Source: an optimization exercise on an open RTL-to-GDS flow (aim: small area and few clock cycles). Production flows keep margins and buffers that such runs may drop. Function was checked by simulation only, so behaviour that the tests miss may differ from the original. Some runs may be left out. An edit can pass the tests and still lose a function that they never use.

==> flow/design.v <==
`timescale 10 ns / 10 ns
module BufferedPipeline #(parameter
		DATA_END = 0
	)(
		input wire validIn,  
		input wire [DATA_END:0] dataIn,  
		input wire busyIn,	  
		input wire validOut,  
		output wire busyOut,  
		output wire [DATA_END:0] currentData,  
		output wire validData,  
		output wire memoryTransfer,  
		input clk,
		input reset
	);
reg [DATA_END:0] inputData,storedData;
reg validInput,validStored;
assign busyOut = validStored;  
assign validData = validInput;
assign currentData = inputData;  
assign memoryTransfer = (validOut & !busyIn);  
always @(posedge clk)
begin
	if(!validInput)  
	begin
		if(validIn)
		begin
			inputData <= dataIn;
			validInput <= 1'b1;
		end
	end
	else if(memoryTransfer)  
	begin
		if(validStored)  
		begin
			inputData <= storedData;
			storedData <= 0;  
			validStored <= 1'b0;
		end
		else if(validIn)  
		begin
			inputData <= dataIn;
			validInput <= 1'b1;  
		end
		else 
		begin
			validInput <= 1'b0;  
			inputData <= 0;
		end
	end
	else if(validIn & !validStored)  
	begin
		storedData <= dataIn;
		validStored <= 1'b1; 
	end
	if(reset)
	begin
		validInput <= 1'b0;
		validStored <= 1'b0;
		inputData <= 0;
		storedData <= 0;
	end
end
endmodule
module MultiCycleBufferedPipeline #(parameter
		DATA_END = 0,
		MAXIMUM_CYCLES_BITS = 8
	)(
		input wire validIn,
		input wire [DATA_END:0] dataIn,
		input wire busyIn,
		output wire busyOut,
		output wire [DATA_END:0] currentData,
		output wire validData,
		output wire [MAXIMUM_CYCLES_BITS-1:0] currentCycles,
		input  wire [MAXIMUM_CYCLES_BITS-1:0] maximumCycles,
		input wire increment,		 
		output wire memoryTransfer,  
		output wire earlyEnd,
		output wire validOut, 		 
		input clk,
		input reset
	);
reg [MAXIMUM_CYCLES_BITS-1:0] cycleCounter;
assign currentCycles = cycleCounter;
assign validOut = (validData & (earlyEnd | (cycleCounter == maximumCycles)));
assign earlyEnd = ((cycleCounter + 1 == maximumCycles) & increment & !busyIn);
BufferedPipeline #(.DATA_END(DATA_END)) pipeline(
		.validIn(validIn),
		.dataIn(dataIn),
		.busyIn(busyIn),
		.validOut(earlyEnd | validOut),  
		.busyOut(busyOut),
		.currentData(currentData),
		.validData(validData),
		.memoryTransfer(memoryTransfer),
		.clk(clk),
		.reset(reset)
	);
always @(posedge clk)
begin
	if(increment)
	begin
		cycleCounter <= cycleCounter + 1;
	end
	if(reset | memoryTransfer | earlyEnd)  
	begin
		cycleCounter <= 0;
	end
end
endmodule
module FSMBufferedPipeline #(parameter
		DATA_END = 0,
		MAXIMUM_STATE_BITS = 8
	)(
		input wire validIn,
		input wire [DATA_END:0] dataIn,
		input wire busyIn,
		output wire busyOut,
		output wire [DATA_END:0] currentData,
		output wire validData,
		output reg [MAXIMUM_STATE_BITS-1:0] currentState,
		input  wire [MAXIMUM_STATE_BITS-1:0] nextState,
		output wire memoryTransfer,  
		input wire validOut,
		input clk,
		input reset
	);
BufferedPipeline #(.DATA_END(DATA_END)) pipeline(
		.validIn(validIn),
		.dataIn(dataIn),
		.busyIn(busyIn),
		.validOut(validOut), 
		.busyOut(busyOut),
		.currentData(currentData),
		.validData(validData),
		.memoryTransfer(memoryTransfer),
		.clk(clk),
		.reset(reset)
	);
wire cannotProgress = (validOut & busyIn);
always @(posedge clk)
begin
	if(validData & !cannotProgress)  
	begin
		currentState <= nextState;
	end
	if(reset)
	begin
		currentState <= 0;
	end
end
endmodule
`timescale 10 ns / 10 ns
module AndTerminalCase(
		input wire [29:0] f,
		input wire [29:0] g,
		output wire hit,
		output reg [29:0] result
	);
wire equal_f_zero,equal_g_zero,equal_negate,equal_f_g,equal_g_one,equal_f_one;
assign equal_f_zero = (f == 30'h3fffffff);
assign equal_g_zero = (g == 30'h3fffffff);
assign equal_negate = ((f[29:1] == g[29:1] && f[0] != g[0]));
assign equal_f_g = (f == g);
assign equal_g_one = (g == 30'h3ffffffe);
assign equal_f_one = (f == 30'h3ffffffe);
wire return_zero,return_f,return_g;
assign return_zero = (equal_f_zero | equal_g_zero | equal_negate);
assign return_f = (equal_f_g | equal_g_one);
assign return_g = equal_f_one;
assign hit = (return_zero | return_f | return_g);
always @*
begin
	casez({return_zero,return_f,return_g})  
	3'b000: begin
		result = 30'h00000000;  
	end
	3'b001: begin
		result = g;
	end
	3'b01?: begin
		result = f;
	end
	3'b1??: begin
		result = 30'h3fffffff;
	end
	endcase
end
endmodule
`timescale 10 ns / 10 ns
module ExistTerminalCase(
		input wire [29:0] f,
		input wire [10-1:0] top,
		input wire [10-1:0] cubeLastVar,
		output wire hit,
		output wire [29:0] result
	);
wire topBigger,equal_f_zero,equal_f_one;
assign topBigger = (top > cubeLastVar);
assign equal_f_zero = (f == 30'h3fffffff);
assign equal_f_one = (f == 30'h3ffffffe);
assign hit = (topBigger | equal_f_zero | equal_f_one);
assign result = f;
endmodule
module ExistTerminalCaseNoVar(
		input wire [29:0] f,
		output wire hit,
		output wire [29:0] result
	);
wire equal_f_zero,equal_f_one;
assign equal_f_zero = (f == 30'h3fffffff);
assign equal_f_one = (f == 30'h3ffffffe);
assign hit = (equal_f_zero | equal_f_one);
assign result = f;
endmodule
`timescale 10 ns / 10 ns
module AbstractTerminalCase(
		input wire [29:0] f,
		input wire [29:0] g,
		output wire hit,
		output wire [29:0] result
	);
wire equal_f_zero,equal_g_zero,equal_negate,equal_f_one,equal_g_one;
assign equal_f_zero = (f == 30'h3fffffff);
assign equal_g_zero = (g == 30'h3fffffff);
assign equal_negate = ((f[29:1] == g[29:1] && f[0] != g[0]));
assign equal_f_one = (f == 30'h3ffffffe);
assign equal_g_one = (g == 30'h3ffffffe);
wire return_zero,return_one;
assign return_zero = (equal_f_zero | equal_g_zero | equal_negate);
assign return_one = (equal_f_one && equal_g_one);
assign hit = (return_zero | return_one);
assign result = return_one ? 30'h3ffffffe : 30'h3fffffff;
endmodule
`timescale 10 ns / 10 ns
module ApplySimpleCasesNoVar(
		input wire [(2-1):0] typeIn,
		input wire [29:0] f,
		input wire [29:0] g,
		output reg [(2-1):0] outType,
		output reg [29:0] outF,
		output reg [29:0] outG,
		output reg hit,
		output reg [29:0] result
	);
wire equal_f_one,equal_f_g,equal_g_one;
assign equal_f_one = (f == 30'h3ffffffe);
assign equal_f_g = (f == g);
assign equal_g_one = (g == 30'h3ffffffe);
wire typeEqualAbstract,transformExistG,transformExistF;
assign typeEqualAbstract = (typeIn == 2);
assign transformExistG = (equal_f_one | equal_f_g);
assign transformExistF = equal_g_one;
reg checkExistGSimpleCase;
always @*
begin
	checkExistGSimpleCase = 0;
	casez({typeEqualAbstract,transformExistG,transformExistF})
	4'b11?: begin
		checkExistGSimpleCase = 1;
		outF = g;
		outG = 30'h3fffffff;  
		outType = 1;
	end
	4'b101:begin
		outF = f; 
		outG = 30'h3fffffff;  
		outType = 1;
	end
	default:begin
		outF = f;
		outG = g;
		outType = typeIn;
	end
	endcase
end
wire andHit;
wire [29:0] andResult;
AndTerminalCase terminalAnd(
		.f(f),
		.g(g),
		.hit(andHit),
		.result(andResult));
wire existHit;
wire [29:0] existResult;
ExistTerminalCaseNoVar terminalExist(
		.f(f),
		.hit(existHit),
		.result(existResult));
wire transformedExistHit;
wire [29:0] transformedExistResult;
ExistTerminalCaseNoVar transformedTerminalExist(  
		.f(g),
		.hit(transformedExistHit),
		.result(transformedExistResult));
wire abstractHit;
wire [29:0] abstractResult;
AbstractTerminalCase terminalAbstract(
		.f(f),
		.g(g),
		.hit(abstractHit),
		.result(abstractResult));
wire existFinalHit;
wire [29:0] existFinalResult;
assign existFinalHit = (checkExistGSimpleCase ? transformedExistHit : existHit);
assign existFinalResult = (checkExistGSimpleCase ? transformedExistResult : existResult);
always @*
begin
	case(typeIn)
		0:begin
			hit = andHit;
			result = andResult;
		end
		1:begin
			hit = existFinalHit;
			result = existFinalResult;
		end
		2:begin
			hit = abstractHit;
			result = abstractResult;
		end
		3:begin
			hit = (f == 30'h3fffffff | f == 30'h3ffffffe);
			result = f;
		end
		default:begin
			hit = 1'b0;
			result = 30'h00000000;  
		end
	endcase
end
endmodule
`timescale 10 ns / 10 ns
module ApplySimpleCases(
		input wire [(2-1):0] typeIn,
		input wire [29:0] f,
		input wire [29:0] g,
		input wire [10-1:0] top,
		input wire [10-1:0] cubeLastVar,
		output reg [(2-1):0]  outType,
		output reg [29:0] outF,
		output reg [29:0] outG,
		output reg hit,
		output reg [29:0] result
	);
wire topBigger,equal_f_one,equal_f_g,equal_g_one;
assign topBigger = (top > cubeLastVar);
assign equal_f_one = (f == 30'h3ffffffe);
assign equal_f_g = (f == g);
assign equal_g_one = (g == 30'h3ffffffe);
wire typeEqualAbstract,transformAnd,transformExistG,transformExistF;
assign typeEqualAbstract = (typeIn == 2);
assign transformAnd = topBigger;
assign transformExistG = (equal_f_one | equal_f_g);
assign transformExistF = equal_g_one;
reg checkExistGSimpleCase;
always @*
begin
	checkExistGSimpleCase = 0;
	casez({typeEqualAbstract,transformAnd,transformExistG,transformExistF})
	4'b11??: begin
		outF = f;
		outG = g;
		outType = 0;
	end
	4'b101?: begin
		checkExistGSimpleCase = 1;
		outF = g;
		outG = 30'h3fffffff;  
		outType = 1;
	end
	4'b1001:begin
		outF = f; 
		outG = 30'h3fffffff;  
		outType = 1;
	end
	default:begin
		outF = f;
		outG = g;
		outType = typeIn;
	end
	endcase
end
wire andHit;
wire [29:0] andResult;
AndTerminalCase terminalAnd(
		.f(f),
		.g(g),
		.hit(andHit),
		.result(andResult));
wire existHit;
wire [29:0] existResult;
ExistTerminalCase terminalExist(
		.f(f),
		.top(top),
		.cubeLastVar(cubeLastVar),
		.hit(existHit),
		.result(existResult));
wire transformedExistHit;
wire [29:0] transformedExistResult;
ExistTerminalCase transformedTerminalExist(  
		.f(g),
		.top(top),
		.cubeLastVar(cubeLastVar),
		.hit(transformedExistHit),
		.result(transformedExistResult));
wire abstractHit;
wire [29:0] abstractResult;
AbstractTerminalCase terminalAbstract(
		.f(f),
		.g(g),
		.hit(abstractHit),
		.result(abstractResult));
wire existFinalHit;
wire [29:0] existFinalResult;
assign existFinalHit = (checkExistGSimpleCase ? transformedExistHit : existHit);
assign existFinalResult = (checkExistGSimpleCase ? transformedExistResult : existResult);
always @*
begin
	case(typeIn)
		0:begin
			hit = andHit;
			result = andResult;
		end
		1:begin
			hit = existFinalHit;
			result = existFinalResult;
		end
		2:begin
			hit = abstractHit;
			result = abstractResult;
		end
		3:begin
			hit = (f == 30'h3fffffff | f == 30'h3ffffffe);
			result = f;
		end
		default:begin
			hit = 1'b0;
			result = 30'h00000000;  
		end
	endcase
end
endmodule
`timescale 10 ns / 10 ns
module Apply (
		input wire [29:0] f,
		input wire [29:0] g,
		input wire [(2-1):0]  typeIn,
		input wire valid,
		output wire simpleCaseHit,
		output wire [29:0] simpleCaseResult,
		output wire validOut,
		output wire [29:0] fn,
		output wire [29:0] fnv,
		output wire [29:0] gn,
		output wire [29:0] gnv,
		output wire quantifyOut,
		output wire [29:0] outF,
		output wire [29:0] outG,
		output wire [(2-1):0] outType,
		output wire [10-1:0] topOut,
		input wire insertValueIntoSimpleCache,
		input wire [18-1:0] simpleCacheIndex,
		input wire [2-1:0] simpleCacheValue, 
		input wire [15:0] avs_config_address, 
		input wire avs_config_write,
		input wire [31:0] avs_config_writedata,
		input wire avs_config_read,
		output wire [31:0] avs_config_readdata,
		output wire avs_config_readdatavalid,
		output wire avs_config_waitrequest,
		output reg [127:0] aso_var_request_data,
		input wire aso_var_request_ready,
		output reg aso_var_request_valid,
		output reg [127:0] aso_node_request_data,
		input wire aso_node_request_ready,
		output reg aso_node_request_valid,
		output reg [127:0] aso_cache_request_data,
		input wire aso_cache_request_ready,
		output reg aso_cache_request_valid,
		input wire [95:0] asi_result_data,
		input wire [1:0] asi_result_channel,
		input wire asi_result_valid,
		input wire [15:0] asi_var_data,
		input wire asi_var_valid,
		input wire clk,
		input wire reset
	);
assign avs_config_waitrequest = 1'b0;
reg [10-1:0] cubeLastVar;
reg [31:0] quantify [1:0];  
reg [1:0] simpleCache [63:0];  
reg [10-1:0] nextVar [63:0];  
reg doInsertValueIntoSimpleCache;
reg [18-1:0] storedSimpleCacheIndex;
reg [2-1:0] storedSimpleCacheValue; 
always @(posedge clk)
begin
	doInsertValueIntoSimpleCache <= insertValueIntoSimpleCache;
	storedSimpleCacheIndex <= simpleCacheIndex;
	storedSimpleCacheValue <= simpleCacheValue; 
	if(doInsertValueIntoSimpleCache)
	begin
		simpleCache[storedSimpleCacheIndex[5:0]] <= storedSimpleCacheValue;
	end
	if(reset)
	begin
		doInsertValueIntoSimpleCache <= 0;
		storedSimpleCacheIndex <= 0;
		storedSimpleCacheValue <= 0;
	end
end
reg hpsPerformWrite;
reg hpsCubeLastVarOperation;
reg [15:0] hpsQuantifyIndex;
reg [31:0] valueToWriteOrRead,quantifyValueRead;
reg hpsPerformRead;
reg hpsReturnData;
reg quantifyDoRead,hpsPerformNextVarRead;
reg hpsPerformNextVarWrite;
reg [10-1:0] hpsNextVarIndex,valueForNextVar,hpsNextVarIndexToRead;
localparam 	SET_CUBE_LAST_VAR = 15'h0005,
			SET_QUANTIFY = 128,
			SET_NEXT_VAR = 256;
always @(posedge clk)
begin
	hpsPerformWrite <= 1'b0;
	hpsCubeLastVarOperation <= 1'b0;
	hpsQuantifyIndex <= 0;
	valueToWriteOrRead <= 0;
	hpsPerformRead <= 1'b0;
	hpsReturnData <= 1'b0;
	quantifyDoRead <= 0;
	hpsPerformNextVarWrite <= 1'b0;
	hpsPerformNextVarRead <= 1'b0;
	if(avs_config_write)
	begin
		if(avs_config_address >= SET_NEXT_VAR)
		begin
			hpsPerformNextVarWrite <= 1'b1;
			hpsNextVarIndex <= avs_config_address - SET_NEXT_VAR;
			valueForNextVar <= avs_config_writedata; 
		end
		else if(avs_config_address >= SET_QUANTIFY)
		begin
			hpsPerformWrite <= 1'b1;
			hpsQuantifyIndex <= avs_config_address - SET_QUANTIFY;
			valueToWriteOrRead <= avs_config_writedata;
		end
		else 
		if(avs_config_address == SET_CUBE_LAST_VAR)
		begin
			hpsPerformWrite <= 1'b1;
			hpsCubeLastVarOperation <= 1'b1;
			valueToWriteOrRead <= avs_config_writedata;
		end
	end
	if(hpsPerformNextVarWrite)
	begin
		nextVar[hpsNextVarIndex[5:0]] <= valueForNextVar;
	end
	if(avs_config_read)
	begin
		if(avs_config_address >= SET_NEXT_VAR)
		begin
			hpsPerformNextVarRead <= 1'b1;
			hpsNextVarIndexToRead <= avs_config_address - SET_NEXT_VAR;
		end
		else if(avs_config_address >= SET_QUANTIFY)
		begin
			hpsPerformRead <= 1'b1;
			hpsQuantifyIndex <= avs_config_address - SET_QUANTIFY;
		end
		else if(avs_config_address == SET_CUBE_LAST_VAR)
		begin
			hpsPerformRead <= 1'b1;
			hpsCubeLastVarOperation <= 1'b1;
		end
	end
	if(hpsPerformNextVarRead)
	begin
		hpsReturnData <= 1'b1;
		valueToWriteOrRead <= nextVar[hpsNextVarIndexToRead[5:0]];
	end
	if(hpsPerformWrite)
	begin
		if(hpsCubeLastVarOperation)
		begin
			cubeLastVar <= valueToWriteOrRead[11:0];
		end
		else 
		begin
			quantify[hpsQuantifyIndex[0]] <= valueToWriteOrRead;	
		end
	end
	else
	if(hpsPerformRead)
	begin
		if(hpsCubeLastVarOperation)
		begin
			hpsReturnData <= 1'b1;
			valueToWriteOrRead <= cubeLastVar;
		end
		else 
		begin
			quantifyValueRead <= quantify[hpsQuantifyIndex[0]];	
			quantifyDoRead <= 1;
		end
	end
	if(quantifyDoRead)
	begin
		hpsReturnData <= 1'b1;
		valueToWriteOrRead <= quantifyValueRead;
	end
	if(reset)
	begin
		quantifyValueRead <= 0;
		hpsNextVarIndex <= 0;
		valueForNextVar <= 0;
		hpsNextVarIndexToRead <= 0;
	end
end
assign avs_config_readdata = hpsReturnData ? valueToWriteOrRead : 0;
assign avs_config_readdatavalid = hpsReturnData;
reg [66:0] apply_input;
always @*
begin
	apply_input = 0;
	apply_input[2:0] = 0; 
	apply_input[3:3] = 0;  
	apply_input[33:4] = f;
	apply_input[63:34] = g;
	apply_input[66:64] = typeIn;
end
wire stage_1_validData;
wire stage_21_busy;
wire [66:0] stage_1_data;
BufferedPipeline #(.DATA_END(66)) stage_1(
		.validIn(valid),
		.busyOut(),
		.busyIn(stage_21_busy),
		.dataIn(apply_input),
		.validData(stage_1_validData),
		.currentData(stage_1_data),
		.memoryTransfer(),
		.validOut(stage_1_validData),
		.clk(clk),
		.reset(reset)
	);
wire [29:0] stage_1_f = stage_1_data[33:4];
wire [29:0] stage_1_g = stage_1_data[63:34];
wire [(2-1):0] stage_1_type = stage_1_data[66:64];
wire [29:0] stage_1_simpleResult;
wire stage_1_hit;
wire [(2-1):0] stage_1_typeOut;
wire [29:0] stage_1_fOut,stage_1_gOut;
ApplySimpleCasesNoVar stage_1_simple_case_no_var(
		.typeIn(stage_1_type),
		.f(stage_1_f),
		.g(stage_1_g),
		.outType(stage_1_typeOut),
		.outF(stage_1_fOut),
		.outG(stage_1_gOut),
		.hit(stage_1_hit),
		.result(stage_1_simpleResult)
	);
wire stage_1_f_bigger = (stage_1_f > stage_1_g);
wire stage_1_reorder = (stage_1_typeOut != 1 && stage_1_typeOut != 3);
wire [29:0] stage_1_finalF = (stage_1_reorder & stage_1_f_bigger) ? stage_1_gOut : stage_1_fOut;
wire [29:0] stage_1_finalG = (stage_1_reorder & stage_1_f_bigger) ? stage_1_fOut : stage_1_gOut;
reg [97:0] stage_12_data;
always @*
begin
	stage_12_data = 0;
	stage_12_data[2:0] = 0;  
	stage_12_data[3:3] = 0;  
	stage_12_data[33:4] = stage_1_finalF;
	stage_12_data[63:34] = stage_1_finalG;
	stage_12_data[66:64] = stage_1_typeOut;
	stage_12_data[96:67] = 0; 
	stage_12_data[97:97] = 0;  
end
wire stage_1_simpleCaseHit = stage_1_hit & stage_1_validData;
wire [29:0] stage_1_simpleCaseResult = (stage_1_hit & stage_1_validData) ? stage_1_simpleResult : 0;
wire stage_2_validData;
wire stage_32_busy;
wire [97:0] stage_2_data;
reg stage_2_validOut;
wire [3:0] stage_2_state;
reg [3:0] stage_2_next_state;
FSMBufferedPipeline #(.DATA_END(97),.MAXIMUM_STATE_BITS(4)) stage_2(
		.validIn(stage_1_validData & !stage_1_hit),
		.busyOut(stage_21_busy),
		.busyIn(stage_32_busy),
		.dataIn(stage_12_data),
		.validData(stage_2_validData),
		.currentData(stage_2_data),
		.currentState(stage_2_state),
		.nextState(stage_2_next_state),
		.memoryTransfer(),
		.validOut(stage_2_validOut),
		.clk(clk),
		.reset(reset)
	);
wire stage_2_responseValid = asi_var_valid;
reg [10-1:0] stage_2_stored_f_var,stage_2_stored_g_var;
reg stage_2_storeFirstRegister,stage_2_storeSecondRegister,stage_2_clearStoredRegisters;
always @(posedge clk)
begin
	if(stage_2_storeFirstRegister)
	begin
		stage_2_stored_f_var <= asi_var_data;
	end
	if(stage_2_storeSecondRegister)
	begin
		stage_2_stored_g_var <= asi_var_data;
	end
	if(stage_2_clearStoredRegisters)
	begin
		stage_2_stored_f_var <= 12'hfff;  
		stage_2_stored_g_var <= 12'hfff;
	end
	if(reset)
	begin
		stage_2_stored_f_var <= 0;
		stage_2_stored_g_var <= 0;
	end
end
wire stage_2_simpleCase = stage_2_data[97:97];
wire [29:0] stage_2_f = stage_2_data[33:4];
wire [29:0] stage_2_g = stage_2_data[63:34];
wire [(2-1):0] stage_2_type = stage_2_data[66:64];
always @*
begin
	stage_2_validOut = 1'b0;
	stage_2_next_state = 0;
	aso_var_request_data = 0;
	aso_var_request_valid = 0;
	stage_2_storeFirstRegister = 1'b0;
	stage_2_storeSecondRegister = 1'b0;
	stage_2_clearStoredRegisters = 1'b0;
	if(stage_2_validData)
	begin
		stage_2_next_state = stage_2_state;  
		casez(stage_2_state)
		4'b0000:begin  
			stage_2_clearStoredRegisters = 1'b1;
			if(stage_2_simpleCase)
			begin
				stage_2_validOut = 1'b1;
				stage_2_next_state = 0;
			end
			else
			begin
				aso_var_request_valid = 1'b1;
				aso_var_request_data[31:3] = stage_2_f[29:1];
				aso_var_request_data[2:0] = 3'b010;
				if(aso_var_request_ready)
				begin
					stage_2_next_state[0] = 1;  
					if(stage_2_type == 1 | stage_2_type == 3)
					begin
						stage_2_next_state[1] = 1;  
					end
				end
			end
		end
		4'b0001: begin  
			aso_var_request_valid = 1'b1;
			aso_var_request_data[31:3] = stage_2_g[29:1];
			aso_var_request_data[2:0] = 3'b010;
			if(stage_2_responseValid)
			begin
				stage_2_storeFirstRegister = 1'b1;
				stage_2_next_state[2] = 1;  
			end
			if(aso_var_request_ready)
			begin
				stage_2_next_state[1] = 1;  
			end
		end
		4'b001?: begin  
			if(stage_2_responseValid)
			begin
				stage_2_storeFirstRegister = 1'b1;
				stage_2_next_state[2] = 1;  
				if(stage_2_type == 1 | stage_2_type == 3)
				begin
					stage_2_next_state[3] = 1;  
				end
			end
		end
		4'b010?: begin  
			aso_var_request_valid = 1'b1;
			aso_var_request_data[31:3] = stage_2_g[29:1];
			aso_var_request_data[2:0] = 3'b010;
			if(aso_var_request_ready)
			begin
				stage_2_next_state[1] = 1;  
			end
		end
		4'b011?: begin  
			if(stage_2_responseValid)
			begin
				stage_2_storeSecondRegister = 1'b1;
				stage_2_next_state[3] = 1;  
			end
		end
		4'b1???: begin  
			stage_2_next_state = 0;
			stage_2_validOut = 1'b1;
		end
		endcase
	end
end
reg [109:0] stage_23_data;
wire [10-1:0] stage_2_top = (stage_2_stored_f_var < stage_2_stored_g_var ? stage_2_stored_f_var : stage_2_stored_g_var);
always @*
begin
	stage_23_data = 0;	
	stage_23_data[97:0] = stage_2_data;
	stage_23_data[109:100] = stage_2_top;
	stage_23_data[98:98] = (stage_2_stored_f_var == stage_2_top);
	stage_23_data[99:99] = (stage_2_stored_g_var == stage_2_top);
end
wire [109:0] stage_3_data;
wire stage_3_validData;
wire stage_43_busy;
BufferedPipeline #(.DATA_END(109)) stage_3(
		.validIn(stage_2_validOut),
		.dataIn(stage_23_data),
		.busyIn(stage_43_busy),
		.validOut(stage_3_validData),  
		.busyOut(stage_32_busy),
		.currentData(stage_3_data),
		.validData(stage_3_validData),
		.memoryTransfer(),
		.clk(clk),
		.reset(reset)
	);
wire [10-1:0] stage_3_top = stage_3_data[109:100];
wire [(2-1):0] stage_3_type = stage_3_data[66:64];
wire [29:0] stage_3_f = stage_3_data[33:4];
wire [29:0] stage_3_g = stage_3_data[63:34];
wire [29:0] stage_3_outF,stage_3_outG,stage_3_simpleResult;
wire [(2-1):0] stage_3_typeOut;
wire stage_3_hit;
ApplySimpleCases stage_3_simple_case(
		.typeIn(stage_3_type),
		.f(stage_3_f),
		.g(stage_3_g),
		.top(stage_3_top),
		.cubeLastVar(cubeLastVar),
		.outType(stage_3_typeOut),
		.outF(stage_3_outF),
		.outG(stage_3_outG),
		.hit(stage_3_hit),
		.result(stage_3_simpleResult)
	);
reg [120:0] stage_34_data;
wire [31:0] stage_3_quantifyData = quantify[stage_3_top[5]];
always @*
begin
	stage_34_data = 0;
	stage_34_data[109:0] = stage_3_data;
	stage_34_data[33:4] = stage_3_outF;
	stage_34_data[63:34] = stage_3_outG;
	stage_34_data[66:64] = stage_3_typeOut;
	stage_34_data[97:97] = 0; 
	stage_34_data[96:67] = 0;  
	stage_34_data[110:110] = stage_3_quantifyData[stage_3_top[4:0]];
	stage_34_data[120:111] = nextVar[stage_3_top[5:0]];
end
wire stage_3_simpleCaseHit = stage_3_hit & stage_3_validData;
wire [29:0] stage_3_simpleCaseResult = (stage_3_hit & stage_3_validData) ? stage_3_simpleResult : 0;
wire [120:0] stage_4_data;
wire stage_4_validData;
wire stage_54_busy;
BufferedPipeline #(.DATA_END(120)) stage_4(
		.validIn(stage_3_validData & !stage_3_hit),
		.dataIn(stage_34_data),
		.busyIn(stage_54_busy),
		.validOut(stage_4_validData),  
		.busyOut(stage_43_busy),
		.currentData(stage_4_data),
		.validData(stage_4_validData),
		.memoryTransfer(),
		.clk(clk),
		.reset(reset)
	);
wire [29:0] stage_4_f = stage_4_data[33:4];
wire [29:0] stage_4_g = stage_4_data[63:34];
wire [(2-1):0] stage_4_type = stage_4_data[66:64];
wire stage_4_stored_quantify = stage_4_data[110:110];
wire [10-1:0] stage_4_top = stage_4_data[109:100];
wire [10-1:0] stage_4_nextTop = stage_4_data[120:111];
wire stage_4_quantify = (stage_4_type == 0 | stage_4_type == 3 ? 1'b0 : stage_4_stored_quantify);
reg [130:0] stage_45_data;
always @*
begin
	stage_45_data = 0;	
	stage_45_data[109:0] = stage_4_data[109:0];
	stage_45_data[110:110] = stage_4_quantify;
	stage_45_data[130:113] = ((stage_4_f + stage_4_g + stage_4_type) ^ stage_4_quantify);
	stage_45_data[112:111] = ((^stage_4_f) * 2 + (^stage_4_g) + stage_4_type + stage_4_quantify);
	stage_45_data[109:100] = (stage_4_type == 3 ? stage_4_nextTop : stage_4_top);
end
wire [130:0] stage_5_data;
wire stage_5_validData;
wire stage_65_busy;
BufferedPipeline #(.DATA_END(130)) stage_5(
		.validIn(stage_4_validData),
		.dataIn(stage_45_data),
		.busyIn(stage_65_busy),
		.validOut(stage_5_validData),  
		.busyOut(stage_54_busy),
		.currentData(stage_5_data),
		.validData(stage_5_validData),
		.memoryTransfer(),
		.clk(clk),
		.reset(reset)
	);
wire [18-1:0] stage_5_hashIndex = stage_5_data[130:113];
reg [132:0] stage_56_data;
always @*
begin
	stage_56_data = 0;	
	stage_56_data[130:0] = stage_5_data;
	stage_56_data[132:131] = simpleCache[stage_5_hashIndex[5:0]];
end
wire stage_6_validData;
wire stage_76_busy;
wire [132:0] stage_6_data;
reg stage_6_validOut;
wire [1:0] stage_6_state;
reg [1:0] stage_6_next_state;
FSMBufferedPipeline #(.DATA_END(132),.MAXIMUM_STATE_BITS(2)) stage_6(
		.validIn(stage_5_validData),
		.busyOut(stage_65_busy),
		.busyIn(stage_76_busy),
		.dataIn(stage_56_data),
		.validData(stage_6_validData),
		.currentData(stage_6_data),
		.currentState(stage_6_state),
		.nextState(stage_6_next_state),
		.memoryTransfer(),
		.validOut(stage_6_validOut),
		.clk(clk),
		.reset(reset)
	);
localparam [1:0] STAGE_6_ID = 2'b10;
wire stage_6_responseValid = (asi_result_valid & asi_result_channel == STAGE_6_ID);
reg [95:0] stage_6_storedCacheEntry;
reg stage_6_storeRegister;
always @(posedge clk)
begin
	if(stage_6_storeRegister)
	begin
		stage_6_storedCacheEntry <= asi_result_data;
	end
	if(reset)
	begin
		stage_6_storedCacheEntry <= 0;
	end
end
wire stage_6_simpleCase = stage_6_data[97:97];
wire [18-1:0] stage_6_cache_hash = stage_6_data[130:113];
wire [2-1:0] stage_6_simpleHash = stage_6_data[112:111];
wire [2-1:0] stage_6_storedSimpleHash = stage_6_data[132:131];
always @*
begin
	stage_6_validOut = 1'b0;
	stage_6_next_state = 0;
	aso_cache_request_data = 0;
	aso_cache_request_valid = 0;
	stage_6_storeRegister = 1'b0;
	if(stage_6_validData)
	begin
		stage_6_next_state = stage_6_state;  
		casez(stage_6_state)
		4'b00:begin  
			if(stage_6_simpleCase | stage_6_simpleHash != stage_6_storedSimpleHash)  
			begin
				stage_6_validOut = 1'b1;
				stage_6_next_state = 0;
			end
			else
			begin
				aso_cache_request_valid = 1'b1;
				aso_cache_request_data[31:3] = stage_6_cache_hash;
				aso_cache_request_data[2:0] = 3'b011;
				if(aso_cache_request_ready)
				begin
					stage_6_next_state[0] = 1;
				end
			end
		end
		4'b01: begin  
			if(stage_6_responseValid)
			begin
				stage_6_storeRegister = 1'b1;
				stage_6_next_state[1] = 1;  
			end
		end
		4'b1?: begin  
			stage_6_next_state = 0;
			stage_6_validOut = 1'b1;
		end
		endcase
	end
end
wire [29:0] stage_6_f = stage_6_data[33:4];
wire [29:0] stage_6_g = stage_6_data[63:34];
wire [(2-1):0] stage_6_type = stage_6_data[66:64];
wire stage_6_quantify = stage_6_data[110:110];
wire [29:0] stage_6_cache_result = stage_6_storedCacheEntry[93:64];
wire stage_6_equal_f = (stage_6_f == stage_6_storedCacheEntry[29:0]);
wire stage_6_equal_g = (stage_6_g == stage_6_storedCacheEntry[61:32]);
wire stage_6_equal_type = (stage_6_type == stage_6_storedCacheEntry[95:94]);
wire stage_6_equal_quantify = (stage_6_quantify == stage_6_storedCacheEntry[30:30]);
wire stage_6_equal_to_cache_entry = (stage_6_equal_f & stage_6_equal_g & stage_6_equal_type & stage_6_equal_quantify);
reg [132:0] stage_67_data;
always @*
begin
	stage_67_data = stage_6_data;	
	if(stage_6_equal_to_cache_entry & !stage_6_simpleCase & stage_6_simpleHash == stage_6_storedSimpleHash)
	begin
		stage_67_data[97:97] = 0; 
		stage_67_data[96:67] = 0; 
	end
end
wire stage_6_hit = (stage_6_equal_to_cache_entry & !stage_6_simpleCase & stage_6_simpleHash == stage_6_storedSimpleHash);
wire stage_6_simpleCaseHit = stage_6_validOut & stage_6_hit;
wire [29:0] stage_6_simpleCaseResult = (stage_6_validOut & stage_6_hit) ? stage_6_cache_result : 0;
assign simpleCaseHit = stage_1_simpleCaseHit | stage_3_simpleCaseHit | stage_6_simpleCaseHit;
assign simpleCaseResult = stage_1_simpleCaseResult | stage_3_simpleCaseResult | stage_6_simpleCaseResult;
wire stage_7_validData;
wire [132:0] stage_7_data;
reg stage_7_validOut;
wire [3:0] stage_7_state;
reg [3:0] stage_7_next_state;
FSMBufferedPipeline #(.DATA_END(132),.MAXIMUM_STATE_BITS(4)) stage_7(
		.validIn(stage_6_validOut & !stage_6_hit),
		.busyOut(stage_76_busy),
		.busyIn(1'b0),
		.dataIn(stage_67_data),
		.validData(stage_7_validData),
		.currentData(stage_7_data),
		.currentState(stage_7_state),
		.nextState(stage_7_next_state),
		.memoryTransfer(),
		.validOut(stage_7_validOut),
		.clk(clk),
		.reset(reset)
	);
localparam [1:0] STAGE_7_ID = 2'b01;
wire stage_7_responseValid = (asi_result_valid & asi_result_channel == STAGE_7_ID);
wire [29:0] stage_7_f,stage_7_g;
assign stage_7_f = stage_7_data[33:4];
assign stage_7_g = stage_7_data[63:34];
wire stage_7_fetchF = stage_7_data[98:98];
wire stage_7_fetchG = stage_7_data[99:99];
reg [64-1:0] stage_7_stored_f_node,stage_7_stored_g_node;
reg stage_7_storeFirstRegister,stage_7_storeSecondRegister,stage_7_clearStoredRegisters;
wire stage_7_simpleCase = stage_7_data[97:97];
always @(posedge clk)
begin
	if(stage_7_storeFirstRegister)
	begin
		stage_7_stored_f_node <= asi_result_data;
	end
	if(stage_7_storeSecondRegister)
	begin
		stage_7_stored_g_node <= asi_result_data;
	end
	if(stage_7_clearStoredRegisters)
	begin
		stage_7_stored_f_node <= {2'b0,stage_7_f,2'b0,stage_7_f};
		stage_7_stored_g_node <= {2'b0,stage_7_g,2'b0,stage_7_g};
	end
	if(reset)
	begin
		stage_7_stored_f_node <= 0;
		stage_7_stored_g_node <= 0;
	end
end
always @*
begin
	stage_7_validOut = 1'b0;
	stage_7_next_state = 0;
	aso_node_request_data = 0;
	aso_node_request_valid = 0;
	stage_7_storeFirstRegister = 1'b0;
	stage_7_storeSecondRegister = 1'b0;
	stage_7_clearStoredRegisters = 1'b0;
	if(stage_7_validData)
	begin
		stage_7_next_state = stage_7_state;  
		casez(stage_7_state)
		4'b0000:begin  
			stage_7_clearStoredRegisters = 1'b1;
			if(stage_7_simpleCase)
			begin
				stage_7_validOut = 1'b1;
				stage_7_next_state = 0;
			end
			else
			begin
				aso_node_request_valid = 1'b1;
				aso_node_request_data[2:0] = 3'b001;  
				if(stage_7_fetchF)
				begin
					aso_node_request_data[31:3] = stage_7_f[29:1];
					if(aso_node_request_ready)
					begin
						stage_7_next_state[0] = 1;
					end
				end
				else 
				begin 
					aso_node_request_data[31:3] = stage_7_g[29:1];
					if(aso_node_request_ready)
					begin
						stage_7_next_state[0] = 1;
						stage_7_next_state[2] = 1;
						stage_7_next_state[1] = 1;
					end
				end
			end
		end
		4'b0001: begin  
			if(stage_7_fetchG)
			begin
				aso_node_request_valid = 1'b1;
				aso_node_request_data[31:3] = stage_7_g[29:1];
				aso_node_request_data[2:0] = 3'b001;
				if(aso_node_request_ready)
				begin
					stage_7_next_state[1] = 1;  
				end
			end
			if(stage_7_responseValid)
			begin
				stage_7_storeFirstRegister = 1'b1;
				stage_7_next_state[2] = 1;  
			end
		end
		4'b001?: begin  
			if(stage_7_responseValid)
			begin
				stage_7_storeFirstRegister = 1'b1;
				stage_7_next_state[2] = 1;  
			end
		end
		4'b010?: begin  
			if(stage_7_fetchG)
			begin
				aso_node_request_valid = 1'b1;
				aso_node_request_data[31:3] = stage_7_g[29:1];
				aso_node_request_data[2:0] = 3'b001;
				if(aso_node_request_ready)
				begin
					stage_7_next_state[1] = 1;  
				end
			end
			else 
			begin
				stage_7_next_state[1] = 1;
				stage_7_next_state[3] = 1;
			end
		end
		4'b011?: begin  
			if(stage_7_responseValid)
			begin
				stage_7_storeSecondRegister = 1'b1;
				stage_7_next_state[3] = 1;  
			end
		end
		4'b1???: begin  
			stage_7_next_state = 0;
			stage_7_validOut = 1'b1;
		end
		endcase
	end
end
wire [1:0] stage_7_type = stage_7_data[66:64];
wire stage_7_negateF = stage_7_f[0];
wire [29:0] stage_7_finalFn = {stage_7_stored_f_node[61:33],stage_7_stored_f_node[32] ^ (stage_7_fetchF & stage_7_negateF)};
wire [29:0] stage_7_finalFnv = {stage_7_stored_f_node[29:1],stage_7_stored_f_node[0] ^ (stage_7_fetchF & stage_7_negateF)};
wire [29:0] stage_7_finalGn = {stage_7_stored_g_node[61:33],stage_7_stored_g_node[32] ^ (stage_7_fetchG & stage_7_g[0])};
wire [29:0] stage_7_finalGnv = {stage_7_stored_g_node[29:1],stage_7_stored_g_node[0] ^ (stage_7_fetchG & stage_7_g[0])};
assign quantifyOut = stage_7_data[110:110];
assign outType = stage_7_type;
assign fn = stage_7_finalFn;
assign fnv = stage_7_finalFnv;
assign gn = stage_7_finalGn;
assign gnv = stage_7_finalGnv;
assign outF = stage_7_data[33:4];
assign outG = stage_7_data[63:34];
assign topOut = stage_7_data[109:100];
assign validOut = stage_7_validOut | simpleCaseHit;  
endmodule
==> flow/run.sh <==
#!/bin/bash
# synth_recipe.tcl (not shown) runs the flow's synth.tcl, then flattens the netlist and writes it again
# the make line also repeats each setting of config.mk as NAME=value (left out here)
make -C /OpenROAD-flow-scripts/flow DESIGN_CONFIG=/design/flow/config.mk WORK_HOME=/design/flow/orfs CLKGATE_MAP_FILE= SYNTH_SCRIPT=/design/flow/synth_recipe.tcl finish
==> flow/config.mk <==
export PLATFORM = sky130hd
export DESIGN_NAME = Apply
export DESIGN_NICKNAME = Apply
export VERILOG_FILES = /design/flow/design.v
export SDC_FILE = /design/flow/constraint.sdc
export NUM_CORES = 4
export LEC_CHECK = 0
export CAP_MARGIN = 20
export CORE_MARGIN = 2
export CORE_UTILIZATION = 40
export PLACE_DENSITY = 0.6
export SLEW_MARGIN = 20
==> flow/constraint.sdc <==
create_clock -name core_clock -period 10.0 [get_ports {clk}]
set_input_delay 2.0000 -clock core_clock [delete_from_list [all_inputs] [get_ports {clk}]]
set_output_delay 2.0000 -clock core_clock [all_outputs]
set_load 0.01 [all_outputs]
==> impl_metrics.tcl, run 1 <==
set metrics [dict create \
    postPlaceCellArea_um2 112000 \
    layout.comb_gates.multi_input 6586 \
    worst_slack_placed_ps 3310 \
    crit_fanout 33 \
    grt_start_max_net_pins 174 \
    synth_warnings 13 \
    antenna_violating_nets_post_route 0 \
    full_die_area_um2 268000 \
    layout.non_clock_buffers 737 \
    sequential_cell_total 2320 \
    synth_enable_flop_cells 842 \
    sh_seq_area_pct 45.8 \
    multi_input_area_um2 45100 \
    setup_total_negative_slack_ps 0 \
    max_clock_freq_ghz 0.129 \
    grt_setup_unrepaired "false" \
    netlist_top_cells_count "1,478 x dfxtp_1, 1,160 x nor2_1, 1,069 x nand2_1, 842 x edfxtp_1, 734 x clkbuf_1" \
    cts_sinks 2320 \
    synth_top_cell_by_area "dfxtp_1" \
    layout-drive-gt1-share_pct 12.0 \
    placement.io_buffers 574 \
    post-route-period-util_pct 77.4 \
    gp_congestion 0.920 \
    number_of_drc_markers_after_the_initial_detailed_route_iteration 8614 \
    critical_path_class "register to output port" \
    dominant_cells "flip-flops and latches" \
    multi_input_area_share_pct 37.6 \
    flip_flop_count_of_the_largest_register_after_layout 640 \
    global_route.peak_usage_layer "met2" \
    row_count 188 \
    route.detailed.drc 0 \
    nNonClkInverters 81 \
    hp-class "register to register" \
    clkbuf_count 321 \
    final_period_minus_worst_setup_slack_ps 7740 \
    floorplan.core_area_um2 263000 \
    grt_overflow_total 0 \
    r2r-start "stage_3.inputData[100]$_SDFFE_PP0P_" \
    post_placement_cell_count 13234 \
    worstSetupEndpointType "output port" \
    ff2ff_setup_slack_ps 5290 \
    worst_slew_pin_slew_ps 1200 \
    post_drt_wl_per_cell_um 24.0 \
    finalNonFillerCells 13685 \
    status "no timing/DRC/antenna violations" \
    timing.hold.worst_path_depth 2 \
    worstReg2RegEnd "stage_4.inputData[99]$_SDFFE_PP0P_" \
    layout.cells.most_common "dfxtp_1" \
    die_x_um 518 \
    die_height_um 518 \
    synthFlopType "dfxtp_1" \
    syn_inst 9999 \
    cts.hold.buffers_added 0 \
    rr_worst_depth 15 \
    num_tap_cells 3515 \
    cts_tree "done" \
    syn-mean-instance-area_um2 10.6 \
]
Testbench counts for the RTL of run 1, summed over its fixed seeds: cycles 61,036.
run 1: routing by layer:
metal | vias to the layer above | routed length [um] | share of wire [%]
met1 | 39658 | 138000 | 42
met4 | 4 | 12100 | 3.7
met3 | 509 | 24500 | 7.5
li1 | 36131 | - | -
met5 | - | 25 | 0.0076
met2 | 3156 | 153000 | 47
run 1: logic make-up (layout without fill, tap and decap cells):
group	after synthesis	count (layout)	share of synthesized area (%)
compound gates	2311	2311	14.8
flops	2320	2320	52.0
mux	599	599	11.4
fa+ha+maj	89	89	1.08
xor+xnor	186	186	1.54
other cells	1	308	0.00355
simple gates	3096	3096	12.5
buf+inv	1397	1261	6.66
run 1: critical path, stage by stage, from the launching register on:
cell and delay (ps):
dfxtp_1 510, nand4_1 180, nor4_1 790, nand2_1 100, buf_4 290, o221ai_1 320
a21oi_1 130, o22ai_1 480, nand2_1 790, o211ai_1 600, clkdlybuf4s50_1 620
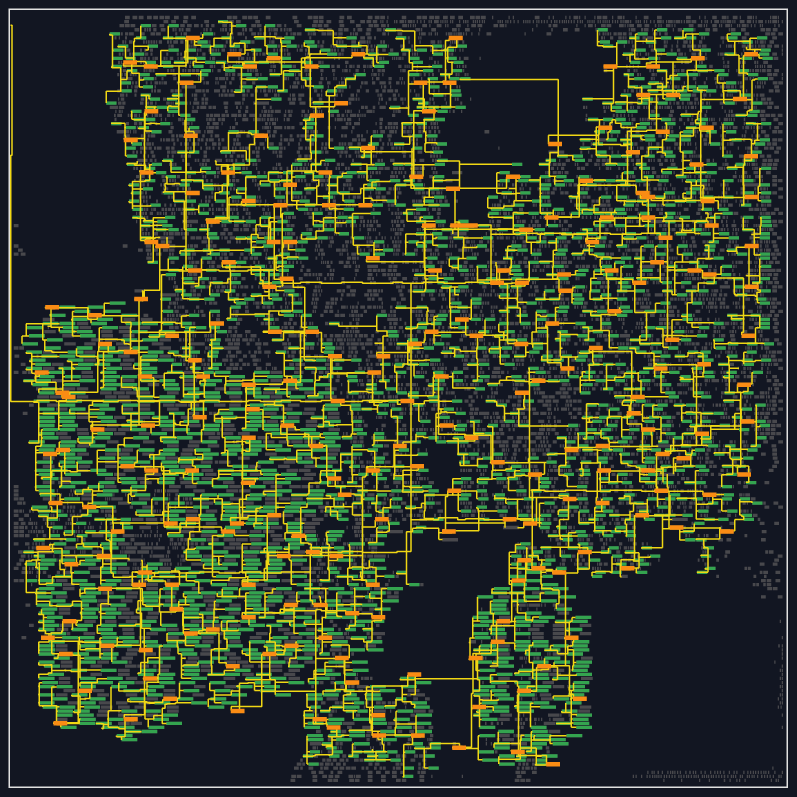
**Above:** run 1 (clock wires, drivers and flops).
(1.5 px per um)
[orange] cells driving clock nets | count: 238
[green] flip-flops | count: 2,320
[yellow] clock wires | length: 28.5 mm
flops lie: widely spread

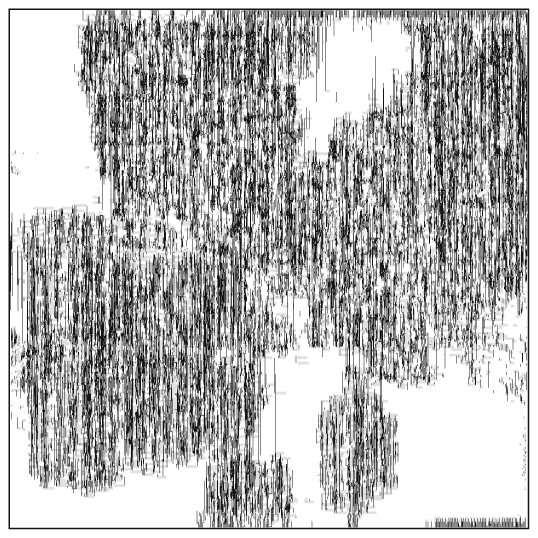
**Above:** run 1 (met2 routing).
(1 px per um) Cells faint in the background.
share of all routed wire: 47%
wire length on this layer: 153 mm
main direction: vertical
nets with wire on the layer: 8,528
longest straight run: 150 um
vias post-DR: 79,458
met2 global-route usage: 37.4%

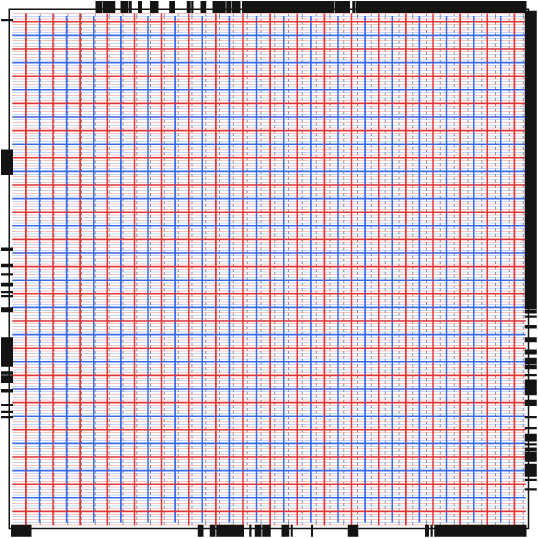
**Above:** run 1 (power grid).
(1 px per um) Pins as bars on the die edge. Tap cells in grey.
[blue] VDD
[red] VSS
rows: 188
tap cells: 3,515

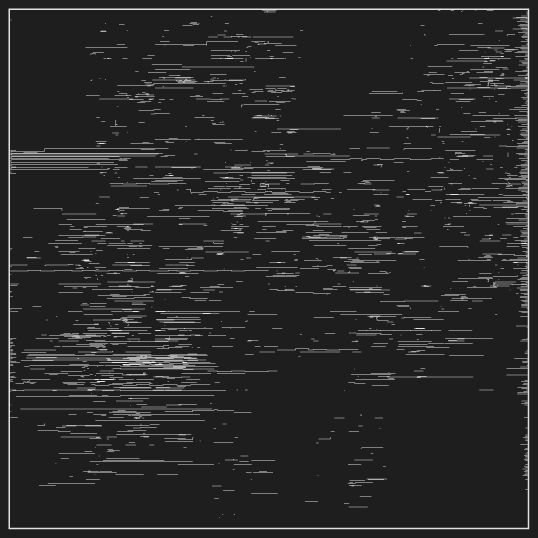
**Above:** run 1 (signal wires on met3).
(1 px per um)
main direction: horizontal
share of all routed wire: 7.5%
wire length on this layer: 24.5 mm
nets with wire on the layer: 1,170

**Run 1: worst path highlighted**

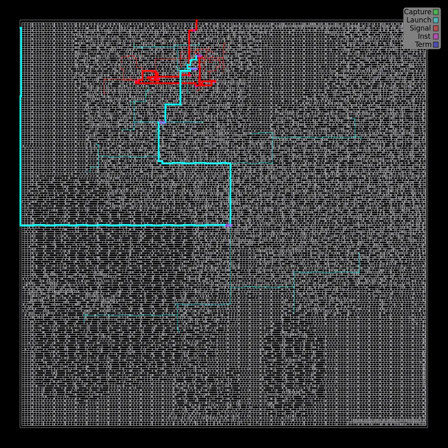

==> run 2: a larger rewrite; changed files in full <==
==> flow/design.v <==
`timescale 10 ns / 10 ns
module Apply (
		input wire [29:0] f,
		input wire [29:0] g,
		input wire [1:0]  typeIn,
		input wire valid,
		output wire simpleCaseHit,
		output wire [29:0] simpleCaseResult,
		output wire validOut,
		output wire [29:0] fn,
		output wire [29:0] fnv,
		output wire [29:0] gn,
		output wire [29:0] gnv,
		output wire quantifyOut,
		output wire [29:0] outF,
		output wire [29:0] outG,
		output wire [1:0] outType,
		output wire [9:0] topOut,
		input wire insertValueIntoSimpleCache,
		input wire [17:0] simpleCacheIndex,
		input wire [1:0] simpleCacheValue,
		input wire [15:0] avs_config_address,
		input wire avs_config_write,
		input wire [31:0] avs_config_writedata,
		input wire avs_config_read,
		output wire [31:0] avs_config_readdata,
		output wire avs_config_readdatavalid,
		output wire avs_config_waitrequest,
		output reg [127:0] aso_var_request_data,
		input wire aso_var_request_ready,
		output reg aso_var_request_valid,
		output reg [127:0] aso_node_request_data,
		input wire aso_node_request_ready,
		output reg aso_node_request_valid,
		output reg [127:0] aso_cache_request_data,
		input wire aso_cache_request_ready,
		output reg aso_cache_request_valid,
		input wire [95:0] asi_result_data,
		input wire [1:0] asi_result_channel,
		input wire asi_result_valid,
		input wire [15:0] asi_var_data,
		input wire asi_var_valid,
		input wire clk,
		input wire reset
	);
assign avs_config_waitrequest = 1'b0;
reg [9:0]  cubeLastVar;
reg [31:0] quantify [0:1];
reg [9:0]  nextVar [0:63];
reg [1:0]  simpleCache [0:63];
wire cfgNext  = |avs_config_address[15:8];
wire cfgQuant = !cfgNext & avs_config_address[7];
wire cfgCube  = (avs_config_address == 16'd5);
always @(posedge clk)
begin
	if(avs_config_write & cfgNext)
		nextVar[avs_config_address[5:0]] <= avs_config_writedata[9:0];
	if(avs_config_write & cfgQuant)
		quantify[avs_config_address[0]] <= avs_config_writedata;
	if(avs_config_write & cfgCube)
		cubeLastVar <= avs_config_writedata[9:0];
	if(insertValueIntoSimpleCache)
		simpleCache[simpleCacheIndex[5:0]] <= simpleCacheValue;
end
reg readValid;
reg readNext, readQuant;
reg [5:0] readIndex;
always @(posedge clk)
begin
	readValid <= avs_config_read & (cfgNext | cfgQuant | cfgCube);
	if(avs_config_read)
	begin
		readNext <= cfgNext;
		readQuant <= cfgQuant;
		readIndex <= avs_config_address[5:0];
	end
	if(reset)
		readValid <= 1'b0;
end
reg busy;               
reg hitNoVar;           
reg [29:0] F, G;        
reg [1:0]  T;           
reg [9:0]  fVar, gVar;
reg varFIssued, varGIssued, varFDone, varGDone;
reg nodeFIssued, nodeGIssued, nodeFDone, nodeGDone;
reg cacheIssued, cacheDone, cacheHit;
reg [29:0] cacheResult;
reg [59:0] nodeF, nodeG;   
reg [1:0] skipNode;      
wire fConst = &f[29:1];
wire gConst = &g[29:1];
wire fZero = fConst & f[0];
wire fOne  = fConst & ~f[0];
wire gZero = gConst & g[0];
wire gOne  = gConst & ~g[0];
wire sameNode = (f[29:1] == g[29:1]);
wire fEqG = sameNode & (f[0] == g[0]);
wire fNegG = sameNode & (f[0] != g[0]);
wire fBigger = (f > g);
reg inHit;
reg [29:0] inResult;
reg [29:0] inF, inG;
reg [1:0] inT;
always @*
begin
	inHit = 1'b0;
	inResult = f;
	case(typeIn)
		2'd0: begin
			inHit = fZero | gZero | fNegG | fEqG | gOne | fOne;
			if(fZero | gZero | fNegG)
				inResult = 30'h3fffffff;
			else if(fEqG | gOne)
				inResult = f;
			else
				inResult = g;
		end
		2'd1, 2'd3: begin
			inHit = fConst;
			inResult = f;
		end
		default: begin  
			inHit = fZero | gZero | fNegG | (fOne & gOne);
			inResult = (fOne & gOne) ? 30'h3ffffffe : 30'h3fffffff;
		end
	endcase
	inT = typeIn;
	inF = f;
	inG = g;
	if(typeIn == 2'd2 & (fOne | fEqG))
	begin
		inT = 2'd1;
		inF = g;
		inG = 30'h3fffffff;
	end
	else if(typeIn == 2'd2 & gOne)
	begin
		inT = 2'd1;
		inG = 30'h3fffffff;
	end
	else if(!typeIn[0] & fBigger)  
	begin
		inF = g;
		inG = f;
	end
end
wire start = valid & !inHit;
wire needG = !T[0];     
wire varsDone = varFDone & (varGDone | !needG);
wire [9:0] gVarEff = needG ? gVar : 10'h3ff;
wire fVarLeq = (fVar <= gVarEff);
wire [9:0] top = fVarLeq ? fVar : gVarEff;
wire fetchF = fVarLeq;
wire fetchG = (gVarEff <= fVar);
wire topBigger = (top > cubeLastVar);
wire varHit = (T == 2'd1) & topBigger;
wire [1:0] T3 = (T == 2'd2 & topBigger) ? 2'd0 : T;
wire [31:0] quantWord = quantify[busy ? top[5] : readIndex[0]];
wire [5:0] nextIndex = busy ? top[5:0] : readIndex;
wire [9:0] nextTop = nextVar[nextIndex];
wire q = (T3[0] ^ T3[1]) & quantWord[top[4:0]];
wire [17:0] hash = (F[17:0] + G[17:0] + {16'b0, T3}) ^ {17'b0, q};
wire [1:0] simpleHash = {^F, 1'b0} + {1'b0, ^G} + T3 + {1'b0, q};
wire simpleMatch = (simpleCache[hash[5:0]] == simpleHash);
wire hashKnown = T[0] == T[1] ? 1'b1 : varsDone;  
wire cacheResolved = hashKnown & (!simpleMatch | cacheDone);
wire doneVarHit = busy & varsDone & varHit;
wire doneCacheHit = busy & varsDone & !varHit & cacheDone & cacheHit;
wire doneNodes = busy & varsDone & !varHit & cacheResolved & !(cacheDone & cacheHit) &
	(!fetchF | nodeFDone) & (!fetchG | nodeGDone);
wire finish = doneVarHit | doneCacheHit | doneNodes;
always @*
begin
	aso_var_request_data = 128'b0;
	aso_var_request_data[2:0] = 3'b010;
	aso_var_request_data[31:3] = valid ? inF[29:1] : (varFIssued ? G[29:1] : F[29:1]);
	aso_var_request_valid = start | (busy & (!varFIssued | (needG & !varGIssued)));
	aso_node_request_data = 128'b0;
	aso_node_request_data[2:0] = 3'b001;
	aso_node_request_data[31:3] = valid ? inF[29:1] : (nodeFIssued ? G[29:1] : F[29:1]);
	aso_node_request_valid = start | (busy & (!nodeFIssued | (!nodeGIssued & (needG | (varsDone & fetchG)))));
	aso_cache_request_data = 128'b0;
	aso_cache_request_data[2:0] = 3'b011;
	aso_cache_request_data[20:3] = hash;
	aso_cache_request_valid = busy & hashKnown & !(varsDone & varHit) & simpleMatch & !cacheIssued;
end
wire varAccept = aso_var_request_valid & aso_var_request_ready;
wire nodeAccept = aso_node_request_valid & aso_node_request_ready;
wire cacheAccept = aso_cache_request_valid & aso_cache_request_ready;
wire varAnswer = asi_var_valid;
wire nodeAnswer = asi_result_valid & (asi_result_channel == 2'b01);
wire cacheAnswer = asi_result_valid & (asi_result_channel == 2'b10);
wire varTake = varAnswer;
wire cacheTake = cacheAnswer;
wire nodeTake = nodeAnswer & (skipNode == 2'd0);
wire nodeDrop = nodeAnswer & (skipNode != 2'd0);
wire [1:0] nodeOwed = {1'b0, nodeFIssued} + {1'b0, nodeGIssued} + {1'b0, nodeAccept}
	- {1'b0, nodeFDone} - {1'b0, nodeGDone} - {1'b0, nodeTake};
wire cacheEntryHit = (asi_result_data[29:0] == F) & (asi_result_data[61:32] == G) &
	(asi_result_data[95:94] == T3) & (asi_result_data[30] == q);
always @(posedge clk)
begin
	hitNoVar <= valid & inHit;
	skipNode <= skipNode - {1'b0, nodeDrop} + (finish ? nodeOwed : 2'd0);
	if(valid)
	begin
		busy <= !inHit;
		F <= inHit ? inResult : inF;
		G <= inG;
		T <= inT;
		varFIssued <= varAccept;
		nodeFIssued <= nodeAccept;
		varGIssued <= 1'b0;
		nodeGIssued <= 1'b0;
		varFDone <= 1'b0;
		varGDone <= 1'b0;
		nodeFDone <= 1'b0;
		nodeGDone <= 1'b0;
		cacheIssued <= 1'b0;
		cacheDone <= 1'b0;
	end
	else
	begin
		if(finish)
			busy <= 1'b0;
		if(varAccept)
		begin
			varFIssued <= 1'b1;
			if(varFIssued)
				varGIssued <= 1'b1;
		end
		if(nodeAccept)
		begin
			nodeFIssued <= 1'b1;
			if(nodeFIssued)
				nodeGIssued <= 1'b1;
		end
		if(cacheAccept)
			cacheIssued <= 1'b1;
		if(varTake)
		begin
			if(!varFDone)
			begin
				varFDone <= 1'b1;
				fVar <= asi_var_data[9:0];
			end
			else
			begin
				varGDone <= 1'b1;
				gVar <= asi_var_data[9:0];
			end
		end
		if(nodeTake)
		begin
			if(!nodeFDone)
			begin
				nodeFDone <= 1'b1;
				nodeF <= {asi_result_data[61:32], asi_result_data[29:0]};
			end
			else
			begin
				nodeGDone <= 1'b1;
				nodeG <= {asi_result_data[61:32], asi_result_data[29:0]};
			end
		end
		if(cacheTake)
		begin
			cacheDone <= 1'b1;
			cacheHit <= cacheEntryHit;
			cacheResult <= asi_result_data[93:64];
		end
	end
	if(reset)
	begin
		busy <= 1'b0;
		hitNoVar <= 1'b0;
		skipNode <= 2'd0;
	end
end
assign validOut = hitNoVar | finish;
assign simpleCaseHit = hitNoVar | doneVarHit | doneCacheHit;
assign simpleCaseResult = doneCacheHit ? cacheResult : F;
assign fn  = fetchF ? {nodeF[59:31], nodeF[30] ^ F[0]} : F;
assign fnv = fetchF ? {nodeF[29:1], nodeF[0] ^ F[0]} : F;
assign gn  = fetchG ? {nodeG[59:31], nodeG[30] ^ G[0]} : G;
assign gnv = fetchG ? {nodeG[29:1], nodeG[0] ^ G[0]} : G;
assign quantifyOut = q;
assign outF = F;
assign outG = G;
assign outType = T3;
assign topOut = (T == 2'd3) ? nextTop : top;
assign avs_config_readdata = readNext ? {22'b0, nextTop} : (readQuant ? quantWord : {22'b0, cubeLastVar});
assign avs_config_readdatavalid = readValid;
endmodule
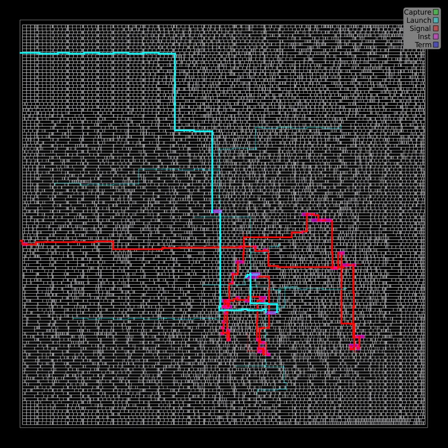
**Above:** run 2 (worst path highlighted).
count of placed standard cells in the final layout, fillers left out: 6,683
setup_tns: -613 ps
post-route core utilization: 49.6%
fin worst setup slack: -326 ps

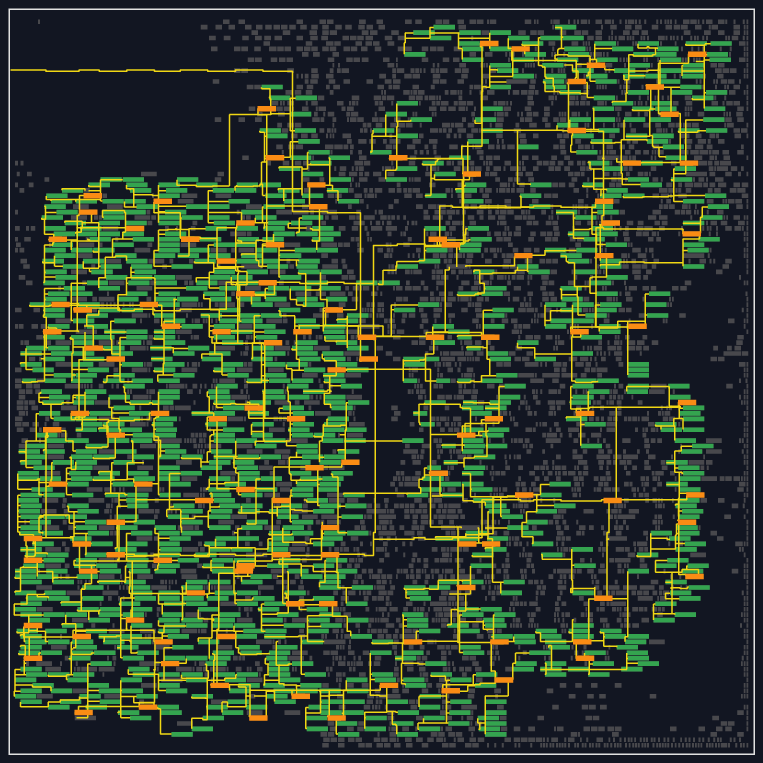
**Above:** run 2 (clock wires, drivers and flops).
(2 px per um)
[yellow] clock wires | length: 13,700 um
[orange] cells driving clock nets | count: 115
[green] flip-flops | count: 1,098
flops lie: widely spread
routed clock nets: 116
Final Skew: 49.0 ps
worst skew pair latency: 770 ps

==> impl_metrics.tcl, run 2 <==
set metrics [dict create \
    row_count 134 \
    wl_met3_um 23400 \
    max_clock_freq_ghz 0.0968 \
    floorplan.core_area_um2 134000 \
    layout.cells.most_common "edfxtp_1" \
    met2_usage_pct 43.8 \
    placement.io_buffers 570 \
    status "failed layout checks" \
    worst_slew_pin_slew_ps 1120 \
    crit_fanout 6 \
    so.violations "negative setup slack" \
    critical_path_class "register to output port" \
    finalWorstSetupSlack_ps -326 \
    route.met2.wl_um 92600 \
    grt_start_max_net_pins 81 \
    cts_sinks 1098 \
    crit_path_top_delay_cell "fa_2" \
    post_placement_cell_count 6438 \
    setup_violations 2 \
    flip_flop_count_of_the_largest_register_after_layout 640 \
    synth_warnings 1 \
    post-route-period-util_pct 103 \
    synth.mux.area_fraction_pct 10.9 \
    die_x_um 372 \
    syn-mean-instance-area_um2 13.2 \
    synth_top_family_by_area "multiplexers" \
    hp-class "register to register" \
    antenna_violating_nets_post_route 0 \
    worstReg2RegEnd "skipNode[1]$_SDFF_PP0_" \
    synthFlopType "edfxtp_1" \
    die_height_um 372 \
    cts_tree "done" \
    path_buf_inv 9 \
    gp_congestion 0.998 \
    timing.hold.worst_path_depth 2 \
    r2r-start "T[0]$_SDFFCE_PP1P_" \
    cts.hold.buffers_added 0 \
    timing.critical_path.max_delay_family "compound AO/OA/AOI/OAI gates" \
    synth_enable_flop_cells 1085 \
]
Testbench counts for the RTL of run 2, summed over its fixed seeds: cycles 33,378.
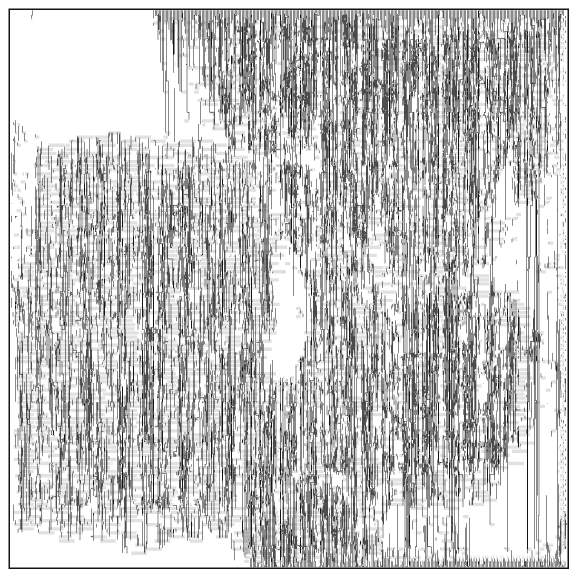
**Above:** run 2 (met2 routing).
(1.5 px per um) Cells faint in the background.
wire length on this layer: 92.6 mm
longest straight run: 211 um
main direction: vertical
vias post-DR: 37,569
final routed wirelength across all metal layers: 208,000 um

[run 2: cell count changes after synthesis, sizes merged, moves of 181 or more]
cell	before	now
a21oi	648	79
a221oi	290	1
a22oi	341	12
buf	582	354
clkbuf	734	177
dfxtp	1478	13
edfxtp	842	1085
mux4	483	171
nand2	1069	579
nand3	231	50
nor2	1160	313
nor3	360	38
o21ai	324	68
[run 2: what timing repair did]
action	in CTS	in global routing
cloned	0	1
buffers inserted	12	6
pin swaps	31	22
setup endpoints to repair	11	9
resized for setup	103	47
hold endpoints to repair	0	0
[run 2: worst reg2reg max path: cells and delay by family (launching register included)]
kind / cells / cell delay, ps
mux: 2 / 520
compound gates: 17 / 3210
xor+xnor: 2 / 290
simple gates: 7 / 860
fa+ha+maj: 7 / 2150
flops: 1 / 510
buf+inv: 11 / 1220
[run 2: final cells by class]
class | count | area, um^2 | share of cell area [%]
Antenna cell | 14 | 35.0 | 0.0528
Clock buffer | 144 | 3050 | 4.59
Clock inverter | 71 | 787 | 1.19
Inverter | 98 | 370 | 0.558
Multi-Input combinational cell | 2680 | 19500 | 29.4
Sequential cell | 1098 | 32800 | 49.5
Tap cell | 1768 | 2210 | 3.33
Timing Repair Buffer | 810 | 7560 | 11.4
**Run 2: power grid**

(1 px per um) Pins as bars on the die edge. Tap cells in grey.
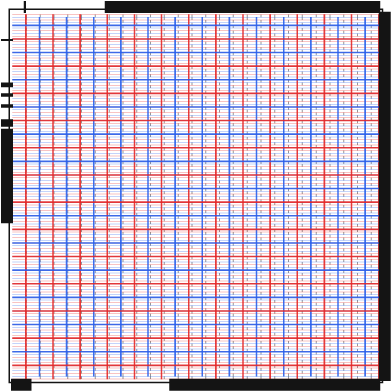

## Run 3: files that changed since run 2, shown whole
==> flow/design.v <==
`timescale 10 ns / 10 ns
module Apply (
		input wire [29:0] f,
		input wire [29:0] g,
		input wire [1:0]  typeIn,
		input wire valid,
		output wire simpleCaseHit,
		output wire [29:0] simpleCaseResult,
		output wire validOut,
		output wire [29:0] fn,
		output wire [29:0] fnv,
		output wire [29:0] gn,
		output wire [29:0] gnv,
		output wire quantifyOut,
		output wire [29:0] outF,
		output wire [29:0] outG,
		output wire [1:0] outType,
		output wire [9:0] topOut,
		input wire insertValueIntoSimpleCache,
		input wire [17:0] simpleCacheIndex,
		input wire [1:0] simpleCacheValue,
		input wire [15:0] avs_config_address,
		input wire avs_config_write,
		input wire [31:0] avs_config_writedata,
		input wire avs_config_read,
		output wire [31:0] avs_config_readdata,
		output wire avs_config_readdatavalid,
		output wire avs_config_waitrequest,
		output reg [127:0] aso_var_request_data,
		input wire aso_var_request_ready,
		output reg aso_var_request_valid,
		output reg [127:0] aso_node_request_data,
		input wire aso_node_request_ready,
		output reg aso_node_request_valid,
		output reg [127:0] aso_cache_request_data,
		input wire aso_cache_request_ready,
		output reg aso_cache_request_valid,
		input wire [95:0] asi_result_data,
		input wire [1:0] asi_result_channel,
		input wire asi_result_valid,
		input wire [15:0] asi_var_data,
		input wire asi_var_valid,
		input wire clk,
		input wire reset
	);
assign avs_config_waitrequest = 1'b0;
reg [9:0]  cubeLastVar;
reg [31:0] quantify [0:1];
reg [9:0]  nextVar [0:63];
reg [1:0]  simpleCache [0:63];
wire cfgNext  = |avs_config_address[15:8];
wire cfgQuant = !cfgNext & avs_config_address[7];
wire cfgCube  = (avs_config_address == 16'd5);
always @(posedge clk)
begin
	if(avs_config_write & cfgNext)
		nextVar[avs_config_address[5:0]] <= avs_config_writedata[9:0];
	if(avs_config_write & cfgQuant)
		quantify[avs_config_address[0]] <= avs_config_writedata;
	if(avs_config_write & cfgCube)
		cubeLastVar <= avs_config_writedata[9:0];
	if(insertValueIntoSimpleCache)
		simpleCache[simpleCacheIndex[5:0]] <= simpleCacheValue;
end
reg readValid;
reg readNext, readQuant;
reg [5:0] readIndex;
always @(posedge clk)
begin
	readValid <= avs_config_read & (cfgNext | cfgQuant | cfgCube);
	if(avs_config_read)
	begin
		readNext <= cfgNext;
		readQuant <= cfgQuant;
		readIndex <= avs_config_address[5:0];
	end
	if(reset)
		readValid <= 1'b0;
end
reg busy;               
reg hitNoVar;           
reg [29:0] F, G;        
reg [1:0]  T;           
reg pF, pG;             
reg [9:0]  fVar, gVar;
reg varFIssued, varGIssued, varFDone, varGDone;
reg nodeFIssued, nodeGIssued, nodeFDone;
reg cacheIssued, cacheMiss;
reg [59:0] nodeF;       
reg [1:0] skipVar, skipNode;   
wire fConst = &f[29:1];
wire gConst = &g[29:1];
wire fZero = fConst & f[0];
wire fOne  = fConst & ~f[0];
wire gZero = gConst & g[0];
wire gOne  = gConst & ~g[0];
wire sameNode = (f[29:1] == g[29:1]);
wire fEqG = sameNode & (f[0] == g[0]);
wire fNegG = sameNode & (f[0] != g[0]);
wire fBigger = (f > g);
wire fParity = ^f;
wire gParity = ^g;
reg inHit;
reg [29:0] inResult;
reg [29:0] inF, inG;
reg [1:0] inT;
reg inFFromG, inGFromF, inGZero;
always @*
begin
	inHit = 1'b0;
	inResult = f;
	case(typeIn)
		2'd0: begin
			inHit = fZero | gZero | fNegG | fEqG | gOne | fOne;
			if(fZero | gZero | fNegG)
				inResult = 30'h3fffffff;
			else if(fEqG | gOne)
				inResult = f;
			else
				inResult = g;
		end
		2'd1, 2'd3: begin
			inHit = fConst;
			inResult = f;
		end
		default: begin  
			inHit = fZero | gZero | fNegG | (fOne & gOne);
			inResult = (fOne & gOne) ? 30'h3ffffffe : 30'h3fffffff;
		end
	endcase
	inT = typeIn;
	inFFromG = 1'b0;
	inGFromF = 1'b0;
	inGZero = 1'b0;
	if(typeIn == 2'd2 & (fOne | fEqG))
	begin
		inT = 2'd1;
		inFFromG = 1'b1;
		inGZero = 1'b1;
	end
	else if(typeIn == 2'd2 & gOne)
	begin
		inT = 2'd1;
		inGZero = 1'b1;
	end
	else if(!typeIn[0] & fBigger)  
	begin
		inFFromG = 1'b1;
		inGFromF = 1'b1;
	end
	inF = inFFromG ? g : f;
	inG = inGZero ? 30'h3fffffff : (inGFromF ? f : g);
end
wire start = valid & !inHit;
wire inHashDirect = (typeIn[0] == typeIn[1]);
wire [17:0] inHash = f[17:0] + g[17:0] + {16'b0, typeIn};
wire inSwap = !typeIn[0] & fBigger;
wire inFParity = inFFromG ? gParity : fParity;
wire inGParity = inGZero ? 1'b0 : (inGFromF ? fParity : gParity);  
wire [1:0] inSimpleHash = {inSwap ? gParity : fParity, 1'b0} + {1'b0, inSwap ? fParity : gParity} + typeIn;
wire needG = !T[0];     
wire varsDone = varFDone & (varGDone | !needG);
wire [9:0] gVarEff = needG ? gVar : 10'h3ff;
wire fVarLeq = (fVar <= gVarEff);
wire [9:0] top = fVarLeq ? fVar : gVarEff;
wire fetchF = fVarLeq;
wire fetchG = (gVarEff <= fVar);
wire topBigger = (top > cubeLastVar);
wire varFNow = varTake & !varFDone;
wire varGNow = varTake & varFDone;
wire [9:0] fVarCur = varFNow ? asi_var_data[9:0] : fVar;
wire [9:0] gVarCur = needG ? (varGNow ? asi_var_data[9:0] : gVar) : 10'h3ff;
wire varsDoneCur = (varFDone | varFNow) & (varGDone | varGNow | !needG);
wire fetchFCur = (fVarCur <= gVarCur);
wire fetchGCur = (gVarCur <= fVarCur);
wire [9:0] topCur = fetchFCur ? fVarCur : gVarCur;
wire [1:0] T3 = (T == 2'd2 & topBigger) ? 2'd0 : T;
wire [31:0] quantWord = quantify[busy ? top[5] : readIndex[0]];
wire [5:0] nextIndex = busy ? topCur[5:0] : readIndex;
wire [9:0] nextTop = nextVar[nextIndex];
wire q = (T3[0] ^ T3[1]) & quantWord[top[4:0]];
wire [17:0] hash = (F[17:0] + G[17:0] + {16'b0, T3}) ^ {17'b0, q};
wire [1:0] simpleHash = {pF, 1'b0} + {1'b0, pG} + T3 + {1'b0, q};
wire [1:0] simpleCacheEntry = simpleCache[valid ? inHash[5:0] : hash[5:0]];
wire inSimpleMatch = (simpleCacheEntry == inSimpleHash);
wire simpleMatch = (simpleCacheEntry == simpleHash);
wire hashKnown = (T[0] == T[1]) | varsDone;  
reg simpleChecked, simpleMatched;
always @(posedge clk)
begin
	simpleChecked <= busy & hashKnown & !valid;
	simpleMatched <= simpleMatch;
end
wire varAnswer = asi_var_valid;
wire nodeAnswer = asi_result_valid & (asi_result_channel == 2'b01);
wire cacheAnswer = asi_result_valid & (asi_result_channel == 2'b10);
wire varTake = varAnswer & (skipVar == 2'd0);
wire varDrop = varAnswer & (skipVar != 2'd0);
wire nodeTake = nodeAnswer & (skipNode == 2'd0);
wire nodeDrop = nodeAnswer & (skipNode != 2'd0);
wire cacheTake = cacheAnswer;
wire nodeFNow = nodeTake & !nodeFDone;
wire nodeGNow = nodeTake & nodeFDone;
wire [59:0] nodeAnswerFields = {asi_result_data[61:32], asi_result_data[29:0]};
wire cacheEntryHit = (asi_result_data[29:0] == F) & (asi_result_data[61:32] == G) &
	(asi_result_data[95:94] == T3) & (asi_result_data[30] == q);
wire doneVarHit = busy & (T == 2'd1) & varTake & !varFDone & (asi_var_data[9:0] > cubeLastVar);
wire doneCacheHit = busy & cacheTake & cacheEntryHit;
wire cacheResolved = simpleChecked & (!simpleMatched | cacheMiss | (cacheTake & !cacheEntryHit));
wire doneNodes = busy & varsDoneCur & cacheResolved &
	(!fetchFCur | nodeFDone) & (!fetchGCur | nodeGNow);
wire finish = doneVarHit | doneCacheHit | doneNodes;
wire nodeGWanted = needG ? (varGIssued & (T[1] | cacheIssued | (simpleChecked & !simpleMatched)) & !(varsDone & !fetchG)) :
	(varsDone & fetchG);
always @*
begin
	aso_var_request_data = 128'b0;
	aso_var_request_data[2:0] = 3'b010;
	aso_var_request_data[31:3] = valid ? inF[29:1] : (varFIssued ? G[29:1] : F[29:1]);
	aso_var_request_valid = start | (busy & (!varFIssued | (needG & !varGIssued)));
	aso_node_request_data = 128'b0;
	aso_node_request_data[2:0] = 3'b001;
	aso_node_request_data[31:3] = valid ? inF[29:1] : (nodeFIssued ? G[29:1] : F[29:1]);
	aso_node_request_valid = start | (busy & (!nodeFIssued | (!nodeGIssued & nodeGWanted)));
	aso_cache_request_data = 128'b0;
	aso_cache_request_data[2:0] = 3'b011;
	aso_cache_request_data[20:3] = valid ? inHash : hash;
	aso_cache_request_valid = (start & inHashDirect & inSimpleMatch) |
		(busy & simpleChecked & simpleMatched & !cacheIssued & !(T == 2'd1 & topBigger));
end
wire varAccept = aso_var_request_valid & aso_var_request_ready;
wire nodeAccept = aso_node_request_valid & aso_node_request_ready;
wire cacheAccept = aso_cache_request_valid & aso_cache_request_ready;
wire [1:0] varOwed = {1'b0, varFIssued} + {1'b0, varGIssued} + {1'b0, varAccept}
	- {1'b0, varFDone} - {1'b0, varGDone} - {1'b0, varTake};
wire [1:0] nodeOwed = {1'b0, nodeFIssued & !nodeFDone & !nodeFNow} + {1'b0, nodeGIssued & !nodeGNow} + {1'b0, nodeAccept};
always @(posedge clk)
begin
	hitNoVar <= valid & inHit;
	skipVar <= skipVar - {1'b0, varDrop} + (finish ? varOwed : 2'd0);
	skipNode <= skipNode - {1'b0, nodeDrop} + (finish ? nodeOwed : 2'd0);
	if(valid)
	begin
		busy <= !inHit;
		F <= inHit ? inResult : inF;
		G <= inG;
		T <= inT;
		pF <= inFParity;
		pG <= inGParity;
		varFIssued <= varAccept;
		nodeFIssued <= nodeAccept;
		cacheIssued <= cacheAccept;
		varGIssued <= 1'b0;
		nodeGIssued <= 1'b0;
		varFDone <= 1'b0;
		varGDone <= 1'b0;
		nodeFDone <= 1'b0;
		cacheMiss <= 1'b0;
	end
	else
	begin
		if(finish)
			busy <= 1'b0;
		if(varAccept)
		begin
			varFIssued <= 1'b1;
			if(varFIssued)
				varGIssued <= 1'b1;
		end
		if(nodeAccept)
		begin
			nodeFIssued <= 1'b1;
			if(nodeFIssued)
				nodeGIssued <= 1'b1;
		end
		if(cacheAccept)
			cacheIssued <= 1'b1;
		if(varTake)
		begin
			if(!varFDone)
			begin
				varFDone <= 1'b1;
				fVar <= asi_var_data[9:0];
			end
			else
			begin
				varGDone <= 1'b1;
				gVar <= asi_var_data[9:0];
			end
		end
		if(nodeFNow)
		begin
			nodeFDone <= 1'b1;
			nodeF <= nodeAnswerFields;
		end
		if(nodeGNow & !finish)
			nodeGIssued <= 1'b0;
		if(cacheTake & !cacheEntryHit)
			cacheMiss <= 1'b1;
	end
	if(reset)
	begin
		busy <= 1'b0;
		hitNoVar <= 1'b0;
		skipVar <= 2'd0;
		skipNode <= 2'd0;
	end
end
assign validOut = hitNoVar | finish;
assign simpleCaseHit = hitNoVar | doneVarHit | doneCacheHit;
assign simpleCaseResult = doneCacheHit ? asi_result_data[93:64] : F;
assign fn  = fetchFCur ? {nodeF[59:31], nodeF[30] ^ F[0]} : F;
assign fnv = fetchFCur ? {nodeF[29:1], nodeF[0] ^ F[0]} : F;
assign gn  = fetchGCur ? {asi_result_data[61:33], asi_result_data[32] ^ G[0]} : G;
assign gnv = fetchGCur ? {asi_result_data[29:1], asi_result_data[0] ^ G[0]} : G;
assign quantifyOut = q;
assign outF = F;
assign outG = G;
assign outType = T3;
assign topOut = (T == 2'd3) ? nextTop : topCur;
assign avs_config_readdata = readNext ? {22'b0, nextTop} : (readQuant ? quantWord : {22'b0, cubeLastVar});
assign avs_config_readdatavalid = readValid;
endmodule
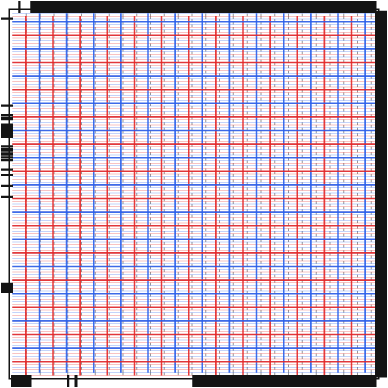
**Above:** run 3 (power grid).
(1 px per um) Pins as bars on the die edge. Tap cells in grey.
[blue] VDD
[red] VSS
met5 straps: 26
met1 rails: 134
die width: 368 um
placeable core area: 131,000 um^2

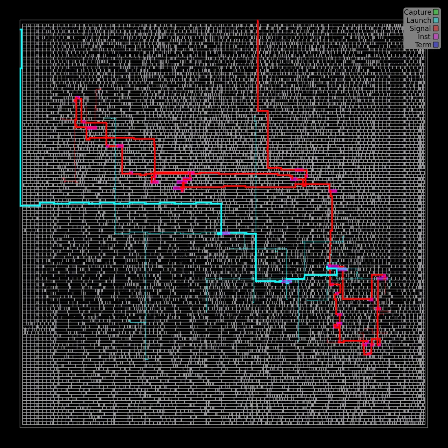
**Above:** run 3 (worst path highlighted).
fin worst setup slack: -178 ps
setup_tns: -178 ps
count of placed standard cells in the final layout, fillers left out: 7,095
post-route core utilization: 51.3%
minimum clock period after layout: 10,180 ps

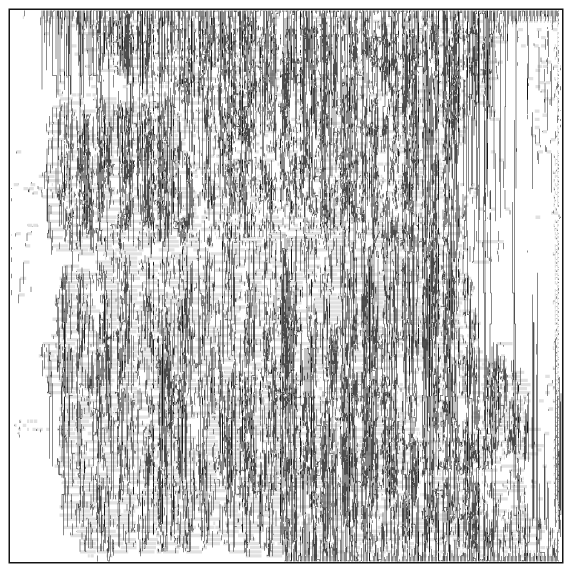
**Above:** run 3 (met2 routing).
(1.5 px per um) Cells faint in the background.
wire length on this layer: 95.3 mm
longest straight run: 186 um

==> impl_metrics.tcl, run 3 <==
set metrics [dict create \
    post_drt_wl_per_cell_um 31.0 \
    min-delay-start "cacheMiss$_SDFFE_PP0P_" \
    so.violations "negative setup slack" \
    path_common_cell "buf_4" \
    most-common-layout-cells "997 x edfxtp_1, 627 x nand2_1, 497 x clkdlybuf4s50_1" \
    final.setup_skew_ps 71.5 \
    placement.io_buffers 570 \
    postPlaceCellArea_um2 61800 \
    layout.cells.most_common "edfxtp_1" \
    synth_enable_flop_cells 997 \
    r2r-start "T[0]$_SDFFCE_PP1P_" \
    antenna_violating_nets_post_route 0 \
    synthFlopType "edfxtp_1" \
    synth.lib_cells_used.distinct 89 \
    cts_sinks 1012 \
    critical_path_class "register to output port" \
    finalWorstSetupSlack_ps -178 \
    share_of_flip_flops_with_an_asynchronous_set_or_reset_after_synthesis_pct 0 \
    worst_path_largest_cell_delay_ps 520 \
    cts_resized 190 \
    crit_path_start "T[0]$_SDFFCE_PP1P_" \
    worst_slew_pin_slew_ps 1100 \
    grt_overflow_total 0 \
    gp_congestion 1.07 \
    setup_violations 1 \
    status "failed layout checks" \
    place_hpwl_um 163000 \
    synth.most_common_cell "edfxtp_1" \
    number_of_global_route_vias_before_repair 37612 \
    netlist_top_cells_count "997 x edfxtp_1, 642 x nand2_1, 310 x buf_4, 278 x nor2_1, 229 x a21oi_1" \
    design_area_um2 67500 \
    crit_fanout 8 \
    full_die_area_um2 135000 \
    syn_inst 4369 \
    min_to "cacheMiss$_SDFFE_PP0P_" \
    via_count 40002 \
    post-route-period-util_pct 102 \
    maxSlewViolCount 0 \
    post_drt_via_cell_ratio 5.64 \
    seq_area_frac_synth_pct 57.1 \
    postCtsSetupBuffers 50 \
    timing.hold.worst_path_depth 2 \
    flip_flop_count_of_the_largest_register_after_layout 640 \
    cts.hold.buffers_added 0 \
    route.detailed.drc 0 \
    ctsHtreeMaxLevel 3 \
    worstReg2RegEnd "skipVar[1]$_SDFF_PP0_" \
    syn-cell-area_um2 53000 \
    design.portCount 901 \
    worstSetupEndpointType "output port" \
    hp-class "register to register" \
    nets 5639 \
    clk_latency_ps 740 \
    synth_largest_type_area_fraction_pct 56.5 \
    post_placement_cell_count 6808 \
    timing.hold.ws_ps 506 \
    grt_start_max_net_pins 156 \
    cp.arrival_ps 8180 \
    dr.pass1.iters 6 \
    synth_warnings 1 \
    syn-mean-instance-area_um2 12.1 \
    layout-drive-gt1-share_pct 17.8 \
    number_of_drc_markers_after_the_initial_detailed_route_iteration 5033 \
    max_clock_freq_ghz 0.0983 \
    drv_cap 0 \
    worstPathRequired_ps 8000 \
    row_count 133 \
    final_routed_wirelength_across_all_metal_layers_um 220000 \
    ys_ff_latch 1012 \
    grt_antenna_before_repair 45 \
    initial_core_util_pct 40.3 \
    yosys-top-cells-area "edfxtp_1 56%, nand2_1 4.5%, buf_4 4.4%, mux4_2 4.1%, mux2i_1 3.9%" \
    worst_slack_placed_ps -788 \
    grt_pass1_wl_um 297000 \
    grt_use_total_pct 31.4 \
    number_of_buffers_on_the_longest_clock_path 3 \
    clock-root-buffer "clkbuf_16" \
    ff2ff_setup_slack_ps 1970 \
    crit_path_end "aso_cache_request_valid" \
    crit_path_top_delay_cell "or4_1" \
    cts_tree "done" \
    relSlewSlack_pct 26.9 \
    cts_buffers 107 \
    clk_pin_slew_worst_paths_ps 70 \
    final_hold_fails 0 \
    layout-area-overhead-vs-synth_pct 27.3 \
    synth_top_cell_by_area "edfxtp_1" \
    rr_worst_depth 38 \
    worstSetupStartpointType "register" \
    grt_setup_unrepaired "true" \
]
Testbench counts for the RTL of run 3, summed over its fixed seeds: cycles 31,167.
-- run 3: metal layers --
layer / up-vias / wire (um) / GRT usage, % / part of all wire (%)
met3: 441 / 22600 / 8.40 / 10
met4: 18 / 14100 / 17.6 / 6.4
met1: 20110 / 87700 / 42.2 / 40
li1: 17248 / - / - / -
met2: 2185 / 95300 / 46.1 / 43
met5: - / 115 / 0 / 0.052
-- run 3: critical path: cells and delay by family, from the launching register on --
kind | cells | cell delay (ps)
buf+inv | 13 | 1840
mux | 1 | 200
flops | 1 | 480
xor+xnor | 1 | 90
compound gates | 9 | 1660
fa+ha+maj | 5 | 1680
simple gates | 7 | 1440
-- run 3: layout make-up --
type,count,area (um^2)
repair buffers,958,9320
well taps,1755,2200
clock buffers,123,2740
clock inverters,77,1060
fillers,11440,64000
inverters,140,533
flip-flops and latches,1012,30200
multi-input cells,3008,21300
diodes,22,55.1
-- run 3: logic make-up after synthesis --
family	count (synthesis)	synth area share, %
AOI/OAI and AO/OA	734	9.27
xor gates and xnor gates	163	2.69
adders and majority gates	157	3.85
buffers and inverters	656	6.99
DFF	1012	57.1
muxes	378	9.58
other	2	0.0142
and+or+nand+nor	1267	10.5
**Run 3: signal wires on met3**

(1 px per um)
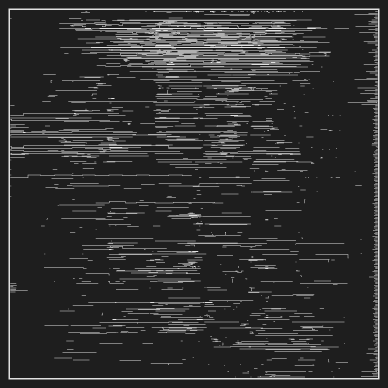

## Run 4: what changed since run 3
--- a/flow/design.v
+++ b/flow/design.v
@@ -82,7 +82,9 @@
 reg [29:0] F, G;        
 reg [1:0]  T;           
 reg pF, pG;             
-reg [9:0]  fVar, gVar;
+reg [9:0]  fVar;
+reg [9:0]  top;          
+reg fetchF, fetchG, q;
 reg varFIssued, varGIssued, varFDone, varGDone;
 reg nodeFIssued, nodeGIssued, nodeFDone;
 reg cacheIssued, cacheMiss;
@@ -160,37 +162,32 @@
 wire [1:0] inSimpleHash = {inSwap ? gParity : fParity, 1'b0} + {1'b0, inSwap ? fParity : gParity} + typeIn;
 wire needG = !T[0];     
 wire varsDone = varFDone & (varGDone | !needG);
-wire [9:0] gVarEff = needG ? gVar : 10'h3ff;
-wire fVarLeq = (fVar <= gVarEff);
-wire [9:0] top = fVarLeq ? fVar : gVarEff;
-wire fetchF = fVarLeq;
-wire fetchG = (gVarEff <= fVar);
-wire topBigger = (top > cubeLastVar);
 wire varFNow = varTake & !varFDone;
 wire varGNow = varTake & varFDone;
-wire [9:0] fVarCur = varFNow ? asi_var_data[9:0] : fVar;
-wire [9:0] gVarCur = needG ? (varGNow ? asi_var_data[9:0] : gVar) : 10'h3ff;
-wire varsDoneCur = (varFDone | varFNow) & (varGDone | varGNow | !needG);
-wire fetchFCur = (fVarCur <= gVarCur);
-wire fetchGCur = (gVarCur <= fVarCur);
-wire [9:0] topCur = fetchFCur ? fVarCur : gVarCur;
-wire [1:0] T3 = (T == 2'd2 & topBigger) ? 2'd0 : T;
-wire [31:0] quantWord = quantify[busy ? top[5] : readIndex[0]];
-wire [5:0] nextIndex = busy ? topCur[5:0] : readIndex;
+wire varsArrive = needG ? varGNow : varFNow;
+wire [9:0] newFVar = varFDone ? fVar : asi_var_data[9:0];
+wire [9:0] newGVar = needG ? asi_var_data[9:0] : 10'h3ff;
+wire newFetchF = (newFVar <= newGVar);
+wire newFetchG = (newGVar <= newFVar);
+wire [9:0] newTop = newFetchF ? newFVar : newGVar;
+wire newTopBigger = (newTop > cubeLastVar);
+wire [1:0] newT = (T == 2'd2 & newTopBigger) ? 2'd0 : T;
+wire [63:0] quantBits = {quantify[1], quantify[0]};
+wire newQ = (newT[0] ^ newT[1]) & quantBits[newTop[5:0]];
+wire andVarsNow = varGNow & (T == 2'd0);
+wire varsDoneCur = varsDone | andVarsNow;
+wire fetchFCur = andVarsNow ? newFetchF : fetchF;
+wire fetchGCur = andVarsNow ? newFetchG : fetchG;
+wire [9:0] topCur = andVarsNow ? newTop : top;
+wire [31:0] quantWord = quantify[readIndex[0]];
+wire [5:0] nextIndex = busy ? top[5:0] : readIndex;
 wire [9:0] nextTop = nextVar[nextIndex];
-wire q = (T3[0] ^ T3[1]) & quantWord[top[4:0]];
-wire [17:0] hash = (F[17:0] + G[17:0] + {16'b0, T3}) ^ {17'b0, q};
-wire [1:0] simpleHash = {pF, 1'b0} + {1'b0, pG} + T3 + {1'b0, q};
+wire [17:0] hash = (F[17:0] + G[17:0] + {16'b0, T}) ^ {17'b0, q};
+wire [1:0] simpleHash = {pF, 1'b0} + {1'b0, pG} + T + {1'b0, q};
 wire [1:0] simpleCacheEntry = simpleCache[valid ? inHash[5:0] : hash[5:0]];
 wire inSimpleMatch = (simpleCacheEntry == inSimpleHash);
 wire simpleMatch = (simpleCacheEntry == simpleHash);
 wire hashKnown = (T[0] == T[1]) | varsDone;  
-reg simpleChecked, simpleMatched;
-always @(posedge clk)
-begin
-	simpleChecked <= busy & hashKnown & !valid;
-	simpleMatched <= simpleMatch;
-end
 wire varAnswer = asi_var_valid;
 wire nodeAnswer = asi_result_valid & (asi_result_channel == 2'b01);
 wire cacheAnswer = asi_result_valid & (asi_result_channel == 2'b10);
@@ -203,14 +200,14 @@
 wire nodeGNow = nodeTake & nodeFDone;
 wire [59:0] nodeAnswerFields = {asi_result_data[61:32], asi_result_data[29:0]};
 wire cacheEntryHit = (asi_result_data[29:0] == F) & (asi_result_data[61:32] == G) &
-	(asi_result_data[95:94] == T3) & (asi_result_data[30] == q);
-wire doneVarHit = busy & (T == 2'd1) & varTake & !varFDone & (asi_var_data[9:0] > cubeLastVar);
+	(asi_result_data[95:94] == T) & (asi_result_data[30] == q);
+wire doneVarHit = busy & (T == 2'd1) & varFNow & newTopBigger;
 wire doneCacheHit = busy & cacheTake & cacheEntryHit;
-wire cacheResolved = simpleChecked & (!simpleMatched | cacheMiss | (cacheTake & !cacheEntryHit));
+wire cacheResolved = hashKnown & (!simpleMatch | cacheMiss | (cacheTake & !cacheEntryHit));
 wire doneNodes = busy & varsDoneCur & cacheResolved &
 	(!fetchFCur | nodeFDone) & (!fetchGCur | nodeGNow);
 wire finish = doneVarHit | doneCacheHit | doneNodes;
-wire nodeGWanted = needG ? (varGIssued & (T[1] | cacheIssued | (simpleChecked & !simpleMatched)) & !(varsDone & !fetchG)) :
+wire nodeGWanted = needG ? (varGIssued & (T[1] | cacheIssued | !simpleMatch) & !(varsDone & !fetchG)) :
 	(varsDone & fetchG);
 always @*
 begin
@@ -226,7 +223,7 @@
 	aso_cache_request_data[2:0] = 3'b011;
 	aso_cache_request_data[20:3] = valid ? inHash : hash;
 	aso_cache_request_valid = (start & inHashDirect & inSimpleMatch) |
-		(busy & simpleChecked & simpleMatched & !cacheIssued & !(T == 2'd1 & topBigger));
+		(busy & hashKnown & simpleMatch & !cacheIssued);
 end
 wire varAccept = aso_var_request_valid & aso_var_request_ready;
 wire nodeAccept = aso_node_request_valid & aso_node_request_ready;
@@ -247,6 +244,7 @@
 		T <= inT;
 		pF <= inFParity;
 		pG <= inGParity;
+		q <= 1'b0;
 		varFIssued <= varAccept;
 		nodeFIssued <= nodeAccept;
 		cacheIssued <= cacheAccept;
@@ -275,18 +273,20 @@
 		end
 		if(cacheAccept)
 			cacheIssued <= 1'b1;
-		if(varTake)
+		if(varFNow)
 		begin
-			if(!varFDone)
-			begin
-				varFDone <= 1'b1;
-				fVar <= asi_var_data[9:0];
-			end
-			else
-			begin
-				varGDone <= 1'b1;
-				gVar <= asi_var_data[9:0];
-			end
+			varFDone <= 1'b1;
+			fVar <= asi_var_data[9:0];
+		end
+		if(varGNow)
+			varGDone <= 1'b1;
+		if(varsArrive)
+		begin
+			top <= newTop;
+			fetchF <= newFetchF;
+			fetchG <= newFetchG;
+			T <= newT;
+			q <= newQ;
 		end
 		if(nodeFNow)
 		begin
@@ -316,7 +316,7 @@
 assign quantifyOut = q;
 assign outF = F;
 assign outG = G;
-assign outType = T3;
+assign outType = T;
 assign topOut = (T == 2'd3) ? nextTop : topCur;
 assign avs_config_readdata = readNext ? {22'b0, nextTop} : (readQuant ? quantWord : {22'b0, cubeLastVar});
 assign avs_config_readdatavalid = readValid;
==> flow/flow/run.sh (new file) <==
#!/bin/bash
# Standard layout, with the smallest buffer on the ports instead of the default delay buffer.
set -euo pipefail
bash standard.sh 'BUFFER_PORTS_ARGS=-buffer_cell sky130_fd_sc_hd__buf_1' finish > standard_flow.log 2>&1
==> flow/standard.sh (new file) <==
#!/bin/bash
# synth_recipe.tcl (not shown) runs the flow's synth.tcl, then flattens the netlist and writes it again
# the make line also repeats each setting of config.mk as NAME=value (left out here)
make -C /OpenROAD-flow-scripts/flow DESIGN_CONFIG=/design/flow/config.mk WORK_HOME=/design/flow/orfs CLKGATE_MAP_FILE= SYNTH_SCRIPT=/design/flow/synth_recipe.tcl "${@:-finish}"
--- a/flow/config.mk
+++ b/flow/config.mk
@@ -8,5 +8,7 @@
 export CAP_MARGIN = 20
 export CORE_MARGIN = 2
 export CORE_UTILIZATION = 40
+export CTS_BUF_LIST = sky130_fd_sc_hd__clkbuf_8
+export CTS_CLUSTER_SIZE = 30
 export PLACE_DENSITY = 0.6
 export SLEW_MARGIN = 20
removed: flow/run.sh
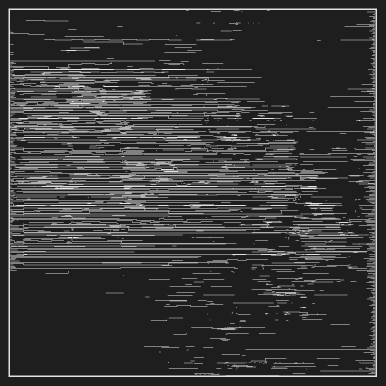
**Above:** run 4 (signal wires on met3).
(1 px per um)
longest straight run: 310 um
main direction: horizontal
share of all routed wire: 16%
nets with wire on the layer: 992
wire length on this layer: 34.8 mm

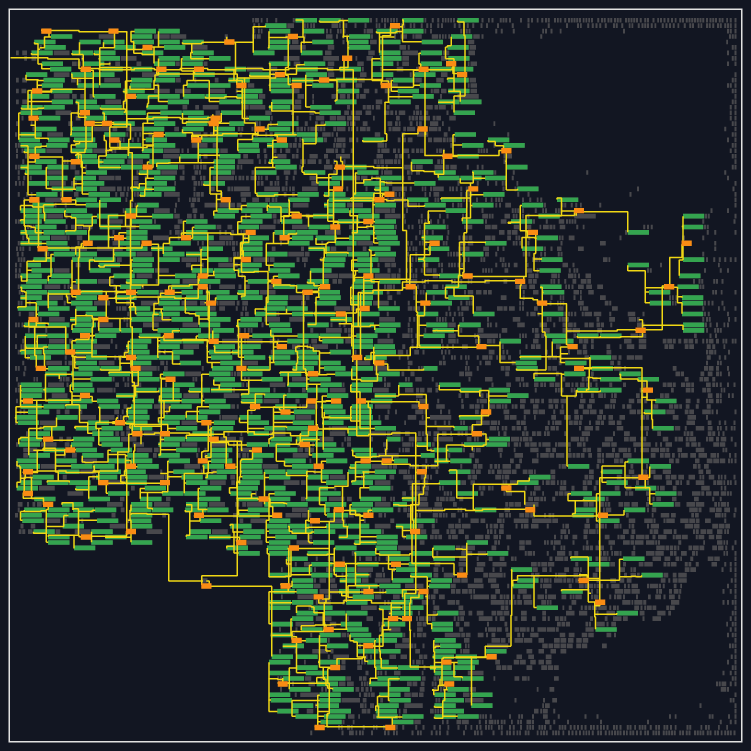
**Above:** run 4 (clock wires, drivers and flops).
(2 px per um)
[orange] cells driving clock nets | count: 170
[yellow] clock wires | length: 13,900 um
[green] flip-flops | count: 1,014
routed clock nets: 171
worst skew pair latency: 910 ps

==> impl_metrics.tcl, run 4 <==
set metrics [dict create \
    status "no timing/DRC/antenna violations" \
    timing.hold.ws_ps 493 \
    max_clock_freq_ghz 0.108 \
    grt_start_max_net_pins 91 \
    layout.cells.most_common "edfxtp_1" \
    worst_slew_pin_slew_ps 1180 \
    clock_cell_area_share_pct 5.60 \
    most-common-layout-cells "999 x edfxtp_1, 557 x buf_1, 513 x nand2_1" \
    layout-drive-gt1-share_pct 12.8 \
    synthFlopType "edfxtp_1" \
    cts.hold.buffers_added 0 \
    cp.arrival_ps 7240 \
    nNonClkInverters 109 \
    design_area_um2 59000 \
    die_x_um 366 \
    synth-simple-area-share_pct 9.34 \
    synth_largest_type_area_fraction_pct 57.4 \
    hp-class "register to register" \
    clock-root-buffer "clkbuf_8" \
    final_period_minus_worst_setup_slack_ps 9240 \
    maxSlewViolCount 0 \
    design.portCount 901 \
    layout.non_clock_buffers 681 \
    post-route-period-util_pct 92.4 \
    grt_antenna_before_repair 53 \
    grt_overflow_total 0 \
    post_drt_via_cell_ratio 5.71 \
    post_placement_cell_count 6247 \
    synth.mux.area_fraction_pct 11.6 \
    relSlewSlack_pct 20.3 \
    path_cells "buf_1 -> or2_2 -> ha_1 -> nor2b_1 -> o21bai_1 -> a211o_1 -> and3_1 -> nand2_1 -> o21ai_0 -> inv_1 -> ha_1 -> nand3_1 -> o41ai_1 -> nor3_1 -> a21oi_1 -> a41o_1 -> or2_2 -> nand2b_1 -> buf_1" \
    route.detailed.drc 0 \
    timing.critical_path.max_delay_family "compound AO/OA/AOI/OAI gates" \
    crit_path_top_delay_cell "o21ai_0" \
    postLayoutCoreUtil_pct 45.5 \
    finalNonFillerCells 6572 \
    worst_path_largest_cell_delay_ps 750 \
    sequential_cell_total 1014 \
    clk_pin_slew_worst_paths_ps 60 \
    n_antenna_cell 16 \
    cts_resized 0 \
    number_of_buffers_on_the_longest_clock_path 3 \
    synth_top_cell_by_area "edfxtp_1" \
    share_of_flip_flops_with_an_asynchronous_set_or_reset_after_synthesis_pct 0 \
    synth_enable_flop_cells 999 \
    post_synth_xor_area_fraction_pct 2.73 \
    seq_area_um2 30300 \
    drv_cap 0 \
    postPlaceCellArea_um2 55600 \
    synth_compound_gate_area_share_pct 8.05 \
    ctsHtreeMaxLevel 4 \
    layout.comb_gates.multi_input 2702 \
    yosys-top-cells-area "edfxtp_1 57%, mux4_2 7.5%, buf_4 4.5%, nand2_1 3.7%, ha_1 3.1%" \
    synth.most_common_cell "edfxtp_1" \
    fillerInstances 11952 \
    dr.pass1.iters 10 \
    number_of_global_route_vias_before_repair 34391 \
    worst_slack_placed_ps 948 \
    multi_input_area_um2 19700 \
    antenna_violating_nets_post_route 0 \
    clkbuf_count 178 \
    cts_sinks 1014 \
    syn_inst 4034 \
    place_hpwl_um 166000 \
    critical_path_class "input pin to output port" \
    grt_use_total_pct 32.1 \
    flip_flop_count_of_the_largest_register_after_layout 640 \
    post_drt_wl_per_cell_um 33.3 \
    postCtsSetupBuffers 0 \
    final.setup_skew_ps 35.5 \
    multi_input_area_share_pct 33.4 \
    final_hold_fails 0 \
    setup_total_negative_slack_ps 0 \
    synth_top_family_by_area "multiplexers" \
    worstPathRequired_ps 8000 \
    initial_core_util_pct 40.3 \
    ff2ff_setup_slack_ps 2290 \
    sh_seq_area_pct 51.4 \
    grt_setup_unrepaired "false" \
    floorplan.core_area_um2 130000 \
    die_height_um 366 \
    num_tap_cells 1742 \
    cts_buffers 170 \
    syn-cell-area_um2 52300 \
]
Testbench counts for the RTL of run 4, summed over its fixed seeds: cycles 30,243.
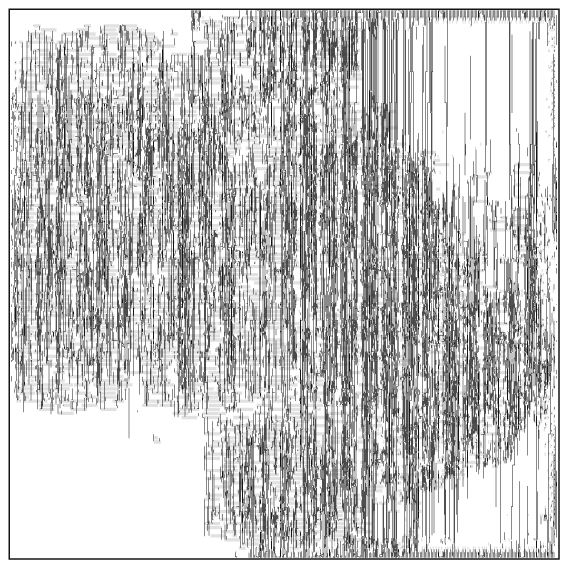
**Above:** run 4 (met2 routing).
(1.5 px per um) Cells faint in the background.
nets with wire on the layer: 4,370
longest straight run: 144 um
met2 global-route usage: 45.8%
vias post-DR: 37,523
final routed wirelength across all metal layers: 219,000 um

[run 4: kinds of logic (layout without fill, tap and decap cells)]
family	count (synthesis)	count (layout)
compound gates	639	639
buf+inv	625	1098
xor+xnor	162	162
flops	1014	1014
other cells	2	325
mux	363	363
fa+ha+maj	139	139
simple gates	1090	1090
[run 4: path summary, 6_finish.rpt]
path                           from  depth (start not counted)                      to
max                 asi_var_data[1]                         19                validOut
min          cacheMiss$_SDFFE_PP0P_                          2  cacheMiss$_SDFFE_PP0P_
max reg2reg   varFDone$_SDFFE_PP0P_                         25  skipNode[1]$_SDFF_PP0_
min reg2reg  cacheMiss$_SDFFE_PP0P_                          2  cacheMiss$_SDFFE_PP0P_
[run 4: per-layer routing]
layer / vias up / routed length, um / global-route usage [%]
li1: 15832 / - / -
met1: 18881 / 78500 / 39.5
met2: 2387 / 92800 / 45.8
met3: 385 / 34800 / 16.8
met4: 38 / 12700 / 16.1
met5: - / 425 / 0
**Run 4: worst path highlighted**

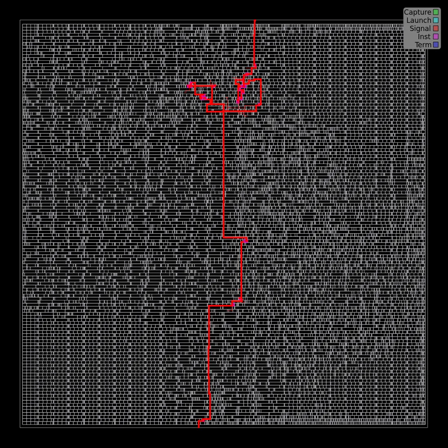

## Run 5: what changed since run 4
==> flow/run.sh (new file) <==
#!/bin/bash
# synth_recipe.tcl (not shown) runs the flow's synth.tcl, then flattens the netlist and writes it again
# the make line also repeats each setting of config.mk as NAME=value (left out here)
make -C /OpenROAD-flow-scripts/flow DESIGN_CONFIG=/design/flow/config.mk WORK_HOME=/design/flow/orfs CLKGATE_MAP_FILE= SYNTH_SCRIPT=/design/flow/synth_recipe.tcl finish
removed: flow/flow/run.sh
removed: flow/standard.sh
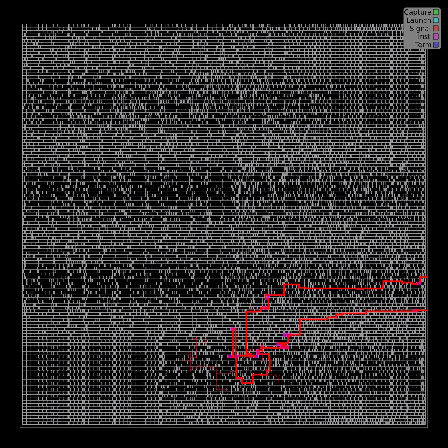
**Above:** run 5 (worst path highlighted).
setup_tns: 0 ps
count of placed standard cells in the final layout, fillers left out: 6,602
minimum clock period after layout: 9600 ps
post-route core utilization: 48.2%

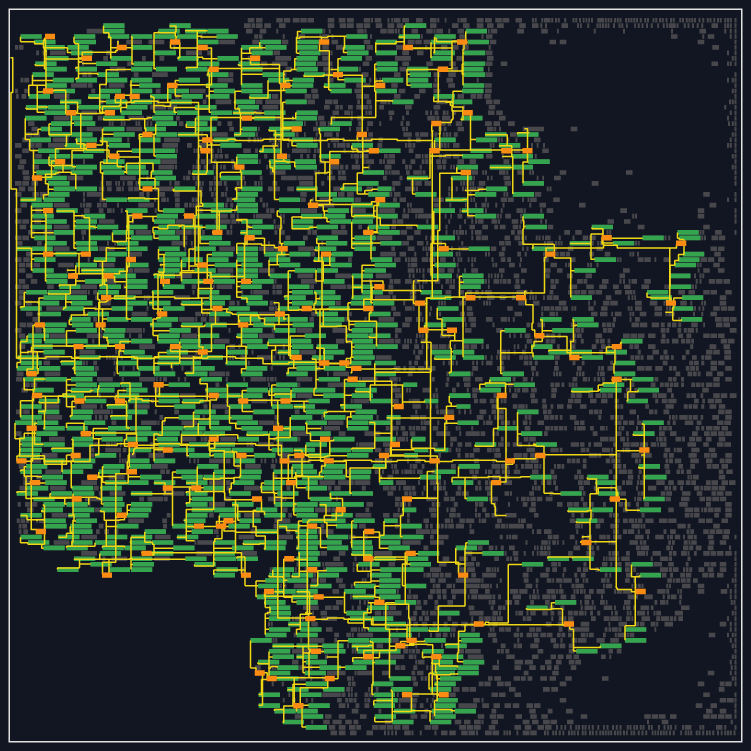
**Above:** run 5 (clock wires, drivers and flops).
(2 px per um)
[orange] cells driving clock nets | count: 169
[yellow] clock wires | length: 13,800 um
[green] flip-flops | count: 1,014
routed clock nets: 170
Final Skew: 40.9 ps

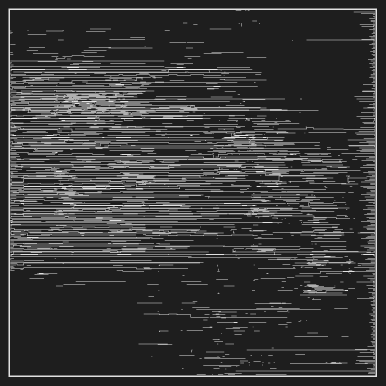
**Above:** run 5 (signal wires on met3).
(1 px per um)
longest straight run: 270 um
main direction: horizontal
nets with wire on the layer: 949
share of all routed wire: 16%
wire length on this layer: 35.1 mm
final routed wirelength across all metal layers: 224,000 um
M3 GR Usage: 17.1%
vias post-DR: 37,673

==> impl_metrics.tcl, run 5 <==
set metrics [dict create \
    gr-usage-met1_pct 40.0 \
    seq_area_frac_synth_pct 58.0 \
    worst_slack_placed_ps 451 \
    clock_cell_area_share_pct 5.01 \
    postCtsSetupBuffers 0 \
    synth_enable_flop_cells 999 \
    number_of_global_route_vias_before_repair 35144 \
    multi_input_area_um2 19700 \
    worstReg2RegEnd "skipNode[1]$_SDFF_PP0_" \
    n_antenna_cell 25 \
    r2r-start "varFDone$_SDFFE_PP0P_" \
    relSlewSlack_pct 19.1 \
    timing.critical_path.max_delay_family "buffers and inverters" \
    drv_cap 0 \
    die_x_um 366 \
    clk_pin_slew_worst_paths_ps 60 \
    nNonClkInverters 109 \
    grt_overflow_total 0 \
    dominant_cells "flip-flops and latches" \
    floorplan.core_area_um2 130000 \
    grt_use_total_pct 32.7 \
    path_cells "clkdlybuf4s50_1 -> inv_1 -> fa_1 -> inv_1 -> ha_1 -> fa_1 -> nand2b_1 -> nand2_2 -> inv_6 -> mux2i_1 -> mux4_1 -> mux2i_1 -> o22ai_1 -> o21ai_0 -> nor4b_1 -> nor4b_1 -> or3_1 -> clkdlybuf4s50_1" \
    crit_path_top_delay_cell "fa_1" \
    clk_latency_ps 910 \
    cp.arrival_ps 7600 \
    met2_usage_pct 46.9 \
    global_route.peak_usage_layer "met2" \
    route.detailed.drc 0 \
    grt_pass1_wl_um 292000 \
    synth.lib_cells_used.distinct 81 \
    grt_start_max_net_pins 85 \
    worst_slew_pin_slew_ps 1190 \
    num_tap_cells 1742 \
    clock-root-buffer "clkbuf_8" \
    maxUsedRoutingLayer "met5" \
    post_drt_via_cell_ratio 5.71 \
    cts_buffers 169 \
    post-route-period-util_pct 96.0 \
    crit_path_start "f[1]" \
    crit_fanout 27 \
    initial_core_util_pct 40.3 \
    layout-drive-gt1-share_pct 12.9 \
    wl_met3_um 35100 \
    synth_warnings 1 \
    worstSetupStartpointType "input pin" \
    grt_setup_unrepaired "false" \
    most-common-layout-cells "999 x edfxtp_1, 559 x clkdlybuf4s50_1, 513 x nand2_1" \
    design_area_um2 62500 \
    grt_antenna_before_repair 47 \
    syn-mean-instance-area_um2 13.0 \
    syn-cell-area_um2 52300 \
    synth.most_common_cell "edfxtp_1" \
    clkbuf_count 175 \
    nets 5094 \
    rr_worst_depth 25 \
    max_clock_freq_ghz 0.104 \
    maxSlewViolCount 0 \
    route.met2.wl_um 95500 \
    min-delay-start "cacheMiss$_SDFFE_PP0P_" \
    number_of_drc_markers_after_the_initial_detailed_route_iteration 5328 \
    status "no timing/DRC/antenna violations" \
    ys_ff_latch 1014 \
    antenna_violating_nets_post_route 0 \
    min_to "cacheMiss$_SDFFE_PP0P_" \
    yosys-top-cells-area "edfxtp_1 57%, mux4_2 7.5%, buf_4 4.5%, nand2_1 3.7%, ha_1 3.1%" \
    setup_violations 0 \
    post_drt_wl_per_cell_um 33.9 \
]
[run 5: cell count changes in the layout (fill, tap and decap cells not counted), moves of 3 or more]
cell | before | now
clkinv_1 | 31 | 38
diode_2 | 16 | 25
buf_2 | 1 | 10
clkdlybuf4s50_1 | 0 | 559
nor2_1 | 244 | 248
buf_4 | 107 | 131
nor2_2 | 8 | 4
inv_16 | 4 | 0
clkbuf_2 | 10 | 0
buf_1 | 557 | 0
bufinv_16 | 6 | 3
[run 5: kinds of logic after synthesis]
logic type,synth area share (%)
xor+xnor,2.73
simple gates,9.34
fa+ha+maj,3.46
other cells,0.0144
buf+inv,6.89
compound gates,8.05
flops,58.0
mux,11.6
**Run 5: met2 routing**

(1.5 px per um) Cells faint in the background.
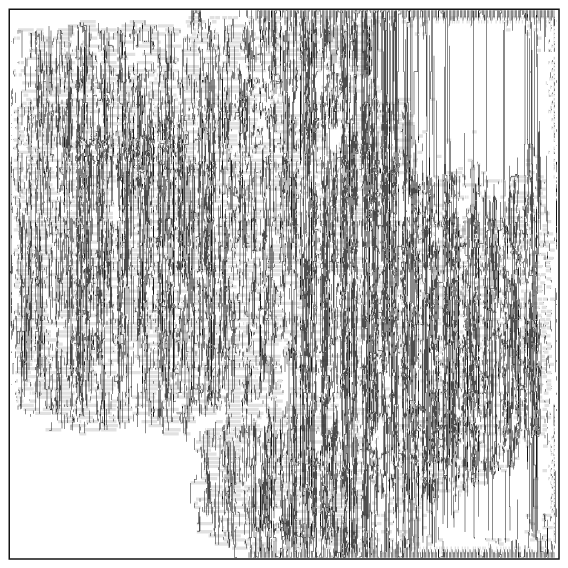

## Run 6: what changed since run 5
--- a/flow/config.mk
+++ b/flow/config.mk
@@ -8,7 +8,5 @@
 export CAP_MARGIN = 20
 export CORE_MARGIN = 2
 export CORE_UTILIZATION = 40
-export CTS_BUF_LIST = sky130_fd_sc_hd__clkbuf_8
-export CTS_CLUSTER_SIZE = 30
 export PLACE_DENSITY = 0.6
 export SLEW_MARGIN = 20
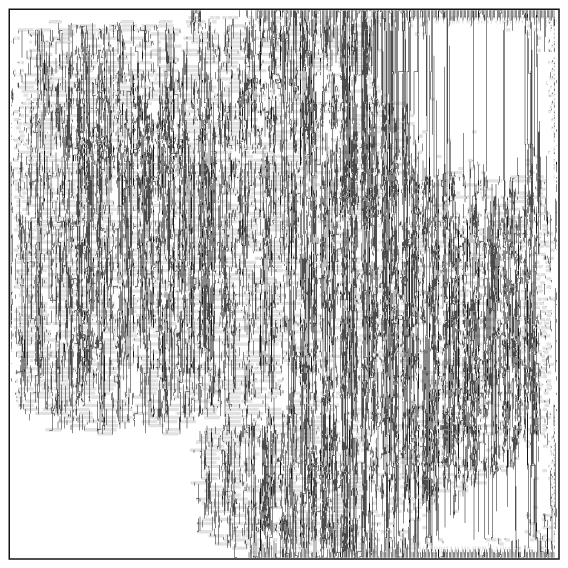
**Above:** run 6 (met2 routing).
(1.5 px per um) Cells faint in the background.
main direction: vertical
nets with wire on the layer: 4,314
longest straight run: 151 um
share of all routed wire: 42%
vias post-DR: 37,114
final routed wirelength across all metal layers: 222,000 um

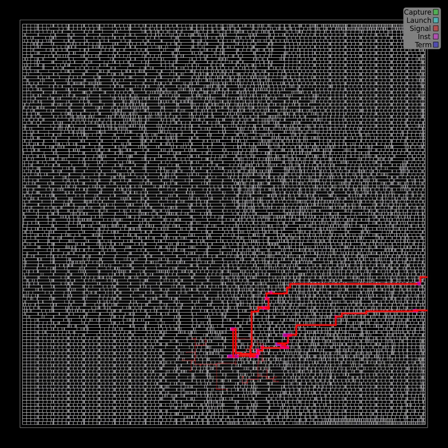
**Above:** run 6 (worst path highlighted).
count of placed standard cells in the final layout, fillers left out: 6,479
post-route core utilization: 48.5%
minimum clock period after layout: 9600 ps
fin worst setup slack: 405 ps

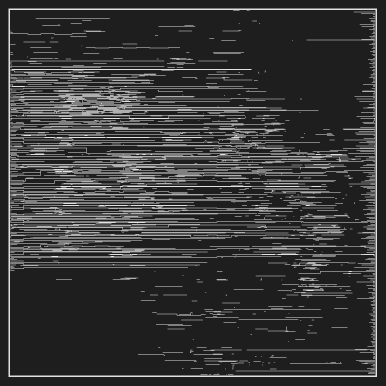
**Above:** run 6 (signal wires on met3).
(1 px per um)
share of all routed wire: 16%
wire length on this layer: 34.8 mm
longest straight run: 257 um

==> impl_metrics.tcl, run 6 <==
set metrics [dict create \
    post-route-period-util_pct 96.0 \
    dr.pass1.iters 6 \
    syn-cell-area_um2 52300 \
    status "no timing/DRC/antenna violations" \
    post_placement_cell_count 6269 \
    die_height_um 366 \
    grt_start_max_net_pins 85 \
    share_of_flip_flops_with_an_asynchronous_set_or_reset_after_synthesis_pct 0 \
    full_die_area_um2 134000 \
    synth_warnings 1 \
    critical_path_class "input pin to output port" \
    final_hold_fails 0 \
    synthFlopType "edfxtp_1" \
    ys_ff_latch 1014 \
    hp-class "register to register" \
    worstPathRequired_ps 8000 \
    placement.io_buffers 570 \
    cp.arrival_ps 7600 \
    ctsHtreeMaxLevel 3 \
    postCtsSetupBuffers 0 \
    design_area_um2 62900 \
    timing.critical_path.max_delay_family "buffers and inverters" \
    grt_use_total_pct 32.5 \
    post_drt_wl_per_cell_um 34.3 \
    path_cells "clkdlybuf4s50_1 -> inv_1 -> fa_1 -> inv_1 -> ha_1 -> fa_1 -> nand2b_1 -> nand2_2 -> inv_6 -> mux2i_1 -> mux4_1 -> mux2i_1 -> o22ai_1 -> o21ai_0 -> nor4b_1 -> nor4b_1 -> or3_1 -> clkdlybuf4s50_1" \
    number_of_global_route_vias_before_repair 34507 \
    nets 5031 \
    worst_slack_placed_ps 451 \
    seq_area_frac_synth_pct 58.0 \
    floorplan.core_area_um2 130000 \
    flip_flop_count_of_the_largest_register_after_layout 640 \
    final.setup_skew_ps 29.5 \
    maxUsedRoutingLayer "met5" \
    cts_resized 0 \
    grt_pass1_wl_um 291000 \
    synth_enable_flop_cells 999 \
    postPlaceCellArea_um2 59300 \
    worstSetupStartpointType "input pin" \
    max_clock_freq_ghz 0.104 \
    crit_path_start "f[1]" \
    drv_cap 0 \
    grt_antenna_before_repair 49 \
    cts_tree "done" \
    min_to "cacheMiss$_SDFFE_PP0P_" \
    layout.cells.most_common "edfxtp_1" \
    gp_congestion 1.01 \
    yosys-top-cells-area "edfxtp_1 57%, mux4_2 7.5%, buf_4 4.5%, nand2_1 3.7%, ha_1 3.1%" \
    ff2ff_setup_slack_ps 2810 \
    wl_met3_um 34800 \
    die_x_um 366 \
    synth_top_cell_by_area "edfxtp_1" \
    antenna_violating_nets_post_route 0 \
    r2r-start "varFDone$_SDFFE_PP0P_" \
    syn_inst 4034 \
    worstReg2RegEnd "skipNode[1]$_SDFF_PP0_" \
    most-common-layout-cells "999 x edfxtp_1, 559 x clkdlybuf4s50_1, 513 x nand2_1" \
    clock-root-buffer "clkbuf_16" \
    number_of_buffers_on_the_longest_clock_path 3 \
    relSlewSlack_pct 19.2 \
    fillerInstances 11472 \
    setup_violations 0 \
    clk_pin_slew_worst_paths_ps 60 \
    netlist_top_cells_count "999 x edfxtp_1, 513 x nand2_1, 313 x buf_4, 253 x nor2_1, 201 x a21oi_1" \
    synth.lib_cells_used.distinct 81 \
    cp.depth 18 \
    rr_worst_depth 25 \
    min-delay-start "cacheMiss$_SDFFE_PP0P_" \
    worst_slew_pin_slew_ps 1190 \
    timing.hold.worst_path_depth 2 \
    cts.hold.buffers_added 0 \
    place_hpwl_um 169000 \
    grt_setup_unrepaired "false" \
    post_drt_via_cell_ratio 5.73 \
    crit_path_end "aso_cache_request_valid" \
    syn-mean-instance-area_um2 13.0 \
    synth_largest_type_area_fraction_pct 57.4 \
    worstSetupEndpointType "output port" \
    synth.most_common_cell "edfxtp_1" \
    crit_path_top_delay_cell "fa_1" \
    grt_overflow_total 0 \
    worst_path_largest_cell_delay_ps 600 \
    crit_fanout 27 \
]
==> run 6: layout make-up <==
cell class                      count  area [um^2]  share of cell area (%)
Inverter                          109          424                   0.675
Clock inverter                     65          786                    1.25
Timing Repair Buffer              703         6700                    10.7
Multi-Input combinational cell   2702        19700                    31.3
Clock buffer                      133         2780                    4.41
Antenna cell                       11         27.5                  0.0438
Sequential cell                  1014        30300                    48.2
Tap cell                         1742         2180                    3.47
==> run 6: cell families after synthesis <==
logic type | Yosys count | synth area share (%)
and+or+nand+nor | 1090 | 9.34
muxes | 363 | 11.6
adders and majority gates | 139 | 3.46
DFF | 1014 | 58.0
other | 2 | 0.0144
xor gates and xnor gates | 162 | 2.73
buffers and inverters | 625 | 6.89
AOI/OAI and AO/OA | 639 | 8.05
==> run 6: layer usage <==
metal	up-vias	track usage, %
met1	18644	40.2
met3	380	16.3
met2	2340	46.4
met4	32	17.2
li1	15718	-
met5	-	0
**Run 6: clock wires, drivers and flops**

(2 px per um)
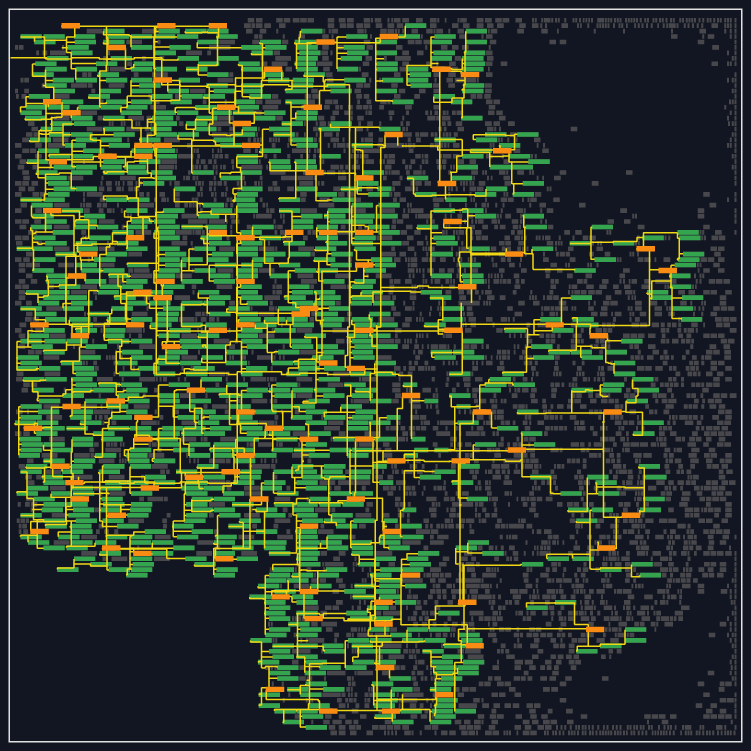

## Run 7: what changed since run 6
--- a/flow/design.v
+++ b/flow/design.v
@@ -181,7 +181,14 @@
 wire [9:0] topCur = andVarsNow ? newTop : top;
 wire [31:0] quantWord = quantify[readIndex[0]];
 wire [5:0] nextIndex = busy ? top[5:0] : readIndex;
-wire [9:0] nextTop = nextVar[nextIndex];
+reg [9:0] nextTop;
+integer ni;  
+always @*
+begin
+	nextTop = 10'b0;
+	for(ni = 0; ni < 64; ni = ni + 1)
+		nextTop = nextTop | (nextVar[ni] & {10{nextIndex == ni}});
+end
 wire [17:0] hash = (F[17:0] + G[17:0] + {16'b0, T}) ^ {17'b0, q};
 wire [1:0] simpleHash = {pF, 1'b0} + {1'b0, pG} + T + {1'b0, q};
 wire [1:0] simpleCacheEntry = simpleCache[valid ? inHash[5:0] : hash[5:0]];
==> flow/flow/run.sh (new file) <==
#!/bin/bash
# Standard layout, with the smallest buffer on the ports instead of the default delay buffer.
set -euo pipefail
bash standard.sh 'BUFFER_PORTS_ARGS=-buffer_cell sky130_fd_sc_hd__buf_1' finish > standard_flow.log 2>&1
==> flow/standard.sh (new file) <==
#!/bin/bash
# synth_recipe.tcl (not shown) runs the flow's synth.tcl, then flattens the netlist and writes it again
# the make line also repeats each setting of config.mk as NAME=value (left out here)
make -C /OpenROAD-flow-scripts/flow DESIGN_CONFIG=/design/flow/config.mk WORK_HOME=/design/flow/orfs CLKGATE_MAP_FILE= SYNTH_SCRIPT=/design/flow/synth_recipe.tcl "${@:-finish}"
removed: flow/run.sh
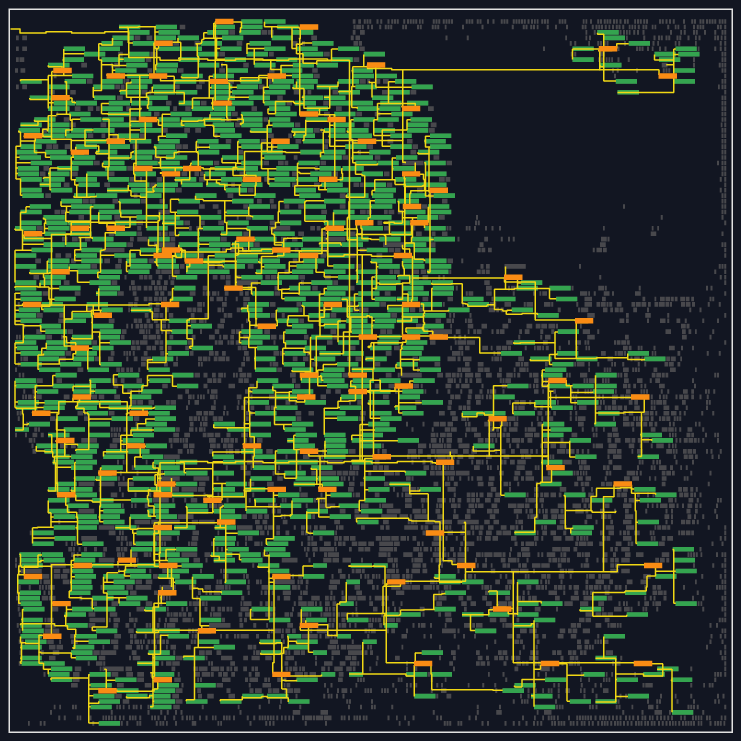
**Above:** run 7 (clock wires, drivers and flops).
(2 px per um)
[orange] cells driving clock nets | count: 106
[green] flip-flops | count: 1,014
[yellow] clock wires | length: 13,000 um
routed clock nets: 107
Final Skew: 49.1 ps
worst skew pair latency: 730 ps

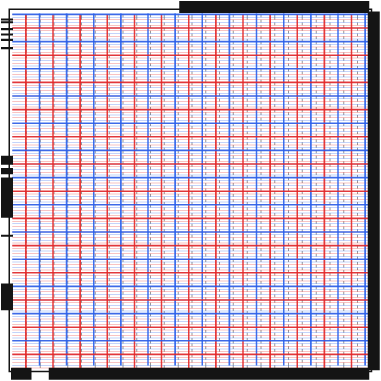
**Above:** run 7 (power grid).
(1 px per um) Pins as bars on the die edge. Tap cells in grey.
[blue] VDD
[red] VSS
rows: 130
tap cells: 1,650
signal pins: 901
met1 rails: 131

==> impl_metrics.tcl, run 7 <==
set metrics [dict create \
    antenna_violating_nets_post_route 0 \
    worstPathRequired_ps 8000 \
    synthFlopType "edfxtp_1" \
    cts_resized 0 \
    most-common-layout-cells "999 x edfxtp_1, 557 x buf_1, 456 x nand2_1" \
    grt_pass1_wl_um 313000 \
    full_die_area_um2 130000 \
    gr-usage-met1_pct 45.9 \
    ctsHtreeMaxLevel 3 \
    syn_inst 4112 \
    worstSetupEndpointType "output port" \
    maxSlewViolCount 0 \
    drv_cap 0 \
    relSlewSlack_pct 6.40 \
    crit_path_end "aso_node_request_valid" \
    placement.io_buffers 570 \
    n_antenna_cell 19 \
    clk_pin_slew_worst_paths_ps 60 \
    synth_warnings 1 \
    final_routed_wirelength_across_all_metal_layers_um 240000 \
    synth_compound_gate_area_share_pct 12.3 \
    nets 5123 \
    status "no timing/DRC/antenna violations" \
    number_of_global_route_vias_before_repair 34917 \
    met2_usage_pct 55.0 \
    multi_input_area_um2 18700 \
    yosys-top-cells-area "edfxtp_1 59%, buf_4 4.6%, nand2_1 3.4%, ha_1 3.2%, a22o_1 2.6%" \
    min_to "varGDone$_SDFFE_PP0P_" \
    cts_tree "done" \
    number_of_buffers_on_the_longest_clock_path 3 \
    rr_worst_depth 24 \
    sequential_cell_total 1014 \
    cts.hold.buffers_added 0 \
    timing.hold.ws_ps 528 \
    clock_cell_area_share_pct 6.22 \
    syn-mean-instance-area_um2 12.4 \
    clkbuf_count 129 \
    initial_core_util_pct 40.4 \
    grt_setup_unrepaired "false" \
    synth_adder_area_share_pct 3.56 \
    gp_congestion 1.03 \
    finalNonFillerCells 6487 \
    global_route.peak_usage_layer "met2" \
    dominant_cells "flip-flops and latches" \
    worstReg2RegEnd "skipNode[1]$_SDFF_PP0_" \
    worst_slew_pin_slew_ps 1400 \
    worstSetupStartpointType "input pin" \
    design.portCount 901 \
    final_period_minus_worst_setup_slack_ps 8780 \
    layout.non_clock_buffers 693 \
    die_height_um 361 \
    row_count 130 \
    design_area_um2 58300 \
    cp.arrival_ps 6780 \
    layout-drive-gt1-share_pct 10.5 \
    grt_use_total_pct 35.6 \
    flip_flop_count_of_the_largest_register_after_layout 640 \
    hp-class "register to register" \
    floorplan.core_area_um2 126000 \
    seq_area_um2 30300 \
    ys_ff_latch 1014 \
    synth.lib_cells_used.distinct 90 \
    grt_antenna_before_repair 41 \
    multi_input_area_share_pct 32.1 \
    min-delay-start "varGDone$_SDFFE_PP0P_" \
    synth-simple-area-share_pct 10.2 \
    synth_top_family_by_area "compound AO/OA/AOI/OAI gates" \
    crit_path_start "typeIn[1]" \
    cts_sinks 1014 \
    layout-area-overhead-vs-synth_pct 14.5 \
    cts_buffers 106 \
    setup_total_negative_slack_ps 0 \
    timing.hold.worst_path_depth 2 \
    synth_top_cell_by_area "edfxtp_1" \
    setup_violations 0 \
    final_hold_fails 0 \
    synth.most_common_cell "edfxtp_1" \
    fillerInstances 11738 \
]
Testbench counts for the RTL of run 7, summed over its fixed seeds: cycles 30,243.
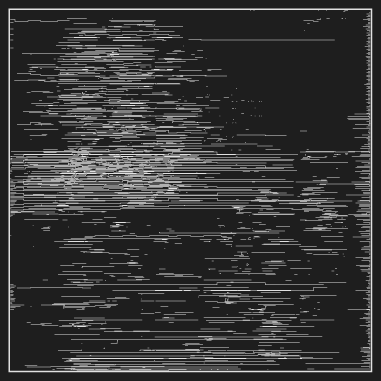
**Above:** run 7 (signal wires on met3).
(1 px per um)
nets with wire on the layer: 975
wire length on this layer: 30.2 mm
M3 GR Usage: 11.8%
vias post-DR: 39,156

run 7: through the flow:
stage	utilization [%]	worst slack, ps
after floorplan	-	2100
after CTS	46.2	1290
after detailed placement	43.3	1320
final	46.3	1220
after global placement	43.3	1350
after global routing	46.3	947
run 7: kinds of logic after synthesis:
| logic type | Yosys count |
|---|---|
| and+or+nand+nor | 1141 |
| DFF | 1014 |
| AOI/OAI and AO/OA | 855 |
| buffers and inverters | 594 |
| muxes | 200 |
| xor gates and xnor gates | 167 |
| adders and majority gates | 139 |
| other | 2 |
run 7: worst max-delay path, cell delays in order:
cell	delay [ps]
buf_1	420
fa_1	530
ha_1	200
inv_1	80
fa_1	460
nand2_1	190
nand2_1	100
inv_2	360
mux4_2	400
mux2i_1	290
mux2i_1	250
xor2_1	200
a32o_1	330
nor4_2	400
a31oi_1	230
buf_1	320
run 7: layer usage:
metal	part of all wire (%)	up-vias
met5	0.037	-
met4	5.0	12
met3	13	453
met2	45	2697
met1	37	19753
li1	-	16241
**Run 7: worst path highlighted**

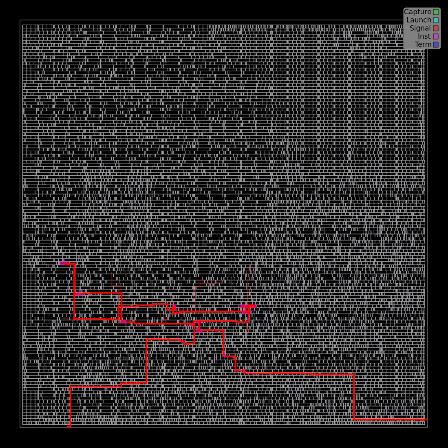

## Run 8: what changed since run 7
--- a/flow/config.mk
+++ b/flow/config.mk
@@ -8,5 +8,7 @@
 export CAP_MARGIN = 20
 export CORE_MARGIN = 2
 export CORE_UTILIZATION = 40
+export CTS_CLUSTER_DIAMETER = 150
+export CTS_CLUSTER_SIZE = 20
 export PLACE_DENSITY = 0.6
 export SLEW_MARGIN = 20
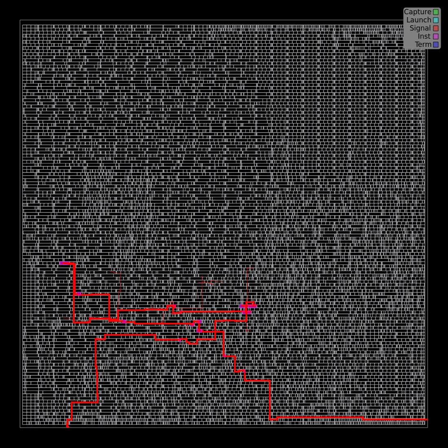
**Above:** run 8 (worst path highlighted).
post-route core utilization: 44.7%
fin worst setup slack: 1180 ps
count of placed standard cells in the final layout, fillers left out: 6,364

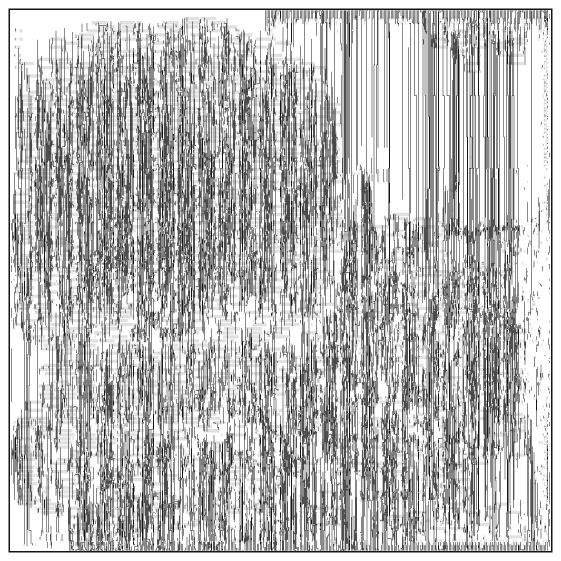
**Above:** run 8 (met2 routing).
(1.5 px per um) Cells faint in the background.
share of all routed wire: 45%
longest straight run: 189 um
wire length on this layer: 108 mm
met2 global-route usage: 54.8%
final routed wirelength across all metal layers: 239,000 um
vias post-DR: 38,819

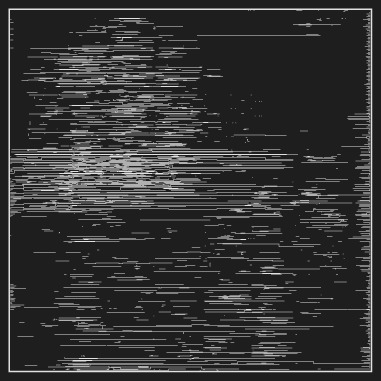
**Above:** run 8 (signal wires on met3).
(1 px per um)
main direction: horizontal
share of all routed wire: 12%
longest straight run: 274 um

==> impl_metrics.tcl, run 8 <==
set metrics [dict create \
    cts_buffers 57 \
    grt_use_total_pct 35.4 \
    worstPathRequired_ps 8000 \
    worstSetupStartpointType "input pin" \
    min-delay-start "varGDone$_SDFFE_PP0P_" \
    r2r-start "F[1]$_DFFE_PP_" \
    max_clock_freq_ghz 0.113 \
    grt_antenna_before_repair 43 \
    synth.most_common_cell "edfxtp_1" \
    wl_met1_um 91600 \
    gp_congestion 1.03 \
    post_drt_via_cell_ratio 6.10 \
    timing.critical_path.max_delay_family "buffers and inverters" \
    synthFlopType "edfxtp_1" \
    grt_setup_unrepaired "false" \
    final_period_minus_worst_setup_slack_ps 8820 \
    min_to "varGDone$_SDFFE_PP0P_" \
    number_of_buffers_on_the_longest_clock_path 3 \
    die_x_um 361 \
    maxSlewViolCount 0 \
    path_buf_inv 4 \
    antenna_violating_nets_post_route 0 \
    critical_path_class "input pin to output port" \
    layout-drive-gt1-share_pct 8.70 \
    number_of_global_route_vias_before_repair 34264 \
    post_synth_xor_area_fraction_pct 2.89 \
    setup_total_negative_slack_ps 0 \
    gr-usage-met1_pct 46.6 \
    cts_tree "done" \
    full_die_area_um2 130000 \
    cp.arrival_ps 6820 \
    rr_worst_depth 24 \
    worstReg2RegEnd "skipNode[1]$_SDFF_PP0_" \
    design_area_um2 56200 \
    nets 5072 \
    placement.io_buffers 570 \
    design.portCount 901 \
    netlist_top_cells_count "999 x edfxtp_1, 456 x nand2_1, 317 x nor2_1, 311 x buf_4, 189 x a21oi_1" \
    worst_path_largest_cell_delay_ps 530 \
    cts_sinks 1014 \
    worst_slack_placed_ps 1320 \
    ctsHtreeMaxLevel 2 \
    wl_met3_um 27800 \
    synth_adder_area_share_pct 3.56 \
    grt_overflow_total 0 \
    syn-mean-instance-area_um2 12.4 \
    grt_pass1_wl_um 311000 \
    layout-area-overhead-vs-synth_pct 10.5 \
    ys_ff_latch 1014 \
    synth_enable_flop_cells 999 \
    route.met2.wl_um 108000 \
    crit_path_top_delay_cell "fa_1" \
    synth_largest_type_area_fraction_pct 58.9 \
    path_cells "buf_1 -> fa_1 -> ha_1 -> inv_1 -> fa_1 -> nand2_1 -> nand2_1 -> inv_2 -> mux4_2 -> mux2i_1 -> mux2i_1 -> xor2_1 -> a32o_1 -> nor4_2 -> a31oi_1 -> buf_1" \
    grt_util_met3_pct 10.3 \
    multi_input_area_um2 18700 \
    maxUsedRoutingLayer "met5" \
    post-route-period-util_pct 88.2 \
    seq_area_frac_synth_pct 59.5 \
    syn-cell-area_um2 50900 \
    clk_pin_slew_worst_paths_ps 100 \
    clk_latency_ps 720 \
    synth_compound_gate_area_share_pct 12.3 \
    initial_core_util_pct 40.4 \
    share_of_flip_flops_with_an_asynchronous_set_or_reset_after_synthesis_pct 0 \
    synth_top_cell_by_area "edfxtp_1" \
    status "no timing/DRC/antenna violations" \
    global_route.peak_usage_layer "met2" \
    clock-root-buffer "clkbuf_16" \
    row_count 130 \
    timing.hold.ws_ps 534 \
    flip_flop_count_of_the_largest_register_after_layout 640 \
    postCtsSetupBuffers 0 \
    cts_resized 0 \
    timing.hold.worst_path_depth 2 \
    synth.lib_cells_used.distinct 90 \
    post_placement_cell_count 6269 \
    synth_top_family_by_area "compound AO/OA/AOI/OAI gates" \
    final_hold_fails 0 \
    number_of_drc_markers_after_the_initial_detailed_route_iteration 5266 \
    place_hpwl_um 180000 \
    synth.mux.area_fraction_pct 4.73 \
    worst_slew_pin_slew_ps 1410 \
    worstSetupEndpointType "output port" \
    post_drt_wl_per_cell_um 37.5 \
    drv_cap 0 \
]
[run 8: cell count changes in the layout (fill, tap and decap cells not counted), sizes merged]
cell      before  now
diode         19   13
clkinvlp       4    0
bufinv        13    0
clkinv        50    5
clkbuf       143   89
buf          679  678
[run 8: worst max-delay path by stage]
stage                               start                     end  cells after the start
after floorplan           asi_var_data[8]                validOut                     20
after global placement          typeIn[1]                validOut                     18
after detailed placement        typeIn[1]                validOut                     18
after CTS                       typeIn[1]                validOut                     18
after global routing      asi_var_data[9]                validOut                     20
final                           typeIn[1]  aso_node_request_valid                     16
[run 8: final cells by class]
cell class,count,share of cell area [%]
Sequential cell,1014,53.9
Multi-Input combinational cell,2811,33.3
Timing Repair Buffer,691,5.52
Tap cell,1650,3.67
Clock buffer,76,2.66
Inverter,103,0.701
Clock inverter,6,0.220
Antenna cell,13,0.0579
[run 8: kinds of logic (layout without fill, tap and decap cells)]
kind of cell,after synthesis,after routing
compound gates,855,855
xor+xnor,167,167
fa+ha+maj,139,139
buf+inv,594,876
flops,1014,1014
mux,200,200
other cells,2,322
simple gates,1141,1141
**Run 8: clock wires, drivers and flops**

(2 px per um)
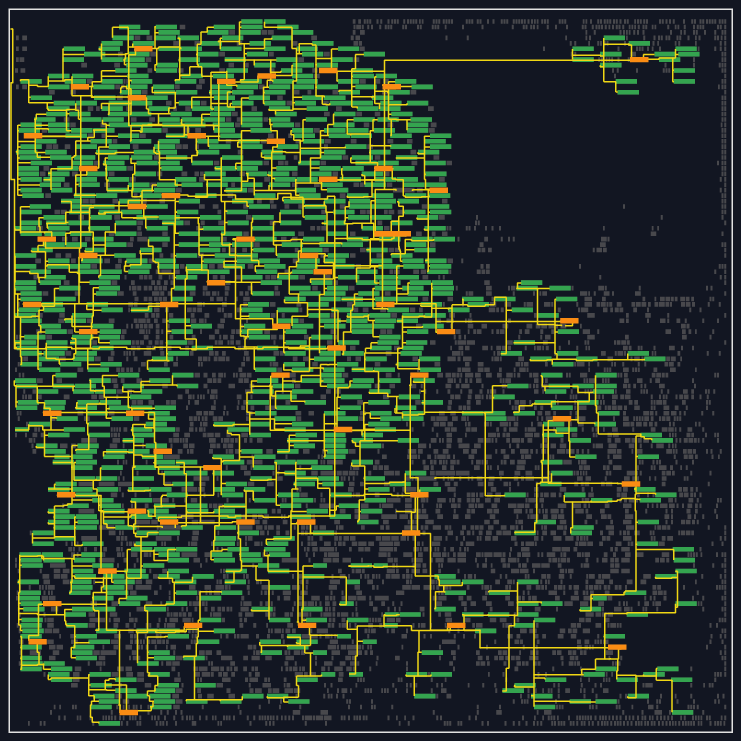

## Run 9: what changed since run 8
--- a/flow/config.mk
+++ b/flow/config.mk
@@ -8,7 +8,7 @@
 export CAP_MARGIN = 20
 export CORE_MARGIN = 2
 export CORE_UTILIZATION = 40
-export CTS_CLUSTER_DIAMETER = 150
-export CTS_CLUSTER_SIZE = 20
+export CTS_CLUSTER_DIAMETER = 100
+export CTS_CLUSTER_SIZE = 24
 export PLACE_DENSITY = 0.6
 export SLEW_MARGIN = 20
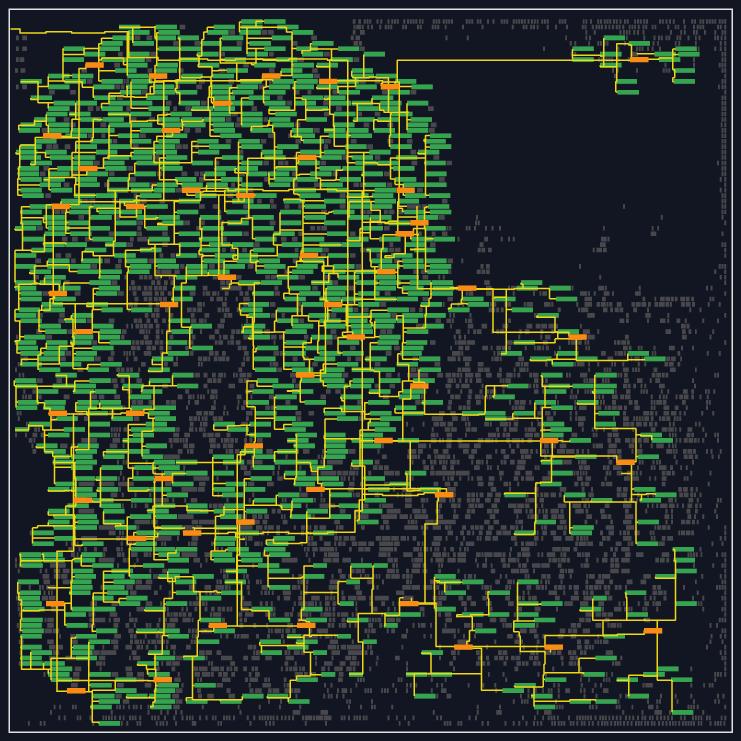
**Above:** run 9 (clock wires, drivers and flops).
(2 px per um)
[orange] cells driving clock nets | count: 52
[green] flip-flops | count: 1,014
[yellow] clock wires | length: 11,800 um
flops lie: widely spread
routed clock nets: 53
worst skew pair latency: 690 ps

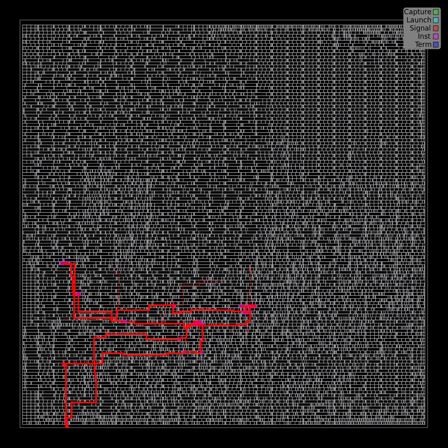
**Above:** run 9 (worst path highlighted).
fin worst setup slack: 1210 ps
minimum clock period after layout: 8790 ps
post-route core utilization: 44.7%
count of placed standard cells in the final layout, fillers left out: 6,370

==> impl_metrics.tcl, run 9 <==
set metrics [dict create \
    timing.hold.worst_path_depth 2 \
    number_of_buffers_on_the_longest_clock_path 3 \
    cp.arrival_ps 6790 \
    layout.cells.most_common "edfxtp_1" \
    n_antenna_cell 22 \
    grt_pass1_wl_um 311000 \
    layout.non_clock_buffers 692 \
    placement.io_buffers 570 \
    number_of_global_route_vias_before_repair 34235 \
    min_to "varGDone$_SDFFE_PP0P_" \
    gp_congestion 1.03 \
    post_drt_wl_per_cell_um 37.4 \
    netlist_top_cells_count "999 x edfxtp_1, 456 x nand2_1, 317 x nor2_1, 311 x buf_4, 189 x a21oi_1" \
    grt_use_total_pct 35.3 \
    cts_resized 0 \
    design.portCount 901 \
    multi_input_area_um2 18700 \
    maxSlewViolCount 0 \
    setup_violations 0 \
    final.setup_skew_ps 12.6 \
    status "no timing/DRC/antenna violations" \
    grt_setup_unrepaired "false" \
    grt_antenna_before_repair 45 \
    post_drt_via_cell_ratio 6.10 \
    synth_warnings 1 \
    timing.hold.ws_ps 537 \
    ctsHtreeMaxLevel 2 \
    r2r-start "F[1]$_DFFE_PP_" \
    relSlewSlack_pct 14.1 \
    flip_flop_count_of_the_largest_register_after_layout 640 \
    most-common-layout-cells "999 x edfxtp_1, 557 x buf_1, 456 x nand2_1" \
    layout-drive-gt1-share_pct 8.85 \
    setup_total_negative_slack_ps 0 \
    cts.hold.buffers_added 0 \
    path_common_cell "nand2_1" \
    initial_core_util_pct 40.4 \
    number_of_drc_markers_after_the_initial_detailed_route_iteration 5498 \
    synthFlopType "edfxtp_1" \
    grt_overflow_total 0 \
    max_clock_freq_ghz 0.114 \
    nets 5068 \
    full_die_area_um2 130000 \
    crit_path_end "validOut" \
    crit_path_top_delay_cell "fa_1" \
    synth_largest_type_area_fraction_pct 58.9 \
    hp-class "register to register" \
    layout.comb_gates.multi_input 2811 \
    clk_pin_slew_worst_paths_ps 100 \
    synth.most_common_cell "edfxtp_1" \
    post-route-period-util_pct 87.9 \
    antenna_violating_nets_post_route 0 \
    ff2ff_setup_slack_ps 3020 \
    clock-root-buffer "clkbuf_16" \
    crit_path_start "typeIn[1]" \
    rr_worst_depth 24 \
    via_count 38872 \
    final_routed_wirelength_across_all_metal_layers_um 238000 \
    cts_sinks 1014 \
    post_placement_cell_count 6269 \
    num_tap_cells 1650 \
    worstSetupEndpointType "output port" \
    multi_input_area_share_pct 33.3 \
    min-delay-start "varGDone$_SDFFE_PP0P_" \
    drv_cap 0 \
    critical_path_class "input pin to output port" \
    nNonClkInverters 103 \
    syn-mean-instance-area_um2 12.4 \
    postCtsSetupBuffers 0 \
]
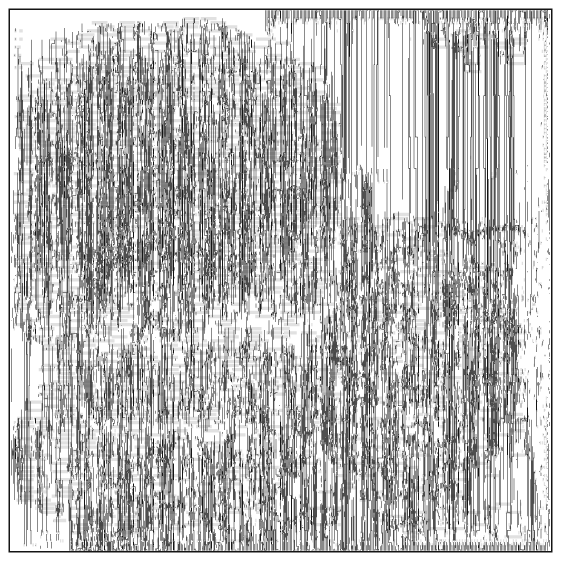
**Above:** run 9 (met2 routing).
(1.5 px per um) Cells faint in the background.
main direction: vertical
share of all routed wire: 45%
wire length on this layer: 108 mm
nets with wire on the layer: 4,328
longest straight run: 195 um

[run 9: cell counts after synthesis]
Identical to the previous run, type by type.
[run 9: critical path, delay by kind of cell]
kind	cells	cell delay, ps
mux	3	930
simple gates	4	640
compound gates	3	730
buf+inv	4	1070
fa+ha+maj	3	1190
xor+xnor	1	200
[run 9: cells by family after synthesis]
logic type,Yosys count,share of synthesized area [%]
AOI/OAI and AO/OA,855,12.3
xor gates and xnor gates,167,2.89
adders and majority gates,139,3.56
buffers and inverters,594,6.78
DFF,1014,59.5
muxes,200,4.73
other,2,0.0148
and+or+nand+nor,1141,10.2
[run 9: per-layer routing]
metal,up-vias,GRT usage (%),routed length [um]
met4,14,14.2,11200
met3,387,11.0,28300
met2,2687,55.1,108000
met5,-,0,109
li1,16060,-,-
met1,19724,45.8,90400
[run 9: stage by stage]
| step | area, um^2 | setup slack (ps) |
|---|---|---|
| 4_1_cts | 56200 | 1290 |
| 3_3_place_gp | 54500 | 1350 |
| 6_report | 56200 | 1210 |
| 3_5_place_dp | 54600 | 1320 |
| 2_1_floorplan | 52100 | 2100 |
| 5_1_grt | 56200 | 951 |
**Run 9: signal wires on met3**

(1 px per um)
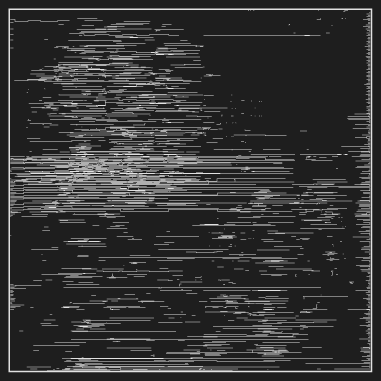

## Run 10: what changed since run 9
==> flow/flow/run.sh (replaced) <==
#!/bin/bash
# Standard layout with two changes:
#  - synthesis maps the logic with an area-oriented ABC script (registers are
#    mapped by the standard synthesis before ABC runs, so they are unchanged);
#  - the ports get the smallest buffer instead of the default delay buffer.
set -euo pipefail
cp -r "$FLOW_HOME/scripts" ./scripts_area
cat > ./scripts_area/abc_area.script <<'ABC'
strash
ifraig
dc2
strash
&get -n
&dch -f
&nf
&put
ABC
bash standard.sh "SCRIPTS_DIR=$PWD/scripts_area" ABC_AREA=1 synth > synth_flow.log 2>&1
bash standard.sh 'BUFFER_PORTS_ARGS=-buffer_cell sky130_fd_sc_hd__buf_1' finish > standard_flow.log 2>&1
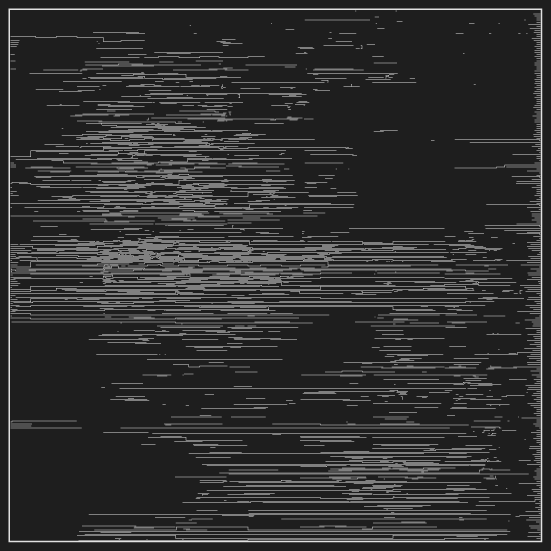
**Above:** run 10 (signal wires on met3).
(1.5 px per um)
nets with wire on the layer: 932
share of all routed wire: 15%
wire length on this layer: 33.2 mm
main direction: horizontal
longest straight run: 303 um
vias post-DR: 37,488
M3 GR Usage: 14.3%
final routed wirelength across all metal layers: 223,000 um

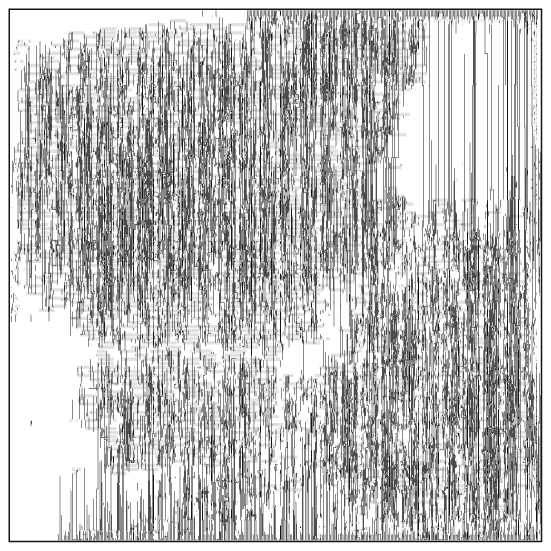
**Above:** run 10 (met2 routing).
(1.5 px per um) Cells faint in the background.
share of all routed wire: 42%
nets with wire on the layer: 4,314
main direction: vertical
longest straight run: 188 um
wire length on this layer: 94.4 mm

==> impl_metrics.tcl, run 10 <==
set metrics [dict create \
    grt_use_total_pct 34.3 \
    clock-root-buffer "clkbuf_16" \
    route.detailed.drc 0 \
    final.setup_skew_ps 29.0 \
    post_drt_wl_per_cell_um 35.8 \
    synth.mux.area_fraction_pct 5.98 \
    worstReg2RegEnd "skipNode[1]$_SDFF_PP0_" \
    crit_path_start "typeIn[1]" \
    ys_ff_latch 1014 \
    status "no timing/DRC/antenna violations" \
    worstSetupStartpointType "input pin" \
    worstSetupEndpointType "output port" \
    number_of_global_route_vias_before_repair 33694 \
    synth-simple-area-share_pct 9.38 \
    rr_worst_depth 26 \
    number_of_buffers_on_the_longest_clock_path 3 \
    place_hpwl_um 170000 \
    clk_pin_slew_worst_paths_ps 110 \
    layout.cells.most_common "edfxtp_1" \
    syn-cell-area_um2 49000 \
    worstPathRequired_ps 8000 \
    nets 4961 \
    synth_top_cell_by_area "edfxtp_1" \
    relSlewSlack_pct 16.5 \
    cts_resized 0 \
    grt_start_max_net_pins 93 \
    cts.hold.buffers_added 0 \
    setup_violations 0 \
    synth_compound_gate_area_share_pct 10.6 \
    yosys-top-cells-area "edfxtp_1 61%, buf_4 4.7%, nand2_1 3.5%, mux2i_1 3.5%, ha_1 3.3%" \
    post_drt_via_cell_ratio 6.01 \
    cp.depth 19 \
    post_synth_xor_area_fraction_pct 2.79 \
    synth_enable_flop_cells 999 \
    layout-drive-gt1-share_pct 7.28 \
    worst_slew_pin_slew_ps 1250 \
    synthFlopType "edfxtp_1" \
    worst_slack_placed_ps 851 \
    die_height_um 354 \
    maxSlewViolCount 0 \
    r2r-start "T[1]$_DFFE_PP_" \
    ctsHtreeMaxLevel 2 \
    max_clock_freq_ghz 0.109 \
    cp.arrival_ps 7190 \
    grt_antenna_before_repair 40 \
    layout-area-overhead-vs-synth_pct 12.8 \
    postCtsSetupBuffers 0 \
    seq_area_frac_synth_pct 61.9 \
    setup_total_negative_slack_ps 0 \
    synth_adder_area_share_pct 3.71 \
    row_count 128 \
    clk_latency_ps 700 \
    design_area_um2 55200 \
    postPlaceCellArea_um2 53500 \
    antenna_violating_nets_post_route 0 \
    cts_sinks 1014 \
    share_of_flip_flops_with_an_asynchronous_set_or_reset_after_synthesis_pct 0 \
    most-common-layout-cells "999 x edfxtp_1, 557 x buf_1, 459 x nand2_1" \
    design.portCount 901 \
    synth_top_family_by_area "compound AO/OA/AOI/OAI gates" \
    cts_tree "done" \
]
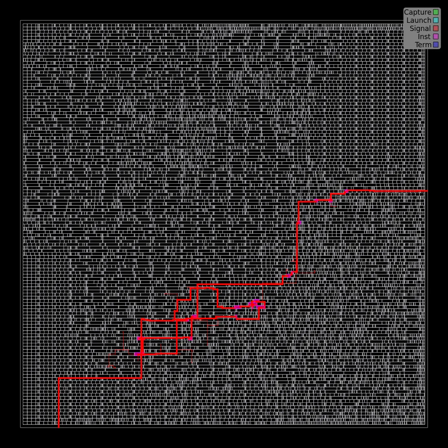
**Above:** run 10 (worst path highlighted).
post-route core utilization: 45.4%
minimum clock period after layout: 9190 ps
fin worst setup slack: 808 ps
count of placed standard cells in the final layout, fillers left out: 6,237

## run 10: changes by cell type after synthesis, moves of 102 or more
cell      before  now
a22o_1       154   19
clkinv_1       0  125
a222oi_1       1  146
clkbuf_1     158    0
a221oi_1     153   51
o21ai_0       64  193
## run 10: area by class of cell
| class | instances | area (um^2) |
|---|---|---|
| Fill cell | 11292 | 66300 |
| Timing Repair Buffer | 751 | 3550 |
| Multi-Input combinational cell | 2624 | 17200 |
| Inverter | 125 | 469 |
| Clock inverter | 13 | 279 |
| Sequential cell | 1014 | 30300 |
| Clock buffer | 61 | 1340 |
| Tap cell | 1625 | 2030 |
| Antenna cell | 24 | 60.1 |
## run 10: routing by layer
layer	wire length, um	global-route usage, %
met1	86600	46.3
met3	33200	14.3
met4	8610	12.2
met2	94400	49.2
met5	126	2.11
**Run 10: clock wires, drivers and flops**

(2 px per um)
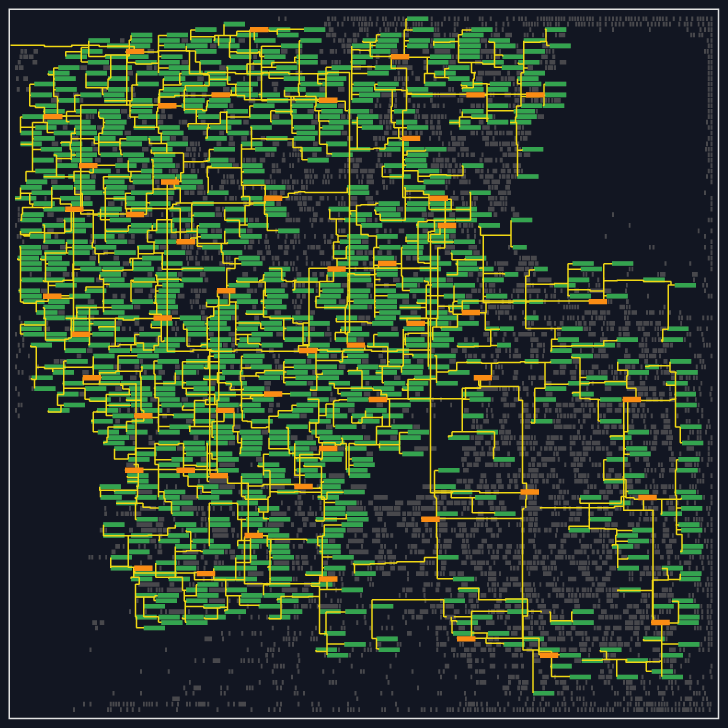

## Run 11: what changed since run 10
--- a/flow/design.v
+++ b/flow/design.v
@@ -45,7 +45,7 @@
 	);
 assign avs_config_waitrequest = 1'b0;
 reg [9:0]  cubeLastVar;
-reg [31:0] quantify [0:1];
+reg [63:0] quantBits;    
 reg [9:0]  nextVar [0:63];
 reg [1:0]  simpleCache [0:63];
 wire cfgNext  = |avs_config_address[15:8];
@@ -56,7 +56,12 @@
 	if(avs_config_write & cfgNext)
 		nextVar[avs_config_address[5:0]] <= avs_config_writedata[9:0];
 	if(avs_config_write & cfgQuant)
-		quantify[avs_config_address[0]] <= avs_config_writedata;
+	begin
+		if(avs_config_address[0])
+			quantBits[63:32] <= avs_config_writedata;
+		else
+			quantBits[31:0] <= avs_config_writedata;
+	end
 	if(avs_config_write & cfgCube)
 		cubeLastVar <= avs_config_writedata[9:0];
 	if(insertValueIntoSimpleCache)
@@ -64,7 +69,6 @@
 end
 reg readValid;
 reg readNext, readQuant;
-reg [5:0] readIndex;
 always @(posedge clk)
 begin
 	readValid <= avs_config_read & (cfgNext | cfgQuant | cfgCube);
@@ -72,7 +76,6 @@
 	begin
 		readNext <= cfgNext;
 		readQuant <= cfgQuant;
-		readIndex <= avs_config_address[5:0];
 	end
 	if(reset)
 		readValid <= 1'b0;
@@ -82,7 +85,6 @@
 reg [29:0] F, G;        
 reg [1:0]  T;           
 reg pF, pG;             
-reg [9:0]  fVar;
 reg [9:0]  top;          
 reg fetchF, fetchG, q;
 reg varFIssued, varGIssued, varFDone, varGDone;
@@ -99,7 +101,20 @@
 wire sameNode = (f[29:1] == g[29:1]);
 wire fEqG = sameNode & (f[0] == g[0]);
 wire fNegG = sameNode & (f[0] != g[0]);
-wire fBigger = (f > g);
+reg [31:0] cmpGt, cmpEq;
+integer cl, ci;
+always @*
+begin
+	cmpGt = {2'b0, f & ~g};
+	cmpEq = {2'b11, ~(f ^ g)};
+	for(cl = 1; cl < 32; cl = cl * 2)
+		for(ci = 0; ci < 32; ci = ci + 2 * cl)
+		begin
+			cmpGt[ci] = cmpGt[ci + cl] | (cmpEq[ci + cl] & cmpGt[ci]);
+			cmpEq[ci] = cmpEq[ci + cl] & cmpEq[ci];
+		end
+end
+wire fBigger = cmpGt[0];
 wire fParity = ^f;
 wire gParity = ^g;
 reg inHit;
@@ -165,22 +180,21 @@
 wire varFNow = varTake & !varFDone;
 wire varGNow = varTake & varFDone;
 wire varsArrive = needG ? varGNow : varFNow;
-wire [9:0] newFVar = varFDone ? fVar : asi_var_data[9:0];
+wire [9:0] newFVar = varFDone ? top : asi_var_data[9:0];
 wire [9:0] newGVar = needG ? asi_var_data[9:0] : 10'h3ff;
 wire newFetchF = (newFVar <= newGVar);
 wire newFetchG = (newGVar <= newFVar);
 wire [9:0] newTop = newFetchF ? newFVar : newGVar;
 wire newTopBigger = (newTop > cubeLastVar);
 wire [1:0] newT = (T == 2'd2 & newTopBigger) ? 2'd0 : T;
-wire [63:0] quantBits = {quantify[1], quantify[0]};
 wire newQ = (newT[0] ^ newT[1]) & quantBits[newTop[5:0]];
 wire andVarsNow = varGNow & (T == 2'd0);
 wire varsDoneCur = varsDone | andVarsNow;
 wire fetchFCur = andVarsNow ? newFetchF : fetchF;
 wire fetchGCur = andVarsNow ? newFetchG : fetchG;
 wire [9:0] topCur = andVarsNow ? newTop : top;
-wire [31:0] quantWord = quantify[readIndex[0]];
-wire [5:0] nextIndex = busy ? top[5:0] : readIndex;
+wire [31:0] quantWord = top[0] ? quantBits[63:32] : quantBits[31:0];
+wire [5:0] nextIndex = top[5:0];
 reg [9:0] nextTop;
 integer ni;  
 always @*
@@ -281,15 +295,13 @@
 		if(cacheAccept)
 			cacheIssued <= 1'b1;
 		if(varFNow)
-		begin
 			varFDone <= 1'b1;
-			fVar <= asi_var_data[9:0];
-		end
 		if(varGNow)
 			varGDone <= 1'b1;
+		if(varTake)
+			top <= newTop;
 		if(varsArrive)
 		begin
-			top <= newTop;
 			fetchF <= newFetchF;
 			fetchG <= newFetchG;
 			T <= newT;
@@ -305,6 +317,8 @@
 		if(cacheTake & !cacheEntryHit)
 			cacheMiss <= 1'b1;
 	end
+	if(avs_config_read)
+		top[5:0] <= avs_config_address[5:0];
 	if(reset)
 	begin
 		busy <= 1'b0;
--- a/flow/flow/run.sh
+++ b/flow/flow/run.sh
@@ -16,4 +16,4 @@
 &put
 ABC
 bash standard.sh "SCRIPTS_DIR=$PWD/scripts_area" ABC_AREA=1 synth > synth_flow.log 2>&1
-bash standard.sh 'BUFFER_PORTS_ARGS=-buffer_cell sky130_fd_sc_hd__buf_1' finish > standard_flow.log 2>&1
+bash standard.sh 'BUFFER_PORTS_ARGS=-buffer_cell sky130_fd_sc_hd__buf_1' SKIP_REPAIR_TIE_FANOUT=1 finish > standard_flow.log 2>&1
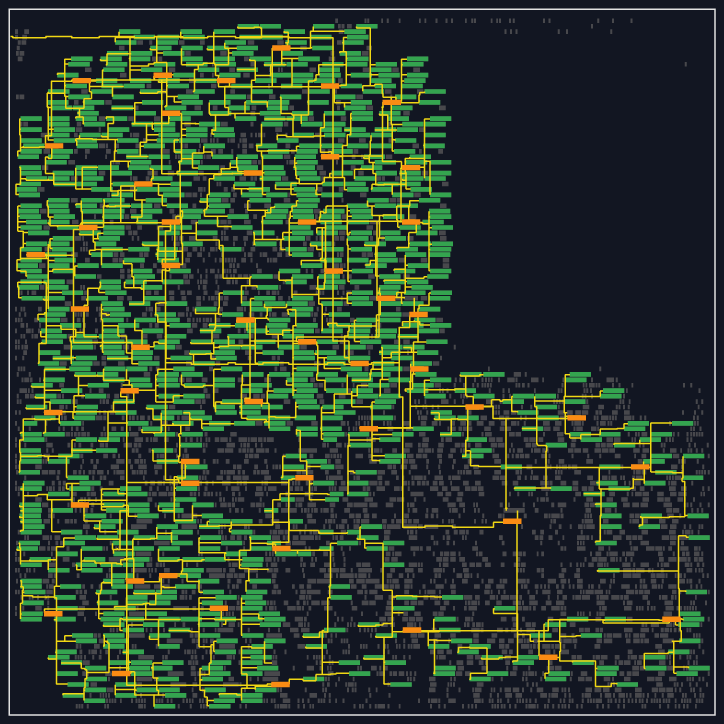
**Above:** run 11 (clock wires, drivers and flops).
(2 px per um)
[green] flip-flops | count: 997
[yellow] clock wires | length: 11,000 um
[orange] cells driving clock nets | count: 49
routed clock nets: 50

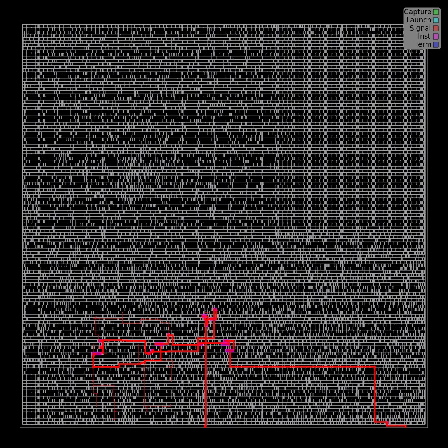
**Above:** run 11 (worst path highlighted).
count of placed standard cells in the final layout, fillers left out: 5,874
post-route core utilization: 44.2%
fin worst setup slack: 583 ps
minimum clock period after layout: 9420 ps

==> impl_metrics.tcl, run 11 <==
set metrics [dict create \
    grt_overflow_total 0 \
    num_tap_cells 1612 \
    sh_seq_area_pct 56.1 \
    floorplan.core_area_um2 120000 \
    flip_flop_count_of_the_largest_register_after_layout 640 \
    most-common-layout-cells "983 x edfxtp_1, 557 x buf_1, 486 x nand2_1" \
    layout.comb_gates.multi_input 2323 \
    ys_ff_latch 997 \
    maxSlewViolCount 0 \
    cts_buffers 49 \
    hp-class "register to register" \
    yosys-top-cells-area "edfxtp_1 61%, buf_4 4.8%, mux2i_1 4.3%, nand2_1 3.8%, ha_1 3.3%" \
    gp_congestion 1.05 \
    postPlaceCellArea_um2 51600 \
    multi_input_area_um2 16000 \
    worst_path_largest_cell_delay_ps 510 \
    row_count 127 \
    crit_path_start "f[1]" \
    design_area_um2 53100 \
    max_clock_freq_ghz 0.106 \
    syn-mean-instance-area_um2 12.9 \
    cts_tree "done" \
    cts_resized 0 \
    die_height_um 352 \
    nets 4603 \
    r2r-start "T[1]$_DFFE_PP_" \
    critical_path_class "input pin to output port" \
    syn_inst 3753 \
    syn-cell-area_um2 48500 \
    worst_slew_pin_slew_ps 1200 \
    cts_sinks 997 \
    design.portCount 901 \
    timing.hold.ws_ps 494 \
    post_drt_wl_per_cell_um 35.5 \
    gr-usage-met1_pct 42.3 \
    crit_fanout 24 \
    path_buf_inv 5 \
    status "no timing/DRC/antenna violations" \
    wl_met1_um 77400 \
    wl_met3_um 28100 \
    synthFlopType "edfxtp_1" \
    antenna_violating_nets_post_route 0 \
    grt_use_total_pct 32.5 \
    worstReg2RegEnd "skipNode[1]$_SDFF_PP0_" \
    full_die_area_um2 124000 \
    seq_area_frac_synth_pct 61.4 \
    layout-area-overhead-vs-synth_pct 9.47 \
    sequential_cell_total 997 \
    route.detailed.drc 0 \
    worst_slack_placed_ps 734 \
    fillerInstances 11333 \
    number_of_drc_markers_after_the_initial_detailed_route_iteration 6186 \
    worstSetupEndpointType "output port" \
    ff2ff_setup_slack_ps 2520 \
    route.met2.wl_um 91700 \
    grt_antenna_before_repair 45 \
    cp.arrival_ps 7420 \
    post-route-period-util_pct 94.2 \
    clk_latency_ps 700 \
    clk_pin_slew_worst_paths_ps 100 \
    seq_area_um2 29800 \
    nNonClkInverters 124 \
    dominant_cells "flip-flops and latches" \
    clock-root-buffer "clkbuf_16" \
    post_placement_cell_count 5769 \
    cp.depth 19 \
    synth_top_cell_by_area "edfxtp_1" \
    worstSetupStartpointType "input pin" \
    ctsHtreeMaxLevel 2 \
    crit_path_end "aso_node_request_valid" \
    synth_largest_type_area_fraction_pct 60.9 \
    dr.pass1.iters 12 \
    synth_warnings 1 \
    die_x_um 352 \
    layout-drive-gt1-share_pct 6.38 \
    synth_enable_flop_cells 983 \
    path_cells "buf_1 -> fa_1 -> ha_1 -> fa_1 -> mux2i_1 -> clkinv_1 -> buf_12 -> mux4_2 -> nor2_1 -> o32ai_1 -> a21oi_1 -> a22oi_1 -> xnor2_1 -> nand2_1 -> o41ai_1 -> nand2_1 -> a21boi_0 -> clkinv_1 -> buf_1" \
    place_hpwl_um 159000 \
    setup_violations 0 \
    placement.io_buffers 570 \
    synth.lib_cells_used.distinct 59 \
    global_route.peak_usage_layer "met2" \
    timing.critical_path.max_delay_family "compound AO/OA/AOI/OAI gates" \
    number_of_global_route_vias_before_repair 33067 \
    grt_pass1_wl_um 279000 \
    n_antenna_cell 31 \
    post_drt_via_cell_ratio 6.11 \
    grt_start_max_net_pins 306 \
    clock_cell_area_share_pct 2.64 \
    rr_worst_depth 27 \
    postCtsSetupBuffers 0 \
    crit_path_top_delay_cell "fa_1" \
    share_of_flip_flops_with_an_asynchronous_set_or_reset_after_synthesis_pct 0 \
]
Testbench counts for the RTL of run 11, summed over its fixed seeds: cycles 30,243.
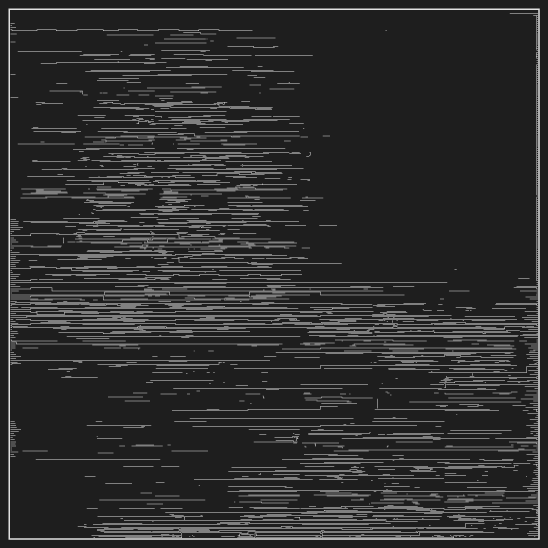
**Above:** run 11 (signal wires on met3).
(1.5 px per um)
main direction: horizontal
share of all routed wire: 13%
wire length on this layer: 28.1 mm
nets with wire on the layer: 872
longest straight run: 291 um
M3 GR Usage: 10.8%
vias post-DR: 35,897
final routed wirelength across all metal layers: 209,000 um

[run 11: cell types whose count changed after synthesis, sizes merged, moves of 14 or more]
cell	delta
a221oi	-29
a22oi	+60
edfxtp	-16
mux2i	+36
nand2	+28
nand2b	-24
nand3	+14
nor2	+25
o21ai	-119
[run 11: worst min path at each step]
stage | start | to | depth (start not counted)
floorplan | cacheMiss$_SDFFE_PP0P_ | cacheMiss$_SDFFE_PP0P_ | 2
global placement | cacheMiss$_SDFFE_PP0P_ | cacheMiss$_SDFFE_PP0P_ | 2
detailed placement | cacheMiss$_SDFFE_PP0P_ | cacheMiss$_SDFFE_PP0P_ | 2
CTS | cacheMiss$_SDFFE_PP0P_ | cacheMiss$_SDFFE_PP0P_ | 2
global route | varGDone$_SDFFE_PP0P_ | varGDone$_SDFFE_PP0P_ | 2
finish | cacheMiss$_SDFFE_PP0P_ | cacheMiss$_SDFFE_PP0P_ | 2
[run 11: kinds of logic after synthesis]
family                     Yosys count  synth area share [%]
DFF                                997                  61.4
other                                2                0.0155
AOI/OAI and AO/OA                  675                  10.4
muxes                              265                  6.23
xor gates and xnor gates           163                  2.94
adders and majority gates          137                  3.69
buffers and inverters              433                  5.74
and+or+nand+nor                   1081                  9.55
**Run 11: power grid**

(1.5 px per um) Pins as bars on the die edge. Tap cells in grey.
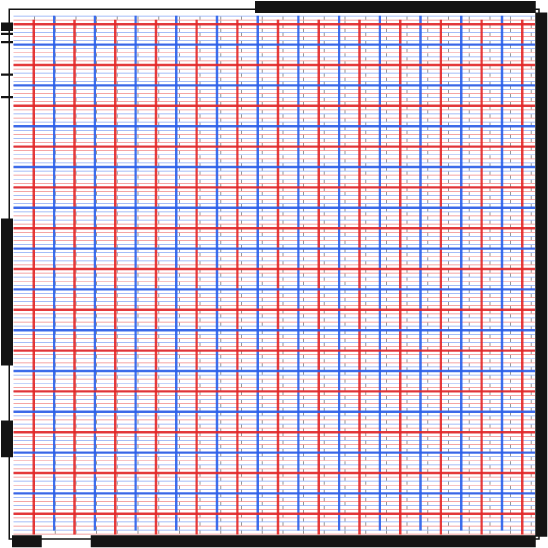

## Run 12: what changed since run 11
--- a/flow/design.v
+++ b/flow/design.v
@@ -82,7 +82,7 @@
 end
 reg busy;               
 reg hitNoVar;           
-reg [29:0] F, G;        
+reg [29:0] opF, opG;        
 reg [1:0]  T;           
 reg pF, pG;             
 reg [9:0]  top;          
@@ -171,10 +171,17 @@
 wire start = valid & !inHit;
 wire inHashDirect = (typeIn[0] == typeIn[1]);
 wire [17:0] inHash = f[17:0] + g[17:0] + {16'b0, typeIn};
-wire inSwap = !typeIn[0] & fBigger;
 wire inFParity = inFFromG ? gParity : fParity;
 wire inGParity = inGZero ? 1'b0 : (inGFromF ? fParity : gParity);  
-wire [1:0] inSimpleHash = {inSwap ? gParity : fParity, 1'b0} + {1'b0, inSwap ? fParity : gParity} + typeIn;
+wire [1:0] inSimpleHash = {inFParity, 1'b0} + {1'b0, inGParity} + typeIn;
+wire varAnswer = asi_var_valid;
+wire nodeAnswer = asi_result_valid & (asi_result_channel == 2'b01);
+wire cacheAnswer = asi_result_valid & (asi_result_channel == 2'b10);
+wire varTake = varAnswer & (skipVar == 2'd0);
+wire varDrop = varAnswer & (skipVar != 2'd0);
+wire nodeTake = nodeAnswer & (skipNode == 2'd0);
+wire nodeDrop = nodeAnswer & (skipNode != 2'd0);
+wire cacheTake = cacheAnswer;
 wire needG = !T[0];     
 wire varsDone = varFDone & (varGDone | !needG);
 wire varFNow = varTake & !varFDone;
@@ -201,26 +208,18 @@
 begin
 	nextTop = 10'b0;
 	for(ni = 0; ni < 64; ni = ni + 1)
-		nextTop = nextTop | (nextVar[ni] & {10{nextIndex == ni}});
+		nextTop = nextTop | (nextVar[ni] & {10{nextIndex == ni[5:0]}});
 end
-wire [17:0] hash = (F[17:0] + G[17:0] + {16'b0, T}) ^ {17'b0, q};
+wire [17:0] hash = (opF[17:0] + opG[17:0] + {16'b0, T}) ^ {17'b0, q};
 wire [1:0] simpleHash = {pF, 1'b0} + {1'b0, pG} + T + {1'b0, q};
 wire [1:0] simpleCacheEntry = simpleCache[valid ? inHash[5:0] : hash[5:0]];
 wire inSimpleMatch = (simpleCacheEntry == inSimpleHash);
 wire simpleMatch = (simpleCacheEntry == simpleHash);
 wire hashKnown = (T[0] == T[1]) | varsDone;  
-wire varAnswer = asi_var_valid;
-wire nodeAnswer = asi_result_valid & (asi_result_channel == 2'b01);
-wire cacheAnswer = asi_result_valid & (asi_result_channel == 2'b10);
-wire varTake = varAnswer & (skipVar == 2'd0);
-wire varDrop = varAnswer & (skipVar != 2'd0);
-wire nodeTake = nodeAnswer & (skipNode == 2'd0);
-wire nodeDrop = nodeAnswer & (skipNode != 2'd0);
-wire cacheTake = cacheAnswer;
 wire nodeFNow = nodeTake & !nodeFDone;
 wire nodeGNow = nodeTake & nodeFDone;
 wire [59:0] nodeAnswerFields = {asi_result_data[61:32], asi_result_data[29:0]};
-wire cacheEntryHit = (asi_result_data[29:0] == F) & (asi_result_data[61:32] == G) &
+wire cacheEntryHit = (asi_result_data[29:0] == opF) & (asi_result_data[61:32] == opG) &
 	(asi_result_data[95:94] == T) & (asi_result_data[30] == q);
 wire doneVarHit = busy & (T == 2'd1) & varFNow & newTopBigger;
 wire doneCacheHit = busy & cacheTake & cacheEntryHit;
@@ -234,11 +233,11 @@
 begin
 	aso_var_request_data = 128'b0;
 	aso_var_request_data[2:0] = 3'b010;
-	aso_var_request_data[31:3] = valid ? inF[29:1] : (varFIssued ? G[29:1] : F[29:1]);
+	aso_var_request_data[31:3] = valid ? inF[29:1] : (varFIssued ? opG[29:1] : opF[29:1]);
 	aso_var_request_valid = start | (busy & (!varFIssued | (needG & !varGIssued)));
 	aso_node_request_data = 128'b0;
 	aso_node_request_data[2:0] = 3'b001;
-	aso_node_request_data[31:3] = valid ? inF[29:1] : (nodeFIssued ? G[29:1] : F[29:1]);
+	aso_node_request_data[31:3] = valid ? inF[29:1] : (nodeFIssued ? opG[29:1] : opF[29:1]);
 	aso_node_request_valid = start | (busy & (!nodeFIssued | (!nodeGIssued & nodeGWanted)));
 	aso_cache_request_data = 128'b0;
 	aso_cache_request_data[2:0] = 3'b011;
@@ -260,8 +259,8 @@
 	if(valid)
 	begin
 		busy <= !inHit;
-		F <= inHit ? inResult : inF;
-		G <= inG;
+		opF <= inHit ? inResult : inF;
+		opG <= inG;
 		T <= inT;
 		pF <= inFParity;
 		pG <= inGParity;
@@ -329,14 +328,14 @@
 end
 assign validOut = hitNoVar | finish;
 assign simpleCaseHit = hitNoVar | doneVarHit | doneCacheHit;
-assign simpleCaseResult = doneCacheHit ? asi_result_data[93:64] : F;
-assign fn  = fetchFCur ? {nodeF[59:31], nodeF[30] ^ F[0]} : F;
-assign fnv = fetchFCur ? {nodeF[29:1], nodeF[0] ^ F[0]} : F;
-assign gn  = fetchGCur ? {asi_result_data[61:33], asi_result_data[32] ^ G[0]} : G;
-assign gnv = fetchGCur ? {asi_result_data[29:1], asi_result_data[0] ^ G[0]} : G;
+assign simpleCaseResult = doneCacheHit ? asi_result_data[93:64] : opF;
+assign fn  = fetchFCur ? {nodeF[59:31], nodeF[30] ^ opF[0]} : opF;
+assign fnv = fetchFCur ? {nodeF[29:1], nodeF[0] ^ opF[0]} : opF;
+assign gn  = fetchGCur ? {asi_result_data[61:33], asi_result_data[32] ^ opG[0]} : opG;
+assign gnv = fetchGCur ? {asi_result_data[29:1], asi_result_data[0] ^ opG[0]} : opG;
 assign quantifyOut = q;
-assign outF = F;
-assign outG = G;
+assign outF = opF;
+assign outG = opG;
 assign outType = T;
 assign topOut = (T == 2'd3) ? nextTop : topCur;
 assign avs_config_readdata = readNext ? {22'b0, nextTop} : (readQuant ? quantWord : {22'b0, cubeLastVar});
==> flow/flow/run.sh (replaced) <==
#!/bin/bash
# Standard layout (standard.sh) with three changes:
#  - synthesis maps the logic with an area-oriented ABC script; the registers
#    are mapped by the standard synthesis before ABC runs, so they are the same;
#  - the ports get the smallest buffer (buf_1) instead of the default delay buffer;
#  - constant outputs share one tie cell per value instead of one tie cell each.
# Each step's full output goes to its own log file in this folder.
set -euo pipefail
cp -r "$FLOW_HOME/scripts" ./scripts_area
cat > ./scripts_area/abc_area.script <<'ABC'
strash
ifraig
dc2
strash
&get -n
&dch -f
&nf
&put
ABC
bash standard.sh "SCRIPTS_DIR=$PWD/scripts_area" ABC_AREA=1 synth > synth_flow.log 2>&1
bash standard.sh 'BUFFER_PORTS_ARGS=-buffer_cell sky130_fd_sc_hd__buf_1' SKIP_REPAIR_TIE_FANOUT=1 finish > standard_flow.log 2>&1
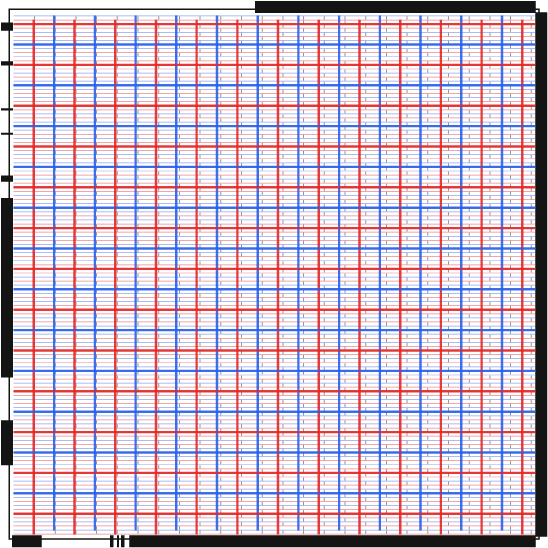
**Above:** run 12 (power grid).
(1.5 px per um) Pins as bars on the die edge. Tap cells in grey.
[blue] VDD
[red] VSS
signal pins: 901
met1 rails: 128
met4 straps: 25
met5 straps: 25

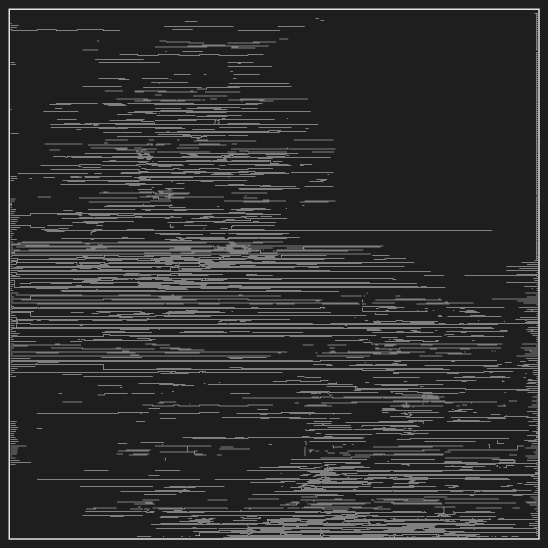
**Above:** run 12 (signal wires on met3).
(1.5 px per um)
share of all routed wire: 16%
nets with wire on the layer: 899
longest straight run: 298 um
wire length on this layer: 32.6 mm
main direction: horizontal
vias post-DR: 36,688
M3 GR Usage: 13.8%
final routed wirelength across all metal layers: 209,000 um

==> impl_metrics.tcl, run 12 <==
set metrics [dict create \
    synth-simple-area-share_pct 11.0 \
    design_area_um2 53300 \
    finalNonFillerCells 5980 \
    crit_path_top_delay_cell "a221oi_1" \
    postPlaceCellArea_um2 51600 \
    crit_fanout 17 \
    ctsHtreeMaxLevel 2 \
    grt_overflow_total 0 \
    worst_slew_pin_slew_ps 1150 \
    grt_start_max_net_pins 306 \
    synth_warnings 1 \
    layout.cells.most_common "edfxtp_1" \
    flip_flop_count_of_the_largest_register_after_layout 640 \
    die_height_um 352 \
    cts_resized 0 \
    multi_input_area_um2 16100 \
    syn_inst 3863 \
    most-common-layout-cells "983 x edfxtp_1, 599 x nand2_1, 557 x buf_1" \
    cts.hold.buffers_added 0 \
    worst_slack_placed_ps 736 \
    grt_antenna_before_repair 31 \
    post_drt_via_cell_ratio 6.14 \
    synth.mux.area_fraction_pct 4.63 \
    postLayoutCoreUtil_pct 44.3 \
    worst_path_largest_cell_delay_ps 640 \
    status "no timing/DRC/antenna violations" \
    clk_latency_ps 680 \
    place_hpwl_um 157000 \
    synth_adder_area_share_pct 3.69 \
    cts_buffers 51 \
    syn-mean-instance-area_um2 12.5 \
    hp-class "register to register" \
    min_to "cacheMiss$_SDFFE_PP0P_" \
    maxSlewViolCount 0 \
    share_of_flip_flops_with_an_asynchronous_set_or_reset_after_synthesis_pct 0 \
    seq_area_frac_synth_pct 61.5 \
    initial_core_util_pct 40.4 \
    synth_enable_flop_cells 983 \
    worstSetupEndpointType "output port" \
    postCtsSetupBuffers 0 \
    synth_top_cell_by_area "edfxtp_1" \
    post_placement_cell_count 5888 \
    number_of_drc_markers_after_the_initial_detailed_route_iteration 6445 \
    number_of_buffers_on_the_longest_clock_path 3 \
    dr.pass1.iters 8 \
    global_route.peak_usage_layer "met2" \
    synth_compound_gate_area_share_pct 10.4 \
    netlist_top_cells_count "983 x edfxtp_1, 600 x nand2_1, 323 x nor2_1, 309 x buf_4, 212 x o21ai_0" \
    final.setup_skew_ps 44.6 \
    syn-cell-area_um2 48500 \
]
Testbench counts for the RTL of run 12, summed over its fixed seeds: cycles 30,243.
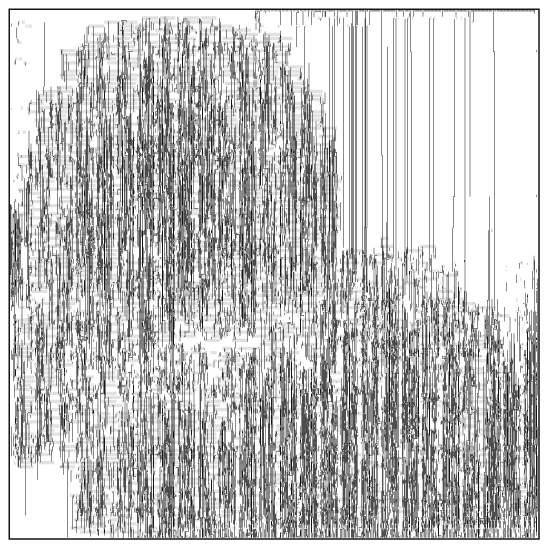
**Above:** run 12 (met2 routing).
(1.5 px per um) Cells faint in the background.
main direction: vertical
share of all routed wire: 43%
met2 global-route usage: 47.7%

## run 12: cell types whose count changed after synthesis, sizes merged, moves of 21 or more
| cell | previous run | this run |
|---|---|---|
| o21ai | 74 | 212 |
| nand2 | 487 | 600 |
| mux2i | 206 | 105 |
| a22oi | 117 | 49 |
| o22a | 32 | 0 |
| a221o | 0 | 23 |
| nand2b | 13 | 34 |
## run 12: worst max-delay path: cells and delay by family
family                     cells  cell delay (ps)
AOI/OAI and AO/OA              5             1420
xor gates and xnor gates       1              120
adders and majority gates      3             1250
buffers and inverters          6             1780
muxes                          2              360
and+or+nand+nor                2              320
## run 12: layer usage
metal  vias to the layer above  share of wire (%)  wire, um
li1                      15373                  -         -
met1                     18341                 37     76100
met2                      2601                 43     89600
met3                       361                 16     32600
met4                        12                4.8     10100
met5                         -              0.037        77
## run 12: final cells by class
| class | instances | area share [%] |
|---|---|---|
| Clock inverter | 14 | 0.397 |
| Tap cell | 1612 | 3.79 |
| Timing Repair Buffer | 725 | 6.30 |
| Clock buffer | 61 | 2.47 |
| Inverter | 124 | 0.874 |
| Sequential cell | 997 | 56.0 |
| Antenna cell | 14 | 0.0658 |
| Multi-Input combinational cell | 2433 | 30.2 |
**Run 12: clock wires, drivers and flops**

(2 px per um)
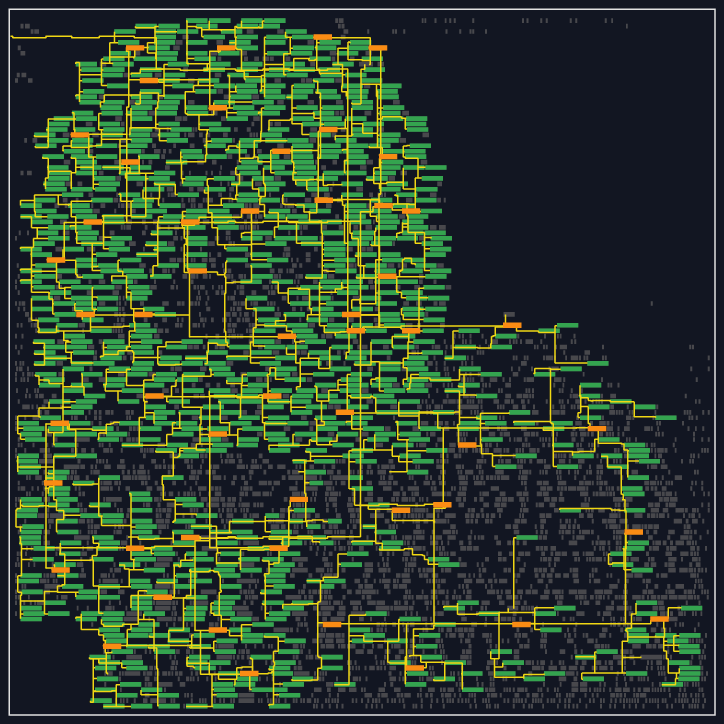

## Run 13: what changed since run 12
--- a/flow/design.v
+++ b/flow/design.v
@@ -101,20 +101,7 @@
 wire sameNode = (f[29:1] == g[29:1]);
 wire fEqG = sameNode & (f[0] == g[0]);
 wire fNegG = sameNode & (f[0] != g[0]);
-reg [31:0] cmpGt, cmpEq;
-integer cl, ci;
-always @*
-begin
-	cmpGt = {2'b0, f & ~g};
-	cmpEq = {2'b11, ~(f ^ g)};
-	for(cl = 1; cl < 32; cl = cl * 2)
-		for(ci = 0; ci < 32; ci = ci + 2 * cl)
-		begin
-			cmpGt[ci] = cmpGt[ci + cl] | (cmpEq[ci + cl] & cmpGt[ci]);
-			cmpEq[ci] = cmpEq[ci + cl] & cmpEq[ci];
-		end
-end
-wire fBigger = cmpGt[0];
+wire fBigger = (f > g);
 wire fParity = ^f;
 wire gParity = ^g;
 reg inHit;
@@ -194,7 +181,15 @@
 wire [9:0] newTop = newFetchF ? newFVar : newGVar;
 wire newTopBigger = (newTop > cubeLastVar);
 wire [1:0] newT = (T == 2'd2 & newTopBigger) ? 2'd0 : T;
-wire newQ = (newT[0] ^ newT[1]) & quantBits[newTop[5:0]];
+reg newQuantBit;
+integer qi;  
+always @*
+begin
+	newQuantBit = 1'b0;
+	for(qi = 0; qi < 64; qi = qi + 1)
+		newQuantBit = newQuantBit | (quantBits[qi] & (newTop[5:0] == qi[5:0]));
+end
+wire newQ = (newT[0] ^ newT[1]) & newQuantBit;
 wire andVarsNow = varGNow & (T == 2'd0);
 wire varsDoneCur = varsDone | andVarsNow;
 wire fetchFCur = andVarsNow ? newFetchF : fetchF;
--- a/flow/config.mk
+++ b/flow/config.mk
@@ -9,6 +9,6 @@
 export CORE_MARGIN = 2
 export CORE_UTILIZATION = 40
 export CTS_CLUSTER_DIAMETER = 100
-export CTS_CLUSTER_SIZE = 24
+export CTS_CLUSTER_SIZE = 28
 export PLACE_DENSITY = 0.6
 export SLEW_MARGIN = 20
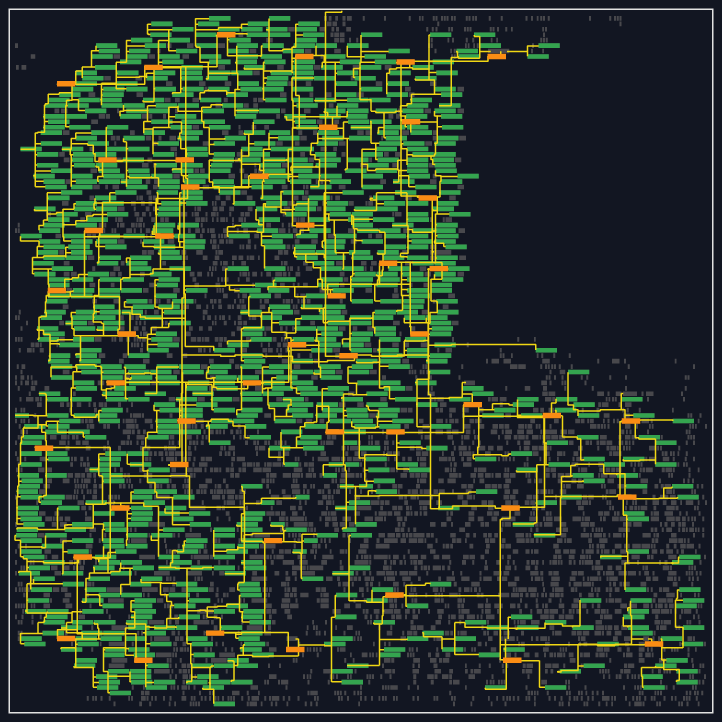
**Above:** run 13 (clock wires, drivers and flops).
(2 px per um)
[orange] cells driving clock nets | count: 46
[yellow] clock wires | length: 10,900 um
[green] flip-flops | count: 997
routed clock nets: 47
worst skew pair latency: 700 ps
Final Skew: 73.1 ps

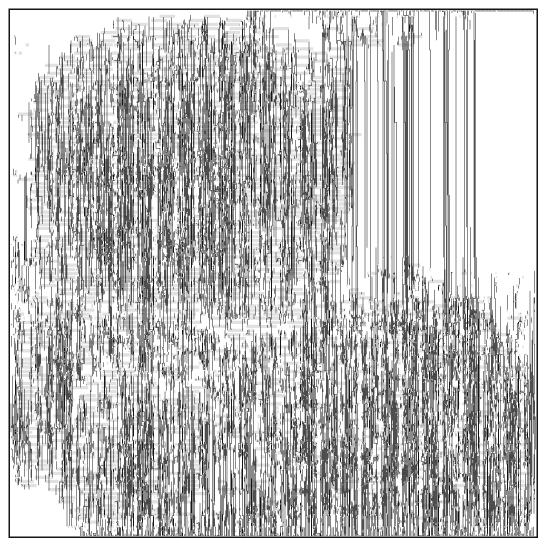
**Above:** run 13 (met2 routing).
(1.5 px per um) Cells faint in the background.
main direction: vertical
wire length on this layer: 93.9 mm
share of all routed wire: 45%
nets with wire on the layer: 3,886

==> impl_metrics.tcl, run 13 <==
set metrics [dict create \
    die_height_um 351 \
    placement.io_buffers 570 \
    antenna_violating_nets_post_route 0 \
    synth.mux.area_fraction_pct 4.94 \
    syn-mean-instance-area_um2 12.9 \
    ys_ff_latch 997 \
    critical_path_class "input pin to output port" \
    fillerInstances 11189 \
    status "no timing/DRC/antenna violations" \
    worstSetupEndpointType "output port" \
    r2r-start "T[1]$_DFFE_PP_" \
    syn_inst 3726 \
    most-common-layout-cells "983 x edfxtp_1, 557 x buf_1, 433 x nand2_1" \
    route.detailed.drc 0 \
    layout-drive-gt1-share_pct 7.09 \
    seq_area_frac_synth_pct 61.9 \
    crit_path_start "f[1]" \
    worst_slack_placed_ps 1210 \
    nets 4576 \
    crit_path_end "aso_cache_request_data[20]" \
    worstSetupStartpointType "input pin" \
    netlist_top_cells_count "983 x edfxtp_1, 433 x nand2_1, 341 x nor2_1, 309 x buf_4, 159 x o21ai_0" \
    ctsHtreeMaxLevel 2 \
    share_of_flip_flops_with_an_asynchronous_set_or_reset_after_synthesis_pct 0 \
    cp.arrival_ps 6960 \
    cts_buffers 46 \
    design.portCount 901 \
    grt_overflow_total 0 \
    synth.lib_cells_used.distinct 56 \
    syn-cell-area_um2 48200 \
    path_buf_inv 3 \
    path_cells "buf_1 -> fa_1 -> ha_1 -> clkinv_1 -> fa_1 -> nor2b_1 -> o21ai_0 -> a21oi_1 -> o21ai_0 -> a21oi_1 -> o21ai_0 -> a21boi_0 -> o21ai_0 -> a21oi_1 -> o21ai_0 -> a21boi_0 -> o21ai_0 -> a21oi_1 -> o21ai_0 -> a31o_1 -> o22ai_1 -> buf_1" \
    full_die_area_um2 123000 \
    initial_core_util_pct 40.3 \
    postCtsSetupBuffers 0 \
    post-route-period-util_pct 89.6 \
    post_placement_cell_count 5748 \
    final_hold_fails 0 \
    finalWorstSetupSlack_ps 1040 \
    synth_top_family_by_area "compound AO/OA/AOI/OAI gates" \
    timing.hold.ws_ps 473 \
    post_drt_wl_per_cell_um 35.9 \
    ff2ff_setup_slack_ps 2940 \
    layout-area-overhead-vs-synth_pct 9.66 \
    flip_flop_count_of_the_largest_register_after_layout 640 \
    timing.hold.worst_path_depth 2 \
    number_of_global_route_vias_before_repair 32796 \
]
Testbench counts for the RTL of run 13, summed over its fixed seeds: cycles 30,243.
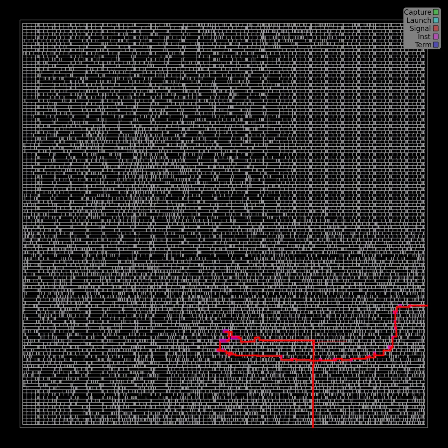
**Above:** run 13 (worst path highlighted).
count of placed standard cells in the final layout, fillers left out: 5,840
post-route core utilization: 44.1%

-- run 13: cell count changes after synthesis, sizes merged, moves of 10 or more --
cell | previous run | this run
nand3 | 72 | 61
o21bai | 27 | 12
a21oi | 125 | 111
nand2 | 600 | 433
nor2 | 323 | 341
a22oi | 49 | 113
mux2i | 105 | 132
o21ai | 212 | 159
clkinv | 124 | 134
-- run 13: worst min-delay path, stage by stage (launching register included) --
cell	delay, ps
dfxtp_1	320
nor2_1	50
nor2_1	70
-- run 13: final cells by class --
type,instances,area [um^2],area share [%]
inverters,134,503,0.952
repair buffers,720,3280,6.21
clock inverters,14,229,0.433
multi-input cells,2286,15700,29.8
well taps,1612,2020,3.82
clock buffers,55,1210,2.28
diodes,22,55.1,0.104
flip-flops and latches,997,29800,56.4
-- run 13: metal layers --
layer | routed length [um] | up-vias | share of wire, % | GRT usage [%]
li1 | - | 15000 | - | -
met1 | 76300 | 17971 | 36 | 42.5
met2 | 93900 | 2499 | 45 | 51.0
met3 | 27600 | 399 | 13 | 10.2
met4 | 11900 | 8 | 5.7 | 16.2
met5 | 171 | - | 0.081 | 0
**Run 13: signal wires on met3**

(1.5 px per um)
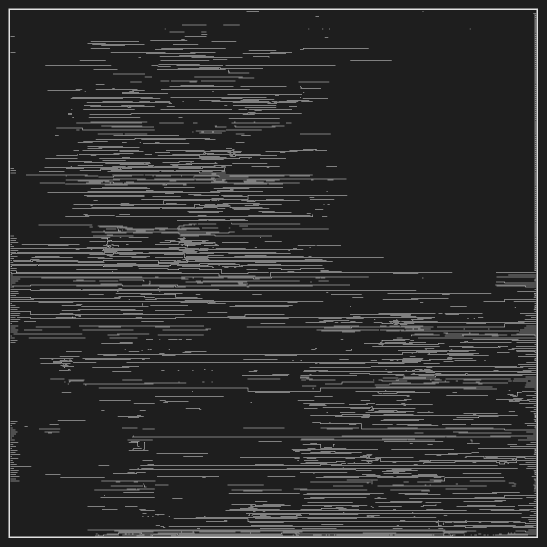

## Run 14: what changed since run 13
--- a/flow/config.mk
+++ b/flow/config.mk
@@ -9,6 +9,6 @@
 export CORE_MARGIN = 2
 export CORE_UTILIZATION = 40
 export CTS_CLUSTER_DIAMETER = 100
-export CTS_CLUSTER_SIZE = 28
+export CTS_CLUSTER_SIZE = 24
 export PLACE_DENSITY = 0.6
 export SLEW_MARGIN = 20
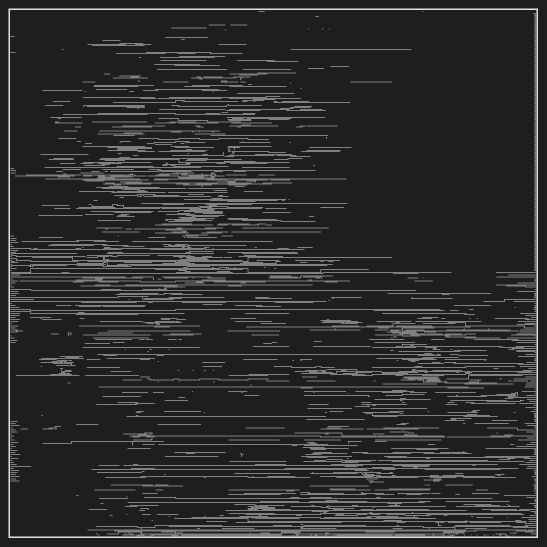
**Above:** run 14 (signal wires on met3).
(1.5 px per um)
nets with wire on the layer: 825
main direction: horizontal
wire length on this layer: 28.1 mm
final routed wirelength across all metal layers: 210,000 um
M3 GR Usage: 10.7%
vias post-DR: 35,720

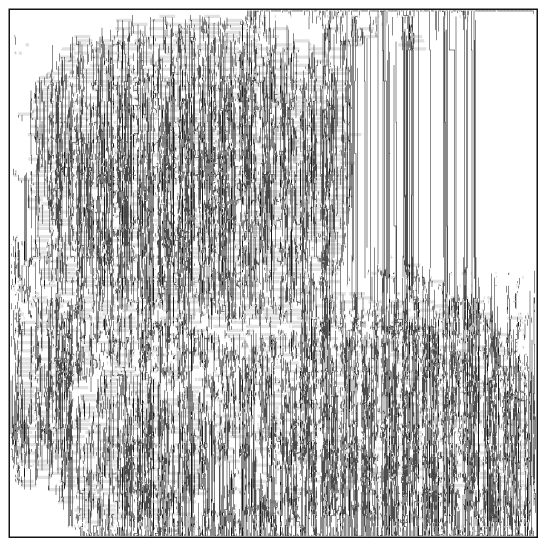
**Above:** run 14 (met2 routing).
(1.5 px per um) Cells faint in the background.
nets with wire on the layer: 3,892
wire length on this layer: 94.3 mm
longest straight run: 201 um
share of all routed wire: 45%

==> impl_metrics.tcl, run 14 <==
set metrics [dict create \
    postPlaceCellArea_um2 51300 \
    cts_tree "done" \
    min-delay-start "cacheMiss$_SDFFE_PP0P_" \
    met2_usage_pct 51.3 \
    hp-class "register to register" \
    syn_inst 3726 \
    path_cells "buf_1 -> fa_1 -> ha_1 -> clkinv_1 -> fa_1 -> nor2b_1 -> o21ai_0 -> a21oi_1 -> o21ai_0 -> a21oi_1 -> o21ai_0 -> a21boi_0 -> o21ai_0 -> a21oi_1 -> o21ai_0 -> a21boi_0 -> o21ai_0 -> a21oi_1 -> o21ai_0 -> a31o_1 -> o22ai_1 -> buf_1" \
    design_area_um2 53000 \
    netlist_top_cells_count "983 x edfxtp_1, 433 x nand2_1, 341 x nor2_1, 309 x buf_4, 159 x o21ai_0" \
    final_hold_fails 0 \
    worst_slew_pin_slew_ps 1250 \
    seq_area_frac_synth_pct 61.9 \
    max_clock_freq_ghz 0.112 \
    r2r-start "T[1]$_DFFE_PP_" \
    share_of_flip_flops_with_an_asynchronous_set_or_reset_after_synthesis_pct 0 \
    grt_start_max_net_pins 306 \
    placement.io_buffers 570 \
    layout-drive-gt1-share_pct 7.19 \
    rr_worst_depth 27 \
    postCtsSetupBuffers 0 \
    crit_path_start "f[1]" \
    cts_sinks 997 \
    place_hpwl_um 157000 \
    path_common_cell "o21ai_0" \
    synth_top_cell_by_area "edfxtp_1" \
    finalWorstSetupSlack_ps 1030 \
    gr-usage-met1_pct 42.4 \
    cts.hold.buffers_added 0 \
    synth.lib_cells_used.distinct 56 \
    synth.most_common_cell "edfxtp_1" \
    global_route.peak_usage_layer "met2" \
    postLayoutCoreUtil_pct 44.3 \
    setup_total_negative_slack_ps 0 \
    number_of_global_route_vias_before_repair 32806 \
    crit_fanout 7 \
    status "no timing/DRC/antenna violations" \
    fillerInstances 11157 \
    synth_enable_flop_cells 983 \
]
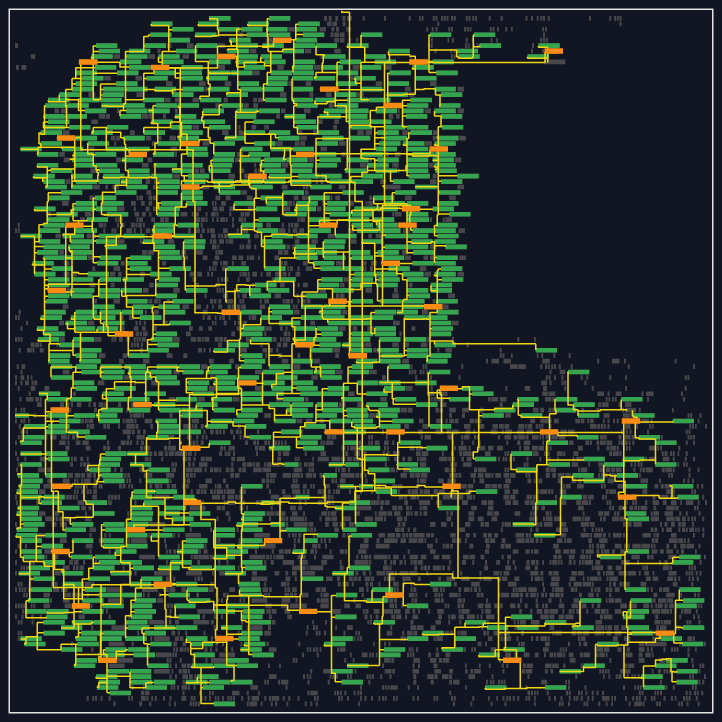
**Above:** run 14 (clock wires, drivers and flops).
(2 px per um)
[yellow] clock wires | length: 11,100 um
[green] flip-flops | count: 997
[orange] cells driving clock nets | count: 52
routed clock nets: 53
worst skew pair latency: 680 ps
Final Skew: 43.6 ps

[run 14: cell count changes in the layout (fill, tap and decap cells not counted), moves of 2 or more]
| cell | change |
|---|---|
| clkbuf_1 | +2 |
| clkbuf_16 | +6 |
| inv_16 | -2 |
| inv_8 | +4 |
| inv_12 | -2 |
[run 14: kinds of logic (layout without fill, tap and decap cells)]
group,count (synthesis),in the layout,share of synthesized area (%)
buf+inv,443,931,5.86
other cells,2,25,0.0156
flops,997,997,61.9
simple gates,1078,1078,9.84
xor+xnor,159,159,2.89
fa+ha+maj,136,136,3.69
mux,196,196,4.94
compound gates,715,715,10.9
[run 14: layout make-up]
class                   instances  share of cell area, %
flip-flops and latches        997                   56.3
clock inverters                14                  0.392
well taps                    1612                   3.81
diodes                         23                  0.109
multi-input cells            2286                   29.7
clock buffers                  63                   2.58
repair buffers                720                   6.20
inverters                     134                  0.950
[run 14: worst max-delay path: cells and delay by family]
kind	cells	cell delay (ps)
AO/OA/AOI/OAI	15	3070
AND/OR/NAND/NOR	1	150
buffers and inverters	3	530
adder cells (fa/ha/maj)	3	1220
[run 14: layer usage]
metal,routed length [um],up-vias
li1,-,15022
met4,11300,10
met3,28100,352
met5,172,-
met1,76300,17920
met2,94300,2416
**Run 14: worst path highlighted**

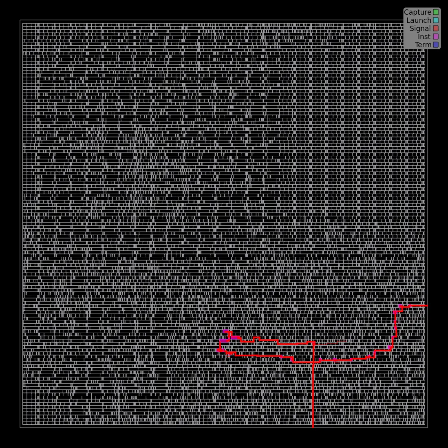

## Run 15: what changed since run 14
--- a/flow/config.mk
+++ b/flow/config.mk
@@ -8,7 +8,7 @@
 export CAP_MARGIN = 20
 export CORE_MARGIN = 2
 export CORE_UTILIZATION = 40
-export CTS_CLUSTER_DIAMETER = 100
-export CTS_CLUSTER_SIZE = 24
+export CTS_CLUSTER_DIAMETER = 80
+export CTS_CLUSTER_SIZE = 30
 export PLACE_DENSITY = 0.6
 export SLEW_MARGIN = 20
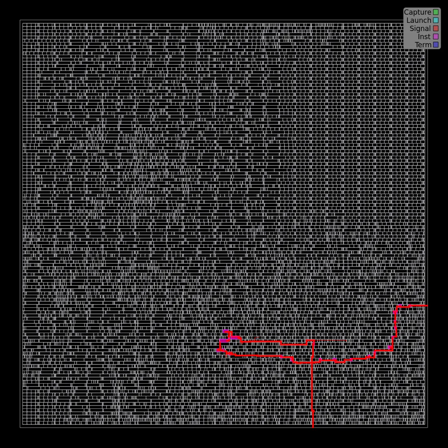
**Above:** run 15 (worst path highlighted).
minimum clock period after layout: 8940 ps
post-route core utilization: 44.6%
fin worst setup slack: 1060 ps
count of placed standard cells in the final layout, fillers left out: 5,866

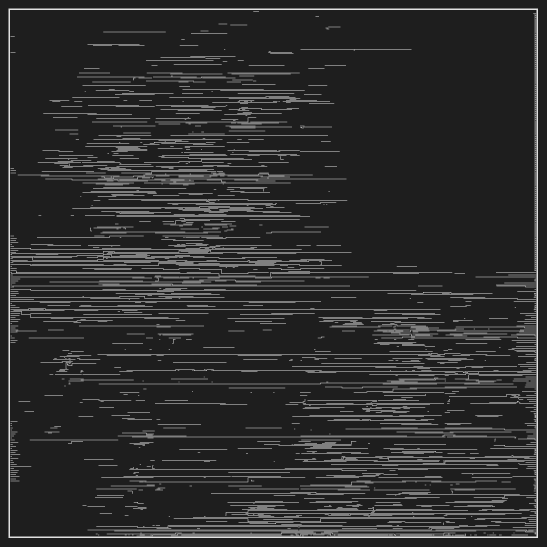
**Above:** run 15 (signal wires on met3).
(1.5 px per um)
share of all routed wire: 13%
main direction: horizontal
longest straight run: 263 um

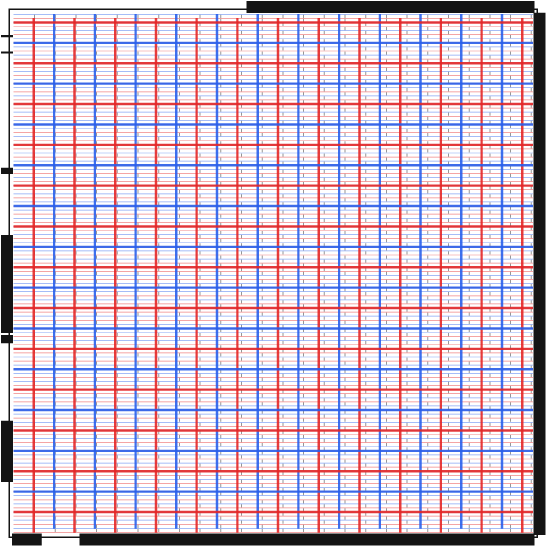
**Above:** run 15 (power grid).
(1.5 px per um) Pins as bars on the die edge. Tap cells in grey.
[red] VSS
[blue] VDD
tap cells: 1,612
met5 straps: 25

==> impl_metrics.tcl, run 15 <==
set metrics [dict create \
    worstReg2RegEnd "skipNode[1]$_SDFF_PP0_" \
    worst_slew_pin_slew_ps 1240 \
    grt_pass1_wl_um 279000 \
    synth_top_family_by_area "compound AO/OA/AOI/OAI gates" \
    number_of_global_route_vias_before_repair 32843 \
    timing.critical_path.max_delay_family "compound AO/OA/AOI/OAI gates" \
    ff2ff_setup_slack_ps 2940 \
    nNonClkInverters 134 \
    initial_core_util_pct 40.3 \
    min_to "cacheMiss$_SDFFE_PP0P_" \
    crit_path_end "aso_cache_request_data[20]" \
    fillerInstances 11114 \
    layout-drive-gt1-share_pct 7.71 \
    share_of_flip_flops_with_an_asynchronous_set_or_reset_after_synthesis_pct 0 \
    nets 4585 \
    grt_overflow_total 0 \
    route.detailed.drc 0 \
    syn_inst 3726 \
    dr.pass1.iters 12 \
    final_hold_fails 0 \
    route.met2.wl_um 94700 \
    crit_fanout 7 \
    yosys-top-cells-area "edfxtp_1 61%, buf_4 4.8%, nand2_1 3.4%, ha_1 3.3%, a222oi_1 3.3%" \
    r2r-start "T[1]$_DFFE_PP_" \
    flip_flop_count_of_the_largest_register_after_layout 640 \
    grt_setup_unrepaired "false" \
    cp.depth 22 \
    number_of_buffers_on_the_longest_clock_path 3 \
    maxUsedRoutingLayer "met5" \
    sequential_cell_total 997 \
    final.setup_skew_ps 75.6 \
    wl_met3_um 27100 \
    floorplan.core_area_um2 120000 \
    synth_warnings 1 \
    design_area_um2 53300 \
    most-common-layout-cells "983 x edfxtp_1, 557 x buf_1, 433 x nand2_1" \
    worst_path_largest_cell_delay_ps 620 \
    clock_cell_area_share_pct 3.65 \
    multi_input_area_um2 15700 \
    ys_ff_latch 997 \
    placement.io_buffers 570 \
    crit_path_start "f[1]" \
    clk_pin_slew_worst_paths_ps 80 \
    post_drt_via_cell_ratio 6.13 \
    ctsHtreeMaxLevel 2 \
    cts_resized 0 \
    min-delay-start "cacheMiss$_SDFFE_PP0P_" \
    layout-area-overhead-vs-synth_pct 10.7 \
    sh_seq_area_pct 55.9 \
    status "no timing/DRC/antenna violations" \
    hp-class "register to register" \
    number_of_drc_markers_after_the_initial_detailed_route_iteration 6067 \
    synth-simple-area-share_pct 9.84 \
    synth_adder_area_share_pct 3.69 \
    crit_path_top_delay_cell "fa_1" \
    row_count 127 \
    seq_area_frac_synth_pct 61.9 \
    clkbuf_count 57 \
    antenna_violating_nets_post_route 0 \
    multi_input_area_share_pct 29.5 \
    synth.most_common_cell "edfxtp_1" \
    bufAreaShareNonClock_pct 6.15 \
    post_synth_xor_area_fraction_pct 2.89 \
    cts_buffers 55 \
    critical_path_class "input pin to output port" \
    post-route-period-util_pct 89.4 \
    netlist_top_cells_count "983 x edfxtp_1, 433 x nand2_1, 341 x nor2_1, 309 x buf_4, 159 x o21ai_0" \
    design.portCount 901 \
    grt_antenna_before_repair 36 \
    grt_use_total_pct 33.3 \
    die_x_um 351 \
    layout.cells.most_common "edfxtp_1" \
    synth.lib_cells_used.distinct 56 \
    path_buf_inv 3 \
    worstSetupStartpointType "input pin" \
    wl_met1_um 77400 \
    seq_area_um2 29800 \
    syn-cell-area_um2 48200 \
    synth_compound_gate_area_share_pct 10.9 \
    drv_cap 0 \
    synthFlopType "edfxtp_1" \
    synth_enable_flop_cells 983 \
    maxSlewViolCount 0 \
]
-- run 15: changes by cell type in the layout (fill, tap and decap cells not counted), moves of 2 or more --
cell	delta
clkbuf_16	+3
diode_2	+2
clkinv_8	+2
clkinvlp_4	+3
inv_6	+3
clkbuf_1	-9
clkinv_16	+5
inv_8	+3
clkinv_1	+2
clkinv_4	+2
-- run 15: metrics by stage --
step / hold WS [ps] / setup slack [ps] / instances / util [%]
4_1_cts: 471 / 1170 / 5840 / 44.5
6_report: 465 / 1060 / 5866 / 44.6
3_5_place_dp: 450 / 1210 / 5748 / 42.9
2_1_floorplan: 430 / 301 / 3726 / -
3_3_place_gp: 440 / 1210 / 5747 / 42.9
5_1_grt: 525 / 646 / 5854 / 44.6
-- run 15: per-layer routing --
metal,global-route usage (%),vias up
met5,0,-
met4,15.7,10
met3,9.99,361
met2,51.3,2422
met1,42.9,18117
li1,-,15034

## afterwards: timing with drivers on the ports
No port has a modelled driver above. Below, the same layouts with a new extraction and two added sets of constraints. Step 1 assumes that a clkbuf_16 drives the clock port and a buf_2 every other input. Step 2, shift: input delay + t, output delay - t, t = (earliest + latest rising clock arrival at the registers) / 2. This alone moves slack from input paths to output paths. Three values: no drivers, after step 1, after step 2; two values: the first two.
run	shift t [ns]	setup WS [ns]	worst setup path at the end	slew at the worst register clock pin (ns)
run 1	0.968	2.261 / 2.164 / 3.132	register to output	0.07 / 0.07
run 2	0.801	-0.326 / -0.398 / 0.404	register to output	0.07 / 0.07
run 3	0.776	-0.178 / -0.251 / 0.063	input to output	0.08 / 0.08
run 4	0.978	0.758 / 0.690 / 0.714	input to output	0.07 / 0.07
run 5	0.970	0.396 / 0.366 / 0.366	input to output	0.07 / 0.07
run 6	0.804	0.405 / 0.375 / 0.375	input to output	0.07 / 0.07
run 7	0.787	1.217 / 1.067 / 1.067	input to output	0.07 / 0.07
run 8	0.792	1.182 / 1.009 / 1.009	input to output	0.11 / 0.11
run 9	0.782	1.208 / 1.048 / 1.048	input to output	0.10 / 0.10
run 10	0.778	0.808 / 0.624 / 0.624	input to output	0.11 / 0.11
run 11	0.770	0.583 / 0.538 / 0.538	input to output	0.11 / 0.11
run 12	0.748	0.712 / 0.688 / 0.688	input to output	0.11 / 0.11
run 13	0.731	1.038 / 0.979 / 0.979	input to output	0.12 / 0.12
run 14	0.728	1.034 / 0.975 / 0.975	input to output	0.11 / 0.11
run 15	0.771	1.062 / 1.002 / 1.002	input to output	0.12 / 0.12
The setup slack of run 10, which loses most, moves by -0.184 ns with the drivers and by -0.184 ns with both steps.
